This is an optimization exercise on Yosys and OpenROAD, whose aim is small area and a short achievable clock period, not a production implementation. In this exercise RTL edits were held to simulation tests only and were not proved equivalent to the original. The series may have gaps, and a smaller design here may also do less where the tests do not look.

run_1/cts.png
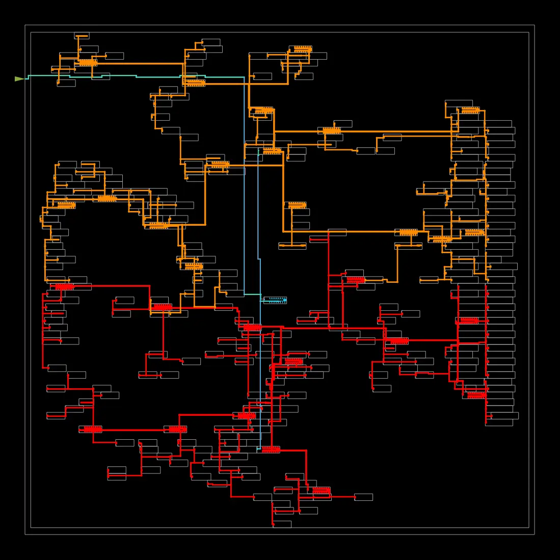
run_1/m2.png
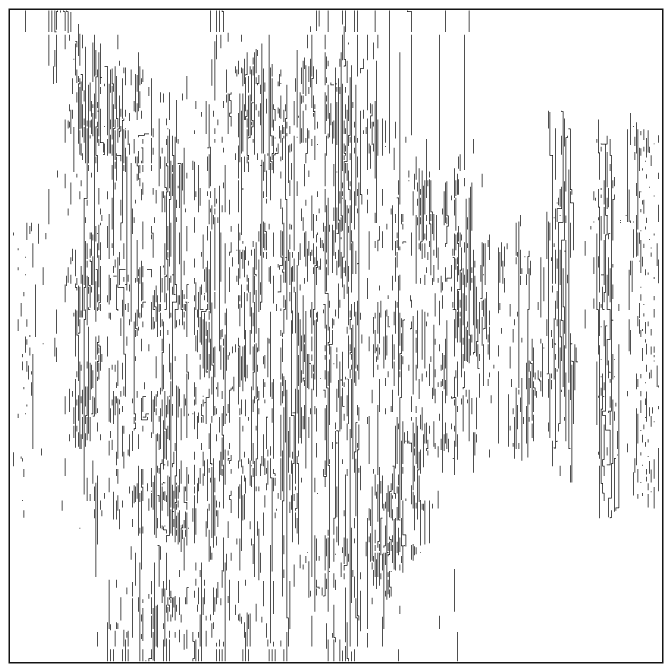
run_1/layers.png
Scale bar: 50 µm.
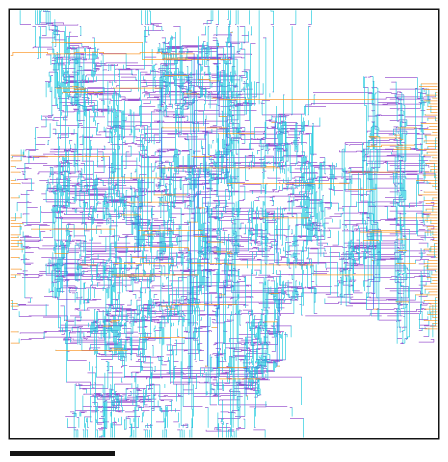
## flow/config.mk

```make
export PLATFORM = sky130hd
export DESIGN_NAME = top_convolution
export DESIGN_NICKNAME = top_convolution
export VERILOG_FILES = /design/flow/design.v
export SDC_FILE = /design/flow/constraint.sdc
export NUM_CORES = 4
export LEC_CHECK = 0
export CAP_MARGIN = 20
export CORE_MARGIN = 2
export CORE_UTILIZATION = 40
export CTS_BUF_LIST = sky130_fd_sc_hd__clkbuf_16
export CTS_CLUSTER_DIAMETER = 50
export CTS_CLUSTER_SIZE = 25
export SLEW_MARGIN = 20
export SYNTH_HIERARCHICAL = 1
export SYNTH_MINIMUM_KEEP_SIZE = 0
```

## flow/constraint.sdc

```tcl
create_clock -name core_clock -period 17.0 [get_ports {clk}]
set_input_delay 3.4000 -clock core_clock [delete_from_list [all_inputs] [get_ports {clk}]]
set_output_delay 3.4000 -clock core_clock [all_outputs]
set_load 0.01 [all_outputs]
```

## flow/design.v

```verilog
module top_convolution#(parameter int IMG_SIZE = 5)(
    input clk,
    input rst,
    input [23:0] in,
    input [71:0] FILTER,
    output reg [(IMG_SIZE-2)*(IMG_SIZE-2)*9-1:0] OUT);
    logic [71:0] f;
    always_ff @(posedge clk) f <= FILTER;
    wire [8:0] tp00 = {f[7], f[7:0]};
    wire [8:0] tp01 = {f[15], f[15:8]};
    wire [8:0] tp02 = {f[23], f[23:16]};
    wire [8:0] tp10 = {f[31], f[31:24]};
    wire [8:0] tp11 = {f[39], f[39:32]};
    wire [8:0] tp12 = {f[47], f[47:40]};
    wire [8:0] tp20 = {f[55], f[55:48]};
    wire [8:0] tp21 = {f[63], f[63:56]};
    wire [8:0] tp22 = {f[71], f[71:64]};
    wire [7:0] cs_s, cs_c;
    for (genvar i = 0; i < 8; i++) begin : csa
        conv_fa u (.a(in[16+i]), .b(in[8+i]), .c(in[i]), .s(cs_s[i]), .co(cs_c[i]));
    end
    wire [7:0] pp880 = {cs_s[7] ^ cs_c[6], cs_s[6] ^ cs_c[5], cs_s[5] ^ cs_c[4], cs_s[4] ^ cs_c[3], cs_s[3] ^ cs_c[2], cs_s[2] ^ cs_c[1], cs_s[1] ^ cs_c[0], cs_s[0]};
    wire [7:0] gg881 = {cs_s[7] & cs_c[6], cs_s[6] & cs_c[5], cs_s[5] & cs_c[4], cs_s[4] & cs_c[3], cs_s[3] & cs_c[2], cs_s[2] & cs_c[1], cs_s[1] & cs_c[0], 1'b0};
    wire [8:1] cy882;
    conv_carry_ks u882 (.g(gg881), .p(pp880), .c(cy882));
    wire [8:0] sin = {(cs_c[7]) ^ cy882[8], pp880[7:1] ^ cy882[7:1], pp880[0]};
    logic [8:0] s;
    always_ff @(posedge clk) s <= sin;
    logic [8:0] r0a, r0b, r0c, d0a, d0b, r1a, r1b, r1c, d1a, d1b, r2a, r2b;
    always_ff @(posedge clk) begin
        r0a <= n0a;
        r0b <= n0b;
        r0c <= n0c;
        d0a <= r0c;
        d0b <= d0a;
        r1a <= n1a;
        r1b <= n1b;
        r1c <= n1c;
        d1a <= r1c;
        d1b <= d1a;
        r2a <= n2a;
        r2b <= n2b;
    end
    wire p1 = ~(s[0] & tp00[0]);
    wire p2 = ~(s[0] & tp00[1]);
    wire p3 = ~(s[0] & tp00[2]);
    wire p4 = ~(s[0] & tp00[3]);
    wire p5 = ~(s[0] & tp00[4]);
    wire p6 = ~(s[0] & tp00[5]);
    wire p7 = ~(s[0] & tp00[6]);
    wire p8 = ~(s[0] & tp00[7]);
    wire p9 = ~(s[0] & tp00[8]);
    wire p10 = ~(s[1] & tp00[0]);
    wire p11 = ~(s[1] & tp00[1]);
    wire p12 = ~(s[1] & tp00[2]);
    wire p13 = ~(s[1] & tp00[3]);
    wire p14 = ~(s[1] & tp00[4]);
    wire p15 = ~(s[1] & tp00[5]);
    wire p16 = ~(s[1] & tp00[6]);
    wire p17 = ~(s[1] & tp00[7]);
    wire p18 = ~(s[2] & tp00[0]);
    wire p19 = ~(s[2] & tp00[1]);
    wire p20 = ~(s[2] & tp00[2]);
    wire p21 = ~(s[2] & tp00[3]);
    wire p22 = ~(s[2] & tp00[4]);
    wire p23 = ~(s[2] & tp00[5]);
    wire p24 = ~(s[2] & tp00[6]);
    wire p25 = ~(s[3] & tp00[0]);
    wire p26 = ~(s[3] & tp00[1]);
    wire p27 = ~(s[3] & tp00[2]);
    wire p28 = ~(s[3] & tp00[3]);
    wire p29 = ~(s[3] & tp00[4]);
    wire p30 = ~(s[3] & tp00[5]);
    wire p31 = ~(s[4] & tp00[0]);
    wire p32 = ~(s[4] & tp00[1]);
    wire p33 = ~(s[4] & tp00[2]);
    wire p34 = ~(s[4] & tp00[3]);
    wire p35 = ~(s[4] & tp00[4]);
    wire p36 = ~(s[5] & tp00[0]);
    wire p37 = ~(s[5] & tp00[1]);
    wire p38 = ~(s[5] & tp00[2]);
    wire p39 = ~(s[5] & tp00[3]);
    wire p40 = ~(s[6] & tp00[0]);
    wire p41 = ~(s[6] & tp00[1]);
    wire p42 = ~(s[6] & tp00[2]);
    wire p43 = ~(s[7] & tp00[0]);
    wire p44 = ~(s[7] & tp00[1]);
    wire p45 = ~(s[8] & tp00[0]);
    wire s46, c46;
    conv_ha u46 (.a(p2), .b(p10), .s(s46), .co(c46));
    wire s47, c47;
    conv_fa u47 (.a(p3), .b(p11), .c(p18), .s(s47), .co(c47));
    wire s48, c48;
    conv_ha u48 (.a(c46), .b(s47), .s(s48), .co(c48));
    wire s49, c49;
    conv_fa u49 (.a(p4), .b(p12), .c(p19), .s(s49), .co(c49));
    wire s50, c50;
    conv_fa u50 (.a(p25), .b(c47), .c(s49), .s(s50), .co(c50));
    wire s51, c51;
    conv_ha u51 (.a(c48), .b(s50), .s(s51), .co(c51));
    wire s52, c52;
    conv_fa u52 (.a(p5), .b(p13), .c(p20), .s(s52), .co(c52));
    wire s53, c53;
    conv_fa u53 (.a(p26), .b(p31), .c(c49), .s(s53), .co(c53));
    wire s54, c54;
    conv_fa u54 (.a(s52), .b(s53), .c(c50), .s(s54), .co(c54));
    wire s55, c55;
    conv_ha u55 (.a(c51), .b(s54), .s(s55), .co(c55));
    wire s56, c56;
    conv_fa u56 (.a(p6), .b(p14), .c(p21), .s(s56), .co(c56));
    wire s57, c57;
    conv_fa u57 (.a(p27), .b(p32), .c(p36), .s(s57), .co(c57));
    wire s58, c58;
    conv_fa u58 (.a(c52), .b(s56), .c(s57), .s(s58), .co(c58));
    wire s59, c59;
    conv_fa u59 (.a(c53), .b(s58), .c(c54), .s(s59), .co(c59));
    wire s60, c60;
    conv_ha u60 (.a(c55), .b(s59), .s(s60), .co(c60));
    wire s61, c61;
    conv_fa u61 (.a(p7), .b(p15), .c(p22), .s(s61), .co(c61));
    wire s62, c62;
    conv_fa u62 (.a(p28), .b(p33), .c(p37), .s(s62), .co(c62));
    wire s63, c63;
    conv_fa u63 (.a(p40), .b(c56), .c(c57), .s(s63), .co(c63));
    wire s64, c64;
    conv_fa u64 (.a(s61), .b(s62), .c(c58), .s(s64), .co(c64));
    wire s65, c65;
    conv_fa u65 (.a(s63), .b(s64), .c(c59), .s(s65), .co(c65));
    wire s66, c66;
    conv_ha u66 (.a(c60), .b(s65), .s(s66), .co(c66));
    wire s67, c67;
    conv_fa u67 (.a(p8), .b(p16), .c(p23), .s(s67), .co(c67));
    wire s68, c68;
    conv_fa u68 (.a(p29), .b(p34), .c(p38), .s(s68), .co(c68));
    wire s69, c69;
    conv_fa u69 (.a(p41), .b(p43), .c(c61), .s(s69), .co(c69));
    wire s70, c70;
    conv_fa u70 (.a(c62), .b(s67), .c(s68), .s(s70), .co(c70));
    wire s71, c71;
    conv_fa u71 (.a(s69), .b(c63), .c(s70), .s(s71), .co(c71));
    wire s72, c72;
    conv_fa u72 (.a(c64), .b(s71), .c(c65), .s(s72), .co(c72));
    wire s73, c73;
    conv_ha u73 (.a(c66), .b(s72), .s(s73), .co(c73));
    wire x74;
    conv_xo u74 (.a(p9), .b(p17), .y(x74));
    wire x75;
    conv_xo u75 (.a(p24), .b(p30), .y(x75));
    wire x76;
    conv_xo u76 (.a(p35), .b(p39), .y(x76));
    wire x77;
    conv_xo u77 (.a(p42), .b(p44), .y(x77));
    wire x78;
    conv_xo u78 (.a(p45), .b(x74), .y(x78));
    wire x79;
    conv_xo u79 (.a(x75), .b(x76), .y(x79));
    wire x80;
    conv_xo u80 (.a(x77), .b(x78), .y(x80));
    wire x81;
    conv_xo u81 (.a(x79), .b(c67), .y(x81));
    wire x82;
    conv_xo u82 (.a(c68), .b(x80), .y(x82));
    wire x83;
    conv_xo u83 (.a(x81), .b(c69), .y(x83));
    wire x84;
    conv_xo u84 (.a(x82), .b(c70), .y(x84));
    wire x85;
    conv_xo u85 (.a(x83), .b(x84), .y(x85));
    wire x86;
    conv_xo u86 (.a(x85), .b(c71), .y(x86));
    wire x87;
    conv_xo u87 (.a(x86), .b(c72), .y(x87));
    wire x88;
    conv_xo u88 (.a(x87), .b(c73), .y(x88));
    wire [8:0] n0a = {x88, s73, s66, s60, s55, s51, s48, s46, p1};
    wire p89 = ~(s[0] & tp01[0]);
    wire p90 = ~(s[0] & tp01[1]);
    wire p91 = ~(s[0] & tp01[2]);
    wire p92 = ~(s[0] & tp01[3]);
    wire p93 = ~(s[0] & tp01[4]);
    wire p94 = ~(s[0] & tp01[5]);
    wire p95 = ~(s[0] & tp01[6]);
    wire p96 = ~(s[0] & tp01[7]);
    wire p97 = ~(s[0] & tp01[8]);
    wire p98 = ~(s[1] & tp01[0]);
    wire p99 = ~(s[1] & tp01[1]);
    wire p100 = ~(s[1] & tp01[2]);
    wire p101 = ~(s[1] & tp01[3]);
    wire p102 = ~(s[1] & tp01[4]);
    wire p103 = ~(s[1] & tp01[5]);
    wire p104 = ~(s[1] & tp01[6]);
    wire p105 = ~(s[1] & tp01[7]);
    wire p106 = ~(s[2] & tp01[0]);
    wire p107 = ~(s[2] & tp01[1]);
    wire p108 = ~(s[2] & tp01[2]);
    wire p109 = ~(s[2] & tp01[3]);
    wire p110 = ~(s[2] & tp01[4]);
    wire p111 = ~(s[2] & tp01[5]);
    wire p112 = ~(s[2] & tp01[6]);
    wire p113 = ~(s[3] & tp01[0]);
    wire p114 = ~(s[3] & tp01[1]);
    wire p115 = ~(s[3] & tp01[2]);
    wire p116 = ~(s[3] & tp01[3]);
    wire p117 = ~(s[3] & tp01[4]);
    wire p118 = ~(s[3] & tp01[5]);
    wire p119 = ~(s[4] & tp01[0]);
    wire p120 = ~(s[4] & tp01[1]);
    wire p121 = ~(s[4] & tp01[2]);
    wire p122 = ~(s[4] & tp01[3]);
    wire p123 = ~(s[4] & tp01[4]);
    wire p124 = ~(s[5] & tp01[0]);
    wire p125 = ~(s[5] & tp01[1]);
    wire p126 = ~(s[5] & tp01[2]);
    wire p127 = ~(s[5] & tp01[3]);
    wire p128 = ~(s[6] & tp01[0]);
    wire p129 = ~(s[6] & tp01[1]);
    wire p130 = ~(s[6] & tp01[2]);
    wire p131 = ~(s[7] & tp01[0]);
    wire p132 = ~(s[7] & tp01[1]);
    wire p133 = ~(s[8] & tp01[0]);
    wire s134, c134;
    conv_ha u134 (.a(r0a[0]), .b(p89), .s(s134), .co(c134));
    wire s135, c135;
    conv_fa u135 (.a(r0a[1]), .b(p90), .c(p98), .s(s135), .co(c135));
    wire s136, c136;
    conv_ha u136 (.a(c134), .b(s135), .s(s136), .co(c136));
    wire s137, c137;
    conv_fa u137 (.a(r0a[2]), .b(p91), .c(p99), .s(s137), .co(c137));
    wire s138, c138;
    conv_fa u138 (.a(p106), .b(c135), .c(s137), .s(s138), .co(c138));
    wire s139, c139;
    conv_ha u139 (.a(c136), .b(s138), .s(s139), .co(c139));
    wire s140, c140;
    conv_fa u140 (.a(r0a[3]), .b(p92), .c(p100), .s(s140), .co(c140));
    wire s141, c141;
    conv_fa u141 (.a(p107), .b(p113), .c(c137), .s(s141), .co(c141));
    wire s142, c142;
    conv_fa u142 (.a(s140), .b(s141), .c(c138), .s(s142), .co(c142));
    wire s143, c143;
    conv_ha u143 (.a(c139), .b(s142), .s(s143), .co(c143));
    wire s144, c144;
    conv_fa u144 (.a(r0a[4]), .b(p93), .c(p101), .s(s144), .co(c144));
    wire s145, c145;
    conv_fa u145 (.a(p108), .b(p114), .c(p119), .s(s145), .co(c145));
    wire s146, c146;
    conv_fa u146 (.a(c140), .b(s144), .c(s145), .s(s146), .co(c146));
    wire s147, c147;
    conv_fa u147 (.a(c141), .b(s146), .c(c142), .s(s147), .co(c147));
    wire s148, c148;
    conv_ha u148 (.a(c143), .b(s147), .s(s148), .co(c148));
    wire s149, c149;
    conv_fa u149 (.a(r0a[5]), .b(p94), .c(p102), .s(s149), .co(c149));
    wire s150, c150;
    conv_fa u150 (.a(p109), .b(p115), .c(p120), .s(s150), .co(c150));
    wire s151, c151;
    conv_fa u151 (.a(p124), .b(c144), .c(c145), .s(s151), .co(c151));
    wire s152, c152;
    conv_fa u152 (.a(s149), .b(s150), .c(c146), .s(s152), .co(c152));
    wire s153, c153;
    conv_fa u153 (.a(s151), .b(s152), .c(c147), .s(s153), .co(c153));
    wire s154, c154;
    conv_ha u154 (.a(c148), .b(s153), .s(s154), .co(c154));
    wire s155, c155;
    conv_fa u155 (.a(r0a[6]), .b(p95), .c(p103), .s(s155), .co(c155));
    wire s156, c156;
    conv_fa u156 (.a(p110), .b(p116), .c(p121), .s(s156), .co(c156));
    wire s157, c157;
    conv_fa u157 (.a(p125), .b(p128), .c(c149), .s(s157), .co(c157));
    wire s158, c158;
    conv_fa u158 (.a(c150), .b(s155), .c(s156), .s(s158), .co(c158));
    wire s159, c159;
    conv_fa u159 (.a(s157), .b(c151), .c(s158), .s(s159), .co(c159));
    wire s160, c160;
    conv_fa u160 (.a(c152), .b(s159), .c(c153), .s(s160), .co(c160));
    wire s161, c161;
    conv_ha u161 (.a(c154), .b(s160), .s(s161), .co(c161));
    wire s162, c162;
    conv_fa u162 (.a(r0a[7]), .b(p96), .c(p104), .s(s162), .co(c162));
    wire s163, c163;
    conv_fa u163 (.a(p111), .b(p117), .c(p122), .s(s163), .co(c163));
    wire s164, c164;
    conv_fa u164 (.a(p126), .b(p129), .c(p131), .s(s164), .co(c164));
    wire s165, c165;
    conv_fa u165 (.a(c155), .b(c156), .c(s162), .s(s165), .co(c165));
    wire s166, c166;
    conv_fa u166 (.a(s163), .b(s164), .c(c157), .s(s166), .co(c166));
    wire s167, c167;
    conv_fa u167 (.a(c158), .b(s165), .c(s166), .s(s167), .co(c167));
    wire s168, c168;
    conv_fa u168 (.a(c159), .b(s167), .c(c160), .s(s168), .co(c168));
    wire s169, c169;
    conv_ha u169 (.a(c161), .b(s168), .s(s169), .co(c169));
    wire x170;
    conv_xo u170 (.a(r0a[8]), .b(p97), .y(x170));
    wire x171;
    conv_xo u171 (.a(p105), .b(p112), .y(x171));
    wire x172;
    conv_xo u172 (.a(p118), .b(p123), .y(x172));
    wire x173;
    conv_xo u173 (.a(p127), .b(p130), .y(x173));
    wire x174;
    conv_xo u174 (.a(p132), .b(p133), .y(x174));
    wire x175;
    conv_xo u175 (.a(x170), .b(x171), .y(x175));
    wire x176;
    conv_xo u176 (.a(x172), .b(x173), .y(x176));
    wire x177;
    conv_xo u177 (.a(x174), .b(x175), .y(x177));
    wire x178;
    conv_xo u178 (.a(x176), .b(c162), .y(x178));
    wire x179;
    conv_xo u179 (.a(c163), .b(c164), .y(x179));
    wire x180;
    conv_xo u180 (.a(x177), .b(x178), .y(x180));
    wire x181;
    conv_xo u181 (.a(x179), .b(x180), .y(x181));
    wire x182;
    conv_xo u182 (.a(c165), .b(x181), .y(x182));
    wire x183;
    conv_xo u183 (.a(c166), .b(x182), .y(x183));
    wire x184;
    conv_xo u184 (.a(x183), .b(c167), .y(x184));
    wire x185;
    conv_xo u185 (.a(x184), .b(c168), .y(x185));
    wire x186;
    conv_xo u186 (.a(x185), .b(c169), .y(x186));
    wire [8:0] n0b = {x186, s169, s161, s154, s148, s143, s139, s136, s134};
    wire p187 = ~(s[0] & tp02[0]);
    wire p188 = ~(s[0] & tp02[1]);
    wire p189 = ~(s[0] & tp02[2]);
    wire p190 = ~(s[0] & tp02[3]);
    wire p191 = ~(s[0] & tp02[4]);
    wire p192 = ~(s[0] & tp02[5]);
    wire p193 = ~(s[0] & tp02[6]);
    wire p194 = ~(s[0] & tp02[7]);
    wire p195 = ~(s[0] & tp02[8]);
    wire p196 = ~(s[1] & tp02[0]);
    wire p197 = ~(s[1] & tp02[1]);
    wire p198 = ~(s[1] & tp02[2]);
    wire p199 = ~(s[1] & tp02[3]);
    wire p200 = ~(s[1] & tp02[4]);
    wire p201 = ~(s[1] & tp02[5]);
    wire p202 = ~(s[1] & tp02[6]);
    wire p203 = ~(s[1] & tp02[7]);
    wire p204 = ~(s[2] & tp02[0]);
    wire p205 = ~(s[2] & tp02[1]);
    wire p206 = ~(s[2] & tp02[2]);
    wire p207 = ~(s[2] & tp02[3]);
    wire p208 = ~(s[2] & tp02[4]);
    wire p209 = ~(s[2] & tp02[5]);
    wire p210 = ~(s[2] & tp02[6]);
    wire p211 = ~(s[3] & tp02[0]);
    wire p212 = ~(s[3] & tp02[1]);
    wire p213 = ~(s[3] & tp02[2]);
    wire p214 = ~(s[3] & tp02[3]);
    wire p215 = ~(s[3] & tp02[4]);
    wire p216 = ~(s[3] & tp02[5]);
    wire p217 = ~(s[4] & tp02[0]);
    wire p218 = ~(s[4] & tp02[1]);
    wire p219 = ~(s[4] & tp02[2]);
    wire p220 = ~(s[4] & tp02[3]);
    wire p221 = ~(s[4] & tp02[4]);
    wire p222 = ~(s[5] & tp02[0]);
    wire p223 = ~(s[5] & tp02[1]);
    wire p224 = ~(s[5] & tp02[2]);
    wire p225 = ~(s[5] & tp02[3]);
    wire p226 = ~(s[6] & tp02[0]);
    wire p227 = ~(s[6] & tp02[1]);
    wire p228 = ~(s[6] & tp02[2]);
    wire p229 = ~(s[7] & tp02[0]);
    wire p230 = ~(s[7] & tp02[1]);
    wire p231 = ~(s[8] & tp02[0]);
    wire s232, c232;
    conv_ha u232 (.a(r0b[0]), .b(p187), .s(s232), .co(c232));
    wire s233, c233;
    conv_fa u233 (.a(r0b[1]), .b(p188), .c(p196), .s(s233), .co(c233));
    wire s234, c234;
    conv_ha u234 (.a(c232), .b(s233), .s(s234), .co(c234));
    wire s235, c235;
    conv_fa u235 (.a(r0b[2]), .b(p189), .c(p197), .s(s235), .co(c235));
    wire s236, c236;
    conv_fa u236 (.a(p204), .b(c233), .c(s235), .s(s236), .co(c236));
    wire s237, c237;
    conv_ha u237 (.a(c234), .b(s236), .s(s237), .co(c237));
    wire s238, c238;
    conv_fa u238 (.a(r0b[3]), .b(p190), .c(p198), .s(s238), .co(c238));
    wire s239, c239;
    conv_fa u239 (.a(p205), .b(p211), .c(c235), .s(s239), .co(c239));
    wire s240, c240;
    conv_fa u240 (.a(s238), .b(s239), .c(c236), .s(s240), .co(c240));
    wire s241, c241;
    conv_ha u241 (.a(c237), .b(s240), .s(s241), .co(c241));
    wire s242, c242;
    conv_fa u242 (.a(r0b[4]), .b(p191), .c(p199), .s(s242), .co(c242));
    wire s243, c243;
    conv_fa u243 (.a(p206), .b(p212), .c(p217), .s(s243), .co(c243));
    wire s244, c244;
    conv_fa u244 (.a(c238), .b(s242), .c(s243), .s(s244), .co(c244));
    wire s245, c245;
    conv_fa u245 (.a(c239), .b(s244), .c(c240), .s(s245), .co(c245));
    wire s246, c246;
    conv_ha u246 (.a(c241), .b(s245), .s(s246), .co(c246));
    wire s247, c247;
    conv_fa u247 (.a(r0b[5]), .b(p192), .c(p200), .s(s247), .co(c247));
    wire s248, c248;
    conv_fa u248 (.a(p207), .b(p213), .c(p218), .s(s248), .co(c248));
    wire s249, c249;
    conv_fa u249 (.a(p222), .b(c242), .c(c243), .s(s249), .co(c249));
    wire s250, c250;
    conv_fa u250 (.a(s247), .b(s248), .c(c244), .s(s250), .co(c250));
    wire s251, c251;
    conv_fa u251 (.a(s249), .b(s250), .c(c245), .s(s251), .co(c251));
    wire s252, c252;
    conv_ha u252 (.a(c246), .b(s251), .s(s252), .co(c252));
    wire s253, c253;
    conv_fa u253 (.a(r0b[6]), .b(p193), .c(p201), .s(s253), .co(c253));
    wire s254, c254;
    conv_fa u254 (.a(p208), .b(p214), .c(p219), .s(s254), .co(c254));
    wire s255, c255;
    conv_fa u255 (.a(p223), .b(p226), .c(c247), .s(s255), .co(c255));
    wire s256, c256;
    conv_fa u256 (.a(c248), .b(s253), .c(s254), .s(s256), .co(c256));
    wire s257, c257;
    conv_fa u257 (.a(s255), .b(c249), .c(s256), .s(s257), .co(c257));
    wire s258, c258;
    conv_fa u258 (.a(c250), .b(s257), .c(c251), .s(s258), .co(c258));
    wire s259, c259;
    conv_ha u259 (.a(c252), .b(s258), .s(s259), .co(c259));
    wire s260, c260;
    conv_fa u260 (.a(r0b[7]), .b(p194), .c(p202), .s(s260), .co(c260));
    wire s261, c261;
    conv_fa u261 (.a(p209), .b(p215), .c(p220), .s(s261), .co(c261));
    wire s262, c262;
    conv_fa u262 (.a(p224), .b(p227), .c(p229), .s(s262), .co(c262));
    wire s263, c263;
    conv_fa u263 (.a(c253), .b(c254), .c(s260), .s(s263), .co(c263));
    wire s264, c264;
    conv_fa u264 (.a(s261), .b(s262), .c(c255), .s(s264), .co(c264));
    wire s265, c265;
    conv_fa u265 (.a(c256), .b(s263), .c(s264), .s(s265), .co(c265));
    wire s266, c266;
    conv_fa u266 (.a(c257), .b(s265), .c(c258), .s(s266), .co(c266));
    wire s267, c267;
    conv_ha u267 (.a(c259), .b(s266), .s(s267), .co(c267));
    wire x268;
    conv_xo u268 (.a(r0b[8]), .b(p195), .y(x268));
    wire x269;
    conv_xo u269 (.a(p203), .b(p210), .y(x269));
    wire x270;
    conv_xo u270 (.a(p216), .b(p221), .y(x270));
    wire x271;
    conv_xo u271 (.a(p225), .b(p228), .y(x271));
    wire x272;
    conv_xo u272 (.a(p230), .b(p231), .y(x272));
    wire x273;
    conv_xo u273 (.a(x268), .b(x269), .y(x273));
    wire x274;
    conv_xo u274 (.a(x270), .b(x271), .y(x274));
    wire x275;
    conv_xo u275 (.a(x272), .b(x273), .y(x275));
    wire x276;
    conv_xo u276 (.a(x274), .b(c260), .y(x276));
    wire x277;
    conv_xo u277 (.a(c261), .b(c262), .y(x277));
    wire x278;
    conv_xo u278 (.a(x275), .b(x276), .y(x278));
    wire x279;
    conv_xo u279 (.a(x277), .b(x278), .y(x279));
    wire x280;
    conv_xo u280 (.a(c263), .b(x279), .y(x280));
    wire x281;
    conv_xo u281 (.a(c264), .b(x280), .y(x281));
    wire x282;
    conv_xo u282 (.a(x281), .b(c265), .y(x282));
    wire x283;
    conv_xo u283 (.a(x282), .b(c266), .y(x283));
    wire x284;
    conv_xo u284 (.a(x283), .b(c267), .y(x284));
    wire [8:0] n0c = {x284, s267, s259, s252, s246, s241, s237, s234, s232};
    wire p285 = ~(s[0] & tp10[0]);
    wire p286 = ~(s[0] & tp10[1]);
    wire p287 = ~(s[0] & tp10[2]);
    wire p288 = ~(s[0] & tp10[3]);
    wire p289 = ~(s[0] & tp10[4]);
    wire p290 = ~(s[0] & tp10[5]);
    wire p291 = ~(s[0] & tp10[6]);
    wire p292 = ~(s[0] & tp10[7]);
    wire p293 = ~(s[0] & tp10[8]);
    wire p294 = ~(s[1] & tp10[0]);
    wire p295 = ~(s[1] & tp10[1]);
    wire p296 = ~(s[1] & tp10[2]);
    wire p297 = ~(s[1] & tp10[3]);
    wire p298 = ~(s[1] & tp10[4]);
    wire p299 = ~(s[1] & tp10[5]);
    wire p300 = ~(s[1] & tp10[6]);
    wire p301 = ~(s[1] & tp10[7]);
    wire p302 = ~(s[2] & tp10[0]);
    wire p303 = ~(s[2] & tp10[1]);
    wire p304 = ~(s[2] & tp10[2]);
    wire p305 = ~(s[2] & tp10[3]);
    wire p306 = ~(s[2] & tp10[4]);
    wire p307 = ~(s[2] & tp10[5]);
    wire p308 = ~(s[2] & tp10[6]);
    wire p309 = ~(s[3] & tp10[0]);
    wire p310 = ~(s[3] & tp10[1]);
    wire p311 = ~(s[3] & tp10[2]);
    wire p312 = ~(s[3] & tp10[3]);
    wire p313 = ~(s[3] & tp10[4]);
    wire p314 = ~(s[3] & tp10[5]);
    wire p315 = ~(s[4] & tp10[0]);
    wire p316 = ~(s[4] & tp10[1]);
    wire p317 = ~(s[4] & tp10[2]);
    wire p318 = ~(s[4] & tp10[3]);
    wire p319 = ~(s[4] & tp10[4]);
    wire p320 = ~(s[5] & tp10[0]);
    wire p321 = ~(s[5] & tp10[1]);
    wire p322 = ~(s[5] & tp10[2]);
    wire p323 = ~(s[5] & tp10[3]);
    wire p324 = ~(s[6] & tp10[0]);
    wire p325 = ~(s[6] & tp10[1]);
    wire p326 = ~(s[6] & tp10[2]);
    wire p327 = ~(s[7] & tp10[0]);
    wire p328 = ~(s[7] & tp10[1]);
    wire p329 = ~(s[8] & tp10[0]);
    wire s330, c330;
    conv_ha u330 (.a(d0b[0]), .b(p285), .s(s330), .co(c330));
    wire s331, c331;
    conv_fa u331 (.a(d0b[1]), .b(p286), .c(p294), .s(s331), .co(c331));
    wire s332, c332;
    conv_ha u332 (.a(c330), .b(s331), .s(s332), .co(c332));
    wire s333, c333;
    conv_fa u333 (.a(d0b[2]), .b(p287), .c(p295), .s(s333), .co(c333));
    wire s334, c334;
    conv_fa u334 (.a(p302), .b(c331), .c(s333), .s(s334), .co(c334));
    wire s335, c335;
    conv_ha u335 (.a(c332), .b(s334), .s(s335), .co(c335));
    wire s336, c336;
    conv_fa u336 (.a(d0b[3]), .b(p288), .c(p296), .s(s336), .co(c336));
    wire s337, c337;
    conv_fa u337 (.a(p303), .b(p309), .c(c333), .s(s337), .co(c337));
    wire s338, c338;
    conv_fa u338 (.a(s336), .b(s337), .c(c334), .s(s338), .co(c338));
    wire s339, c339;
    conv_ha u339 (.a(c335), .b(s338), .s(s339), .co(c339));
    wire s340, c340;
    conv_fa u340 (.a(d0b[4]), .b(p289), .c(p297), .s(s340), .co(c340));
    wire s341, c341;
    conv_fa u341 (.a(p304), .b(p310), .c(p315), .s(s341), .co(c341));
    wire s342, c342;
    conv_fa u342 (.a(c336), .b(s340), .c(s341), .s(s342), .co(c342));
    wire s343, c343;
    conv_fa u343 (.a(c337), .b(s342), .c(c338), .s(s343), .co(c343));
    wire s344, c344;
    conv_ha u344 (.a(c339), .b(s343), .s(s344), .co(c344));
    wire s345, c345;
    conv_fa u345 (.a(d0b[5]), .b(p290), .c(p298), .s(s345), .co(c345));
    wire s346, c346;
    conv_fa u346 (.a(p305), .b(p311), .c(p316), .s(s346), .co(c346));
    wire s347, c347;
    conv_fa u347 (.a(p320), .b(c340), .c(c341), .s(s347), .co(c347));
    wire s348, c348;
    conv_fa u348 (.a(s345), .b(s346), .c(c342), .s(s348), .co(c348));
    wire s349, c349;
    conv_fa u349 (.a(s347), .b(s348), .c(c343), .s(s349), .co(c349));
    wire s350, c350;
    conv_ha u350 (.a(c344), .b(s349), .s(s350), .co(c350));
    wire s351, c351;
    conv_fa u351 (.a(d0b[6]), .b(p291), .c(p299), .s(s351), .co(c351));
    wire s352, c352;
    conv_fa u352 (.a(p306), .b(p312), .c(p317), .s(s352), .co(c352));
    wire s353, c353;
    conv_fa u353 (.a(p321), .b(p324), .c(c345), .s(s353), .co(c353));
    wire s354, c354;
    conv_fa u354 (.a(c346), .b(s351), .c(s352), .s(s354), .co(c354));
    wire s355, c355;
    conv_fa u355 (.a(s353), .b(c347), .c(s354), .s(s355), .co(c355));
    wire s356, c356;
    conv_fa u356 (.a(c348), .b(s355), .c(c349), .s(s356), .co(c356));
    wire s357, c357;
    conv_ha u357 (.a(c350), .b(s356), .s(s357), .co(c357));
    wire s358, c358;
    conv_fa u358 (.a(d0b[7]), .b(p292), .c(p300), .s(s358), .co(c358));
    wire s359, c359;
    conv_fa u359 (.a(p307), .b(p313), .c(p318), .s(s359), .co(c359));
    wire s360, c360;
    conv_fa u360 (.a(p322), .b(p325), .c(p327), .s(s360), .co(c360));
    wire s361, c361;
    conv_fa u361 (.a(c351), .b(c352), .c(s358), .s(s361), .co(c361));
    wire s362, c362;
    conv_fa u362 (.a(s359), .b(s360), .c(c353), .s(s362), .co(c362));
    wire s363, c363;
    conv_fa u363 (.a(c354), .b(s361), .c(s362), .s(s363), .co(c363));
    wire s364, c364;
    conv_fa u364 (.a(c355), .b(s363), .c(c356), .s(s364), .co(c364));
    wire s365, c365;
    conv_ha u365 (.a(c357), .b(s364), .s(s365), .co(c365));
    wire x366;
    conv_xo u366 (.a(d0b[8]), .b(p293), .y(x366));
    wire x367;
    conv_xo u367 (.a(p301), .b(p308), .y(x367));
    wire x368;
    conv_xo u368 (.a(p314), .b(p319), .y(x368));
    wire x369;
    conv_xo u369 (.a(p323), .b(p326), .y(x369));
    wire x370;
    conv_xo u370 (.a(p328), .b(p329), .y(x370));
    wire x371;
    conv_xo u371 (.a(x366), .b(x367), .y(x371));
    wire x372;
    conv_xo u372 (.a(x368), .b(x369), .y(x372));
    wire x373;
    conv_xo u373 (.a(x370), .b(x371), .y(x373));
    wire x374;
    conv_xo u374 (.a(x372), .b(c358), .y(x374));
    wire x375;
    conv_xo u375 (.a(c359), .b(c360), .y(x375));
    wire x376;
    conv_xo u376 (.a(x373), .b(x374), .y(x376));
    wire x377;
    conv_xo u377 (.a(x375), .b(x376), .y(x377));
    wire x378;
    conv_xo u378 (.a(c361), .b(x377), .y(x378));
    wire x379;
    conv_xo u379 (.a(c362), .b(x378), .y(x379));
    wire x380;
    conv_xo u380 (.a(x379), .b(c363), .y(x380));
    wire x381;
    conv_xo u381 (.a(x380), .b(c364), .y(x381));
    wire x382;
    conv_xo u382 (.a(x381), .b(c365), .y(x382));
    wire [8:0] n1a = {x382, s365, s357, s350, s344, s339, s335, s332, s330};
    wire p383 = ~(s[0] & tp11[0]);
    wire p384 = ~(s[0] & tp11[1]);
    wire p385 = ~(s[0] & tp11[2]);
    wire p386 = ~(s[0] & tp11[3]);
    wire p387 = ~(s[0] & tp11[4]);
    wire p388 = ~(s[0] & tp11[5]);
    wire p389 = ~(s[0] & tp11[6]);
    wire p390 = ~(s[0] & tp11[7]);
    wire p391 = ~(s[0] & tp11[8]);
    wire p392 = ~(s[1] & tp11[0]);
    wire p393 = ~(s[1] & tp11[1]);
    wire p394 = ~(s[1] & tp11[2]);
    wire p395 = ~(s[1] & tp11[3]);
    wire p396 = ~(s[1] & tp11[4]);
    wire p397 = ~(s[1] & tp11[5]);
    wire p398 = ~(s[1] & tp11[6]);
    wire p399 = ~(s[1] & tp11[7]);
    wire p400 = ~(s[2] & tp11[0]);
    wire p401 = ~(s[2] & tp11[1]);
    wire p402 = ~(s[2] & tp11[2]);
    wire p403 = ~(s[2] & tp11[3]);
    wire p404 = ~(s[2] & tp11[4]);
    wire p405 = ~(s[2] & tp11[5]);
    wire p406 = ~(s[2] & tp11[6]);
    wire p407 = ~(s[3] & tp11[0]);
    wire p408 = ~(s[3] & tp11[1]);
    wire p409 = ~(s[3] & tp11[2]);
    wire p410 = ~(s[3] & tp11[3]);
    wire p411 = ~(s[3] & tp11[4]);
    wire p412 = ~(s[3] & tp11[5]);
    wire p413 = ~(s[4] & tp11[0]);
    wire p414 = ~(s[4] & tp11[1]);
    wire p415 = ~(s[4] & tp11[2]);
    wire p416 = ~(s[4] & tp11[3]);
    wire p417 = ~(s[4] & tp11[4]);
    wire p418 = ~(s[5] & tp11[0]);
    wire p419 = ~(s[5] & tp11[1]);
    wire p420 = ~(s[5] & tp11[2]);
    wire p421 = ~(s[5] & tp11[3]);
    wire p422 = ~(s[6] & tp11[0]);
    wire p423 = ~(s[6] & tp11[1]);
    wire p424 = ~(s[6] & tp11[2]);
    wire p425 = ~(s[7] & tp11[0]);
    wire p426 = ~(s[7] & tp11[1]);
    wire p427 = ~(s[8] & tp11[0]);
    wire s428, c428;
    conv_ha u428 (.a(r1a[0]), .b(p383), .s(s428), .co(c428));
    wire s429, c429;
    conv_fa u429 (.a(r1a[1]), .b(p384), .c(p392), .s(s429), .co(c429));
    wire s430, c430;
    conv_ha u430 (.a(c428), .b(s429), .s(s430), .co(c430));
    wire s431, c431;
    conv_fa u431 (.a(r1a[2]), .b(p385), .c(p393), .s(s431), .co(c431));
    wire s432, c432;
    conv_fa u432 (.a(p400), .b(c429), .c(s431), .s(s432), .co(c432));
    wire s433, c433;
    conv_ha u433 (.a(c430), .b(s432), .s(s433), .co(c433));
    wire s434, c434;
    conv_fa u434 (.a(r1a[3]), .b(p386), .c(p394), .s(s434), .co(c434));
    wire s435, c435;
    conv_fa u435 (.a(p401), .b(p407), .c(c431), .s(s435), .co(c435));
    wire s436, c436;
    conv_fa u436 (.a(s434), .b(s435), .c(c432), .s(s436), .co(c436));
    wire s437, c437;
    conv_ha u437 (.a(c433), .b(s436), .s(s437), .co(c437));
    wire s438, c438;
    conv_fa u438 (.a(r1a[4]), .b(p387), .c(p395), .s(s438), .co(c438));
    wire s439, c439;
    conv_fa u439 (.a(p402), .b(p408), .c(p413), .s(s439), .co(c439));
    wire s440, c440;
    conv_fa u440 (.a(c434), .b(s438), .c(s439), .s(s440), .co(c440));
    wire s441, c441;
    conv_fa u441 (.a(c435), .b(s440), .c(c436), .s(s441), .co(c441));
    wire s442, c442;
    conv_ha u442 (.a(c437), .b(s441), .s(s442), .co(c442));
    wire s443, c443;
    conv_fa u443 (.a(r1a[5]), .b(p388), .c(p396), .s(s443), .co(c443));
    wire s444, c444;
    conv_fa u444 (.a(p403), .b(p409), .c(p414), .s(s444), .co(c444));
    wire s445, c445;
    conv_fa u445 (.a(p418), .b(c438), .c(c439), .s(s445), .co(c445));
    wire s446, c446;
    conv_fa u446 (.a(s443), .b(s444), .c(c440), .s(s446), .co(c446));
    wire s447, c447;
    conv_fa u447 (.a(s445), .b(s446), .c(c441), .s(s447), .co(c447));
    wire s448, c448;
    conv_ha u448 (.a(c442), .b(s447), .s(s448), .co(c448));
    wire s449, c449;
    conv_fa u449 (.a(r1a[6]), .b(p389), .c(p397), .s(s449), .co(c449));
    wire s450, c450;
    conv_fa u450 (.a(p404), .b(p410), .c(p415), .s(s450), .co(c450));
    wire s451, c451;
    conv_fa u451 (.a(p419), .b(p422), .c(c443), .s(s451), .co(c451));
    wire s452, c452;
    conv_fa u452 (.a(c444), .b(s449), .c(s450), .s(s452), .co(c452));
    wire s453, c453;
    conv_fa u453 (.a(s451), .b(c445), .c(s452), .s(s453), .co(c453));
    wire s454, c454;
    conv_fa u454 (.a(c446), .b(s453), .c(c447), .s(s454), .co(c454));
    wire s455, c455;
    conv_ha u455 (.a(c448), .b(s454), .s(s455), .co(c455));
    wire s456, c456;
    conv_fa u456 (.a(r1a[7]), .b(p390), .c(p398), .s(s456), .co(c456));
    wire s457, c457;
    conv_fa u457 (.a(p405), .b(p411), .c(p416), .s(s457), .co(c457));
    wire s458, c458;
    conv_fa u458 (.a(p420), .b(p423), .c(p425), .s(s458), .co(c458));
    wire s459, c459;
    conv_fa u459 (.a(c449), .b(c450), .c(s456), .s(s459), .co(c459));
    wire s460, c460;
    conv_fa u460 (.a(s457), .b(s458), .c(c451), .s(s460), .co(c460));
    wire s461, c461;
    conv_fa u461 (.a(c452), .b(s459), .c(s460), .s(s461), .co(c461));
    wire s462, c462;
    conv_fa u462 (.a(c453), .b(s461), .c(c454), .s(s462), .co(c462));
    wire s463, c463;
    conv_ha u463 (.a(c455), .b(s462), .s(s463), .co(c463));
    wire x464;
    conv_xo u464 (.a(r1a[8]), .b(p391), .y(x464));
    wire x465;
    conv_xo u465 (.a(p399), .b(p406), .y(x465));
    wire x466;
    conv_xo u466 (.a(p412), .b(p417), .y(x466));
    wire x467;
    conv_xo u467 (.a(p421), .b(p424), .y(x467));
    wire x468;
    conv_xo u468 (.a(p426), .b(p427), .y(x468));
    wire x469;
    conv_xo u469 (.a(x464), .b(x465), .y(x469));
    wire x470;
    conv_xo u470 (.a(x466), .b(x467), .y(x470));
    wire x471;
    conv_xo u471 (.a(x468), .b(x469), .y(x471));
    wire x472;
    conv_xo u472 (.a(x470), .b(c456), .y(x472));
    wire x473;
    conv_xo u473 (.a(c457), .b(c458), .y(x473));
    wire x474;
    conv_xo u474 (.a(x471), .b(x472), .y(x474));
    wire x475;
    conv_xo u475 (.a(x473), .b(x474), .y(x475));
    wire x476;
    conv_xo u476 (.a(c459), .b(x475), .y(x476));
    wire x477;
    conv_xo u477 (.a(c460), .b(x476), .y(x477));
    wire x478;
    conv_xo u478 (.a(x477), .b(c461), .y(x478));
    wire x479;
    conv_xo u479 (.a(x478), .b(c462), .y(x479));
    wire x480;
    conv_xo u480 (.a(x479), .b(c463), .y(x480));
    wire [8:0] n1b = {x480, s463, s455, s448, s442, s437, s433, s430, s428};
    wire p481 = ~(s[0] & tp12[0]);
    wire p482 = ~(s[0] & tp12[1]);
    wire p483 = ~(s[0] & tp12[2]);
    wire p484 = ~(s[0] & tp12[3]);
    wire p485 = ~(s[0] & tp12[4]);
    wire p486 = ~(s[0] & tp12[5]);
    wire p487 = ~(s[0] & tp12[6]);
    wire p488 = ~(s[0] & tp12[7]);
    wire p489 = ~(s[0] & tp12[8]);
    wire p490 = ~(s[1] & tp12[0]);
    wire p491 = ~(s[1] & tp12[1]);
    wire p492 = ~(s[1] & tp12[2]);
    wire p493 = ~(s[1] & tp12[3]);
    wire p494 = ~(s[1] & tp12[4]);
    wire p495 = ~(s[1] & tp12[5]);
    wire p496 = ~(s[1] & tp12[6]);
    wire p497 = ~(s[1] & tp12[7]);
    wire p498 = ~(s[2] & tp12[0]);
    wire p499 = ~(s[2] & tp12[1]);
    wire p500 = ~(s[2] & tp12[2]);
    wire p501 = ~(s[2] & tp12[3]);
    wire p502 = ~(s[2] & tp12[4]);
    wire p503 = ~(s[2] & tp12[5]);
    wire p504 = ~(s[2] & tp12[6]);
    wire p505 = ~(s[3] & tp12[0]);
    wire p506 = ~(s[3] & tp12[1]);
    wire p507 = ~(s[3] & tp12[2]);
    wire p508 = ~(s[3] & tp12[3]);
    wire p509 = ~(s[3] & tp12[4]);
    wire p510 = ~(s[3] & tp12[5]);
    wire p511 = ~(s[4] & tp12[0]);
    wire p512 = ~(s[4] & tp12[1]);
    wire p513 = ~(s[4] & tp12[2]);
    wire p514 = ~(s[4] & tp12[3]);
    wire p515 = ~(s[4] & tp12[4]);
    wire p516 = ~(s[5] & tp12[0]);
    wire p517 = ~(s[5] & tp12[1]);
    wire p518 = ~(s[5] & tp12[2]);
    wire p519 = ~(s[5] & tp12[3]);
    wire p520 = ~(s[6] & tp12[0]);
    wire p521 = ~(s[6] & tp12[1]);
    wire p522 = ~(s[6] & tp12[2]);
    wire p523 = ~(s[7] & tp12[0]);
    wire p524 = ~(s[7] & tp12[1]);
    wire p525 = ~(s[8] & tp12[0]);
    wire s526, c526;
    conv_ha u526 (.a(r1b[0]), .b(p481), .s(s526), .co(c526));
    wire s527, c527;
    conv_fa u527 (.a(r1b[1]), .b(p482), .c(p490), .s(s527), .co(c527));
    wire s528, c528;
    conv_ha u528 (.a(c526), .b(s527), .s(s528), .co(c528));
    wire s529, c529;
    conv_fa u529 (.a(r1b[2]), .b(p483), .c(p491), .s(s529), .co(c529));
    wire s530, c530;
    conv_fa u530 (.a(p498), .b(c527), .c(s529), .s(s530), .co(c530));
    wire s531, c531;
    conv_ha u531 (.a(c528), .b(s530), .s(s531), .co(c531));
    wire s532, c532;
    conv_fa u532 (.a(r1b[3]), .b(p484), .c(p492), .s(s532), .co(c532));
    wire s533, c533;
    conv_fa u533 (.a(p499), .b(p505), .c(c529), .s(s533), .co(c533));
    wire s534, c534;
    conv_fa u534 (.a(s532), .b(s533), .c(c530), .s(s534), .co(c534));
    wire s535, c535;
    conv_ha u535 (.a(c531), .b(s534), .s(s535), .co(c535));
    wire s536, c536;
    conv_fa u536 (.a(r1b[4]), .b(p485), .c(p493), .s(s536), .co(c536));
    wire s537, c537;
    conv_fa u537 (.a(p500), .b(p506), .c(p511), .s(s537), .co(c537));
    wire s538, c538;
    conv_fa u538 (.a(c532), .b(s536), .c(s537), .s(s538), .co(c538));
    wire s539, c539;
    conv_fa u539 (.a(c533), .b(s538), .c(c534), .s(s539), .co(c539));
    wire s540, c540;
    conv_ha u540 (.a(c535), .b(s539), .s(s540), .co(c540));
    wire s541, c541;
    conv_fa u541 (.a(r1b[5]), .b(p486), .c(p494), .s(s541), .co(c541));
    wire s542, c542;
    conv_fa u542 (.a(p501), .b(p507), .c(p512), .s(s542), .co(c542));
    wire s543, c543;
    conv_fa u543 (.a(p516), .b(c536), .c(c537), .s(s543), .co(c543));
    wire s544, c544;
    conv_fa u544 (.a(s541), .b(s542), .c(c538), .s(s544), .co(c544));
    wire s545, c545;
    conv_fa u545 (.a(s543), .b(s544), .c(c539), .s(s545), .co(c545));
    wire s546, c546;
    conv_ha u546 (.a(c540), .b(s545), .s(s546), .co(c546));
    wire s547, c547;
    conv_fa u547 (.a(r1b[6]), .b(p487), .c(p495), .s(s547), .co(c547));
    wire s548, c548;
    conv_fa u548 (.a(p502), .b(p508), .c(p513), .s(s548), .co(c548));
    wire s549, c549;
    conv_fa u549 (.a(p517), .b(p520), .c(c541), .s(s549), .co(c549));
    wire s550, c550;
    conv_fa u550 (.a(c542), .b(s547), .c(s548), .s(s550), .co(c550));
    wire s551, c551;
    conv_fa u551 (.a(s549), .b(c543), .c(s550), .s(s551), .co(c551));
    wire s552, c552;
    conv_fa u552 (.a(c544), .b(s551), .c(c545), .s(s552), .co(c552));
    wire s553, c553;
    conv_ha u553 (.a(c546), .b(s552), .s(s553), .co(c553));
    wire s554, c554;
    conv_fa u554 (.a(r1b[7]), .b(p488), .c(p496), .s(s554), .co(c554));
    wire s555, c555;
    conv_fa u555 (.a(p503), .b(p509), .c(p514), .s(s555), .co(c555));
    wire s556, c556;
    conv_fa u556 (.a(p518), .b(p521), .c(p523), .s(s556), .co(c556));
    wire s557, c557;
    conv_fa u557 (.a(c547), .b(c548), .c(s554), .s(s557), .co(c557));
    wire s558, c558;
    conv_fa u558 (.a(s555), .b(s556), .c(c549), .s(s558), .co(c558));
    wire s559, c559;
    conv_fa u559 (.a(c550), .b(s557), .c(s558), .s(s559), .co(c559));
    wire s560, c560;
    conv_fa u560 (.a(c551), .b(s559), .c(c552), .s(s560), .co(c560));
    wire s561, c561;
    conv_ha u561 (.a(c553), .b(s560), .s(s561), .co(c561));
    wire x562;
    conv_xo u562 (.a(r1b[8]), .b(p489), .y(x562));
    wire x563;
    conv_xo u563 (.a(p497), .b(p504), .y(x563));
    wire x564;
    conv_xo u564 (.a(p510), .b(p515), .y(x564));
    wire x565;
    conv_xo u565 (.a(p519), .b(p522), .y(x565));
    wire x566;
    conv_xo u566 (.a(p524), .b(p525), .y(x566));
    wire x567;
    conv_xo u567 (.a(x562), .b(x563), .y(x567));
    wire x568;
    conv_xo u568 (.a(x564), .b(x565), .y(x568));
    wire x569;
    conv_xo u569 (.a(x566), .b(x567), .y(x569));
    wire x570;
    conv_xo u570 (.a(x568), .b(c554), .y(x570));
    wire x571;
    conv_xo u571 (.a(c555), .b(c556), .y(x571));
    wire x572;
    conv_xo u572 (.a(x569), .b(x570), .y(x572));
    wire x573;
    conv_xo u573 (.a(x571), .b(x572), .y(x573));
    wire x574;
    conv_xo u574 (.a(c557), .b(x573), .y(x574));
    wire x575;
    conv_xo u575 (.a(c558), .b(x574), .y(x575));
    wire x576;
    conv_xo u576 (.a(x575), .b(c559), .y(x576));
    wire x577;
    conv_xo u577 (.a(x576), .b(c560), .y(x577));
    wire x578;
    conv_xo u578 (.a(x577), .b(c561), .y(x578));
    wire [8:0] n1c = {x578, s561, s553, s546, s540, s535, s531, s528, s526};
    wire p579 = ~(s[0] & tp20[0]);
    wire p580 = ~(s[0] & tp20[1]);
    wire p581 = ~(s[0] & tp20[2]);
    wire p582 = ~(s[0] & tp20[3]);
    wire p583 = ~(s[0] & tp20[4]);
    wire p584 = ~(s[0] & tp20[5]);
    wire p585 = ~(s[0] & tp20[6]);
    wire p586 = ~(s[0] & tp20[7]);
    wire p587 = ~(s[0] & tp20[8]);
    wire p588 = ~(s[1] & tp20[0]);
    wire p589 = ~(s[1] & tp20[1]);
    wire p590 = ~(s[1] & tp20[2]);
    wire p591 = ~(s[1] & tp20[3]);
    wire p592 = ~(s[1] & tp20[4]);
    wire p593 = ~(s[1] & tp20[5]);
    wire p594 = ~(s[1] & tp20[6]);
    wire p595 = ~(s[1] & tp20[7]);
    wire p596 = ~(s[2] & tp20[0]);
    wire p597 = ~(s[2] & tp20[1]);
    wire p598 = ~(s[2] & tp20[2]);
    wire p599 = ~(s[2] & tp20[3]);
    wire p600 = ~(s[2] & tp20[4]);
    wire p601 = ~(s[2] & tp20[5]);
    wire p602 = ~(s[2] & tp20[6]);
    wire p603 = ~(s[3] & tp20[0]);
    wire p604 = ~(s[3] & tp20[1]);
    wire p605 = ~(s[3] & tp20[2]);
    wire p606 = ~(s[3] & tp20[3]);
    wire p607 = ~(s[3] & tp20[4]);
    wire p608 = ~(s[3] & tp20[5]);
    wire p609 = ~(s[4] & tp20[0]);
    wire p610 = ~(s[4] & tp20[1]);
    wire p611 = ~(s[4] & tp20[2]);
    wire p612 = ~(s[4] & tp20[3]);
    wire p613 = ~(s[4] & tp20[4]);
    wire p614 = ~(s[5] & tp20[0]);
    wire p615 = ~(s[5] & tp20[1]);
    wire p616 = ~(s[5] & tp20[2]);
    wire p617 = ~(s[5] & tp20[3]);
    wire p618 = ~(s[6] & tp20[0]);
    wire p619 = ~(s[6] & tp20[1]);
    wire p620 = ~(s[6] & tp20[2]);
    wire p621 = ~(s[7] & tp20[0]);
    wire p622 = ~(s[7] & tp20[1]);
    wire p623 = ~(s[8] & tp20[0]);
    wire s624, c624;
    conv_ha u624 (.a(d1b[0]), .b(p579), .s(s624), .co(c624));
    wire s625, c625;
    conv_fa u625 (.a(d1b[1]), .b(p580), .c(p588), .s(s625), .co(c625));
    wire s626, c626;
    conv_ha u626 (.a(c624), .b(s625), .s(s626), .co(c626));
    wire s627, c627;
    conv_fa u627 (.a(d1b[2]), .b(p581), .c(p589), .s(s627), .co(c627));
    wire s628, c628;
    conv_fa u628 (.a(p596), .b(c625), .c(s627), .s(s628), .co(c628));
    wire s629, c629;
    conv_ha u629 (.a(c626), .b(s628), .s(s629), .co(c629));
    wire s630, c630;
    conv_fa u630 (.a(d1b[3]), .b(p582), .c(p590), .s(s630), .co(c630));
    wire s631, c631;
    conv_fa u631 (.a(p597), .b(p603), .c(c627), .s(s631), .co(c631));
    wire s632, c632;
    conv_fa u632 (.a(s630), .b(s631), .c(c628), .s(s632), .co(c632));
    wire s633, c633;
    conv_ha u633 (.a(c629), .b(s632), .s(s633), .co(c633));
    wire s634, c634;
    conv_fa u634 (.a(d1b[4]), .b(p583), .c(p591), .s(s634), .co(c634));
    wire s635, c635;
    conv_fa u635 (.a(p598), .b(p604), .c(p609), .s(s635), .co(c635));
    wire s636, c636;
    conv_fa u636 (.a(c630), .b(s634), .c(s635), .s(s636), .co(c636));
    wire s637, c637;
    conv_fa u637 (.a(c631), .b(s636), .c(c632), .s(s637), .co(c637));
    wire s638, c638;
    conv_ha u638 (.a(c633), .b(s637), .s(s638), .co(c638));
    wire s639, c639;
    conv_fa u639 (.a(d1b[5]), .b(p584), .c(p592), .s(s639), .co(c639));
    wire s640, c640;
    conv_fa u640 (.a(p599), .b(p605), .c(p610), .s(s640), .co(c640));
    wire s641, c641;
    conv_fa u641 (.a(p614), .b(c634), .c(c635), .s(s641), .co(c641));
    wire s642, c642;
    conv_fa u642 (.a(s639), .b(s640), .c(c636), .s(s642), .co(c642));
    wire s643, c643;
    conv_fa u643 (.a(s641), .b(s642), .c(c637), .s(s643), .co(c643));
    wire s644, c644;
    conv_ha u644 (.a(c638), .b(s643), .s(s644), .co(c644));
    wire s645, c645;
    conv_fa u645 (.a(d1b[6]), .b(p585), .c(p593), .s(s645), .co(c645));
    wire s646, c646;
    conv_fa u646 (.a(p600), .b(p606), .c(p611), .s(s646), .co(c646));
    wire s647, c647;
    conv_fa u647 (.a(p615), .b(p618), .c(c639), .s(s647), .co(c647));
    wire s648, c648;
    conv_fa u648 (.a(c640), .b(s645), .c(s646), .s(s648), .co(c648));
    wire s649, c649;
    conv_fa u649 (.a(s647), .b(c641), .c(s648), .s(s649), .co(c649));
    wire s650, c650;
    conv_fa u650 (.a(c642), .b(s649), .c(c643), .s(s650), .co(c650));
    wire s651, c651;
    conv_ha u651 (.a(c644), .b(s650), .s(s651), .co(c651));
    wire s652, c652;
    conv_fa u652 (.a(d1b[7]), .b(p586), .c(p594), .s(s652), .co(c652));
    wire s653, c653;
    conv_fa u653 (.a(p601), .b(p607), .c(p612), .s(s653), .co(c653));
    wire s654, c654;
    conv_fa u654 (.a(p616), .b(p619), .c(p621), .s(s654), .co(c654));
    wire s655, c655;
    conv_fa u655 (.a(c645), .b(c646), .c(s652), .s(s655), .co(c655));
    wire s656, c656;
    conv_fa u656 (.a(s653), .b(s654), .c(c647), .s(s656), .co(c656));
    wire s657, c657;
    conv_fa u657 (.a(c648), .b(s655), .c(s656), .s(s657), .co(c657));
    wire s658, c658;
    conv_fa u658 (.a(c649), .b(s657), .c(c650), .s(s658), .co(c658));
    wire s659, c659;
    conv_ha u659 (.a(c651), .b(s658), .s(s659), .co(c659));
    wire x660;
    conv_xo u660 (.a(d1b[8]), .b(p587), .y(x660));
    wire x661;
    conv_xo u661 (.a(p595), .b(p602), .y(x661));
    wire x662;
    conv_xo u662 (.a(p608), .b(p613), .y(x662));
    wire x663;
    conv_xo u663 (.a(p617), .b(p620), .y(x663));
    wire x664;
    conv_xo u664 (.a(p622), .b(p623), .y(x664));
    wire x665;
    conv_xo u665 (.a(x660), .b(x661), .y(x665));
    wire x666;
    conv_xo u666 (.a(x662), .b(x663), .y(x666));
    wire x667;
    conv_xo u667 (.a(x664), .b(x665), .y(x667));
    wire x668;
    conv_xo u668 (.a(x666), .b(c652), .y(x668));
    wire x669;
    conv_xo u669 (.a(c653), .b(c654), .y(x669));
    wire x670;
    conv_xo u670 (.a(x667), .b(x668), .y(x670));
    wire x671;
    conv_xo u671 (.a(x669), .b(x670), .y(x671));
    wire x672;
    conv_xo u672 (.a(c655), .b(x671), .y(x672));
    wire x673;
    conv_xo u673 (.a(c656), .b(x672), .y(x673));
    wire x674;
    conv_xo u674 (.a(x673), .b(c657), .y(x674));
    wire x675;
    conv_xo u675 (.a(x674), .b(c658), .y(x675));
    wire x676;
    conv_xo u676 (.a(x675), .b(c659), .y(x676));
    wire [8:0] n2a = {x676, s659, s651, s644, s638, s633, s629, s626, s624};
    wire p677 = ~(s[0] & tp21[0]);
    wire p678 = ~(s[0] & tp21[1]);
    wire p679 = ~(s[0] & tp21[2]);
    wire p680 = ~(s[0] & tp21[3]);
    wire p681 = ~(s[0] & tp21[4]);
    wire p682 = ~(s[0] & tp21[5]);
    wire p683 = ~(s[0] & tp21[6]);
    wire p684 = ~(s[0] & tp21[7]);
    wire p685 = ~(s[0] & tp21[8]);
    wire p686 = ~(s[1] & tp21[0]);
    wire p687 = ~(s[1] & tp21[1]);
    wire p688 = ~(s[1] & tp21[2]);
    wire p689 = ~(s[1] & tp21[3]);
    wire p690 = ~(s[1] & tp21[4]);
    wire p691 = ~(s[1] & tp21[5]);
    wire p692 = ~(s[1] & tp21[6]);
    wire p693 = ~(s[1] & tp21[7]);
    wire p694 = ~(s[2] & tp21[0]);
    wire p695 = ~(s[2] & tp21[1]);
    wire p696 = ~(s[2] & tp21[2]);
    wire p697 = ~(s[2] & tp21[3]);
    wire p698 = ~(s[2] & tp21[4]);
    wire p699 = ~(s[2] & tp21[5]);
    wire p700 = ~(s[2] & tp21[6]);
    wire p701 = ~(s[3] & tp21[0]);
    wire p702 = ~(s[3] & tp21[1]);
    wire p703 = ~(s[3] & tp21[2]);
    wire p704 = ~(s[3] & tp21[3]);
    wire p705 = ~(s[3] & tp21[4]);
    wire p706 = ~(s[3] & tp21[5]);
    wire p707 = ~(s[4] & tp21[0]);
    wire p708 = ~(s[4] & tp21[1]);
    wire p709 = ~(s[4] & tp21[2]);
    wire p710 = ~(s[4] & tp21[3]);
    wire p711 = ~(s[4] & tp21[4]);
    wire p712 = ~(s[5] & tp21[0]);
    wire p713 = ~(s[5] & tp21[1]);
    wire p714 = ~(s[5] & tp21[2]);
    wire p715 = ~(s[5] & tp21[3]);
    wire p716 = ~(s[6] & tp21[0]);
    wire p717 = ~(s[6] & tp21[1]);
    wire p718 = ~(s[6] & tp21[2]);
    wire p719 = ~(s[7] & tp21[0]);
    wire p720 = ~(s[7] & tp21[1]);
    wire p721 = ~(s[8] & tp21[0]);
    wire s722, c722;
    conv_ha u722 (.a(r2a[0]), .b(p677), .s(s722), .co(c722));
    wire s723, c723;
    conv_fa u723 (.a(r2a[1]), .b(p678), .c(p686), .s(s723), .co(c723));
    wire s724, c724;
    conv_ha u724 (.a(c722), .b(s723), .s(s724), .co(c724));
    wire s725, c725;
    conv_fa u725 (.a(r2a[2]), .b(p679), .c(p687), .s(s725), .co(c725));
    wire s726, c726;
    conv_fa u726 (.a(p694), .b(c723), .c(s725), .s(s726), .co(c726));
    wire s727, c727;
    conv_ha u727 (.a(c724), .b(s726), .s(s727), .co(c727));
    wire s728, c728;
    conv_fa u728 (.a(r2a[3]), .b(p680), .c(p688), .s(s728), .co(c728));
    wire s729, c729;
    conv_fa u729 (.a(p695), .b(p701), .c(c725), .s(s729), .co(c729));
    wire s730, c730;
    conv_fa u730 (.a(s728), .b(s729), .c(c726), .s(s730), .co(c730));
    wire s731, c731;
    conv_ha u731 (.a(c727), .b(s730), .s(s731), .co(c731));
    wire s732, c732;
    conv_fa u732 (.a(r2a[4]), .b(p681), .c(p689), .s(s732), .co(c732));
    wire s733, c733;
    conv_fa u733 (.a(p696), .b(p702), .c(p707), .s(s733), .co(c733));
    wire s734, c734;
    conv_fa u734 (.a(c728), .b(s732), .c(s733), .s(s734), .co(c734));
    wire s735, c735;
    conv_fa u735 (.a(c729), .b(s734), .c(c730), .s(s735), .co(c735));
    wire s736, c736;
    conv_ha u736 (.a(c731), .b(s735), .s(s736), .co(c736));
    wire s737, c737;
    conv_fa u737 (.a(r2a[5]), .b(p682), .c(p690), .s(s737), .co(c737));
    wire s738, c738;
    conv_fa u738 (.a(p697), .b(p703), .c(p708), .s(s738), .co(c738));
    wire s739, c739;
    conv_fa u739 (.a(p712), .b(c732), .c(c733), .s(s739), .co(c739));
    wire s740, c740;
    conv_fa u740 (.a(s737), .b(s738), .c(c734), .s(s740), .co(c740));
    wire s741, c741;
    conv_fa u741 (.a(s739), .b(s740), .c(c735), .s(s741), .co(c741));
    wire s742, c742;
    conv_ha u742 (.a(c736), .b(s741), .s(s742), .co(c742));
    wire s743, c743;
    conv_fa u743 (.a(r2a[6]), .b(p683), .c(p691), .s(s743), .co(c743));
    wire s744, c744;
    conv_fa u744 (.a(p698), .b(p704), .c(p709), .s(s744), .co(c744));
    wire s745, c745;
    conv_fa u745 (.a(p713), .b(p716), .c(c737), .s(s745), .co(c745));
    wire s746, c746;
    conv_fa u746 (.a(c738), .b(s743), .c(s744), .s(s746), .co(c746));
    wire s747, c747;
    conv_fa u747 (.a(s745), .b(c739), .c(s746), .s(s747), .co(c747));
    wire s748, c748;
    conv_fa u748 (.a(c740), .b(s747), .c(c741), .s(s748), .co(c748));
    wire s749, c749;
    conv_ha u749 (.a(c742), .b(s748), .s(s749), .co(c749));
    wire s750, c750;
    conv_fa u750 (.a(r2a[7]), .b(p684), .c(p692), .s(s750), .co(c750));
    wire s751, c751;
    conv_fa u751 (.a(p699), .b(p705), .c(p710), .s(s751), .co(c751));
    wire s752, c752;
    conv_fa u752 (.a(p714), .b(p717), .c(p719), .s(s752), .co(c752));
    wire s753, c753;
    conv_fa u753 (.a(c743), .b(c744), .c(s750), .s(s753), .co(c753));
    wire s754, c754;
    conv_fa u754 (.a(s751), .b(s752), .c(c745), .s(s754), .co(c754));
    wire s755, c755;
    conv_fa u755 (.a(c746), .b(s753), .c(s754), .s(s755), .co(c755));
    wire s756, c756;
    conv_fa u756 (.a(c747), .b(s755), .c(c748), .s(s756), .co(c756));
    wire s757, c757;
    conv_ha u757 (.a(c749), .b(s756), .s(s757), .co(c757));
    wire x758;
    conv_xo u758 (.a(r2a[8]), .b(p685), .y(x758));
    wire x759;
    conv_xo u759 (.a(p693), .b(p700), .y(x759));
    wire x760;
    conv_xo u760 (.a(p706), .b(p711), .y(x760));
    wire x761;
    conv_xo u761 (.a(p715), .b(p718), .y(x761));
    wire x762;
    conv_xo u762 (.a(p720), .b(p721), .y(x762));
    wire x763;
    conv_xo u763 (.a(x758), .b(x759), .y(x763));
    wire x764;
    conv_xo u764 (.a(x760), .b(x761), .y(x764));
    wire x765;
    conv_xo u765 (.a(x762), .b(x763), .y(x765));
    wire x766;
    conv_xo u766 (.a(x764), .b(c750), .y(x766));
    wire x767;
    conv_xo u767 (.a(c751), .b(c752), .y(x767));
    wire x768;
    conv_xo u768 (.a(x765), .b(x766), .y(x768));
    wire x769;
    conv_xo u769 (.a(x767), .b(x768), .y(x769));
    wire x770;
    conv_xo u770 (.a(c753), .b(x769), .y(x770));
    wire x771;
    conv_xo u771 (.a(c754), .b(x770), .y(x771));
    wire x772;
    conv_xo u772 (.a(x771), .b(c755), .y(x772));
    wire x773;
    conv_xo u773 (.a(x772), .b(c756), .y(x773));
    wire x774;
    conv_xo u774 (.a(x773), .b(c757), .y(x774));
    wire [8:0] n2b = {x774, s757, s749, s742, s736, s731, s727, s724, s722};
    wire p775 = ~(s[0] & tp22[0]);
    wire p776 = ~(s[0] & tp22[1]);
    wire p777 = ~(s[0] & tp22[2]);
    wire p778 = ~(s[0] & tp22[3]);
    wire p779 = ~(s[0] & tp22[4]);
    wire p780 = ~(s[0] & tp22[5]);
    wire p781 = ~(s[0] & tp22[6]);
    wire p782 = ~(s[0] & tp22[7]);
    wire p783 = ~(s[0] & tp22[8]);
    wire p784 = ~(s[1] & tp22[0]);
    wire p785 = ~(s[1] & tp22[1]);
    wire p786 = ~(s[1] & tp22[2]);
    wire p787 = ~(s[1] & tp22[3]);
    wire p788 = ~(s[1] & tp22[4]);
    wire p789 = ~(s[1] & tp22[5]);
    wire p790 = ~(s[1] & tp22[6]);
    wire p791 = ~(s[1] & tp22[7]);
    wire p792 = ~(s[2] & tp22[0]);
    wire p793 = ~(s[2] & tp22[1]);
    wire p794 = ~(s[2] & tp22[2]);
    wire p795 = ~(s[2] & tp22[3]);
    wire p796 = ~(s[2] & tp22[4]);
    wire p797 = ~(s[2] & tp22[5]);
    wire p798 = ~(s[2] & tp22[6]);
    wire p799 = ~(s[3] & tp22[0]);
    wire p800 = ~(s[3] & tp22[1]);
    wire p801 = ~(s[3] & tp22[2]);
    wire p802 = ~(s[3] & tp22[3]);
    wire p803 = ~(s[3] & tp22[4]);
    wire p804 = ~(s[3] & tp22[5]);
    wire p805 = ~(s[4] & tp22[0]);
    wire p806 = ~(s[4] & tp22[1]);
    wire p807 = ~(s[4] & tp22[2]);
    wire p808 = ~(s[4] & tp22[3]);
    wire p809 = ~(s[4] & tp22[4]);
    wire p810 = ~(s[5] & tp22[0]);
    wire p811 = ~(s[5] & tp22[1]);
    wire p812 = ~(s[5] & tp22[2]);
    wire p813 = ~(s[5] & tp22[3]);
    wire p814 = ~(s[6] & tp22[0]);
    wire p815 = ~(s[6] & tp22[1]);
    wire p816 = ~(s[6] & tp22[2]);
    wire p817 = ~(s[7] & tp22[0]);
    wire p818 = ~(s[7] & tp22[1]);
    wire p819 = ~(s[8] & tp22[0]);
    wire s820, c820;
    conv_ha u820 (.a(r2b[0]), .b(p775), .s(s820), .co(c820));
    wire x821;
    conv_xn u821 (.a(r2b[1]), .b(p776), .y(x821));
    wire o822;
    conv_or u822 (.a(r2b[1]), .b(p776), .y(o822));
    wire s823, c823;
    conv_fa u823 (.a(p784), .b(x821), .c(c820), .s(s823), .co(c823));
    wire x824;
    conv_xn u824 (.a(r2b[2]), .b(p777), .y(x824));
    wire o825;
    conv_or u825 (.a(r2b[2]), .b(p777), .y(o825));
    wire s826, c826;
    conv_fa u826 (.a(p785), .b(p792), .c(o822), .s(s826), .co(c826));
    wire s827, c827;
    conv_fa u827 (.a(x824), .b(s826), .c(c823), .s(s827), .co(c827));
    wire s828, c828;
    conv_fa u828 (.a(r2b[3]), .b(p778), .c(p786), .s(s828), .co(c828));
    wire s829, c829;
    conv_fa u829 (.a(p793), .b(p799), .c(o825), .s(s829), .co(c829));
    wire s830, c830;
    conv_fa u830 (.a(c826), .b(s828), .c(s829), .s(s830), .co(c830));
    wire s831, c831;
    conv_ha u831 (.a(c827), .b(s830), .s(s831), .co(c831));
    wire x832;
    conv_xn u832 (.a(r2b[4]), .b(p779), .y(x832));
    wire o833;
    conv_or u833 (.a(r2b[4]), .b(p779), .y(o833));
    wire s834, c834;
    conv_fa u834 (.a(p787), .b(p794), .c(p800), .s(s834), .co(c834));
    wire s835, c835;
    conv_fa u835 (.a(p805), .b(x832), .c(c828), .s(s835), .co(c835));
    wire s836, c836;
    conv_fa u836 (.a(c829), .b(s834), .c(s835), .s(s836), .co(c836));
    wire s837, c837;
    conv_fa u837 (.a(c830), .b(s836), .c(c831), .s(s837), .co(c837));
    wire x838;
    conv_xn u838 (.a(r2b[5]), .b(p780), .y(x838));
    wire o839;
    conv_or u839 (.a(r2b[5]), .b(p780), .y(o839));
    wire s840, c840;
    conv_fa u840 (.a(p788), .b(p795), .c(p801), .s(s840), .co(c840));
    wire s841, c841;
    conv_fa u841 (.a(p806), .b(p810), .c(o833), .s(s841), .co(c841));
    wire s842, c842;
    conv_fa u842 (.a(x838), .b(c834), .c(s840), .s(s842), .co(c842));
    wire s843, c843;
    conv_fa u843 (.a(s841), .b(c835), .c(s842), .s(s843), .co(c843));
    wire s844, c844;
    conv_fa u844 (.a(c836), .b(s843), .c(c837), .s(s844), .co(c844));
    wire x845;
    conv_xn u845 (.a(r2b[6]), .b(p781), .y(x845));
    wire o846;
    conv_or u846 (.a(r2b[6]), .b(p781), .y(o846));
    wire s847, c847;
    conv_fa u847 (.a(p789), .b(p796), .c(p802), .s(s847), .co(c847));
    wire s848, c848;
    conv_fa u848 (.a(p807), .b(p811), .c(p814), .s(s848), .co(c848));
    wire s849, c849;
    conv_fa u849 (.a(o839), .b(x845), .c(c840), .s(s849), .co(c849));
    wire s850, c850;
    conv_fa u850 (.a(c841), .b(s847), .c(s848), .s(s850), .co(c850));
    wire s851, c851;
    conv_fa u851 (.a(s849), .b(c842), .c(s850), .s(s851), .co(c851));
    wire s852, c852;
    conv_fa u852 (.a(c843), .b(s851), .c(c844), .s(s852), .co(c852));
    wire x853;
    conv_xn u853 (.a(r2b[7]), .b(p782), .y(x853));
    wire o854;
    conv_or u854 (.a(r2b[7]), .b(p782), .y(o854));
    wire s855, c855;
    conv_fa u855 (.a(p790), .b(p797), .c(p803), .s(s855), .co(c855));
    wire s856, c856;
    conv_fa u856 (.a(p808), .b(p812), .c(p815), .s(s856), .co(c856));
    wire s857, c857;
    conv_fa u857 (.a(p817), .b(o846), .c(x853), .s(s857), .co(c857));
    wire s858, c858;
    conv_fa u858 (.a(c847), .b(c848), .c(s855), .s(s858), .co(c858));
    wire s859, c859;
    conv_fa u859 (.a(s856), .b(s857), .c(c849), .s(s859), .co(c859));
    wire s860, c860;
    conv_fa u860 (.a(c850), .b(s858), .c(s859), .s(s860), .co(c860));
    wire s861, c861;
    conv_fa u861 (.a(c851), .b(s860), .c(c852), .s(s861), .co(c861));
    wire x862;
    conv_xo u862 (.a(r2b[8]), .b(p783), .y(x862));
    wire x863;
    conv_xo u863 (.a(p791), .b(p798), .y(x863));
    wire x864;
    conv_xo u864 (.a(p804), .b(p809), .y(x864));
    wire x865;
    conv_xo u865 (.a(p813), .b(p816), .y(x865));
    wire x866;
    conv_xo u866 (.a(p818), .b(p819), .y(x866));
    wire x867;
    conv_xo u867 (.a(o854), .b(x862), .y(x867));
    wire x868;
    conv_xo u868 (.a(x863), .b(x864), .y(x868));
    wire x869;
    conv_xo u869 (.a(x865), .b(x866), .y(x869));
    wire x870;
    conv_xo u870 (.a(x867), .b(x868), .y(x870));
    wire x871;
    conv_xo u871 (.a(x869), .b(c855), .y(x871));
    wire x872;
    conv_xo u872 (.a(c856), .b(c857), .y(x872));
    wire x873;
    conv_xo u873 (.a(x870), .b(x871), .y(x873));
    wire x874;
    conv_xo u874 (.a(x872), .b(x873), .y(x874));
    wire x875;
    conv_xo u875 (.a(c858), .b(x874), .y(x875));
    wire x876;
    conv_xo u876 (.a(c859), .b(x875), .y(x876));
    wire x877;
    conv_xo u877 (.a(x876), .b(c860), .y(x877));
    wire x878;
    conv_xo u878 (.a(x877), .b(c861), .y(x878));
    wire w879 = ~x878;
    wire [8:0] res_n = {w879, s861, s852, s844, s837, s831, s827, s823, s820};
    logic [4:0] cnt;
    always_ff @(posedge clk)
        if (rst || cnt == 5'd25) cnt <= 5'd0;
        else cnt <= cnt + 5'd1;
    wire [8:0] dval = rst ? 9'd0 : ~res_n;
    always_ff @(posedge clk)
        for (int p = 0; p < 9; p++)
            if (rst || cnt == 5'(((p/3)+2)*5 + (p%3) + 2 + 1))
                OUT[p*9 +: 9] <= dval;
endmodule
module conv_carry_ks(input [7:0] g, input [7:0] p, output [8:1] c);
    wire [7:0] g1, p1, g2, p2, g3;
    genvar i;
    for (i = 0; i < 8; i++) begin : l1
        if (i >= 1) conv_gp u (.gh(g[i]), .ph(p[i]), .gl(g[i-1]), .pl(p[i-1]), .g(g1[i]), .p(p1[i]));
        else begin
            assign g1[i] = g[i];
            assign p1[i] = p[i];
        end
    end
    for (i = 0; i < 8; i++) begin : l2
        if (i >= 2) conv_gp u (.gh(g1[i]), .ph(p1[i]), .gl(g1[i-2]), .pl(p1[i-2]), .g(g2[i]), .p(p2[i]));
        else begin
            assign g2[i] = g1[i];
            assign p2[i] = p1[i];
        end
    end
    for (i = 0; i < 8; i++) begin : l3
        if (i >= 4) conv_g u (.gh(g2[i]), .ph(p2[i]), .gl(g2[i-4]), .g(g3[i]));
        else assign g3[i] = g2[i];
    end
    assign c = g3;
endmodule
module conv_gp(input gh, input ph, input gl, input pl, output g, output p);
    assign g = gh | (ph & gl);
    assign p = ph & pl;
endmodule
module conv_g(input gh, input ph, input gl, output g);
    assign g = gh | (ph & gl);
endmodule
module conv_ha(input a, input b, output s, output co);
    assign s = a ^ b;
    assign co = a & b;
endmodule
module conv_xo(input a, input b, output y);
    assign y = a ^ b;
endmodule
module conv_or(input a, input b, output y);
    assign y = a | b;
endmodule
module conv_xn(input a, input b, output y);
    assign y = ~(a ^ b);
endmodule
module conv_fa(input a, input b, input c, output s, output co);
    assign s = a ^ b ^ c;
    assign co = (a & b) | (a & c) | (b & c);
endmodule
module conv_carry(input [7:0] g, input [7:0] p, output [8:1] c);
    wire [7:0] g1, p1, g2, p2, g3;
    genvar i;
    for (i = 0; i < 8; i++) begin : l1
        if (i >= 1) begin
            assign g1[i] = g[i] | (p[i] & g[i-1]);
            assign p1[i] = p[i] & p[i-1];
        end else begin
            assign g1[i] = g[i];
            assign p1[i] = p[i];
        end
    end
    for (i = 0; i < 8; i++) begin : l2
        if (i >= 2) begin
            assign g2[i] = g1[i] | (p1[i] & g1[i-2]);
            assign p2[i] = p1[i] & p1[i-2];
        end else begin
            assign g2[i] = g1[i];
            assign p2[i] = p1[i];
        end
    end
    for (i = 0; i < 8; i++) begin : l3
        if (i >= 4) assign g3[i] = g2[i] | (p2[i] & g2[i-4]);
        else assign g3[i] = g2[i];
    end
    assign c = g3;
endmodule
```

## flow/flow/run.sh

```bash
#!/bin/bash
# Layout flow: the standard ORFS flow (standard.sh, unchanged synthesis)
# with two settings changed: the port buffers are buf_1 cells instead of the
# default choice, and timing repair aims for 12.5 ns of setup slack.
set -euo pipefail
export BUFFER_PORTS_ARGS="-buffer_cell sky130_fd_sc_hd__buf_1"
export SETUP_SLACK_MARGIN=12.5
bash standard.sh > standard_make.log 2>&1
```

## flow/standard.sh

```bash
#!/bin/bash
# synth_recipe.tcl (not shown) runs the flow's synth.tcl, then flattens the netlist and writes it again
# the make line also repeats each setting of config.mk as NAME=value (left out here)
make -C /OpenROAD-flow-scripts/flow DESIGN_CONFIG=/design/flow/config.mk WORK_HOME=/design/flow/orfs CLKGATE_MAP_FILE= SYNTH_SCRIPT=/design/flow/synth_recipe.tcl "${@:-finish}"
```

==> impl_results.md, run 1 <==
- DR pass1 iterations: 5
- Final Wtd Congestion: 0.811
- Hold Crit Depth: 0
- CP delay by family, top: flip-flops
- Final WS setup: 12.44 ns
- Final Core Density: between 40% and 50%
- Fraction of area in multi-input gates: 50.8%
- Gate count after technology mapping: between 1000 and 1500
- Worst Reg2Reg Path Length in Cells: 11
- # Max-Cap Violations: 0
- Rel. slew slack: around 37%
- Wire length of the first global-routing pass: around 53000 µm
- CTS resizes: 11
- Aggregate negative setup slack: 0 ns
- R2r startpoint: s[1]
- R2R setup slack: 12.61 ns
- Placed insts: slightly below 2000
- Register area: 0.00632 mm²
- DR WL met3: 1850 µm
- Endpoint type of the worst setup path: output port
- Final Hold Fails: 0
- Synth-to-Final Area Change: 16.6%
- Post-layout min period: 4.56 ns
- Post-route cell area: roughly 0.019 mm²
- Biggest regs: OUT: 81 flops, f: 72 flops
- Reg with most FFs: OUT
- WL met2: 17000 µm
- Place WS: 11.94 ns
- CTS clk-pin slew, worst paths: 0.08 ns
- Most common cell after layout, fill and taps aside: nand2_1
- Outcome: finished clean
- Top Layer Used: met4
- Initial core utilization: 40.4%
- Hold Crit Class: reg2reg
- Critical Path Sink: OUT[17]
- ANT cells: 0
- Area of the multi-input gates: 0.00950 mm²
- Final Non-Filler Cells: 2014
- Signal buf overhead: 5.24%
- Clock-cell share: 6.44%
- Fraction of the cycle the final worst path needs: between 20% and 30%
- Core ar.: 0.0396 mm²
- Number of multi-input logic gates: 960
- Post-CTS Hold Buffers: 0
- Worst Tran Pin Value: 0.947 ns
- Post-CTS Setup Inserts: 0
- # setup viols final: 0
- Kind of critical path: reg2out
- Post-DP HPWL: 22800 µm
- CTS Root Cell: clkbuf_16
- Post-Synthesis Cell Area: 0.0160 mm²
- Row count: 73
- Largest register FFs: slightly above 80
- Non-clk bufs: 192
- Max Transition Viols Final: 0
- Most frequent cells in the layout: 397 x nand2_1, 253 x fa_1, 189 x dfxtp_1
- CP max FO: 1
- Worst skew pair latency: 0.59 ns
- I/O Buffers: 178
- Area after DPL: 0.0172 mm²
- Clock buf count: 31
- Met1 Usage GRT: 20.3%
- Synth warnings: 7
- FF+latch count: 275
- Crit. Startpoint: OUT[17]
- Top cell category: multi-input gates
- Clock skew: 0.0257 ns
- Hold Path Sink: d0b[3]
- WP buf/inv: 1
- Crit-path cells: clkbuf_2
- Via density: 4.75
- Nonclk inv count: 6
- Critical Path RT: 13.60 ns
- Nets: 1893
- Avg Cell Area, Syn: 12.3 µm²
- Gr ovfl total: 0
- DIE HEIGHT: 204 µm
- Crit path arrival time: ~1.2 ns
- Routed Antenna Nets: 0
- R2r endpoint: OUT[35]
- Fill count: about 3600
- WP depth: 1
- Crit-path max cell delay: between 0.4 and 0.5 ns
- IO Pins: 179
- Seq/total area: approximately a third
- Initial antenna violation count: 0
- Min-delay src: d0a[3]
- H-Tree Depth: 1
- Fmax: 219 MHz
- DRC: 0
- Maximum clock path buffer count: 3
- GR peak layer: met2
- Worst setup SP type: flop
- Die span in x: 204 µm
- Crit-path slowest cell: edfxtp_1
- Die Area: 0.0417 mm²
- RSZ-0062 raised after global routing: yes
- M1 WL: 13900 µm
- Final Hold Slack: 0.319 ns
- Num tapcells: 525
- Share of cells above drive strength 1: 10.4%
- CTS tree: done
- Vias in the first global route: 10427
- Met3 Resource Use GR: 2.25%
- Largest net degree at the start of global routing: 73
- First DRT Iteration DRCs: 333
-- cts.png (at the start) --
CTS Buf Count: 30
# clock sinks: 275

-- m2.png (at the start) --
main direction	vertical
wire length on this layer	17000 µm
share of all routed wire	51%
vias: 9572
WL final: 33400 µm
met2 Use GR: 28.7%

-- layers.png (at the start) --
layer	colour	wire length
M1	purple	13900 µm
M3	orange	1850 µm
M2	cyan	17000 µm
M4	blue	683 µm
routed len/inst: 16.6 µm
Global Route Usage Sum: 16.1%

## Run 2: what changed since run 1
--- a/flow/config.mk
+++ b/flow/config.mk
@@ -10,6 +10,6 @@
 export CORE_UTILIZATION = 40
 export CTS_BUF_LIST = sky130_fd_sc_hd__clkbuf_16
-export CTS_CLUSTER_DIAMETER = 50
-export CTS_CLUSTER_SIZE = 25
+export CTS_CLUSTER_DIAMETER = 60
+export CTS_CLUSTER_SIZE = 30
 export SLEW_MARGIN = 20
 export SYNTH_HIERARCHICAL = 1
==> impl_results.md, run 2 <==
- WP depth: 1 (unchanged)
- Crit path arrival time: 1.13 ns (-0.03 ns)
- Worst Reg2Reg Path Length in Cells: 11 (unchanged)
- Crit. Startpoint: OUT[35]
- Seq/total area: 34.1% (+0.30 points)
- Signal buf overhead: 5.38% (+0.14 points)
- Critical Path RT: 13.60 ns (about the same)
- Hold Path Sink: d0a[5]
- # clock sinks: 275 (unchanged)
- Clock buf count: 25 (-19%)
- Final WS setup: 12.47 ns (+0.0336 ns)
- Post-CTS Hold Buffers: 0 (unchanged)
- ANT cells: 0 (unchanged)
- Largest net degree at the start of global routing: 73 (unchanged)
- I/O Buffers: 178 (unchanged)
- CTS resizes: 12 (+1)
- Critical Path Sink: OUT[35]
- Vias in the first global route: 10358 (-0.66%)
- Post-CTS Setup Inserts: 0 (unchanged)
- Post-layout min period: 4.53 ns (-0.0336 ns)
- FF+latch count: 275 (unchanged)
- Biggest regs: OUT: 81 flops, f: 72 flops
- CTS Root Cell: clkbuf_16
- Max Transition Viols Final: 0 (unchanged)
- Final Non-Filler Cells: 2005 (-0.45%)
- Nonclk inv count: 6 (unchanged)
- Gr ovfl total: 0 (unchanged)
- Place WS: 11.94 ns (unchanged)
- Worst skew pair latency: 0.57 ns (-0.02 ns)
- Synth warnings: 7 (unchanged)
- Number of multi-input logic gates: 960 (unchanged)
- R2r endpoint: OUT[80]
- Most frequent cells in the layout: 397 x nand2_1, 253 x fa_1, 189 x dfxtp_1
- Rel. slew slack: 36.5% (-0.24 points)
- Vias: 9521 (-0.53%)
- Initial core utilization: 40.4% (unchanged)
- Non-clk bufs: 195 (+1.6%)
- Post-DP HPWL: 22800 µm (unchanged)
- CTS Buf Count: 24 (-20%)
- DR pass1 iterations: 5 (unchanged)
- Area after DPL: 0.0172 mm² (unchanged)
- GR peak layer: met2
- R2r startpoint: s[1]
- Fraction of the cycle the final worst path needs: 26.7% (-0.20 points)
- IO Pins: 179 (unchanged)
- Fmax: 221 MHz (+0.74%)
- Top cell category: multi-input gates
- Met3 Resource Use GR: 2.06% (-0.19 points)
- Kind of critical path: reg2out
- # Max-Cap Violations: 0 (unchanged)
- DR WL met3: 1770 µm (-4.3%)
- Crit-path max cell delay: 0.42 ns (about the same)
- Share of cells above drive strength 1: 9.53% (-0.88 points)
- DIE HEIGHT: 204 µm (unchanged)
- Min-delay src: r0c[5]
- Die span in x: 204 µm (unchanged)
- Met1 Usage GRT: 20.5% (+0.16 points)
- Initial antenna violation count: 0 (unchanged)
- H-Tree Depth: 1 (unchanged)
- CP max FO: 1 (unchanged)
- Final Core Density: 46.7% (-0.39 points)
- Nets: 1890 (-0.16%)
- CP delay by family, top: flip-flops
- Routed Antenna Nets: 0 (unchanged)
- Top Layer Used: met4
- Num tapcells: 525 (unchanged)
- Final Hold Slack: 0.322 ns (+0.00343 ns)
- # setup viols final: 0 (unchanged)
- Fill count: 3634 (+0.14%)
- Worst Tran Pin Value: 0.951 ns (+0.00352 ns)
- Placed insts: 1952 (unchanged)
- Final Wtd Congestion: 0.811 (unchanged)
- Crit-path slowest cell: edfxtp_1
- Largest register FFs: 81 (unchanged)
- Most common cell after layout, fill and taps aside: nand2_1
- CTS tree: done
- Clock-cell share: 5.49% (-0.95 points)
- Die Area: 0.0417 mm² (unchanged)
- Gate count after technology mapping: 1305 (unchanged)
- Aggregate negative setup slack: 0 ns (unchanged)
- WP buf/inv: 1 (unchanged)
- Outcome: finished clean
- Crit-path cells: buf_1
- Clock skew: 0.0246 ns (-0.00111 ns)
- Worst setup SP type: flop
- CTS clk-pin slew, worst paths: 0.09 ns (about the same)
- DRC: 0 (unchanged)
- Area of the multi-input gates: 0.00951 mm² (+0.11%)
- M1 WL: 13900 µm (+0.30%)
- Final Hold Fails: 0 (unchanged)
- Met2 Use GR: 28.7% (-0.061 points)
- Wire length of the first global-routing pass: 52700 µm (-0.20%)
- Avg Cell Area, Syn: 12.3 µm² (unchanged)
- First DRT Iteration DRCs: 310 (-6.9%)
- Maximum clock path buffer count: 3 (unchanged)
- RSZ-0062 raised after global routing: yes
- WL met2: 17000 µm (+0.40%)
- Reg with most FFs: OUT
- Hold Crit Depth: 0 (unchanged)
- Post-route cell area: 0.0185 mm² (-0.83%)
- Row count: 73 (unchanged)
- Fraction of area in multi-input gates: 51.3% (+0.48 points)
- R2R setup slack: 12.64 ns (+0.03 ns)
- Via density: 4.75 (about the same)
- Register area: 0.00633 mm² (about the same)
- Core ar.: 0.0396 mm² (unchanged)
- Synth-to-Final Area Change: 15.6%
- Hold Crit Class: reg2reg
- Post-Synthesis Cell Area: 0.0160 mm² (unchanged)
- Endpoint type of the worst setup path: output port
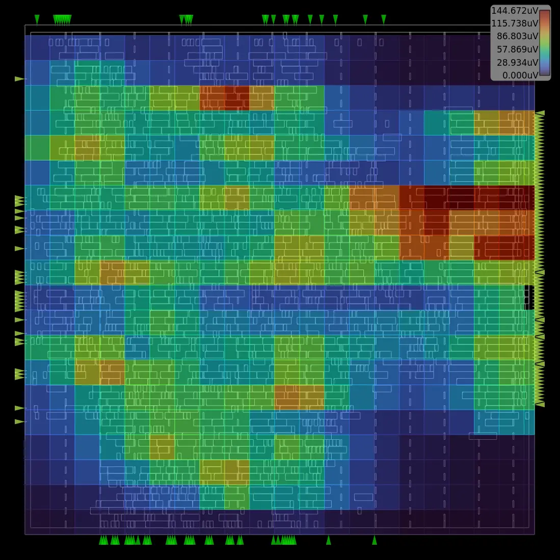
run_2/ir_map.png

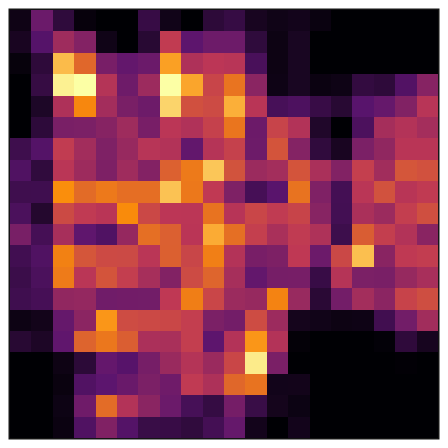
run_2/route_heat.png
20 x 20 tiles, from black (low) to pale yellow (high), scaled to the fullest tile. Values are wire area over tile area, all layers added.
densest ninth of the die	middle
mean over tiles	0.13
tiles over half the peak	25%
emptiest ninth of the die	bottom right
fullest tile	0.39
routed len/inst: 16.6 µm
Global Route Usage Sum: 16.0%
WL final: 33400 µm

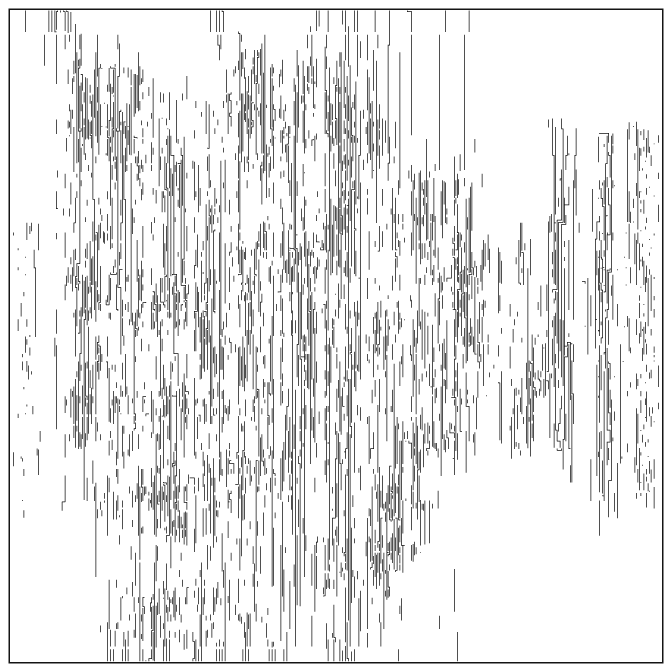
run_2/m2.png
longest straight run	80.2 µm
nets with wire on the layer	1632

## Run 3: what changed since run 2
--- a/flow/flow/run.sh
+++ b/flow/flow/run.sh
@@ -6,3 +6,4 @@
 export BUFFER_PORTS_ARGS="-buffer_cell sky130_fd_sc_hd__buf_1"
 export SETUP_SLACK_MARGIN=12.5
+export CTS_ARGS="-sink_clustering_enable -repair_clock_nets -buf_list sky130_fd_sc_hd__clkbuf_16 -sink_clustering_size 30 -sink_clustering_max_diameter 60 -distance_between_buffers 500 -branching_point_buffers_distance 500"
 bash standard.sh > standard_make.log 2>&1
==> impl_results.md, run 3 <==
- Outcome: finished clean
- Number of multi-input logic gates: 960 (unchanged)
- Endpoint type of the worst setup path: output port
- R2r startpoint: s[1]
- First DRT Iteration DRCs: 310 (unchanged)
- Met3 Resource Use GR: 2.06% (unchanged)
- Final Hold Fails: 0 (unchanged)
- Share of cells above drive strength 1: 9.53% (unchanged)
- Die Area: 0.0417 mm² (unchanged)
- ANT cells: 0 (unchanged)
- I/O Buffers: 178 (unchanged)
- Wire length of the first global-routing pass: 52700 µm (unchanged)
- Area of the multi-input gates: 0.00951 mm² (unchanged)
- CTS clk-pin slew, worst paths: 0.09 ns (about the same)
- Most common cell after layout, fill and taps aside: nand2_1
- Post-CTS Setup Inserts: 0 (unchanged)
- Post-layout min period: 4.53 ns (unchanged)
- R2R setup slack: 12.64 ns (about the same)
- DIE HEIGHT: 204 µm (unchanged)
- Core ar.: 0.0396 mm² (unchanged)
- IO Pins: 179 (unchanged)
- Initial core utilization: 40.4% (unchanged)
- Maximum clock path buffer count: 3 (unchanged)
- Fill count: 3634 (unchanged)
- Clock buf count: 25 (unchanged)
- CTS tree: done
- # setup viols final: 0 (unchanged)
- Rel. slew slack: 36.5% (unchanged)
- Reg with most FFs: OUT
- Post-route cell area: 0.0185 mm² (unchanged)
- Min-delay src: r0c[5]
- Routed len/inst: 16.6 µm (unchanged)
- Crit-path cells: buf_1
- Synth warnings: 7 (unchanged)
- Max Transition Viols Final: 0 (unchanged)
- CP delay by family, top: flip-flops
- Hold Path Sink: d0a[5]
- WP depth: 1 (unchanged)
- Top Layer Used: met4
- Crit. Startpoint: OUT[35]
- Die span in x: 204 µm (unchanged)
- Hold Crit Class: reg2reg
- Num tapcells: 525 (unchanged)
- Largest register FFs: 81 (unchanged)
- Aggregate negative setup slack: 0 ns (unchanged)
- # clock sinks: 275 (unchanged)
- Area after DPL: 0.0172 mm² (unchanged)
- CP max FO: 1 (unchanged)
- RSZ-0062 raised after global routing: yes
- Worst Reg2Reg Path Length in Cells: 11 (unchanged)
- Avg Cell Area, Syn: 12.3 µm² (unchanged)
- Post-Synthesis Cell Area: 0.0160 mm² (unchanged)
- Row count: 73 (unchanged)
- Final Hold Slack: 0.322 ns (unchanged)
- Post-DP HPWL: 22800 µm (unchanged)
- Vias in the first global route: 10358 (unchanged)
- Gate count after technology mapping: 1305 (unchanged)
- Final WS setup: 12.47 ns (unchanged)
- Crit-path slowest cell: edfxtp_1
- GR peak layer: met2
- DR WL met3: 1770 µm (unchanged)
- Synth-to-Final Area Change: 15.6% (unchanged)
- CTS resizes: 12 (unchanged)
- Largest net degree at the start of global routing: 73 (unchanged)
- Seq/total area: 34.1% (unchanged)
- Post-CTS Hold Buffers: 0 (unchanged)
- Non-clk bufs: 195 (unchanged)
- Placed insts: 1952 (unchanged)
- Crit path arrival time: 1.13 ns (about the same)
- DR pass1 iterations: 5 (unchanged)
- Final Non-Filler Cells: 2005 (unchanged)
- WL final: 33400 µm (unchanged)
- DRC: 0 (unchanged)
- Fmax: 221 MHz (unchanged)
- WP buf/inv: 1 (unchanged)
- Final Core Density: 46.7% (unchanged)
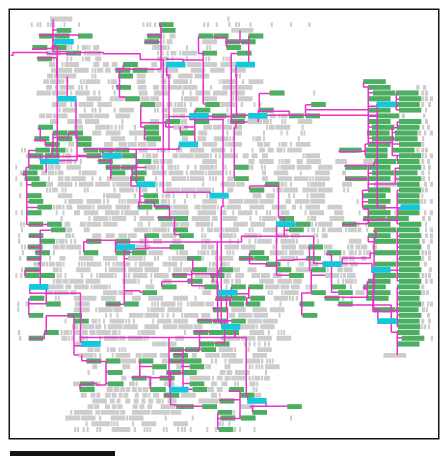
run_3/clock_wires.png
Scale bar: 50 µm.
[flip-flops] green | count: 275
[clock-net drivers] cyan | count: 24
[clock wires] magenta | length: 3250 µm
flops lie	widely spread
routed clock nets	25
worst skew pair latency: 0.57 ns
clock skew: 0.0246 ns

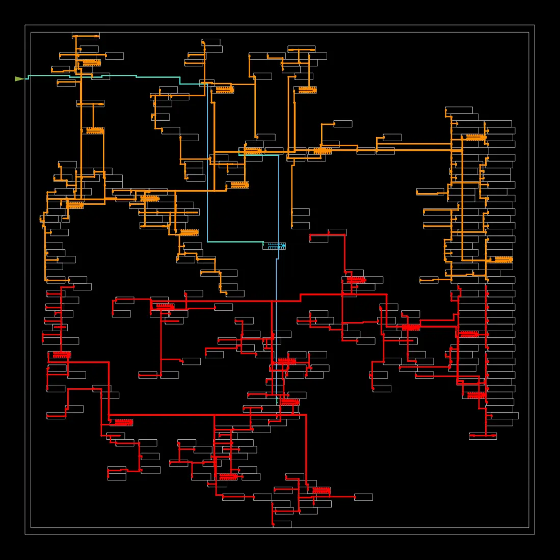
run_3/cts.png
FF+latch count: 275
CTS Root Cell: clkbuf_16
CTS Buf Count: 24

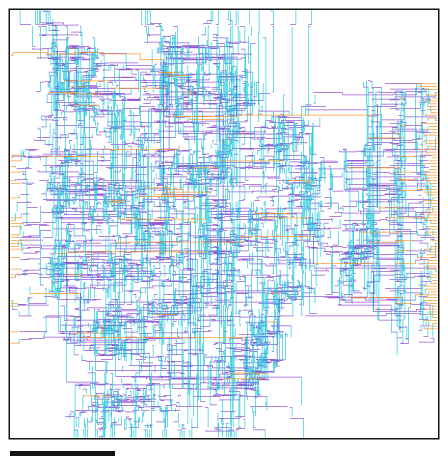
run_3/layers.png
Scale bar: 50 µm.
layer	colour	wire length
M3	orange	1770 µm
M1	purple	13900 µm
M2	cyan	17000 µm
M4	blue	669 µm
vias: 9521

## Run 4: what changed since run 3
==> flow/flow/run.sh (replaced) <==
#!/bin/bash
# Layout flow: the standard ORFS flow (standard.sh, unchanged synthesis)
# with two settings changed: the port buffers are buf_1 cells instead of the
# default choice, and timing repair aims for 12.5 ns of setup slack.
set -euo pipefail
export BUFFER_PORTS_ARGS="-buffer_cell sky130_fd_sc_hd__buf_1"
export SETUP_SLACK_MARGIN=12.5
export CTS_ARGS="-sink_clustering_enable -repair_clock_nets -buf_list sky130_fd_sc_hd__clkbuf_16 -sink_clustering_size 30 -sink_clustering_max_diameter 60 -sink_clustering_levels 1"
bash standard.sh > standard_make.log 2>&1
==> impl_results.md, run 4 <==
- Biggest regs: OUT: 81 flops, f: 72 flops
- H-Tree Depth: 1
- Min-delay src: r0c[5]
- Hold Crit Depth: 0
- Post-route cell area: 0.0185 mm² (unchanged)
- CTS clk-pin slew, worst paths: 0.09 ns (about the same)
- CTS tree: done
- CP max FO: 1 (unchanged)
- IO Pins: 179 (unchanged)
- DR WL met3: 1770 µm (unchanged)
- Post-CTS Hold Buffers: 0 (unchanged)
- Top cell category: multi-input gates
- Maximum clock path buffer count: 3 (unchanged)
- Num tapcells: 525 (unchanged)
- Die span in x: 204 µm (unchanged)
- Post-Synthesis Cell Area: 0.0160 mm² (unchanged)
- Met2 Use GR: 28.7%
- R2R setup slack: 12.64 ns (about the same)
- Placed insts: 1952 (unchanged)
- Die Area: 0.0417 mm² (unchanged)
- Fill count: 3634 (unchanged)
- Hold Path Sink: d0a[5]
- Number of multi-input logic gates: 960 (unchanged)
- WL met2: about 17000 µm
- Via density: 4.75
- Core ar.: 0.0396 mm² (unchanged)
- Non-clk bufs: 195 (unchanged)
- Final Hold Fails: 0 (unchanged)
- DIE HEIGHT: 204 µm (unchanged)
- Vias in the first global route: 10358 (unchanged)
- Nonclk inv count: 6
- Global Route Usage Sum: between 10% and 20%
- WL final: 33400 µm (unchanged)
- M1 WL: 13900 µm
- Clock buf count: 25 (unchanged)
- Rel. slew slack: 36.5% (unchanged)
- Post-DP HPWL: 22800 µm (unchanged)
- DRC: 0 (unchanged)
- Post-layout min period: 4.53 ns (unchanged)
- Kind of critical path: reg2out
- Top Layer Used: met4
- CTS resizes: 12 (unchanged)
- GR peak layer: met2
- Area after DPL: 0.0172 mm² (unchanged)
- Crit. Startpoint: OUT[35]
- CTS Root Cell: clkbuf_16
- Outcome: finished clean
- Routed Antenna Nets: 0
- Synth-to-Final Area Change: 15.6% (unchanged)
- Final Non-Filler Cells: 2005 (unchanged)
- Worst skew pair latency: 0.57 ns (about the same)
- R2r startpoint: s[1]
- Signal buf overhead: about 5.4%
- Initial core utilization: 40.4% (unchanged)
- Fraction of the cycle the final worst path needs: about a quarter
- Critical Path Sink: OUT[35]
- Met1 Usage GRT: between 20% and 30%
- Critical Path RT: ~14 ns
- Avg Cell Area, Syn: 12.3 µm² (unchanged)
- Final Core Density: 46.7% (unchanged)
- Most common cell after layout, fill and taps aside: nand2_1
- Crit path arrival time: 1.13 ns (about the same)
- R2r endpoint: OUT[80]
- Crit-path cells: buf_1
- Gr ovfl total: 0
- Post-CTS Setup Inserts: 0 (unchanged)
- Final Wtd Congestion: 0.811
- CP delay by family, top: flip-flops
- Max Transition Viols Final: 0 (unchanged)
- Vias: 9521 (unchanged)
- Endpoint type of the worst setup path: output port
- Row count: 73 (unchanged)
- Clock skew: 0.0246 ns (unchanged)
- Hold Crit Class: reg2reg
- RSZ-0062 raised after global routing: yes
- Share of cells above drive strength 1: 9.53% (unchanged)
- First DRT Iteration DRCs: 310 (unchanged)
- Met3 Resource Use GR: 2.06% (unchanged)
- Worst setup SP type: flop
- Area of the multi-input gates: 0.00951 mm² (unchanged)
- Final WS setup: 12.47 ns (unchanged)
- Nets: between 1500 and 2000
- Largest register FFs: 81 (unchanged)
- Reg with most FFs: OUT
- Crit-path slowest cell: edfxtp_1
- Clock-cell share: 5.49%
- DR pass1 iterations: 5 (unchanged)
- Initial antenna violation count: 0
- Place WS: 11.94 ns
- Worst Reg2Reg Path Length in Cells: 11 (unchanged)
- Wire length of the first global-routing pass: 52700 µm (unchanged)
- Most frequent cells in the layout: 397 x nand2_1, 253 x fa_1, 189 x dfxtp_1
- WP buf/inv: 1 (unchanged)
- Worst Tran Pin Value: 0.951 ns
- Register area: around 0.0063 mm²
- Final Hold Slack: 0.322 ns (unchanged)
- Largest net degree at the start of global routing: 73 (unchanged)
- Gate count after technology mapping: 1305 (unchanged)
- # Max-Cap Violations: 0
- # clock sinks: 275 (unchanged)
- Routed len/inst: 16.6 µm (unchanged)
- FF+latch count: 275 (unchanged)
- Fmax: 221 MHz (unchanged)
- Seq/total area: 34.1% (unchanged)
- ANT cells: 0 (unchanged)
- WP depth: 1 (unchanged)
- # setup viols final: 0 (unchanged)
- I/O Buffers: 178 (unchanged)
- Aggregate negative setup slack: 0 ns (unchanged)
- Synth warnings: 7 (unchanged)
- CTS Buf Count: 24 (unchanged)
- Crit-path max cell delay: 0.42 ns
- Fraction of area in multi-input gates: 51.3%
## Run 5: what changed since run 4
==> flow/flow/run.sh (replaced) <==
#!/bin/bash
# Layout flow: the standard ORFS flow (standard.sh, unchanged synthesis)
# with two settings changed: the port buffers are buf_1 cells instead of the
# default choice, and timing repair aims for 12.6 ns of setup slack.
set -euo pipefail
export BUFFER_PORTS_ARGS="-buffer_cell sky130_fd_sc_hd__buf_1"
export SETUP_SLACK_MARGIN=12.6
bash standard.sh > standard_make.log 2>&1
==> impl_results.md, run 5 <==
- Initial antenna violation count: 0 (unchanged)
- DR pass1 iterations: 4 (-1)
- # setup viols final: 0 (unchanged)
- Row count: 73 (unchanged)
- First DRT Iteration DRCs: 372 (+20%)
- Reg with most FFs: OUT
- Post-CTS Setup Inserts: 5 (+5)
- Met2 Use GR: 28.6% (-0.048 points)
- Non-clk bufs: 199 (+2.1%)
- IO Pins: 179 (unchanged)
- Largest net degree at the start of global routing: 73 (unchanged)
- Avg Cell Area, Syn: 12.3 µm² (unchanged)
- Final WS setup: 12.44 ns (-0.0309 ns)
- Worst Reg2Reg Path Length in Cells: 11 (unchanged)
- Register area: 0.00633 mm² (unchanged)
- RSZ-0062 raised after global routing: yes
- R2r startpoint: s[0]
- Signal buf overhead: 5.68% (+0.30 points)
- Met1 Usage GRT: 20.9% (+0.46 points)
- I/O Buffers: 178 (unchanged)
- Synth warnings: 7 (unchanged)
- Worst setup SP type: flop
- Synth-to-Final Area Change: 16.5%
- Top cell category: multi-input gates
- Endpoint type of the worst setup path: output port
- WP buf/inv: 1 (unchanged)
- Post-route cell area: 0.0187 mm² (+0.83%)
- Share of cells above drive strength 1: 10.7% (+1.2 points)
- Gate count after technology mapping: 1305 (unchanged)
- Worst skew pair latency: 0.58 ns (about the same)
- Hold Crit Class: reg2reg
- Nonclk inv count: 6 (unchanged)
- CTS tree: done
- Final Hold Slack: 0.322 ns (-0.000462 ns)
- Area of the multi-input gates: 0.00953 mm² (+0.24%)
- Global Route Usage Sum: 16.4% (+0.39 points)
- CTS Root Cell: clkbuf_16
- Routed Antenna Nets: 0 (unchanged)
- Kind of critical path: reg2out
- Place WS: 11.92 ns (-0.0168 ns)
- Crit-path max cell delay: 0.43 ns (about the same)
- Most frequent cells in the layout: 397 x nand2_1, 252 x fa_1, 189 x dfxtp_1
- Outcome: finished clean
- Crit. Startpoint: OUT[3]
- Critical Path Sink: OUT[3]
- Largest register FFs: 81 (unchanged)
- Fmax: 219 MHz (-0.68%)
- Die span in x: 204 µm (unchanged)
- Biggest regs: OUT: 81 flops, f: 72 flops
- Vias: 9504 (-0.18%)
- Hold Path Sink: d1b[5]
- Crit-path slowest cell: edfxtp_1
- Clock buf count: 27 (+8.0%)
- # Max-Cap Violations: 0 (unchanged)
- Final Non-Filler Cells: 2013 (+0.40%)
- # clock sinks: 275 (unchanged)
- CTS resizes: 14 (+2)
- Clock-cell share: 5.81% (+0.32 points)
- Via density: 4.72 (-0.58%)
- Max Transition Viols Final: 0 (unchanged)
- Final Hold Fails: 0 (unchanged)
- CP delay by family, top: flip-flops
- Post-layout min period: 4.56 ns (+0.0309 ns)
- CTS clk-pin slew, worst paths: 0.09 ns (about the same)
- CP max FO: 1 (unchanged)
- Most common cell after layout, fill and taps aside: nand2_1
- Hold Crit Depth: 0 (unchanged)
- Maximum clock path buffer count: 3 (unchanged)
- Die Area: 0.0417 mm² (unchanged)
- Num tapcells: 525 (unchanged)
- Post-DP HPWL: 22800 µm (+0.17%)
- Gr ovfl total: 0 (unchanged)
- Post-Synthesis Cell Area: 0.0160 mm² (unchanged)
- R2R setup slack: 12.76 ns (+0.12 ns)
- R2r endpoint: OUT[17]
- WL met2: 16700 µm (-1.9%)
- Post-CTS Hold Buffers: 0 (unchanged)
- DRC: 0 (unchanged)
- Number of multi-input logic gates: 960 (unchanged)
- Crit-path cells: clkbuf_2
- Worst Tran Pin Value: 0.884 ns (-0.0673 ns)
- Critical Path RT: 13.60 ns (about the same)
- Final Wtd Congestion: 0.809 (-0.26%)
- Final Core Density: 47.1% (+0.39 points)
- WL final: 33600 µm (+0.68%)
- Fill count: 3638 (+0.11%)
- CTS Buf Count: 26 (+8.3%)
- Core ar.: 0.0396 mm² (unchanged)
- Vias in the first global route: 10382 (+0.23%)
- Placed insts: 1952 (unchanged)
- ANT cells: 0 (unchanged)
- M1 WL: 14400 µm (+3.3%)
- Fraction of the cycle the final worst path needs: 26.8% (+0.18 points)
- H-Tree Depth: 1 (unchanged)
- Top Layer Used: met4
- FF+latch count: 275 (unchanged)
- Min-delay src: d1a[5]
- Rel. slew slack: 41.1% (+4.6 points)
- Aggregate negative setup slack: 0 ns (unchanged)
- Met3 Resource Use GR: 2.41% (+0.35 points)
- Crit path arrival time: 1.16 ns (+0.03 ns)
- DIE HEIGHT: 204 µm (unchanged)
- Area after DPL: 0.0172 mm² (+0.10%)
- Routed len/inst: 16.7 µm (+0.28%)
- Initial core utilization: 40.4% (unchanged)
- DR WL met3: 1690 µm (-4.3%)
- Fraction of area in multi-input gates: 51.0% (-0.30 points)
- Seq/total area: 33.9% (-0.28 points)
- Wire length of the first global-routing pass: 53700 µm (+1.9%)
- WP depth: 1 (unchanged)
- Nets: 1896 (+0.32%)
- GR peak layer: met2
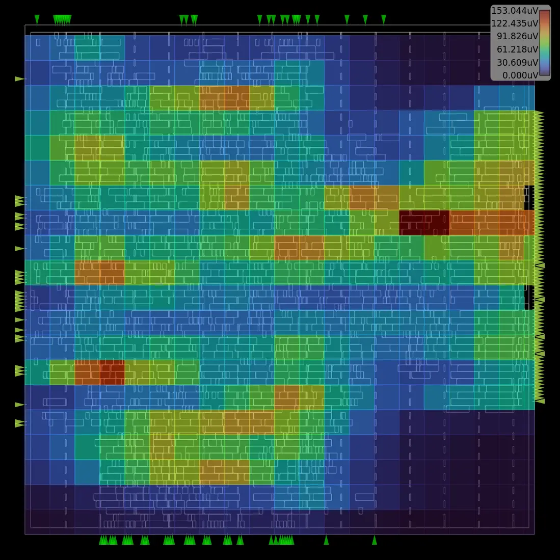
run_5/ir_map.png

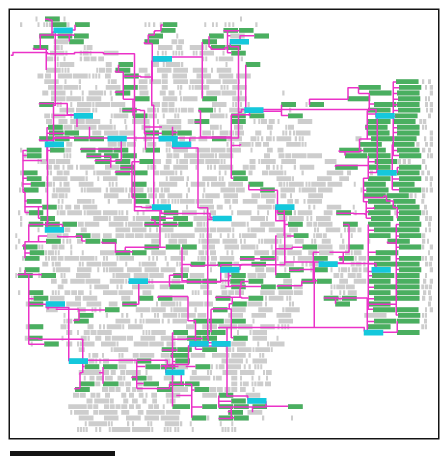
run_5/clock_wires.png
Scale bar: 50 µm.
clock skew: 0.0222 ns

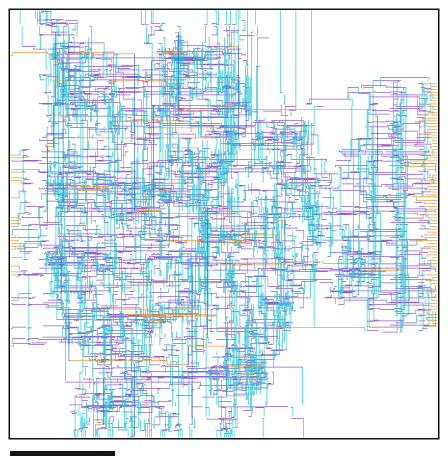
run_5/layers.png
Scale bar: 50 µm.
layer	colour	wire length
M1	purple	14400 µm
M4	blue	832 µm
M3	orange	1690 µm
M2	cyan	16700 µm

## Run 6: what changed since run 5
==> flow/flow/run.sh (replaced) <==
#!/bin/bash
# Layout flow: the standard ORFS flow (standard.sh, unchanged synthesis)
# with two settings changed: the port buffers are buf_1 cells instead of the
# default choice, and timing repair aims for 12.2 ns of setup slack.
set -euo pipefail
export BUFFER_PORTS_ARGS="-buffer_cell sky130_fd_sc_hd__buf_1"
export SETUP_SLACK_MARGIN=12.2
bash standard.sh > standard_make.log 2>&1
==> impl_results.md, run 6 <==
- CP delay by family, top: adder cells
- Nets: 1884 (-0.63%)
- First DRT Iteration DRCs: 362 (-2.7%)
- Hold Crit Class: reg2reg
- Crit path arrival time: 5.04 ns (+3.88 ns)
- Kind of critical path: reg2reg
- Hold Path Sink: d0a[5]
- CTS Root Cell: clkbuf_16
- Fill count: 3648 (+0.27%)
- Met1 Usage GRT: 20.8% (-0.13 points)
- Avg Cell Area, Syn: 12.3 µm² (unchanged)
- WP depth: 11 (+10)
- Post-CTS Setup Inserts: 0 (-5)
- Vias in the first global route: 10370 (-0.12%)
- Wire length of the first global-routing pass: 52900 µm (-1.6%)
- Row count: 73 (unchanged)
- R2r endpoint: r0b[8]
- Outcome: finished clean
- Worst setup SP type: flop
- Final Core Density: 46.5% (-0.62 points)
- Area of the multi-input gates: 0.00947 mm² (-0.59%)
- FF+latch count: 275 (unchanged)
- Final WS setup: 12.42 ns (-0.0168 ns)
- Gr ovfl total: 0 (unchanged)
- Routed len/inst: 15.9 µm (-4.8%)
- Non-clk bufs: 187 (-6.0%)
- Die span in x: 204 µm (unchanged)
- DIE HEIGHT: 204 µm (unchanged)
- Min-delay src: r0c[5]
- WL met2: 15800 µm (-5.3%)
- Fraction of area in multi-input gates: 51.4% (+0.37 points)
- DR pass1 iterations: 5 (+1)
- Rel. slew slack: 36.2% (-4.8 points)
- # setup viols final: 0 (unchanged)
- Fmax: 218 MHz (-0.37%)
- DR WL met3: 1660 µm (-2.0%)
- Clock-cell share: 6.54% (+0.73 points)
- M1 WL: 13700 µm (-4.3%)
- Post-layout min period: 4.58 ns (+0.0168 ns)
- Worst Tran Pin Value: 0.954 ns (+0.0707 ns)
- Critical Path Sink: r0b[8]
- CP max FO: 55 (+54)
- Seq/total area: 34.3% (+0.42 points)
- Worst Reg2Reg Path Length in Cells: 11 (unchanged)
- Biggest regs: OUT: 81 flops, f: 72 flops
- Most common cell after layout, fill and taps aside: nand2_1
- Place WS: 11.91 ns (-0.00670 ns)
- CTS Buf Count: 27 (+3.8%)
- Num tapcells: 525 (unchanged)
- Fraction of the cycle the final worst path needs: 26.9% (+0.099 points)
- Core ar.: 0.0396 mm² (unchanged)
- # clock sinks: 275 (unchanged)
- Initial antenna violation count: 0 (unchanged)
- Routed Antenna Nets: 0 (unchanged)
- Die Area: 0.0417 mm² (unchanged)
- Signal buf overhead: 4.11% (-1.6 points)
- Via density: 4.73 (+0.15%)
- Met3 Resource Use GR: 2.23% (-0.18 points)
- Area after DPL: 0.0172 mm² (-0.12%)
- ANT cells: 0 (unchanged)
- Global Route Usage Sum: 16.0% (-0.39 points)
- Crit-path max cell delay: 0.59 ns (+0.16 ns)
- R2r startpoint: s[0]
- R2R setup slack: 12.42 ns (-0.34 ns)
- Reg with most FFs: OUT
- Post-CTS Hold Buffers: 0 (unchanged)
- I/O Buffers: 178 (unchanged)
- Post-Synthesis Cell Area: 0.0160 mm² (unchanged)
- Maximum clock path buffer count: 3 (unchanged)
- Largest net degree at the start of global routing: 64 (-12%)
- Most frequent cells in the layout: 397 x nand2_1, 253 x fa_1, 190 x dfxtp_1
- GR peak layer: met2
- Gate count after technology mapping: 1305 (unchanged)
- Clock buf count: 27 (unchanged)
- Crit-path cells: buf_8 -> nand2_1 -> fa_1 -> fa_1 -> fa_1 -> fa_1 -> fa_1 -> fa_1 -> fa_1 -> ha_1 -> xor2_1
- RSZ-0062 raised after global routing: no
- Final Non-Filler Cells: 2002 (-0.55%)
- Nonclk inv count: 6 (unchanged)
- Share of cells above drive strength 1: 5.35% (-5.3 points)
- IO Pins: 179 (unchanged)
- Largest register FFs: 81 (unchanged)
- Aggregate negative setup slack: 0 ns (unchanged)
- Crit-path slowest cell: dfxtp_2
- Register area: 0.00632 mm² (about the same)
- Post-route cell area: 0.0184 mm² (-1.3%)
- Post-DP HPWL: 22700 µm (-0.55%)
- H-Tree Depth: 1 (unchanged)
- Final Hold Fails: 0 (unchanged)
- Placed insts: 1952 (unchanged)
- WL final: 31800 µm (-5.4%)
- Number of multi-input logic gates: 959 (-0.10%)
- Top Layer Used: met4
- Final Wtd Congestion: 0.798 (-1.4%)
- CTS resizes: 1 (-13)
- Max Transition Viols Final: 0 (unchanged)
- Hold Crit Depth: 0 (unchanged)
- Synth warnings: 7 (unchanged)
- Initial core utilization: 40.4% (unchanged)
- Endpoint type of the worst setup path: flop
- WP buf/inv: 1 (unchanged)
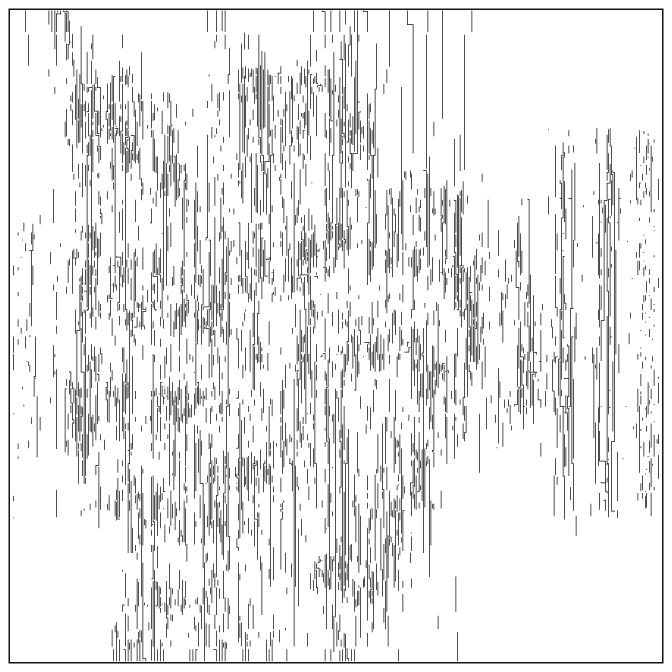
run_6/m2.png
vias: 9466
met2 Use GR: 28.1%

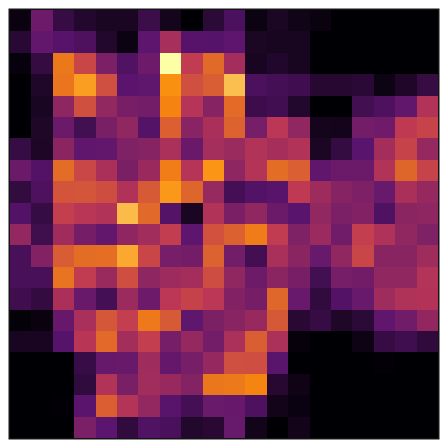
run_6/route_heat.png
20 x 20 tiles, from black (low) to pale yellow (high), scaled to the fullest tile. Values are wire area over tile area, all layers added.
fullest tile	0.41
nearly empty tiles	17%
emptiest ninth of the die	bottom right
mean over tiles	0.12
tiles over half the peak	18%

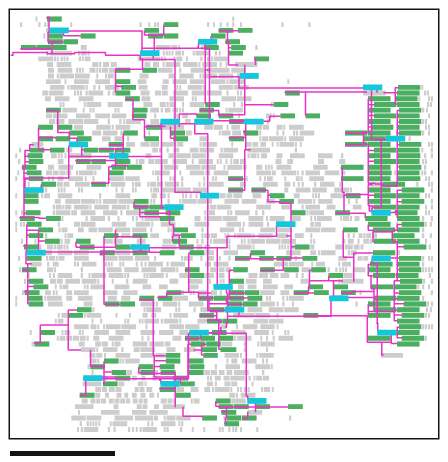
run_6/clock_wires.png
Scale bar: 50 µm.
[clock wires] magenta | length: 3300 µm
[clock-net drivers] cyan | count: 27
[flip-flops] green | count: 275
routed clock nets	28
worst skew pair latency: 0.58 ns
clock skew: 0.0203 ns

## Run 7: what changed since run 6
==> flow/flow/run.sh (replaced) <==
#!/bin/bash
# Layout flow: the standard ORFS flow (standard.sh, unchanged synthesis)
# with two settings changed: the port buffers are buf_1 cells instead of the
# default choice, and timing repair aims for 12.3 ns of setup slack.
set -euo pipefail
export BUFFER_PORTS_ARGS="-buffer_cell sky130_fd_sc_hd__buf_1"
export SETUP_SLACK_MARGIN=12.3
bash standard.sh > standard_make.log 2>&1
==> impl_results.md, run 7 <==
- Nets: 1884 (unchanged)
- Die Area: 0.0417 mm² (unchanged)
- GR peak layer: met2
- Global Route Usage Sum: 16.0% (about the same)
- DR WL met3: 1610 µm (-2.9%)
- R2r endpoint: r0b[8]
- Post-layout min period: 4.53 ns (-0.0438 ns)
- Post-Synthesis Cell Area: 0.0160 mm² (unchanged)
- Fmax: 221 MHz (+0.96%)
- CP max FO: 1 (-98%)
- Share of cells above drive strength 1: 5.42% (+0.068 points)
- WP depth: 1 (-10)
- Post-CTS Hold Buffers: 0 (unchanged)
- Post-CTS Setup Inserts: 0 (unchanged)
- ANT cells: 0 (unchanged)
- DIE HEIGHT: 204 µm (unchanged)
- Top Layer Used: met4
- Crit path arrival time: 1.13 ns (-3.91 ns)
- Final Wtd Congestion: 0.798 (unchanged)
- Final Hold Fails: 0 (unchanged)
- Critical Path RT: between 10 and 15 ns
- Num tapcells: 525 (unchanged)
- Register area: 0.00632 mm² (about the same)
- Nonclk inv count: 6 (unchanged)
- CTS tree: done
- Gate count after technology mapping: 1305 (unchanged)
- Rel. slew slack: 35.5% (-0.76 points)
- M1 WL: 13800 µm (+0.13%)
- Die span in x: 204 µm (unchanged)
- # setup viols final: 0 (unchanged)
- Worst Tran Pin Value: 0.966 ns (+0.0114 ns)
- Most common cell after layout, fill and taps aside: nand2_1
- # clock sinks: 275 (unchanged)
- WL met2: 15900 µm (+0.23%)
- Worst skew pair latency: 0.58 ns (about the same)
- Row count: 73 (unchanged)
- CTS resizes: 3 (+2)
- Hold Crit Class: reg2reg
- CTS Root Cell: clkbuf_16
- Reg with most FFs: OUT
- Outcome: finished clean
- Max Transition Viols Final: 0 (unchanged)
- Wire length of the first global-routing pass: 52900 µm (about the same)
- Endpoint type of the worst setup path: output port
- Final Non-Filler Cells: 2002 (unchanged)
- Initial core utilization: 40.4% (unchanged)
- IO Pins: 179 (unchanged)
- Fill count: 3647 (-0.027%)
- Met3 Resource Use GR: 2.23% (unchanged)
- Maximum clock path buffer count: 3 (unchanged)
- # Max-Cap Violations: 0
- Crit-path max cell delay: 0.41 ns (-0.18 ns)
- Crit. Startpoint: OUT[73]
- First DRT Iteration DRCs: 358 (-1.1%)
- Largest register FFs: 81 (unchanged)
- Post-DP HPWL: 22700 µm (unchanged)
- R2R setup slack: 12.55 ns (+0.13 ns)
- Met2 Use GR: 28.1% (unchanged)
- Fraction of area in multi-input gates: 51.4% (about the same)
- Hold Crit Depth: 0 (unchanged)
- CTS Buf Count: 27 (unchanged)
- Place WS: 11.91 ns (unchanged)
- Crit-path slowest cell: edfxtp_1
- Worst setup SP type: flop
- Final Core Density: 46.6% (about the same)
- Kind of critical path: reg2out
- Synth warnings: 7 (unchanged)
- Placed insts: 1952 (unchanged)
- Aggregate negative setup slack: 0 ns (unchanged)
- Seq/total area: 34.3% (about the same)
- I/O Buffers: 178 (unchanged)
- Met1 Usage GRT: 20.8% (about the same)
- Via density: 4.73 (+0.11%)
- Most frequent cells in the layout: 397 x nand2_1, 253 x fa_1, 190 x dfxtp_1
- H-Tree Depth: 1 (unchanged)
- Gr ovfl total: 0 (unchanged)
- Clock-cell share: 6.53% (about the same)
- Crit-path cells: buf_1
- Worst Reg2Reg Path Length in Cells: 11 (unchanged)
- CP delay by family, top: flip-flops
- Routed len/inst: 15.9 µm (about the same)
- Vias in the first global route: 10369 (-0.0096%)
- Avg Cell Area, Syn: 12.3 µm² (unchanged)
- Area after DPL: 0.0172 mm² (unchanged)
- Post-route cell area: 0.0185 mm² (about the same)
- Min-delay src: r0c[5]
- FF+latch count: 275 (unchanged)
- Number of multi-input logic gates: 959 (unchanged)
- Routed Antenna Nets: 0 (unchanged)
- Non-clk bufs: 187 (unchanged)
- Fraction of the cycle the final worst path needs: 26.7% (-0.26 points)
- Final WS setup: 12.47 ns (+0.0438 ns)
- Clock buf count: 27 (unchanged)
- Largest net degree at the start of global routing: 64 (unchanged)
- Area of the multi-input gates: 0.00948 mm² (about the same)
- RSZ-0062 raised after global routing: yes
- Hold Path Sink: d0a[5]
- Core ar.: 0.0396 mm² (unchanged)
- DR pass1 iterations: 5 (unchanged)
- WP buf/inv: 1 (unchanged)
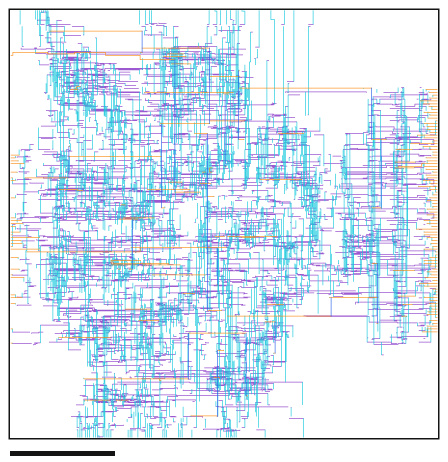
run_7/layers.png
Scale bar: 50 µm.
layer	colour	wire length
M4	blue	556 µm
M2	cyan	15900 µm
M3	orange	1610 µm
M1	purple	13800 µm

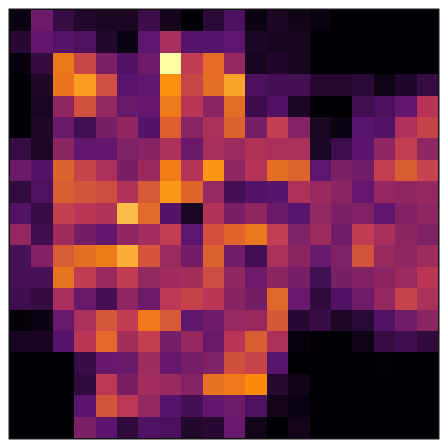
run_7/route_heat.png
20 x 20 tiles, from black (low) to pale yellow (high), scaled to the fullest tile. Values are wire area over tile area, all layers added.
nearly empty tiles	17%
emptiest ninth of the die	bottom right
tiles over half the peak	18%
mean over tiles	0.12
fullest tile	0.41
WL final: 31800 µm
vias: 9476

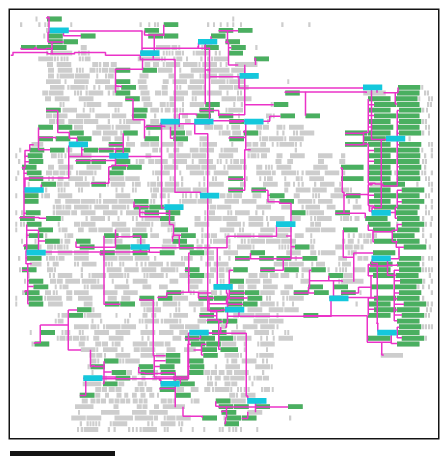
run_7/clock_wires.png
Scale bar: 50 µm.
clock skew: 0.0206 ns

## Run 8: what changed since run 7
==> flow/flow/run.sh (replaced) <==
#!/bin/bash
# Layout flow: the standard ORFS flow (standard.sh, unchanged synthesis)
# with two settings changed: the port buffers are buf_1 cells instead of the
# default choice, and timing repair aims for 12.4 ns of setup slack.
set -euo pipefail
export BUFFER_PORTS_ARGS="-buffer_cell sky130_fd_sc_hd__buf_1"
export SETUP_SLACK_MARGIN=12.4
bash standard.sh > standard_make.log 2>&1
==> impl_results.md, run 8 <==
- Met1 Usage GRT: 20.8% (-0.045 points)
- Avg Cell Area, Syn: 12.3 µm² (unchanged)
- Largest register FFs: 81 (unchanged)
- CTS Buf Count: 25 (-7.4%)
- Met2 Use GR: 27.8% (-0.23 points)
- Most common cell after layout, fill and taps aside: nand2_1
- Worst Tran Pin Value: 1.01 ns (+0.0490 ns)
- Outcome: finished clean
- GR peak layer: met2
- CP max FO: 1 (unchanged)
- Row count: 73 (unchanged)
- CTS tree: done
- Min-delay src: d0a[3]
- Hold Crit Class: reg2reg
- IO Pins: 179 (unchanged)
- Kind of critical path: reg2out
- Via density: 4.73 (about the same)
- ANT cells: 0 (unchanged)
- Post-route cell area: 0.0183 mm² (-0.87%)
- Global Route Usage Sum: 16.1% (+0.10 points)
- Crit-path slowest cell: edfxtp_1
- CTS resizes: 8 (+5)
- Num tapcells: 525 (unchanged)
- Hold Path Sink: d0b[3]
- Max Transition Viols Final: 0 (unchanged)
- Gr ovfl total: 0 (unchanged)
- Post-CTS Setup Inserts: 0 (unchanged)
- # setup viols final: 0 (unchanged)
- DR WL met3: 1960 µm (+22%)
- CTS Root Cell: clkbuf_16
- Routed Antenna Nets: 0 (unchanged)
- Post-layout min period: 4.55 ns (+0.0179 ns)
- CP delay by family, top: flip-flops
- WL met2: 15700 µm (-1.1%)
- Seq/total area: 34.6% (+0.30 points)
- Worst skew pair latency: 0.58 ns (about the same)
- Nonclk inv count: 6 (unchanged)
- Die Area: 0.0417 mm² (unchanged)
- Share of cells above drive strength 1: 5.43% (+0.015 points)
- Worst Reg2Reg Path Length in Cells: 11 (unchanged)
- First DRT Iteration DRCs: 372 (+3.9%)
- I/O Buffers: 178 (unchanged)
- Largest net degree at the start of global routing: 73 (+14%)
- Endpoint type of the worst setup path: output port
- Met3 Resource Use GR: 2.74% (+0.51 points)
- H-Tree Depth: 1 (unchanged)
- Critical Path RT: 13.60 ns (about the same)
- Register area: 0.00632 mm² (unchanged)
- Crit-path max cell delay: 0.43 ns (+0.02 ns)
- Clock-cell share: 5.64% (-0.89 points)
- WP depth: 1 (unchanged)
- Maximum clock path buffer count: 3 (unchanged)
- Fraction of area in multi-input gates: 51.9% (+0.49 points)
- Area of the multi-input gates: 0.00948 mm² (about the same)
- R2R setup slack: 12.63 ns (+0.08 ns)
- Post-DP HPWL: 23000 µm (+1.1%)
- Final Non-Filler Cells: 1998 (-0.20%)
- Final Hold Fails: 0 (unchanged)
- Number of multi-input logic gates: 959 (unchanged)
- M1 WL: 13500 µm (-1.6%)
- Synth warnings: 7 (unchanged)
- Crit-path cells: clkbuf_2
- Fill count: 3677 (+0.82%)
- Fmax: 220 MHz (-0.39%)
- # clock sinks: 275 (unchanged)
- Post-CTS Hold Buffers: 0 (unchanged)
- Top Layer Used: met4
- Die span in x: 204 µm (unchanged)
- Final WS setup: 12.45 ns (-0.0179 ns)
- Clock buf count: 25 (-7.4%)
- Non-clk bufs: 187 (unchanged)
- Most frequent cells in the layout: 397 x nand2_1, 253 x fa_1, 190 x dfxtp_1
- Nets: 1882 (-0.11%)
- DR pass1 iterations: 5 (unchanged)
- Reg with most FFs: OUT
- WP buf/inv: 1 (unchanged)
- Wire length of the first global-routing pass: 52700 µm (-0.30%)
- Aggregate negative setup slack: 0 ns (unchanged)
- WL final: 31900 µm (+0.36%)
- R2r endpoint: r1b[8]
- Gate count after technology mapping: 1305 (unchanged)
- Crit. Startpoint: OUT[7]
- Crit path arrival time: 1.15 ns (+0.02 ns)
- Initial core utilization: 40.4% (unchanged)
- Fraction of the cycle the final worst path needs: 26.8% (+0.11 points)
- Placed insts: 1952 (unchanged)
- Vias: 9448 (-0.30%)
- Biggest regs: OUT: 81 flops, f: 72 flops
- Hold Crit Depth: 0 (unchanged)
- Area after DPL: 0.0172 mm² (about the same)
- Final Core Density: 46.1% (-0.41 points)
- # Max-Cap Violations: 0 (unchanged)
- FF+latch count: 275 (unchanged)
- Vias in the first global route: 10272 (-0.94%)
- Post-Synthesis Cell Area: 0.0160 mm² (unchanged)
- Place WS: 11.90 ns (-0.0154 ns)
- RSZ-0062 raised after global routing: yes
- Core ar.: 0.0396 mm² (unchanged)
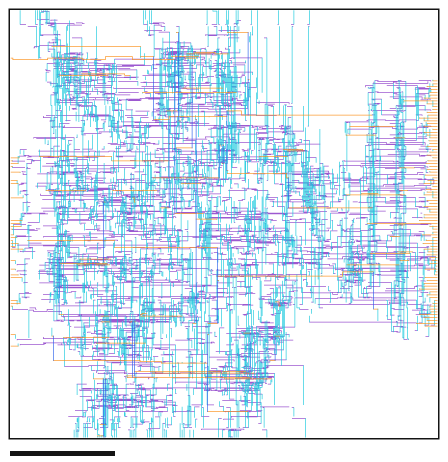
run_8/layers.png
Scale bar: 50 µm.
layer	colour	wire length
M1	purple	13500 µm
M2	cyan	15700 µm
M4	blue	725 µm
M3	orange	1960 µm

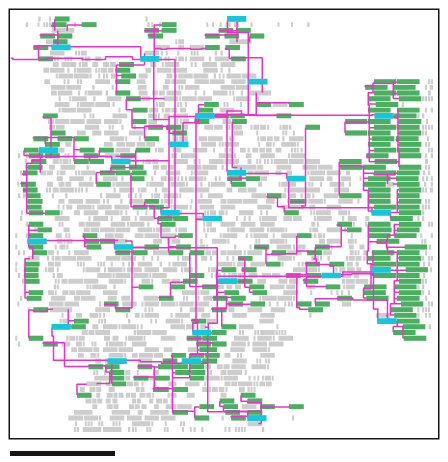
run_8/clock_wires.png
Scale bar: 50 µm.
[clock-net drivers] cyan | count: 25
[flip-flops] green | count: 275
[clock wires] magenta | length: 3250 µm
flops lie	widely spread
clock skew: 0.0323 ns

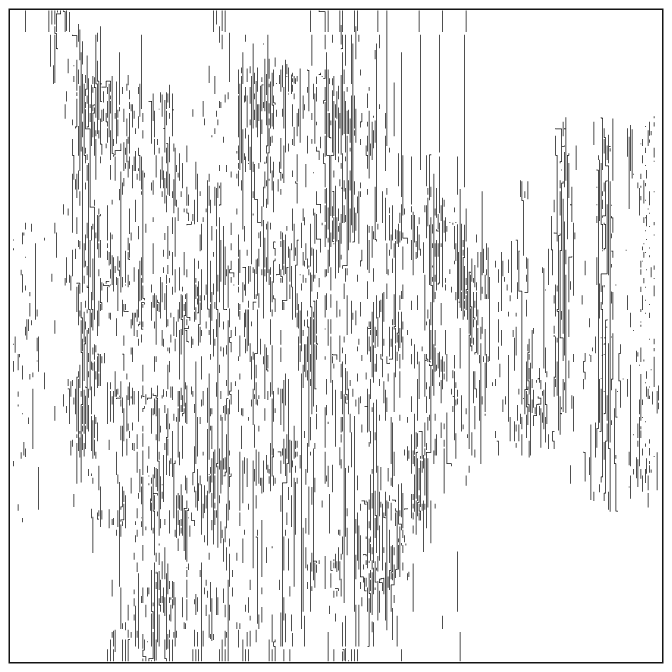
run_8/m2.png
share of all routed wire	49%
nets with wire on the layer	1595
longest straight run	81.6 µm
main direction	vertical

## Run 9: what changed since run 8
--- a/flow/design.v
+++ b/flow/design.v
@@ -25,66 +25,68 @@
     conv_carry_ks u882 (.g(gg881), .p(pp880), .c(cy882));
     wire [8:0] sin = {(cs_c[7]) ^ cy882[8], pp880[7:1] ^ cy882[7:1], pp880[0]};
-    logic [8:0] s;
-    always_ff @(posedge clk) s <= sin;
-    logic [8:0] r0a, r0b, r0c, d0a, d0b, r1a, r1b, r1c, d1a, d1b, r2a, r2b;
+    logic [8:0] s, x1, x2;
+    always_ff @(posedge clk) begin
+        s <= sin;
+        x1 <= s;
+        x2 <= x1;
+    end
+    logic [8:0] r0a, r0b, r0c, d0, r1a, r1b, r1c, d1, r2a, r2b;
     always_ff @(posedge clk) begin
         r0a <= n0a;
         r0b <= n0b;
         r0c <= n0c;
-        d0a <= r0c;
-        d0b <= d0a;
+        d0 <= r0c;
         r1a <= n1a;
         r1b <= n1b;
         r1c <= n1c;
-        d1a <= r1c;
-        d1b <= d1a;
+        d1 <= r1c;
         r2a <= n2a;
         r2b <= n2b;
     end
-    wire p1 = ~(s[0] & tp00[0]);
-    wire p2 = ~(s[0] & tp00[1]);
-    wire p3 = ~(s[0] & tp00[2]);
-    wire p4 = ~(s[0] & tp00[3]);
-    wire p5 = ~(s[0] & tp00[4]);
-    wire p6 = ~(s[0] & tp00[5]);
-    wire p7 = ~(s[0] & tp00[6]);
-    wire p8 = ~(s[0] & tp00[7]);
-    wire p9 = ~(s[0] & tp00[8]);
-    wire p10 = ~(s[1] & tp00[0]);
-    wire p11 = ~(s[1] & tp00[1]);
-    wire p12 = ~(s[1] & tp00[2]);
-    wire p13 = ~(s[1] & tp00[3]);
-    wire p14 = ~(s[1] & tp00[4]);
-    wire p15 = ~(s[1] & tp00[5]);
-    wire p16 = ~(s[1] & tp00[6]);
-    wire p17 = ~(s[1] & tp00[7]);
-    wire p18 = ~(s[2] & tp00[0]);
-    wire p19 = ~(s[2] & tp00[1]);
-    wire p20 = ~(s[2] & tp00[2]);
-    wire p21 = ~(s[2] & tp00[3]);
-    wire p22 = ~(s[2] & tp00[4]);
-    wire p23 = ~(s[2] & tp00[5]);
-    wire p24 = ~(s[2] & tp00[6]);
-    wire p25 = ~(s[3] & tp00[0]);
-    wire p26 = ~(s[3] & tp00[1]);
-    wire p27 = ~(s[3] & tp00[2]);
-    wire p28 = ~(s[3] & tp00[3]);
-    wire p29 = ~(s[3] & tp00[4]);
-    wire p30 = ~(s[3] & tp00[5]);
-    wire p31 = ~(s[4] & tp00[0]);
-    wire p32 = ~(s[4] & tp00[1]);
-    wire p33 = ~(s[4] & tp00[2]);
-    wire p34 = ~(s[4] & tp00[3]);
-    wire p35 = ~(s[4] & tp00[4]);
-    wire p36 = ~(s[5] & tp00[0]);
-    wire p37 = ~(s[5] & tp00[1]);
-    wire p38 = ~(s[5] & tp00[2]);
-    wire p39 = ~(s[5] & tp00[3]);
-    wire p40 = ~(s[6] & tp00[0]);
-    wire p41 = ~(s[6] & tp00[1]);
-    wire p42 = ~(s[6] & tp00[2]);
-    wire p43 = ~(s[7] & tp00[0]);
-    wire p44 = ~(s[7] & tp00[1]);
-    wire p45 = ~(s[8] & tp00[0]);
+    wire p1 = ~(x2[0] & tp00[0]);
+    wire p2 = ~(x2[0] & tp00[1]);
+    wire p3 = ~(x2[0] & tp00[2]);
+    wire p4 = ~(x2[0] & tp00[3]);
+    wire p5 = ~(x2[0] & tp00[4]);
+    wire p6 = ~(x2[0] & tp00[5]);
+    wire p7 = ~(x2[0] & tp00[6]);
+    wire p8 = ~(x2[0] & tp00[7]);
+    wire p9 = ~(x2[0] & tp00[8]);
+    wire p10 = ~(x2[1] & tp00[0]);
+    wire p11 = ~(x2[1] & tp00[1]);
+    wire p12 = ~(x2[1] & tp00[2]);
+    wire p13 = ~(x2[1] & tp00[3]);
+    wire p14 = ~(x2[1] & tp00[4]);
+    wire p15 = ~(x2[1] & tp00[5]);
+    wire p16 = ~(x2[1] & tp00[6]);
+    wire p17 = ~(x2[1] & tp00[7]);
+    wire p18 = ~(x2[2] & tp00[0]);
+    wire p19 = ~(x2[2] & tp00[1]);
+    wire p20 = ~(x2[2] & tp00[2]);
+    wire p21 = ~(x2[2] & tp00[3]);
+    wire p22 = ~(x2[2] & tp00[4]);
+    wire p23 = ~(x2[2] & tp00[5]);
+    wire p24 = ~(x2[2] & tp00[6]);
+    wire p25 = ~(x2[3] & tp00[0]);
+    wire p26 = ~(x2[3] & tp00[1]);
+    wire p27 = ~(x2[3] & tp00[2]);
+    wire p28 = ~(x2[3] & tp00[3]);
+    wire p29 = ~(x2[3] & tp00[4]);
+    wire p30 = ~(x2[3] & tp00[5]);
+    wire p31 = ~(x2[4] & tp00[0]);
+    wire p32 = ~(x2[4] & tp00[1]);
+    wire p33 = ~(x2[4] & tp00[2]);
+    wire p34 = ~(x2[4] & tp00[3]);
+    wire p35 = ~(x2[4] & tp00[4]);
+    wire p36 = ~(x2[5] & tp00[0]);
+    wire p37 = ~(x2[5] & tp00[1]);
+    wire p38 = ~(x2[5] & tp00[2]);
+    wire p39 = ~(x2[5] & tp00[3]);
+    wire p40 = ~(x2[6] & tp00[0]);
+    wire p41 = ~(x2[6] & tp00[1]);
+    wire p42 = ~(x2[6] & tp00[2]);
+    wire p43 = ~(x2[7] & tp00[0]);
+    wire p44 = ~(x2[7] & tp00[1]);
+    wire p45 = ~(x2[8] & tp00[0]);
     wire s46, c46;
     conv_ha u46 (.a(p2), .b(p10), .s(s46), .co(c46));
@@ -174,49 +176,49 @@
     conv_xo u88 (.a(x87), .b(c73), .y(x88));
     wire [8:0] n0a = {x88, s73, s66, s60, s55, s51, s48, s46, p1};
-    wire p89 = ~(s[0] & tp01[0]);
-    wire p90 = ~(s[0] & tp01[1]);
-    wire p91 = ~(s[0] & tp01[2]);
-    wire p92 = ~(s[0] & tp01[3]);
-    wire p93 = ~(s[0] & tp01[4]);
-    wire p94 = ~(s[0] & tp01[5]);
-    wire p95 = ~(s[0] & tp01[6]);
-    wire p96 = ~(s[0] & tp01[7]);
-    wire p97 = ~(s[0] & tp01[8]);
-    wire p98 = ~(s[1] & tp01[0]);
-    wire p99 = ~(s[1] & tp01[1]);
-    wire p100 = ~(s[1] & tp01[2]);
-    wire p101 = ~(s[1] & tp01[3]);
-    wire p102 = ~(s[1] & tp01[4]);
-    wire p103 = ~(s[1] & tp01[5]);
-    wire p104 = ~(s[1] & tp01[6]);
-    wire p105 = ~(s[1] & tp01[7]);
-    wire p106 = ~(s[2] & tp01[0]);
-    wire p107 = ~(s[2] & tp01[1]);
-    wire p108 = ~(s[2] & tp01[2]);
-    wire p109 = ~(s[2] & tp01[3]);
-    wire p110 = ~(s[2] & tp01[4]);
-    wire p111 = ~(s[2] & tp01[5]);
-    wire p112 = ~(s[2] & tp01[6]);
-    wire p113 = ~(s[3] & tp01[0]);
-    wire p114 = ~(s[3] & tp01[1]);
-    wire p115 = ~(s[3] & tp01[2]);
-    wire p116 = ~(s[3] & tp01[3]);
-    wire p117 = ~(s[3] & tp01[4]);
-    wire p118 = ~(s[3] & tp01[5]);
-    wire p119 = ~(s[4] & tp01[0]);
-    wire p120 = ~(s[4] & tp01[1]);
-    wire p121 = ~(s[4] & tp01[2]);
-    wire p122 = ~(s[4] & tp01[3]);
-    wire p123 = ~(s[4] & tp01[4]);
-    wire p124 = ~(s[5] & tp01[0]);
-    wire p125 = ~(s[5] & tp01[1]);
-    wire p126 = ~(s[5] & tp01[2]);
-    wire p127 = ~(s[5] & tp01[3]);
-    wire p128 = ~(s[6] & tp01[0]);
-    wire p129 = ~(s[6] & tp01[1]);
-    wire p130 = ~(s[6] & tp01[2]);
-    wire p131 = ~(s[7] & tp01[0]);
-    wire p132 = ~(s[7] & tp01[1]);
-    wire p133 = ~(s[8] & tp01[0]);
+    wire p89 = ~(x2[0] & tp01[0]);
+    wire p90 = ~(x2[0] & tp01[1]);
+    wire p91 = ~(x2[0] & tp01[2]);
+    wire p92 = ~(x2[0] & tp01[3]);
+    wire p93 = ~(x2[0] & tp01[4]);
+    wire p94 = ~(x2[0] & tp01[5]);
+    wire p95 = ~(x2[0] & tp01[6]);
+    wire p96 = ~(x2[0] & tp01[7]);
+    wire p97 = ~(x2[0] & tp01[8]);
+    wire p98 = ~(x2[1] & tp01[0]);
+    wire p99 = ~(x2[1] & tp01[1]);
+    wire p100 = ~(x2[1] & tp01[2]);
+    wire p101 = ~(x2[1] & tp01[3]);
+    wire p102 = ~(x2[1] & tp01[4]);
+    wire p103 = ~(x2[1] & tp01[5]);
+    wire p104 = ~(x2[1] & tp01[6]);
+    wire p105 = ~(x2[1] & tp01[7]);
+    wire p106 = ~(x2[2] & tp01[0]);
+    wire p107 = ~(x2[2] & tp01[1]);
+    wire p108 = ~(x2[2] & tp01[2]);
+    wire p109 = ~(x2[2] & tp01[3]);
+    wire p110 = ~(x2[2] & tp01[4]);
+    wire p111 = ~(x2[2] & tp01[5]);
+    wire p112 = ~(x2[2] & tp01[6]);
+    wire p113 = ~(x2[3] & tp01[0]);
+    wire p114 = ~(x2[3] & tp01[1]);
+    wire p115 = ~(x2[3] & tp01[2]);
+    wire p116 = ~(x2[3] & tp01[3]);
+    wire p117 = ~(x2[3] & tp01[4]);
+    wire p118 = ~(x2[3] & tp01[5]);
+    wire p119 = ~(x2[4] & tp01[0]);
+    wire p120 = ~(x2[4] & tp01[1]);
+    wire p121 = ~(x2[4] & tp01[2]);
+    wire p122 = ~(x2[4] & tp01[3]);
+    wire p123 = ~(x2[4] & tp01[4]);
+    wire p124 = ~(x2[5] & tp01[0]);
+    wire p125 = ~(x2[5] & tp01[1]);
+    wire p126 = ~(x2[5] & tp01[2]);
+    wire p127 = ~(x2[5] & tp01[3]);
+    wire p128 = ~(x2[6] & tp01[0]);
+    wire p129 = ~(x2[6] & tp01[1]);
+    wire p130 = ~(x2[6] & tp01[2]);
+    wire p131 = ~(x2[7] & tp01[0]);
+    wire p132 = ~(x2[7] & tp01[1]);
+    wire p133 = ~(x2[8] & tp01[0]);
     wire s134, c134;
     conv_ha u134 (.a(r0a[0]), .b(p89), .s(s134), .co(c134));
@@ -326,49 +328,49 @@
     conv_xo u186 (.a(x185), .b(c169), .y(x186));
     wire [8:0] n0b = {x186, s169, s161, s154, s148, s143, s139, s136, s134};
-    wire p187 = ~(s[0] & tp02[0]);
-    wire p188 = ~(s[0] & tp02[1]);
-    wire p189 = ~(s[0] & tp02[2]);
-    wire p190 = ~(s[0] & tp02[3]);
-    wire p191 = ~(s[0] & tp02[4]);
-    wire p192 = ~(s[0] & tp02[5]);
-    wire p193 = ~(s[0] & tp02[6]);
-    wire p194 = ~(s[0] & tp02[7]);
-    wire p195 = ~(s[0] & tp02[8]);
-    wire p196 = ~(s[1] & tp02[0]);
-    wire p197 = ~(s[1] & tp02[1]);
-    wire p198 = ~(s[1] & tp02[2]);
-    wire p199 = ~(s[1] & tp02[3]);
-    wire p200 = ~(s[1] & tp02[4]);
-    wire p201 = ~(s[1] & tp02[5]);
-    wire p202 = ~(s[1] & tp02[6]);
-    wire p203 = ~(s[1] & tp02[7]);
-    wire p204 = ~(s[2] & tp02[0]);
-    wire p205 = ~(s[2] & tp02[1]);
-    wire p206 = ~(s[2] & tp02[2]);
-    wire p207 = ~(s[2] & tp02[3]);
-    wire p208 = ~(s[2] & tp02[4]);
-    wire p209 = ~(s[2] & tp02[5]);
-    wire p210 = ~(s[2] & tp02[6]);
-    wire p211 = ~(s[3] & tp02[0]);
-    wire p212 = ~(s[3] & tp02[1]);
-    wire p213 = ~(s[3] & tp02[2]);
-    wire p214 = ~(s[3] & tp02[3]);
-    wire p215 = ~(s[3] & tp02[4]);
-    wire p216 = ~(s[3] & tp02[5]);
-    wire p217 = ~(s[4] & tp02[0]);
-    wire p218 = ~(s[4] & tp02[1]);
-    wire p219 = ~(s[4] & tp02[2]);
-    wire p220 = ~(s[4] & tp02[3]);
-    wire p221 = ~(s[4] & tp02[4]);
-    wire p222 = ~(s[5] & tp02[0]);
-    wire p223 = ~(s[5] & tp02[1]);
-    wire p224 = ~(s[5] & tp02[2]);
-    wire p225 = ~(s[5] & tp02[3]);
-    wire p226 = ~(s[6] & tp02[0]);
-    wire p227 = ~(s[6] & tp02[1]);
-    wire p228 = ~(s[6] & tp02[2]);
-    wire p229 = ~(s[7] & tp02[0]);
-    wire p230 = ~(s[7] & tp02[1]);
-    wire p231 = ~(s[8] & tp02[0]);
+    wire p187 = ~(x2[0] & tp02[0]);
+    wire p188 = ~(x2[0] & tp02[1]);
+    wire p189 = ~(x2[0] & tp02[2]);
+    wire p190 = ~(x2[0] & tp02[3]);
+    wire p191 = ~(x2[0] & tp02[4]);
+    wire p192 = ~(x2[0] & tp02[5]);
+    wire p193 = ~(x2[0] & tp02[6]);
+    wire p194 = ~(x2[0] & tp02[7]);
+    wire p195 = ~(x2[0] & tp02[8]);
+    wire p196 = ~(x2[1] & tp02[0]);
+    wire p197 = ~(x2[1] & tp02[1]);
+    wire p198 = ~(x2[1] & tp02[2]);
+    wire p199 = ~(x2[1] & tp02[3]);
+    wire p200 = ~(x2[1] & tp02[4]);
+    wire p201 = ~(x2[1] & tp02[5]);
+    wire p202 = ~(x2[1] & tp02[6]);
+    wire p203 = ~(x2[1] & tp02[7]);
+    wire p204 = ~(x2[2] & tp02[0]);
+    wire p205 = ~(x2[2] & tp02[1]);
+    wire p206 = ~(x2[2] & tp02[2]);
+    wire p207 = ~(x2[2] & tp02[3]);
+    wire p208 = ~(x2[2] & tp02[4]);
+    wire p209 = ~(x2[2] & tp02[5]);
+    wire p210 = ~(x2[2] & tp02[6]);
+    wire p211 = ~(x2[3] & tp02[0]);
+    wire p212 = ~(x2[3] & tp02[1]);
+    wire p213 = ~(x2[3] & tp02[2]);
+    wire p214 = ~(x2[3] & tp02[3]);
+    wire p215 = ~(x2[3] & tp02[4]);
+    wire p216 = ~(x2[3] & tp02[5]);
+    wire p217 = ~(x2[4] & tp02[0]);
+    wire p218 = ~(x2[4] & tp02[1]);
+    wire p219 = ~(x2[4] & tp02[2]);
+    wire p220 = ~(x2[4] & tp02[3]);
+    wire p221 = ~(x2[4] & tp02[4]);
+    wire p222 = ~(x2[5] & tp02[0]);
+    wire p223 = ~(x2[5] & tp02[1]);
+    wire p224 = ~(x2[5] & tp02[2]);
+    wire p225 = ~(x2[5] & tp02[3]);
+    wire p226 = ~(x2[6] & tp02[0]);
+    wire p227 = ~(x2[6] & tp02[1]);
+    wire p228 = ~(x2[6] & tp02[2]);
+    wire p229 = ~(x2[7] & tp02[0]);
+    wire p230 = ~(x2[7] & tp02[1]);
+    wire p231 = ~(x2[8] & tp02[0]);
     wire s232, c232;
     conv_ha u232 (.a(r0b[0]), .b(p187), .s(s232), .co(c232));
@@ -478,57 +480,57 @@
     conv_xo u284 (.a(x283), .b(c267), .y(x284));
     wire [8:0] n0c = {x284, s267, s259, s252, s246, s241, s237, s234, s232};
-    wire p285 = ~(s[0] & tp10[0]);
-    wire p286 = ~(s[0] & tp10[1]);
-    wire p287 = ~(s[0] & tp10[2]);
-    wire p288 = ~(s[0] & tp10[3]);
-    wire p289 = ~(s[0] & tp10[4]);
-    wire p290 = ~(s[0] & tp10[5]);
-    wire p291 = ~(s[0] & tp10[6]);
-    wire p292 = ~(s[0] & tp10[7]);
-    wire p293 = ~(s[0] & tp10[8]);
-    wire p294 = ~(s[1] & tp10[0]);
-    wire p295 = ~(s[1] & tp10[1]);
-    wire p296 = ~(s[1] & tp10[2]);
-    wire p297 = ~(s[1] & tp10[3]);
-    wire p298 = ~(s[1] & tp10[4]);
-    wire p299 = ~(s[1] & tp10[5]);
-    wire p300 = ~(s[1] & tp10[6]);
-    wire p301 = ~(s[1] & tp10[7]);
-    wire p302 = ~(s[2] & tp10[0]);
-    wire p303 = ~(s[2] & tp10[1]);
-    wire p304 = ~(s[2] & tp10[2]);
-    wire p305 = ~(s[2] & tp10[3]);
-    wire p306 = ~(s[2] & tp10[4]);
-    wire p307 = ~(s[2] & tp10[5]);
-    wire p308 = ~(s[2] & tp10[6]);
-    wire p309 = ~(s[3] & tp10[0]);
-    wire p310 = ~(s[3] & tp10[1]);
-    wire p311 = ~(s[3] & tp10[2]);
-    wire p312 = ~(s[3] & tp10[3]);
-    wire p313 = ~(s[3] & tp10[4]);
-    wire p314 = ~(s[3] & tp10[5]);
-    wire p315 = ~(s[4] & tp10[0]);
-    wire p316 = ~(s[4] & tp10[1]);
-    wire p317 = ~(s[4] & tp10[2]);
-    wire p318 = ~(s[4] & tp10[3]);
-    wire p319 = ~(s[4] & tp10[4]);
-    wire p320 = ~(s[5] & tp10[0]);
-    wire p321 = ~(s[5] & tp10[1]);
-    wire p322 = ~(s[5] & tp10[2]);
-    wire p323 = ~(s[5] & tp10[3]);
-    wire p324 = ~(s[6] & tp10[0]);
-    wire p325 = ~(s[6] & tp10[1]);
-    wire p326 = ~(s[6] & tp10[2]);
-    wire p327 = ~(s[7] & tp10[0]);
-    wire p328 = ~(s[7] & tp10[1]);
-    wire p329 = ~(s[8] & tp10[0]);
+    wire p285 = ~(x1[0] & tp10[0]);
+    wire p286 = ~(x1[0] & tp10[1]);
+    wire p287 = ~(x1[0] & tp10[2]);
+    wire p288 = ~(x1[0] & tp10[3]);
+    wire p289 = ~(x1[0] & tp10[4]);
+    wire p290 = ~(x1[0] & tp10[5]);
+    wire p291 = ~(x1[0] & tp10[6]);
+    wire p292 = ~(x1[0] & tp10[7]);
+    wire p293 = ~(x1[0] & tp10[8]);
+    wire p294 = ~(x1[1] & tp10[0]);
+    wire p295 = ~(x1[1] & tp10[1]);
+    wire p296 = ~(x1[1] & tp10[2]);
+    wire p297 = ~(x1[1] & tp10[3]);
+    wire p298 = ~(x1[1] & tp10[4]);
+    wire p299 = ~(x1[1] & tp10[5]);
+    wire p300 = ~(x1[1] & tp10[6]);
+    wire p301 = ~(x1[1] & tp10[7]);
+    wire p302 = ~(x1[2] & tp10[0]);
+    wire p303 = ~(x1[2] & tp10[1]);
+    wire p304 = ~(x1[2] & tp10[2]);
+    wire p305 = ~(x1[2] & tp10[3]);
+    wire p306 = ~(x1[2] & tp10[4]);
+    wire p307 = ~(x1[2] & tp10[5]);
+    wire p308 = ~(x1[2] & tp10[6]);
+    wire p309 = ~(x1[3] & tp10[0]);
+    wire p310 = ~(x1[3] & tp10[1]);
+    wire p311 = ~(x1[3] & tp10[2]);
+    wire p312 = ~(x1[3] & tp10[3]);
+    wire p313 = ~(x1[3] & tp10[4]);
+    wire p314 = ~(x1[3] & tp10[5]);
+    wire p315 = ~(x1[4] & tp10[0]);
+    wire p316 = ~(x1[4] & tp10[1]);
+    wire p317 = ~(x1[4] & tp10[2]);
+    wire p318 = ~(x1[4] & tp10[3]);
+    wire p319 = ~(x1[4] & tp10[4]);
+    wire p320 = ~(x1[5] & tp10[0]);
+    wire p321 = ~(x1[5] & tp10[1]);
+    wire p322 = ~(x1[5] & tp10[2]);
+    wire p323 = ~(x1[5] & tp10[3]);
+    wire p324 = ~(x1[6] & tp10[0]);
+    wire p325 = ~(x1[6] & tp10[1]);
+    wire p326 = ~(x1[6] & tp10[2]);
+    wire p327 = ~(x1[7] & tp10[0]);
+    wire p328 = ~(x1[7] & tp10[1]);
+    wire p329 = ~(x1[8] & tp10[0]);
     wire s330, c330;
-    conv_ha u330 (.a(d0b[0]), .b(p285), .s(s330), .co(c330));
+    conv_ha u330 (.a(d0[0]), .b(p285), .s(s330), .co(c330));
     wire s331, c331;
-    conv_fa u331 (.a(d0b[1]), .b(p286), .c(p294), .s(s331), .co(c331));
+    conv_fa u331 (.a(d0[1]), .b(p286), .c(p294), .s(s331), .co(c331));
     wire s332, c332;
     conv_ha u332 (.a(c330), .b(s331), .s(s332), .co(c332));
     wire s333, c333;
-    conv_fa u333 (.a(d0b[2]), .b(p287), .c(p295), .s(s333), .co(c333));
+    conv_fa u333 (.a(d0[2]), .b(p287), .c(p295), .s(s333), .co(c333));
     wire s334, c334;
     conv_fa u334 (.a(p302), .b(c331), .c(s333), .s(s334), .co(c334));
@@ -536,5 +538,5 @@
     conv_ha u335 (.a(c332), .b(s334), .s(s335), .co(c335));
     wire s336, c336;
-    conv_fa u336 (.a(d0b[3]), .b(p288), .c(p296), .s(s336), .co(c336));
+    conv_fa u336 (.a(d0[3]), .b(p288), .c(p296), .s(s336), .co(c336));
     wire s337, c337;
     conv_fa u337 (.a(p303), .b(p309), .c(c333), .s(s337), .co(c337));
@@ -544,5 +546,5 @@
     conv_ha u339 (.a(c335), .b(s338), .s(s339), .co(c339));
     wire s340, c340;
-    conv_fa u340 (.a(d0b[4]), .b(p289), .c(p297), .s(s340), .co(c340));
+    conv_fa u340 (.a(d0[4]), .b(p289), .c(p297), .s(s340), .co(c340));
     wire s341, c341;
     conv_fa u341 (.a(p304), .b(p310), .c(p315), .s(s341), .co(c341));
@@ -554,5 +556,5 @@
     conv_ha u344 (.a(c339), .b(s343), .s(s344), .co(c344));
     wire s345, c345;
-    conv_fa u345 (.a(d0b[5]), .b(p290), .c(p298), .s(s345), .co(c345));
+    conv_fa u345 (.a(d0[5]), .b(p290), .c(p298), .s(s345), .co(c345));
     wire s346, c346;
     conv_fa u346 (.a(p305), .b(p311), .c(p316), .s(s346), .co(c346));
@@ -566,5 +568,5 @@
     conv_ha u350 (.a(c344), .b(s349), .s(s350), .co(c350));
     wire s351, c351;
-    conv_fa u351 (.a(d0b[6]), .b(p291), .c(p299), .s(s351), .co(c351));
+    conv_fa u351 (.a(d0[6]), .b(p291), .c(p299), .s(s351), .co(c351));
     wire s352, c352;
     conv_fa u352 (.a(p306), .b(p312), .c(p317), .s(s352), .co(c352));
@@ -580,5 +582,5 @@
     conv_ha u357 (.a(c350), .b(s356), .s(s357), .co(c357));
     wire s358, c358;
-    conv_fa u358 (.a(d0b[7]), .b(p292), .c(p300), .s(s358), .co(c358));
+    conv_fa u358 (.a(d0[7]), .b(p292), .c(p300), .s(s358), .co(c358));
     wire s359, c359;
     conv_fa u359 (.a(p307), .b(p313), .c(p318), .s(s359), .co(c359));
@@ -596,5 +598,5 @@
     conv_ha u365 (.a(c357), .b(s364), .s(s365), .co(c365));
     wire x366;
-    conv_xo u366 (.a(d0b[8]), .b(p293), .y(x366));
+    conv_xo u366 (.a(d0[8]), .b(p293), .y(x366));
     wire x367;
     conv_xo u367 (.a(p301), .b(p308), .y(x367));
@@ -630,49 +632,49 @@
     conv_xo u382 (.a(x381), .b(c365), .y(x382));
     wire [8:0] n1a = {x382, s365, s357, s350, s344, s339, s335, s332, s330};
-    wire p383 = ~(s[0] & tp11[0]);
-    wire p384 = ~(s[0] & tp11[1]);
-    wire p385 = ~(s[0] & tp11[2]);
-    wire p386 = ~(s[0] & tp11[3]);
-    wire p387 = ~(s[0] & tp11[4]);
-    wire p388 = ~(s[0] & tp11[5]);
-    wire p389 = ~(s[0] & tp11[6]);
-    wire p390 = ~(s[0] & tp11[7]);
-    wire p391 = ~(s[0] & tp11[8]);
-    wire p392 = ~(s[1] & tp11[0]);
-    wire p393 = ~(s[1] & tp11[1]);
-    wire p394 = ~(s[1] & tp11[2]);
-    wire p395 = ~(s[1] & tp11[3]);
-    wire p396 = ~(s[1] & tp11[4]);
-    wire p397 = ~(s[1] & tp11[5]);
-    wire p398 = ~(s[1] & tp11[6]);
-    wire p399 = ~(s[1] & tp11[7]);
-    wire p400 = ~(s[2] & tp11[0]);
-    wire p401 = ~(s[2] & tp11[1]);
-    wire p402 = ~(s[2] & tp11[2]);
-    wire p403 = ~(s[2] & tp11[3]);
-    wire p404 = ~(s[2] & tp11[4]);
-    wire p405 = ~(s[2] & tp11[5]);
-    wire p406 = ~(s[2] & tp11[6]);
-    wire p407 = ~(s[3] & tp11[0]);
-    wire p408 = ~(s[3] & tp11[1]);
-    wire p409 = ~(s[3] & tp11[2]);
-    wire p410 = ~(s[3] & tp11[3]);
-    wire p411 = ~(s[3] & tp11[4]);
-    wire p412 = ~(s[3] & tp11[5]);
-    wire p413 = ~(s[4] & tp11[0]);
-    wire p414 = ~(s[4] & tp11[1]);
-    wire p415 = ~(s[4] & tp11[2]);
-    wire p416 = ~(s[4] & tp11[3]);
-    wire p417 = ~(s[4] & tp11[4]);
-    wire p418 = ~(s[5] & tp11[0]);
-    wire p419 = ~(s[5] & tp11[1]);
-    wire p420 = ~(s[5] & tp11[2]);
-    wire p421 = ~(s[5] & tp11[3]);
-    wire p422 = ~(s[6] & tp11[0]);
-    wire p423 = ~(s[6] & tp11[1]);
-    wire p424 = ~(s[6] & tp11[2]);
-    wire p425 = ~(s[7] & tp11[0]);
-    wire p426 = ~(s[7] & tp11[1]);
-    wire p427 = ~(s[8] & tp11[0]);
+    wire p383 = ~(x1[0] & tp11[0]);
+    wire p384 = ~(x1[0] & tp11[1]);
+    wire p385 = ~(x1[0] & tp11[2]);
+    wire p386 = ~(x1[0] & tp11[3]);
+    wire p387 = ~(x1[0] & tp11[4]);
+    wire p388 = ~(x1[0] & tp11[5]);
+    wire p389 = ~(x1[0] & tp11[6]);
+    wire p390 = ~(x1[0] & tp11[7]);
+    wire p391 = ~(x1[0] & tp11[8]);
+    wire p392 = ~(x1[1] & tp11[0]);
+    wire p393 = ~(x1[1] & tp11[1]);
+    wire p394 = ~(x1[1] & tp11[2]);
+    wire p395 = ~(x1[1] & tp11[3]);
+    wire p396 = ~(x1[1] & tp11[4]);
+    wire p397 = ~(x1[1] & tp11[5]);
+    wire p398 = ~(x1[1] & tp11[6]);
+    wire p399 = ~(x1[1] & tp11[7]);
+    wire p400 = ~(x1[2] & tp11[0]);
+    wire p401 = ~(x1[2] & tp11[1]);
+    wire p402 = ~(x1[2] & tp11[2]);
+    wire p403 = ~(x1[2] & tp11[3]);
+    wire p404 = ~(x1[2] & tp11[4]);
+    wire p405 = ~(x1[2] & tp11[5]);
+    wire p406 = ~(x1[2] & tp11[6]);
+    wire p407 = ~(x1[3] & tp11[0]);
+    wire p408 = ~(x1[3] & tp11[1]);
+    wire p409 = ~(x1[3] & tp11[2]);
+    wire p410 = ~(x1[3] & tp11[3]);
+    wire p411 = ~(x1[3] & tp11[4]);
+    wire p412 = ~(x1[3] & tp11[5]);
+    wire p413 = ~(x1[4] & tp11[0]);
+    wire p414 = ~(x1[4] & tp11[1]);
+    wire p415 = ~(x1[4] & tp11[2]);
+    wire p416 = ~(x1[4] & tp11[3]);
+    wire p417 = ~(x1[4] & tp11[4]);
+    wire p418 = ~(x1[5] & tp11[0]);
+    wire p419 = ~(x1[5] & tp11[1]);
+    wire p420 = ~(x1[5] & tp11[2]);
+    wire p421 = ~(x1[5] & tp11[3]);
+    wire p422 = ~(x1[6] & tp11[0]);
+    wire p423 = ~(x1[6] & tp11[1]);
+    wire p424 = ~(x1[6] & tp11[2]);
+    wire p425 = ~(x1[7] & tp11[0]);
+    wire p426 = ~(x1[7] & tp11[1]);
+    wire p427 = ~(x1[8] & tp11[0]);
     wire s428, c428;
     conv_ha u428 (.a(r1a[0]), .b(p383), .s(s428), .co(c428));
@@ -782,49 +784,49 @@
     conv_xo u480 (.a(x479), .b(c463), .y(x480));
     wire [8:0] n1b = {x480, s463, s455, s448, s442, s437, s433, s430, s428};
-    wire p481 = ~(s[0] & tp12[0]);
-    wire p482 = ~(s[0] & tp12[1]);
-    wire p483 = ~(s[0] & tp12[2]);
-    wire p484 = ~(s[0] & tp12[3]);
-    wire p485 = ~(s[0] & tp12[4]);
-    wire p486 = ~(s[0] & tp12[5]);
-    wire p487 = ~(s[0] & tp12[6]);
-    wire p488 = ~(s[0] & tp12[7]);
-    wire p489 = ~(s[0] & tp12[8]);
-    wire p490 = ~(s[1] & tp12[0]);
-    wire p491 = ~(s[1] & tp12[1]);
-    wire p492 = ~(s[1] & tp12[2]);
-    wire p493 = ~(s[1] & tp12[3]);
-    wire p494 = ~(s[1] & tp12[4]);
-    wire p495 = ~(s[1] & tp12[5]);
-    wire p496 = ~(s[1] & tp12[6]);
-    wire p497 = ~(s[1] & tp12[7]);
-    wire p498 = ~(s[2] & tp12[0]);
-    wire p499 = ~(s[2] & tp12[1]);
-    wire p500 = ~(s[2] & tp12[2]);
-    wire p501 = ~(s[2] & tp12[3]);
-    wire p502 = ~(s[2] & tp12[4]);
-    wire p503 = ~(s[2] & tp12[5]);
-    wire p504 = ~(s[2] & tp12[6]);
-    wire p505 = ~(s[3] & tp12[0]);
-    wire p506 = ~(s[3] & tp12[1]);
-    wire p507 = ~(s[3] & tp12[2]);
-    wire p508 = ~(s[3] & tp12[3]);
-    wire p509 = ~(s[3] & tp12[4]);
-    wire p510 = ~(s[3] & tp12[5]);
-    wire p511 = ~(s[4] & tp12[0]);
-    wire p512 = ~(s[4] & tp12[1]);
-    wire p513 = ~(s[4] & tp12[2]);
-    wire p514 = ~(s[4] & tp12[3]);
-    wire p515 = ~(s[4] & tp12[4]);
-    wire p516 = ~(s[5] & tp12[0]);
-    wire p517 = ~(s[5] & tp12[1]);
-    wire p518 = ~(s[5] & tp12[2]);
-    wire p519 = ~(s[5] & tp12[3]);
-    wire p520 = ~(s[6] & tp12[0]);
-    wire p521 = ~(s[6] & tp12[1]);
-    wire p522 = ~(s[6] & tp12[2]);
-    wire p523 = ~(s[7] & tp12[0]);
-    wire p524 = ~(s[7] & tp12[1]);
-    wire p525 = ~(s[8] & tp12[0]);
+    wire p481 = ~(x1[0] & tp12[0]);
+    wire p482 = ~(x1[0] & tp12[1]);
+    wire p483 = ~(x1[0] & tp12[2]);
+    wire p484 = ~(x1[0] & tp12[3]);
+    wire p485 = ~(x1[0] & tp12[4]);
+    wire p486 = ~(x1[0] & tp12[5]);
+    wire p487 = ~(x1[0] & tp12[6]);
+    wire p488 = ~(x1[0] & tp12[7]);
+    wire p489 = ~(x1[0] & tp12[8]);
+    wire p490 = ~(x1[1] & tp12[0]);
+    wire p491 = ~(x1[1] & tp12[1]);
+    wire p492 = ~(x1[1] & tp12[2]);
+    wire p493 = ~(x1[1] & tp12[3]);
+    wire p494 = ~(x1[1] & tp12[4]);
+    wire p495 = ~(x1[1] & tp12[5]);
+    wire p496 = ~(x1[1] & tp12[6]);
+    wire p497 = ~(x1[1] & tp12[7]);
+    wire p498 = ~(x1[2] & tp12[0]);
+    wire p499 = ~(x1[2] & tp12[1]);
+    wire p500 = ~(x1[2] & tp12[2]);
+    wire p501 = ~(x1[2] & tp12[3]);
+    wire p502 = ~(x1[2] & tp12[4]);
+    wire p503 = ~(x1[2] & tp12[5]);
+    wire p504 = ~(x1[2] & tp12[6]);
+    wire p505 = ~(x1[3] & tp12[0]);
+    wire p506 = ~(x1[3] & tp12[1]);
+    wire p507 = ~(x1[3] & tp12[2]);
+    wire p508 = ~(x1[3] & tp12[3]);
+    wire p509 = ~(x1[3] & tp12[4]);
+    wire p510 = ~(x1[3] & tp12[5]);
+    wire p511 = ~(x1[4] & tp12[0]);
+    wire p512 = ~(x1[4] & tp12[1]);
+    wire p513 = ~(x1[4] & tp12[2]);
+    wire p514 = ~(x1[4] & tp12[3]);
+    wire p515 = ~(x1[4] & tp12[4]);
+    wire p516 = ~(x1[5] & tp12[0]);
+    wire p517 = ~(x1[5] & tp12[1]);
+    wire p518 = ~(x1[5] & tp12[2]);
+    wire p519 = ~(x1[5] & tp12[3]);
+    wire p520 = ~(x1[6] & tp12[0]);
+    wire p521 = ~(x1[6] & tp12[1]);
+    wire p522 = ~(x1[6] & tp12[2]);
+    wire p523 = ~(x1[7] & tp12[0]);
+    wire p524 = ~(x1[7] & tp12[1]);
+    wire p525 = ~(x1[8] & tp12[0]);
     wire s526, c526;
     conv_ha u526 (.a(r1b[0]), .b(p481), .s(s526), .co(c526));
@@ -980,11 +982,11 @@
     wire p623 = ~(s[8] & tp20[0]);
     wire s624, c624;
-    conv_ha u624 (.a(d1b[0]), .b(p579), .s(s624), .co(c624));
+    conv_ha u624 (.a(d1[0]), .b(p579), .s(s624), .co(c624));
     wire s625, c625;
-    conv_fa u625 (.a(d1b[1]), .b(p580), .c(p588), .s(s625), .co(c625));
+    conv_fa u625 (.a(d1[1]), .b(p580), .c(p588), .s(s625), .co(c625));
     wire s626, c626;
     conv_ha u626 (.a(c624), .b(s625), .s(s626), .co(c626));
     wire s627, c627;
-    conv_fa u627 (.a(d1b[2]), .b(p581), .c(p589), .s(s627), .co(c627));
+    conv_fa u627 (.a(d1[2]), .b(p581), .c(p589), .s(s627), .co(c627));
     wire s628, c628;
     conv_fa u628 (.a(p596), .b(c625), .c(s627), .s(s628), .co(c628));
@@ -992,5 +994,5 @@
     conv_ha u629 (.a(c626), .b(s628), .s(s629), .co(c629));
     wire s630, c630;
-    conv_fa u630 (.a(d1b[3]), .b(p582), .c(p590), .s(s630), .co(c630));
+    conv_fa u630 (.a(d1[3]), .b(p582), .c(p590), .s(s630), .co(c630));
     wire s631, c631;
     conv_fa u631 (.a(p597), .b(p603), .c(c627), .s(s631), .co(c631));
@@ -1000,5 +1002,5 @@
     conv_ha u633 (.a(c629), .b(s632), .s(s633), .co(c633));
     wire s634, c634;
-    conv_fa u634 (.a(d1b[4]), .b(p583), .c(p591), .s(s634), .co(c634));
+    conv_fa u634 (.a(d1[4]), .b(p583), .c(p591), .s(s634), .co(c634));
     wire s635, c635;
     conv_fa u635 (.a(p598), .b(p604), .c(p609), .s(s635), .co(c635));
@@ -1010,5 +1012,5 @@
     conv_ha u638 (.a(c633), .b(s637), .s(s638), .co(c638));
     wire s639, c639;
-    conv_fa u639 (.a(d1b[5]), .b(p584), .c(p592), .s(s639), .co(c639));
+    conv_fa u639 (.a(d1[5]), .b(p584), .c(p592), .s(s639), .co(c639));
     wire s640, c640;
     conv_fa u640 (.a(p599), .b(p605), .c(p610), .s(s640), .co(c640));
@@ -1022,5 +1024,5 @@
     conv_ha u644 (.a(c638), .b(s643), .s(s644), .co(c644));
     wire s645, c645;
-    conv_fa u645 (.a(d1b[6]), .b(p585), .c(p593), .s(s645), .co(c645));
+    conv_fa u645 (.a(d1[6]), .b(p585), .c(p593), .s(s645), .co(c645));
     wire s646, c646;
     conv_fa u646 (.a(p600), .b(p606), .c(p611), .s(s646), .co(c646));
@@ -1036,5 +1038,5 @@
     conv_ha u651 (.a(c644), .b(s650), .s(s651), .co(c651));
     wire s652, c652;
-    conv_fa u652 (.a(d1b[7]), .b(p586), .c(p594), .s(s652), .co(c652));
+    conv_fa u652 (.a(d1[7]), .b(p586), .c(p594), .s(s652), .co(c652));
     wire s653, c653;
     conv_fa u653 (.a(p601), .b(p607), .c(p612), .s(s653), .co(c653));
@@ -1052,5 +1054,5 @@
     conv_ha u659 (.a(c651), .b(s658), .s(s659), .co(c659));
     wire x660;
-    conv_xo u660 (.a(d1b[8]), .b(p587), .y(x660));
+    conv_xo u660 (.a(d1[8]), .b(p587), .y(x660));
     wire x661;
     conv_xo u661 (.a(p595), .b(p602), .y(x661));
==> impl_results.md, run 9 <==
- Outcome: finished clean
- WP buf/inv: 1 (unchanged)
- Critical Path RT: 13.60 ns (about the same)
- Synth-to-Final Area Change: 14.5%
- Gr ovfl total: 0 (unchanged)
- Crit path arrival time: 1.17 ns (+0.02 ns)
- RSZ-0062 raised after global routing: yes
- Nets: 1883 (+0.053%)
- Clock-cell share: 5.64% (about the same)
- I/O Buffers: 178 (unchanged)
- Synth warnings: 7 (unchanged)
- Nonclk inv count: 6 (unchanged)
- Place WS: 11.92 ns (+0.0246 ns)
- Endpoint type of the worst setup path: output port
- Maximum clock path buffer count: 3 (unchanged)
- Final WS setup: 12.43 ns (-0.0152 ns)
- Kind of critical path: reg2out
- Post-route cell area: 0.0183 mm² (-0.11%)
- Final Wtd Congestion: roughly 0.80
- Seq/total area: 34.6% (about the same)
- Area after DPL: 0.0172 mm² (about the same)
- Worst setup SP type: flop
- Row count: 73 (unchanged)
- Routed Antenna Nets: 0 (unchanged)
- Crit. Startpoint: OUT[63]
- Final Non-Filler Cells: 1999 (+0.050%)
- Wire length of the first global-routing pass: 53800 µm (+2.0%)
- Non-clk bufs: 186 (-0.53%)
- Register area: 0.00632 mm² (about the same)
- Hold Crit Class: reg2reg
- ANT cells: 0 (unchanged)
- Final Core Density: 46.2% (+0.056 points)
- # Max-Cap Violations: 0 (unchanged)
- Placed insts: 1951 (-0.051%)
- Fmax: 219 MHz (-0.33%)
- Biggest regs: OUT: 81 flops, f: 72 flops
- R2r startpoint: s[0]
- Global Route Usage Sum: 16.5% (+0.38 points)
- Hold Crit Depth: 0 (unchanged)
- Crit-path max cell delay: 0.43 ns (about the same)
- Crit-path cells: clkbuf_2
- Fill count: 3620 (-1.6%)
- First DRT Iteration DRCs: 412 (+11%)
- Initial antenna violation count: 0
- Most frequent cells in the layout: 397 x nand2_1, 253 x fa_1, 192 x dfxtp_1
- Post-DP HPWL: 24500 µm (+6.7%)
- Most common cell after layout, fill and taps aside: nand2_1
- WL met2: 16600 µm (+6.1%)
- Hold Path Sink: d0[6]
- Signal buf overhead: under 10%
- CP delay by family, top: flip-flops
- Final Hold Fails: 0 (unchanged)
- Top cell category: multi-input gates
- Post-CTS Setup Inserts: 0 (unchanged)
- CTS Root Cell: clkbuf_16
- Post-CTS Hold Buffers: 0 (unchanged)
- Worst Tran Pin Value: 0.972 ns (-0.0428 ns)
- Min-delay src: r0c[6]
- M1 WL: 13700 µm (+1.3%)
- Die span in x: 204 µm (-0.22%)
- Post-layout min period: 4.57 ns (+0.0152 ns)
- IO Pins: 179 (unchanged)
- Number of multi-input logic gates: 960 (+0.10%)
- Routed len/inst: approximately 16 µm
- DR WL met3: 1640 µm (-16%)
- Reg with most FFs: OUT
- Gate count after technology mapping: 1294 (-0.84%)
- CTS clk-pin slew, worst paths: 0.10 ns
- Fraction of area in multi-input gates: 52.0% (+0.15 points)
- Area of the multi-input gates: 0.00950 mm² (+0.17%)
- # setup viols final: 0 (unchanged)
- Largest register FFs: 81 (unchanged)
- CP max FO: 1 (unchanged)
- # clock sinks: 275 (unchanged)
- Vias in the first global route: 10466 (+1.9%)
- DR pass1 iterations: 5 (unchanged)
- Rel. slew slack: between 30% and 40%
- Fraction of the cycle the final worst path needs: 26.9% (+0.089 points)
- Critical Path Sink: OUT[63]
- DRC: 0
- Share of cells above drive strength 1: 5.70% (+0.27 points)
- CTS tree: done
- Die Area: 0.0415 mm² (-0.43%)
- Met1 Usage GRT: 20.8% (+0.034 points)
- Crit-path slowest cell: edfxtp_1
- Initial core utilization: 40.4% (-0.084 points)
- Largest net degree at the start of global routing: 31 (-58%)
- Max Transition Viols Final: 0 (unchanged)
- R2R setup slack: 12.58 ns (-0.05 ns)
- Avg Cell Area, Syn: 12.3 µm² (+0.41%)
- Met3 Resource Use GR: 2.59% (-0.15 points)
- Post-Synthesis Cell Area: 0.0160 mm² (-0.44%)
- Top Layer Used: met4
- Worst Reg2Reg Path Length in Cells: 12 (+1)
- R2r endpoint: OUT[62]
- WP depth: 1 (unchanged)
- Core ar.: 0.0395 mm² (-0.23%)
- GR peak layer: met2
- FF+latch count: 275 (unchanged)
- Num tapcells: 525 (unchanged)
- DIE HEIGHT: roughly 200 µm
- CTS resizes: 3 (-5)
- Via density: 4.76 (+0.57%)
- Aggregate negative setup slack: 0 ns (unchanged)
- Clock buf count: 26 (+4.0%)
- Final Hold Slack: approximately 0.32 ns
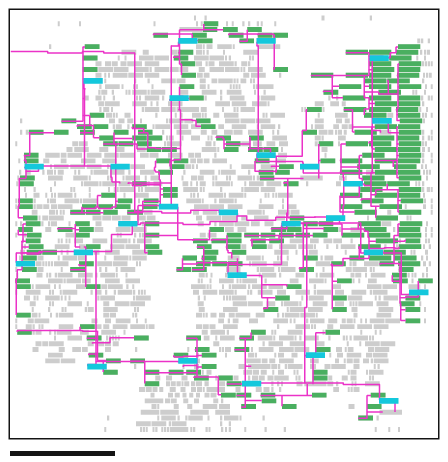
run_9/clock_wires.png
Scale bar: 50 µm.
clock skew: 0.0541 ns
worst skew pair latency: 0.59 ns

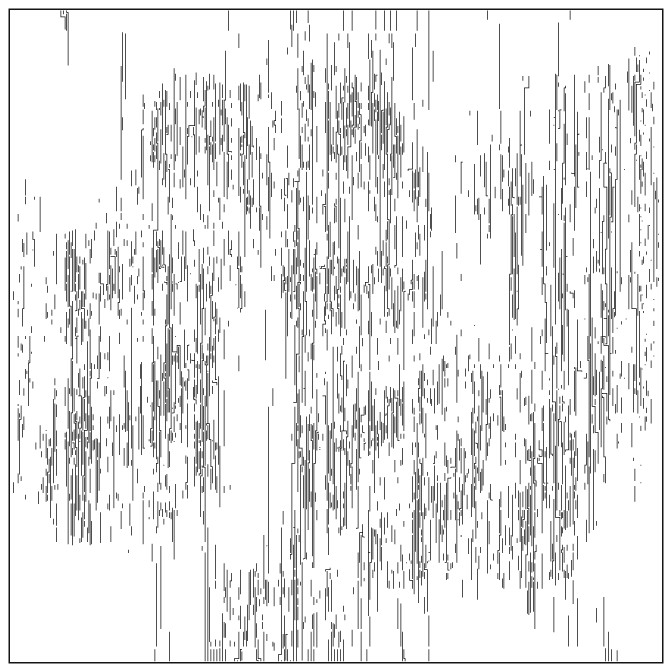
run_9/m2.png
met2 Use GR: 29.5%
vias: 9507
WL final: 32700 µm

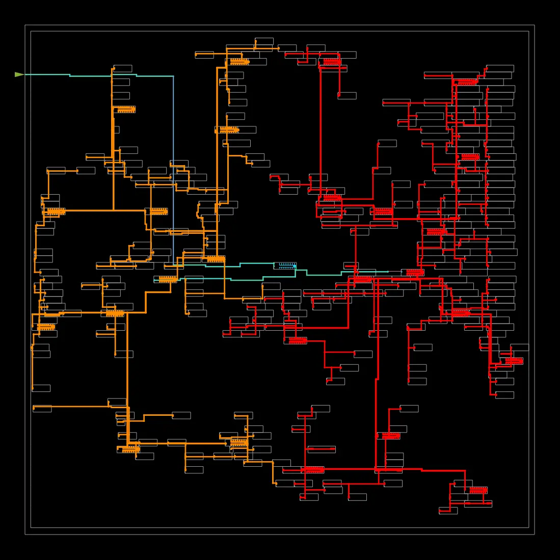
run_9/cts.png
H-Tree Depth: 1
CTS Buf Count: 26

## Run 10: what changed since run 9
==> flow/flow/run.sh (replaced) <==
#!/bin/bash
# Layout flow: the standard ORFS flow (standard.sh, unchanged synthesis)
# with one setting changed: the port buffers are buf_1 cells instead of the
# default choice.
set -euo pipefail
export BUFFER_PORTS_ARGS="-buffer_cell sky130_fd_sc_hd__buf_1"
bash standard.sh > standard_make.log 2>&1
==> impl_results.md, run 10 <==
- Wire length of the first global-routing pass: 54100 µm (+0.54%)
- Global Route Usage Sum: 16.6% (+0.097 points)
- Gr ovfl total: 0 (unchanged)
- Die Area: 0.0415 mm² (unchanged)
- Final WS setup: 12.26 ns (-0.176 ns)
- Aggregate negative setup slack: 0 ns (unchanged)
- Vias: 9514 (+0.074%)
- Placed insts: 1951 (unchanged)
- Outcome: finished clean
- CP delay by family, top: adder cells
- Routed len/inst: 16.4 µm (+0.40%)
- CTS tree: done
- Rel. slew slack: 35.7% (+0.48 points)
- DR pass1 iterations: 5 (unchanged)
- Die span in x: 204 µm (unchanged)
- WP depth: 11 (+10)
- Top cell category: multi-input gates
- Final Hold Slack: 0.325 ns (+0.000957 ns)
- DIE HEIGHT: 204 µm (unchanged)
- Post-CTS Setup Inserts: 0 (unchanged)
- Crit-path cells: buf_4 -> nand2_1 -> fa_1 -> fa_1 -> fa_1 -> fa_1 -> fa_1 -> fa_1 -> fa_1 -> xor2_1 -> nor2b_1
- Crit-path slowest cell: nor2b_1
- Row count: 73 (unchanged)
- Synth warnings: 7 (unchanged)
- R2r startpoint: s[0]
- Crit-path max cell delay: 0.55 ns (+0.12 ns)
- Hold Crit Class: reg2reg
- CTS clk-pin slew, worst paths: 0.09 ns (about the same)
- Maximum clock path buffer count: 3 (unchanged)
- Post-CTS Hold Buffers: 0 (unchanged)
- Final Wtd Congestion: 0.809 (+1.3%)
- DR WL met3: 1710 µm (+4.0%)
- WL final: 32800 µm (+0.50%)
- Crit. Startpoint: s[0]
- ANT cells: 0 (unchanged)
- # setup viols final: 0 (unchanged)
- Area of the multi-input gates: 0.00939 mm² (-1.1%)
- Core ar.: 0.0395 mm² (unchanged)
- RSZ-0062 raised after global routing: no
- Crit path arrival time: 5.05 ns (+3.88 ns)
- Reg with most FFs: OUT
- Hold Path Sink: d0[8]
- IO Pins: 179 (unchanged)
- CTS Root Cell: clkbuf_16
- Largest net degree at the start of global routing: 30 (-3.2%)
- Clock-cell share: 5.86% (+0.23 points)
- H-Tree Depth: 1 (unchanged)
- Number of multi-input logic gates: 959 (-0.10%)
- Fraction of the cycle the final worst path needs: 27.9% (+1.0 points)
- Signal buf overhead: 4.00% (-0.063 points)
- Max Transition Viols Final: 0 (unchanged)
- Num tapcells: 525 (unchanged)
- Fraction of area in multi-input gates: 51.7% (-0.33 points)
- Min-delay src: r0c[8]
- Final Hold Fails: 0 (unchanged)
- DRC: 0 (unchanged)
- Post-layout min period: 4.74 ns (+0.176 ns)
- Post-route cell area: 0.0182 mm² (-0.48%)
- Routed Antenna Nets: 0 (unchanged)
- Worst skew pair latency: 0.59 ns (about the same)
- Post-Synthesis Cell Area: 0.0160 mm² (unchanged)
- Avg Cell Area, Syn: 12.3 µm² (unchanged)
- Clock buf count: 27 (+3.8%)
- Initial antenna violation count: 0 (unchanged)
- Met3 Resource Use GR: 2.91% (+0.32 points)
- CTS resizes: 0 (-3)
- Fill count: 3623 (+0.083%)
- Post-DP HPWL: 24300 µm (-0.64%)
- Fmax: 211 MHz (-3.7%)
- Non-clk bufs: 186 (unchanged)
- Kind of critical path: reg2reg
- Via density: 4.75 (about the same)
- FF+latch count: 275 (unchanged)
- Clock skew: 0.0356 ns (-0.0185 ns)
- M1 WL: 13500 µm (-1.5%)
- CP max FO: 25 (+24)
- Top Layer Used: met4
- GR peak layer: met2
- Met1 Usage GRT: 20.4% (-0.45 points)
- Critical Path Sink: OUT[80]
- Largest register FFs: 81 (unchanged)
- Initial core utilization: 40.4% (unchanged)
- Place WS: 11.83 ns (-0.0915 ns)
- Vias in the first global route: 10484 (+0.17%)
- Worst setup SP type: flop
- Biggest regs: OUT: 81 flops, f: 72 flops
- I/O Buffers: 178 (unchanged)
- Endpoint type of the worst setup path: flop
- Most common cell after layout, fill and taps aside: nand2_1
- R2R setup slack: 12.26 ns (-0.32 ns)
- Worst Reg2Reg Path Length in Cells: 11 (-1)
- WP buf/inv: 1 (unchanged)
- Synth-to-Final Area Change: 13.9%
- Hold Crit Depth: 0 (unchanged)
- WL met2: 16700 µm (+0.47%)
- Area after DPL: 0.0171 mm² (-0.47%)
- Most frequent CP cell: fa_1
- Share of cells above drive strength 1: 4.34% (-1.4 points)
- Register area: 0.00632 mm² (about the same)
- First DRT Iteration DRCs: 417 (+1.2%)
- Final Core Density: 46.0% (-0.22 points)
- Seq/total area: 34.7% (+0.15 points)
- Nets: 1883 (unchanged)
- R2r endpoint: OUT[80]
- Most frequent cells in the layout: 397 x nand2_1, 253 x fa_1, 194 x dfxtp_1
- Met2 Use GR: 29.8% (+0.35 points)
- Final Non-Filler Cells: 2001 (+0.10%)
- Worst Tran Pin Value: 0.963 ns (-0.00856 ns)
- Gate count after technology mapping: 1294 (unchanged)
- Nonclk inv count: 6 (unchanged)
- # Max-Cap Violations: 0 (unchanged)
- # clock sinks: 275 (unchanged)
- Critical Path RT: 17.31 ns (+3.71 ns)
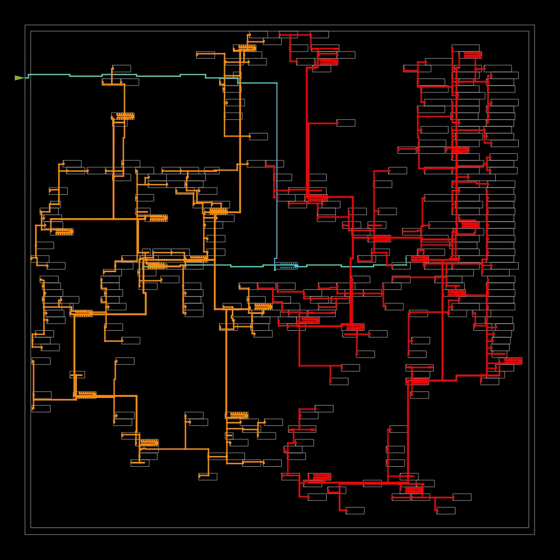
run_10/cts.png
CTS Buf Count: 27

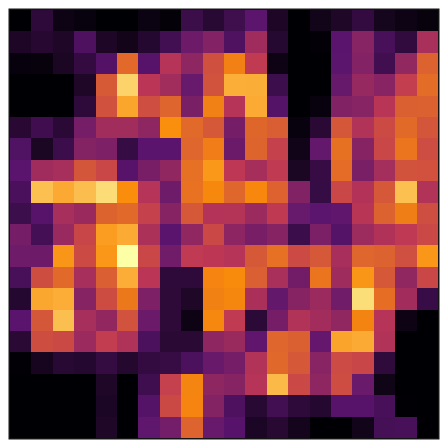
run_10/route_heat.png
20 x 20 tiles, from black (low) to pale yellow (high), scaled to the fullest tile. Values are wire area over tile area, all layers added.
nearly empty tiles	12%
fullest tile	0.35
tiles over half the peak	33%
mean over tiles	0.13

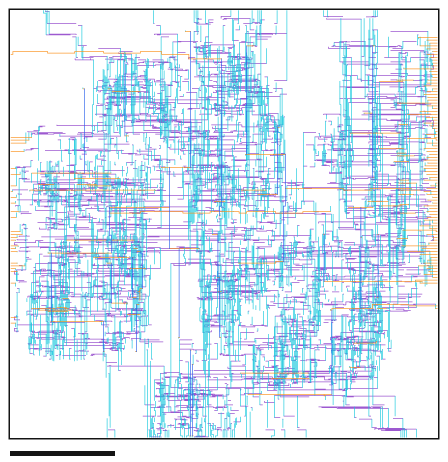
run_10/layers.png
Scale bar: 50 µm.
layer	colour	wire length
M3	orange	1710 µm
M2	cyan	16700 µm
M1	purple	13500 µm
M4	blue	916 µm

## Run 11: what changed since run 10
--- a/flow/design.v
+++ b/flow/design.v
@@ -32,16 +32,4 @@
     end
     logic [8:0] r0a, r0b, r0c, d0, r1a, r1b, r1c, d1, r2a, r2b;
-    always_ff @(posedge clk) begin
-        r0a <= n0a;
-        r0b <= n0b;
-        r0c <= n0c;
-        d0 <= r0c;
-        r1a <= n1a;
-        r1b <= n1b;
-        r1c <= n1c;
-        d1 <= r1c;
-        r2a <= n2a;
-        r2b <= n2b;
-    end
     wire p1 = ~(x2[0] & tp00[0]);
     wire p2 = ~(x2[0] & tp00[1]);
@@ -1405,4 +1393,16 @@
     wire w879 = ~x878;
     wire [8:0] res_n = {w879, s861, s852, s844, s837, s831, s827, s823, s820};
+    always_ff @(posedge clk) begin
+        r0a <= n0a;
+        r0b <= n0b;
+        r0c <= n0c;
+        d0 <= r0c;
+        r1a <= n1a;
+        r1b <= n1b;
+        r1c <= n1c;
+        d1 <= r1c;
+        r2a <= n2a;
+        r2b <= n2b;
+    end
     logic [4:0] cnt;
     always_ff @(posedge clk)
@@ -1462,29 +1462,2 @@
     assign co = (a & b) | (a & c) | (b & c);
 endmodule
-module conv_carry(input [7:0] g, input [7:0] p, output [8:1] c);
-    wire [7:0] g1, p1, g2, p2, g3;
-    genvar i;
-    for (i = 0; i < 8; i++) begin : l1
-        if (i >= 1) begin
-            assign g1[i] = g[i] | (p[i] & g[i-1]);
-            assign p1[i] = p[i] & p[i-1];
-        end else begin
-            assign g1[i] = g[i];
-            assign p1[i] = p[i];
-        end
-    end
-    for (i = 0; i < 8; i++) begin : l2
-        if (i >= 2) begin
-            assign g2[i] = g1[i] | (p1[i] & g1[i-2]);
-            assign p2[i] = p1[i] & p1[i-2];
-        end else begin
-            assign g2[i] = g1[i];
-            assign p2[i] = p1[i];
-        end
-    end
-    for (i = 0; i < 8; i++) begin : l3
-        if (i >= 4) assign g3[i] = g2[i] | (p2[i] & g2[i-4]);
-        else assign g3[i] = g2[i];
-    end
-    assign c = g3;
-endmodule
==> flow/flow/run.sh (replaced) <==
#!/bin/bash
# Layout flow: the standard ORFS flow (standard.sh, unchanged synthesis)
# with two settings changed: the port buffers are buf_1 cells instead of the
# default choice, and timing repair aims for 12.4 ns of setup slack.
set -euo pipefail
export BUFFER_PORTS_ARGS="-buffer_cell sky130_fd_sc_hd__buf_1"
export SETUP_SLACK_MARGIN=12.4
bash standard.sh > standard_make.log 2>&1
==> impl_results.md, run 11 <==
- Outcome: finished clean
- Initial antenna violation count: 0 (unchanged)
- Num tapcells: 525 (unchanged)
- Worst Reg2Reg Path Length in Cells: 10 (-1)
- FF+latch count: 275 (unchanged)
- Final Non-Filler Cells: 2001 (unchanged)
- Wire length of the first global-routing pass: 53600 µm (-0.80%)
- Crit-path cells: clkbuf_2
- Post-CTS Hold Buffers: 0 (unchanged)
- Critical Path Sink: OUT[62]
- # Max-Cap Violations: 0 (unchanged)
- WP depth: 1 (-10)
- Place WS: 11.92 ns (+0.0892 ns)
- DIE HEIGHT: 204 µm (unchanged)
- Crit-path max cell delay: 0.46 ns (-0.09 ns)
- DRC: 0 (unchanged)
- DR pass1 iterations: 5 (unchanged)
- Most common cell after layout, fill and taps aside: nand2_1
- Clock buf count: 27 (unchanged)
- Rel. slew slack: 36.0% (+0.37 points)
- Hold Crit Depth: 0 (unchanged)
- CTS Root Cell: clkbuf_16
- Die Area: 0.0415 mm² (unchanged)
- Routed Antenna Nets: 0 (unchanged)
- Met3 Resource Use GR: 2.59% (-0.32 points)
- Fraction of the cycle the final worst path needs: 27.1% (-0.85 points)
- First DRT Iteration DRCs: 390 (-6.5%)
- Hold Path Sink: d1[8]
- # clock sinks: 275 (unchanged)
- Top cell category: multi-input gates
- Worst Tran Pin Value: 0.958 ns (-0.00549 ns)
- Hold Crit Class: reg2reg
- Met1 Usage GRT: 20.2% (-0.21 points)
- Worst skew pair latency: 0.59 ns (about the same)
- Area after DPL: 0.0172 mm² (+0.47%)
- Post-route cell area: 0.0183 mm² (+0.55%)
- Post-CTS Setup Inserts: 0 (unchanged)
- Non-clk bufs: 186 (unchanged)
- CP max FO: 1 (-96%)
- IO Pins: 179 (unchanged)
- GR peak layer: met2
- Worst setup SP type: flop
- Final Hold Slack: 0.298 ns (-0.0273 ns)
- Clock skew: 0.0371 ns (+0.00151 ns)
- Share of cells above drive strength 1: 5.62% (+1.3 points)
- Fraction of area in multi-input gates: 51.9% (+0.21 points)
- WP buf/inv: 1 (unchanged)
- Nonclk inv count: 6 (unchanged)
- R2r startpoint: s[1]
- Core ar.: 0.0395 mm² (unchanged)
- Final WS setup: 12.40 ns (+0.145 ns)
- Number of multi-input logic gates: 959 (unchanged)
- Gate count after technology mapping: 1294 (unchanged)
- Most frequent cells in the layout: 397 x nand2_1, 253 x fa_1, 192 x dfxtp_1
- Signal buf overhead: 4.04% (+0.033 points)
- Reg with most FFs: OUT
- Final Hold Fails: 0 (unchanged)
- Via density: 4.80 (+1.0%)
- DR WL met3: 1800 µm (+5.6%)
- Largest register FFs: 81 (unchanged)
- Row count: 73 (unchanged)
- Die span in x: 204 µm (unchanged)
- Clock-cell share: 5.82% (-0.046 points)
- Post-DP HPWL: 24500 µm (+0.61%)
- Endpoint type of the worst setup path: output port
- Aggregate negative setup slack: 0 ns (unchanged)
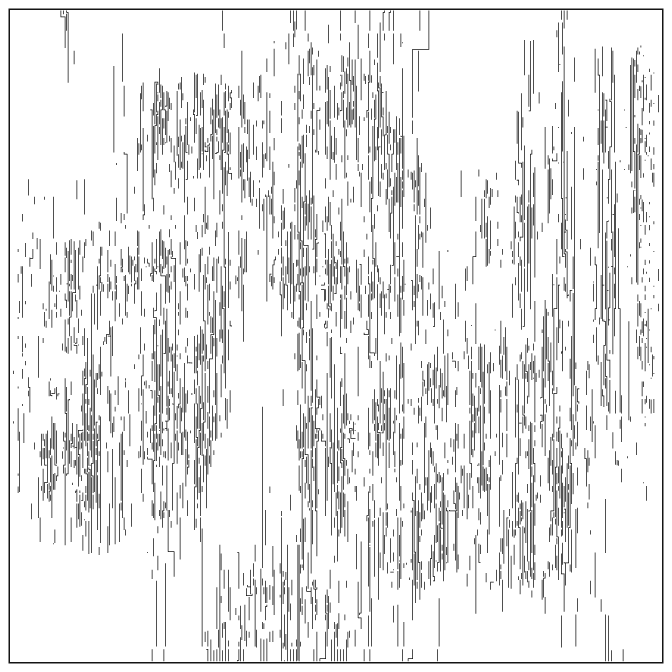
run_11/m2.png
nets with wire on the layer	1649
longest straight run	80.6 µm
share of all routed wire	51%
vias: 9611
WL final: 32800 µm
met2 Use GR: 29.5%

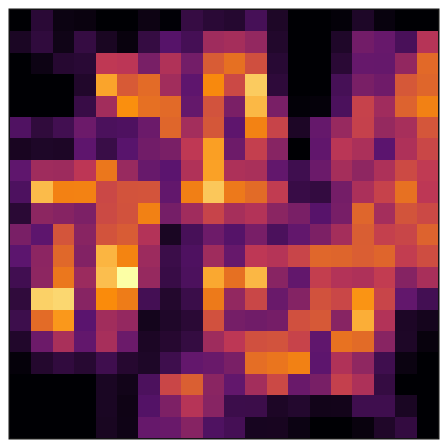
run_11/route_heat.png
20 x 20 tiles, from black (low) to pale yellow (high), scaled to the fullest tile. Values are wire area over tile area, all layers added.
mean over tiles	0.13
tiles over half the peak	27%
fullest tile	0.38
nearly empty tiles	11%
routed len/inst: 16.4 µm
Global Route Usage Sum: 16.4%

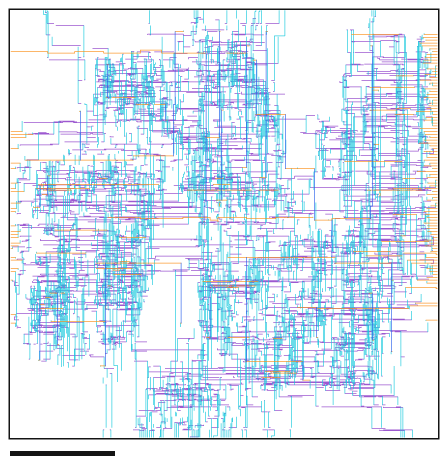
run_11/layers.png
Scale bar: 50 µm.

==> re-timing with driven ports <==
How much do the figures lean on ideal ports? The routed layouts below were timed once more, with nothing changed but the port constraints. Step 1, drivers: a clkbuf_16 drives clk and a buf_2 each remaining input, both assumed. Step 2 adds t to the input delays and takes it off the output delays; t is the mean of the earliest and latest rising clock arrival at the registers after step 1. Input paths then give back, and output paths get back, about the clock's delay inside the block. Three values: no drivers, after step 1, after step 2; two values: the first two.
run	shift t [ns]	setup WS [ns]	worst setup path after step 2	pins driven straight from the clock port
run 1	0.635	12.435 / 12.381 / 11.936	input to register	1
run 2	0.603	12.469 / 12.419 / 11.940	input to register	1
run 3	0.603	12.469 / 12.419 / 11.940	input to register	1
run 4	0.603	12.469 / 12.419 / 11.940	input to register	1
run 5	0.617	12.438 / 12.386 / 11.909	input to register	1
run 6	0.620	12.421 / 12.411 / 11.906	input to register	1
run 7	0.619	12.465 / 12.414 / 11.908	input to register	1
run 8	0.611	12.447 / 12.396 / 11.884	input to register	1
run 9	0.613	12.432 / 12.379 / 11.885	input to register	1
run 10	0.623	12.256 / 12.256 / 11.830	input to register	1
run 11	0.614	12.401 / 12.350 / 11.904	input to register	1
After both steps setup and hold are still met in every run listed. The setup slack of run 8, which loses most, moves by -0.051 ns with the drivers and by -0.563 ns with both steps.
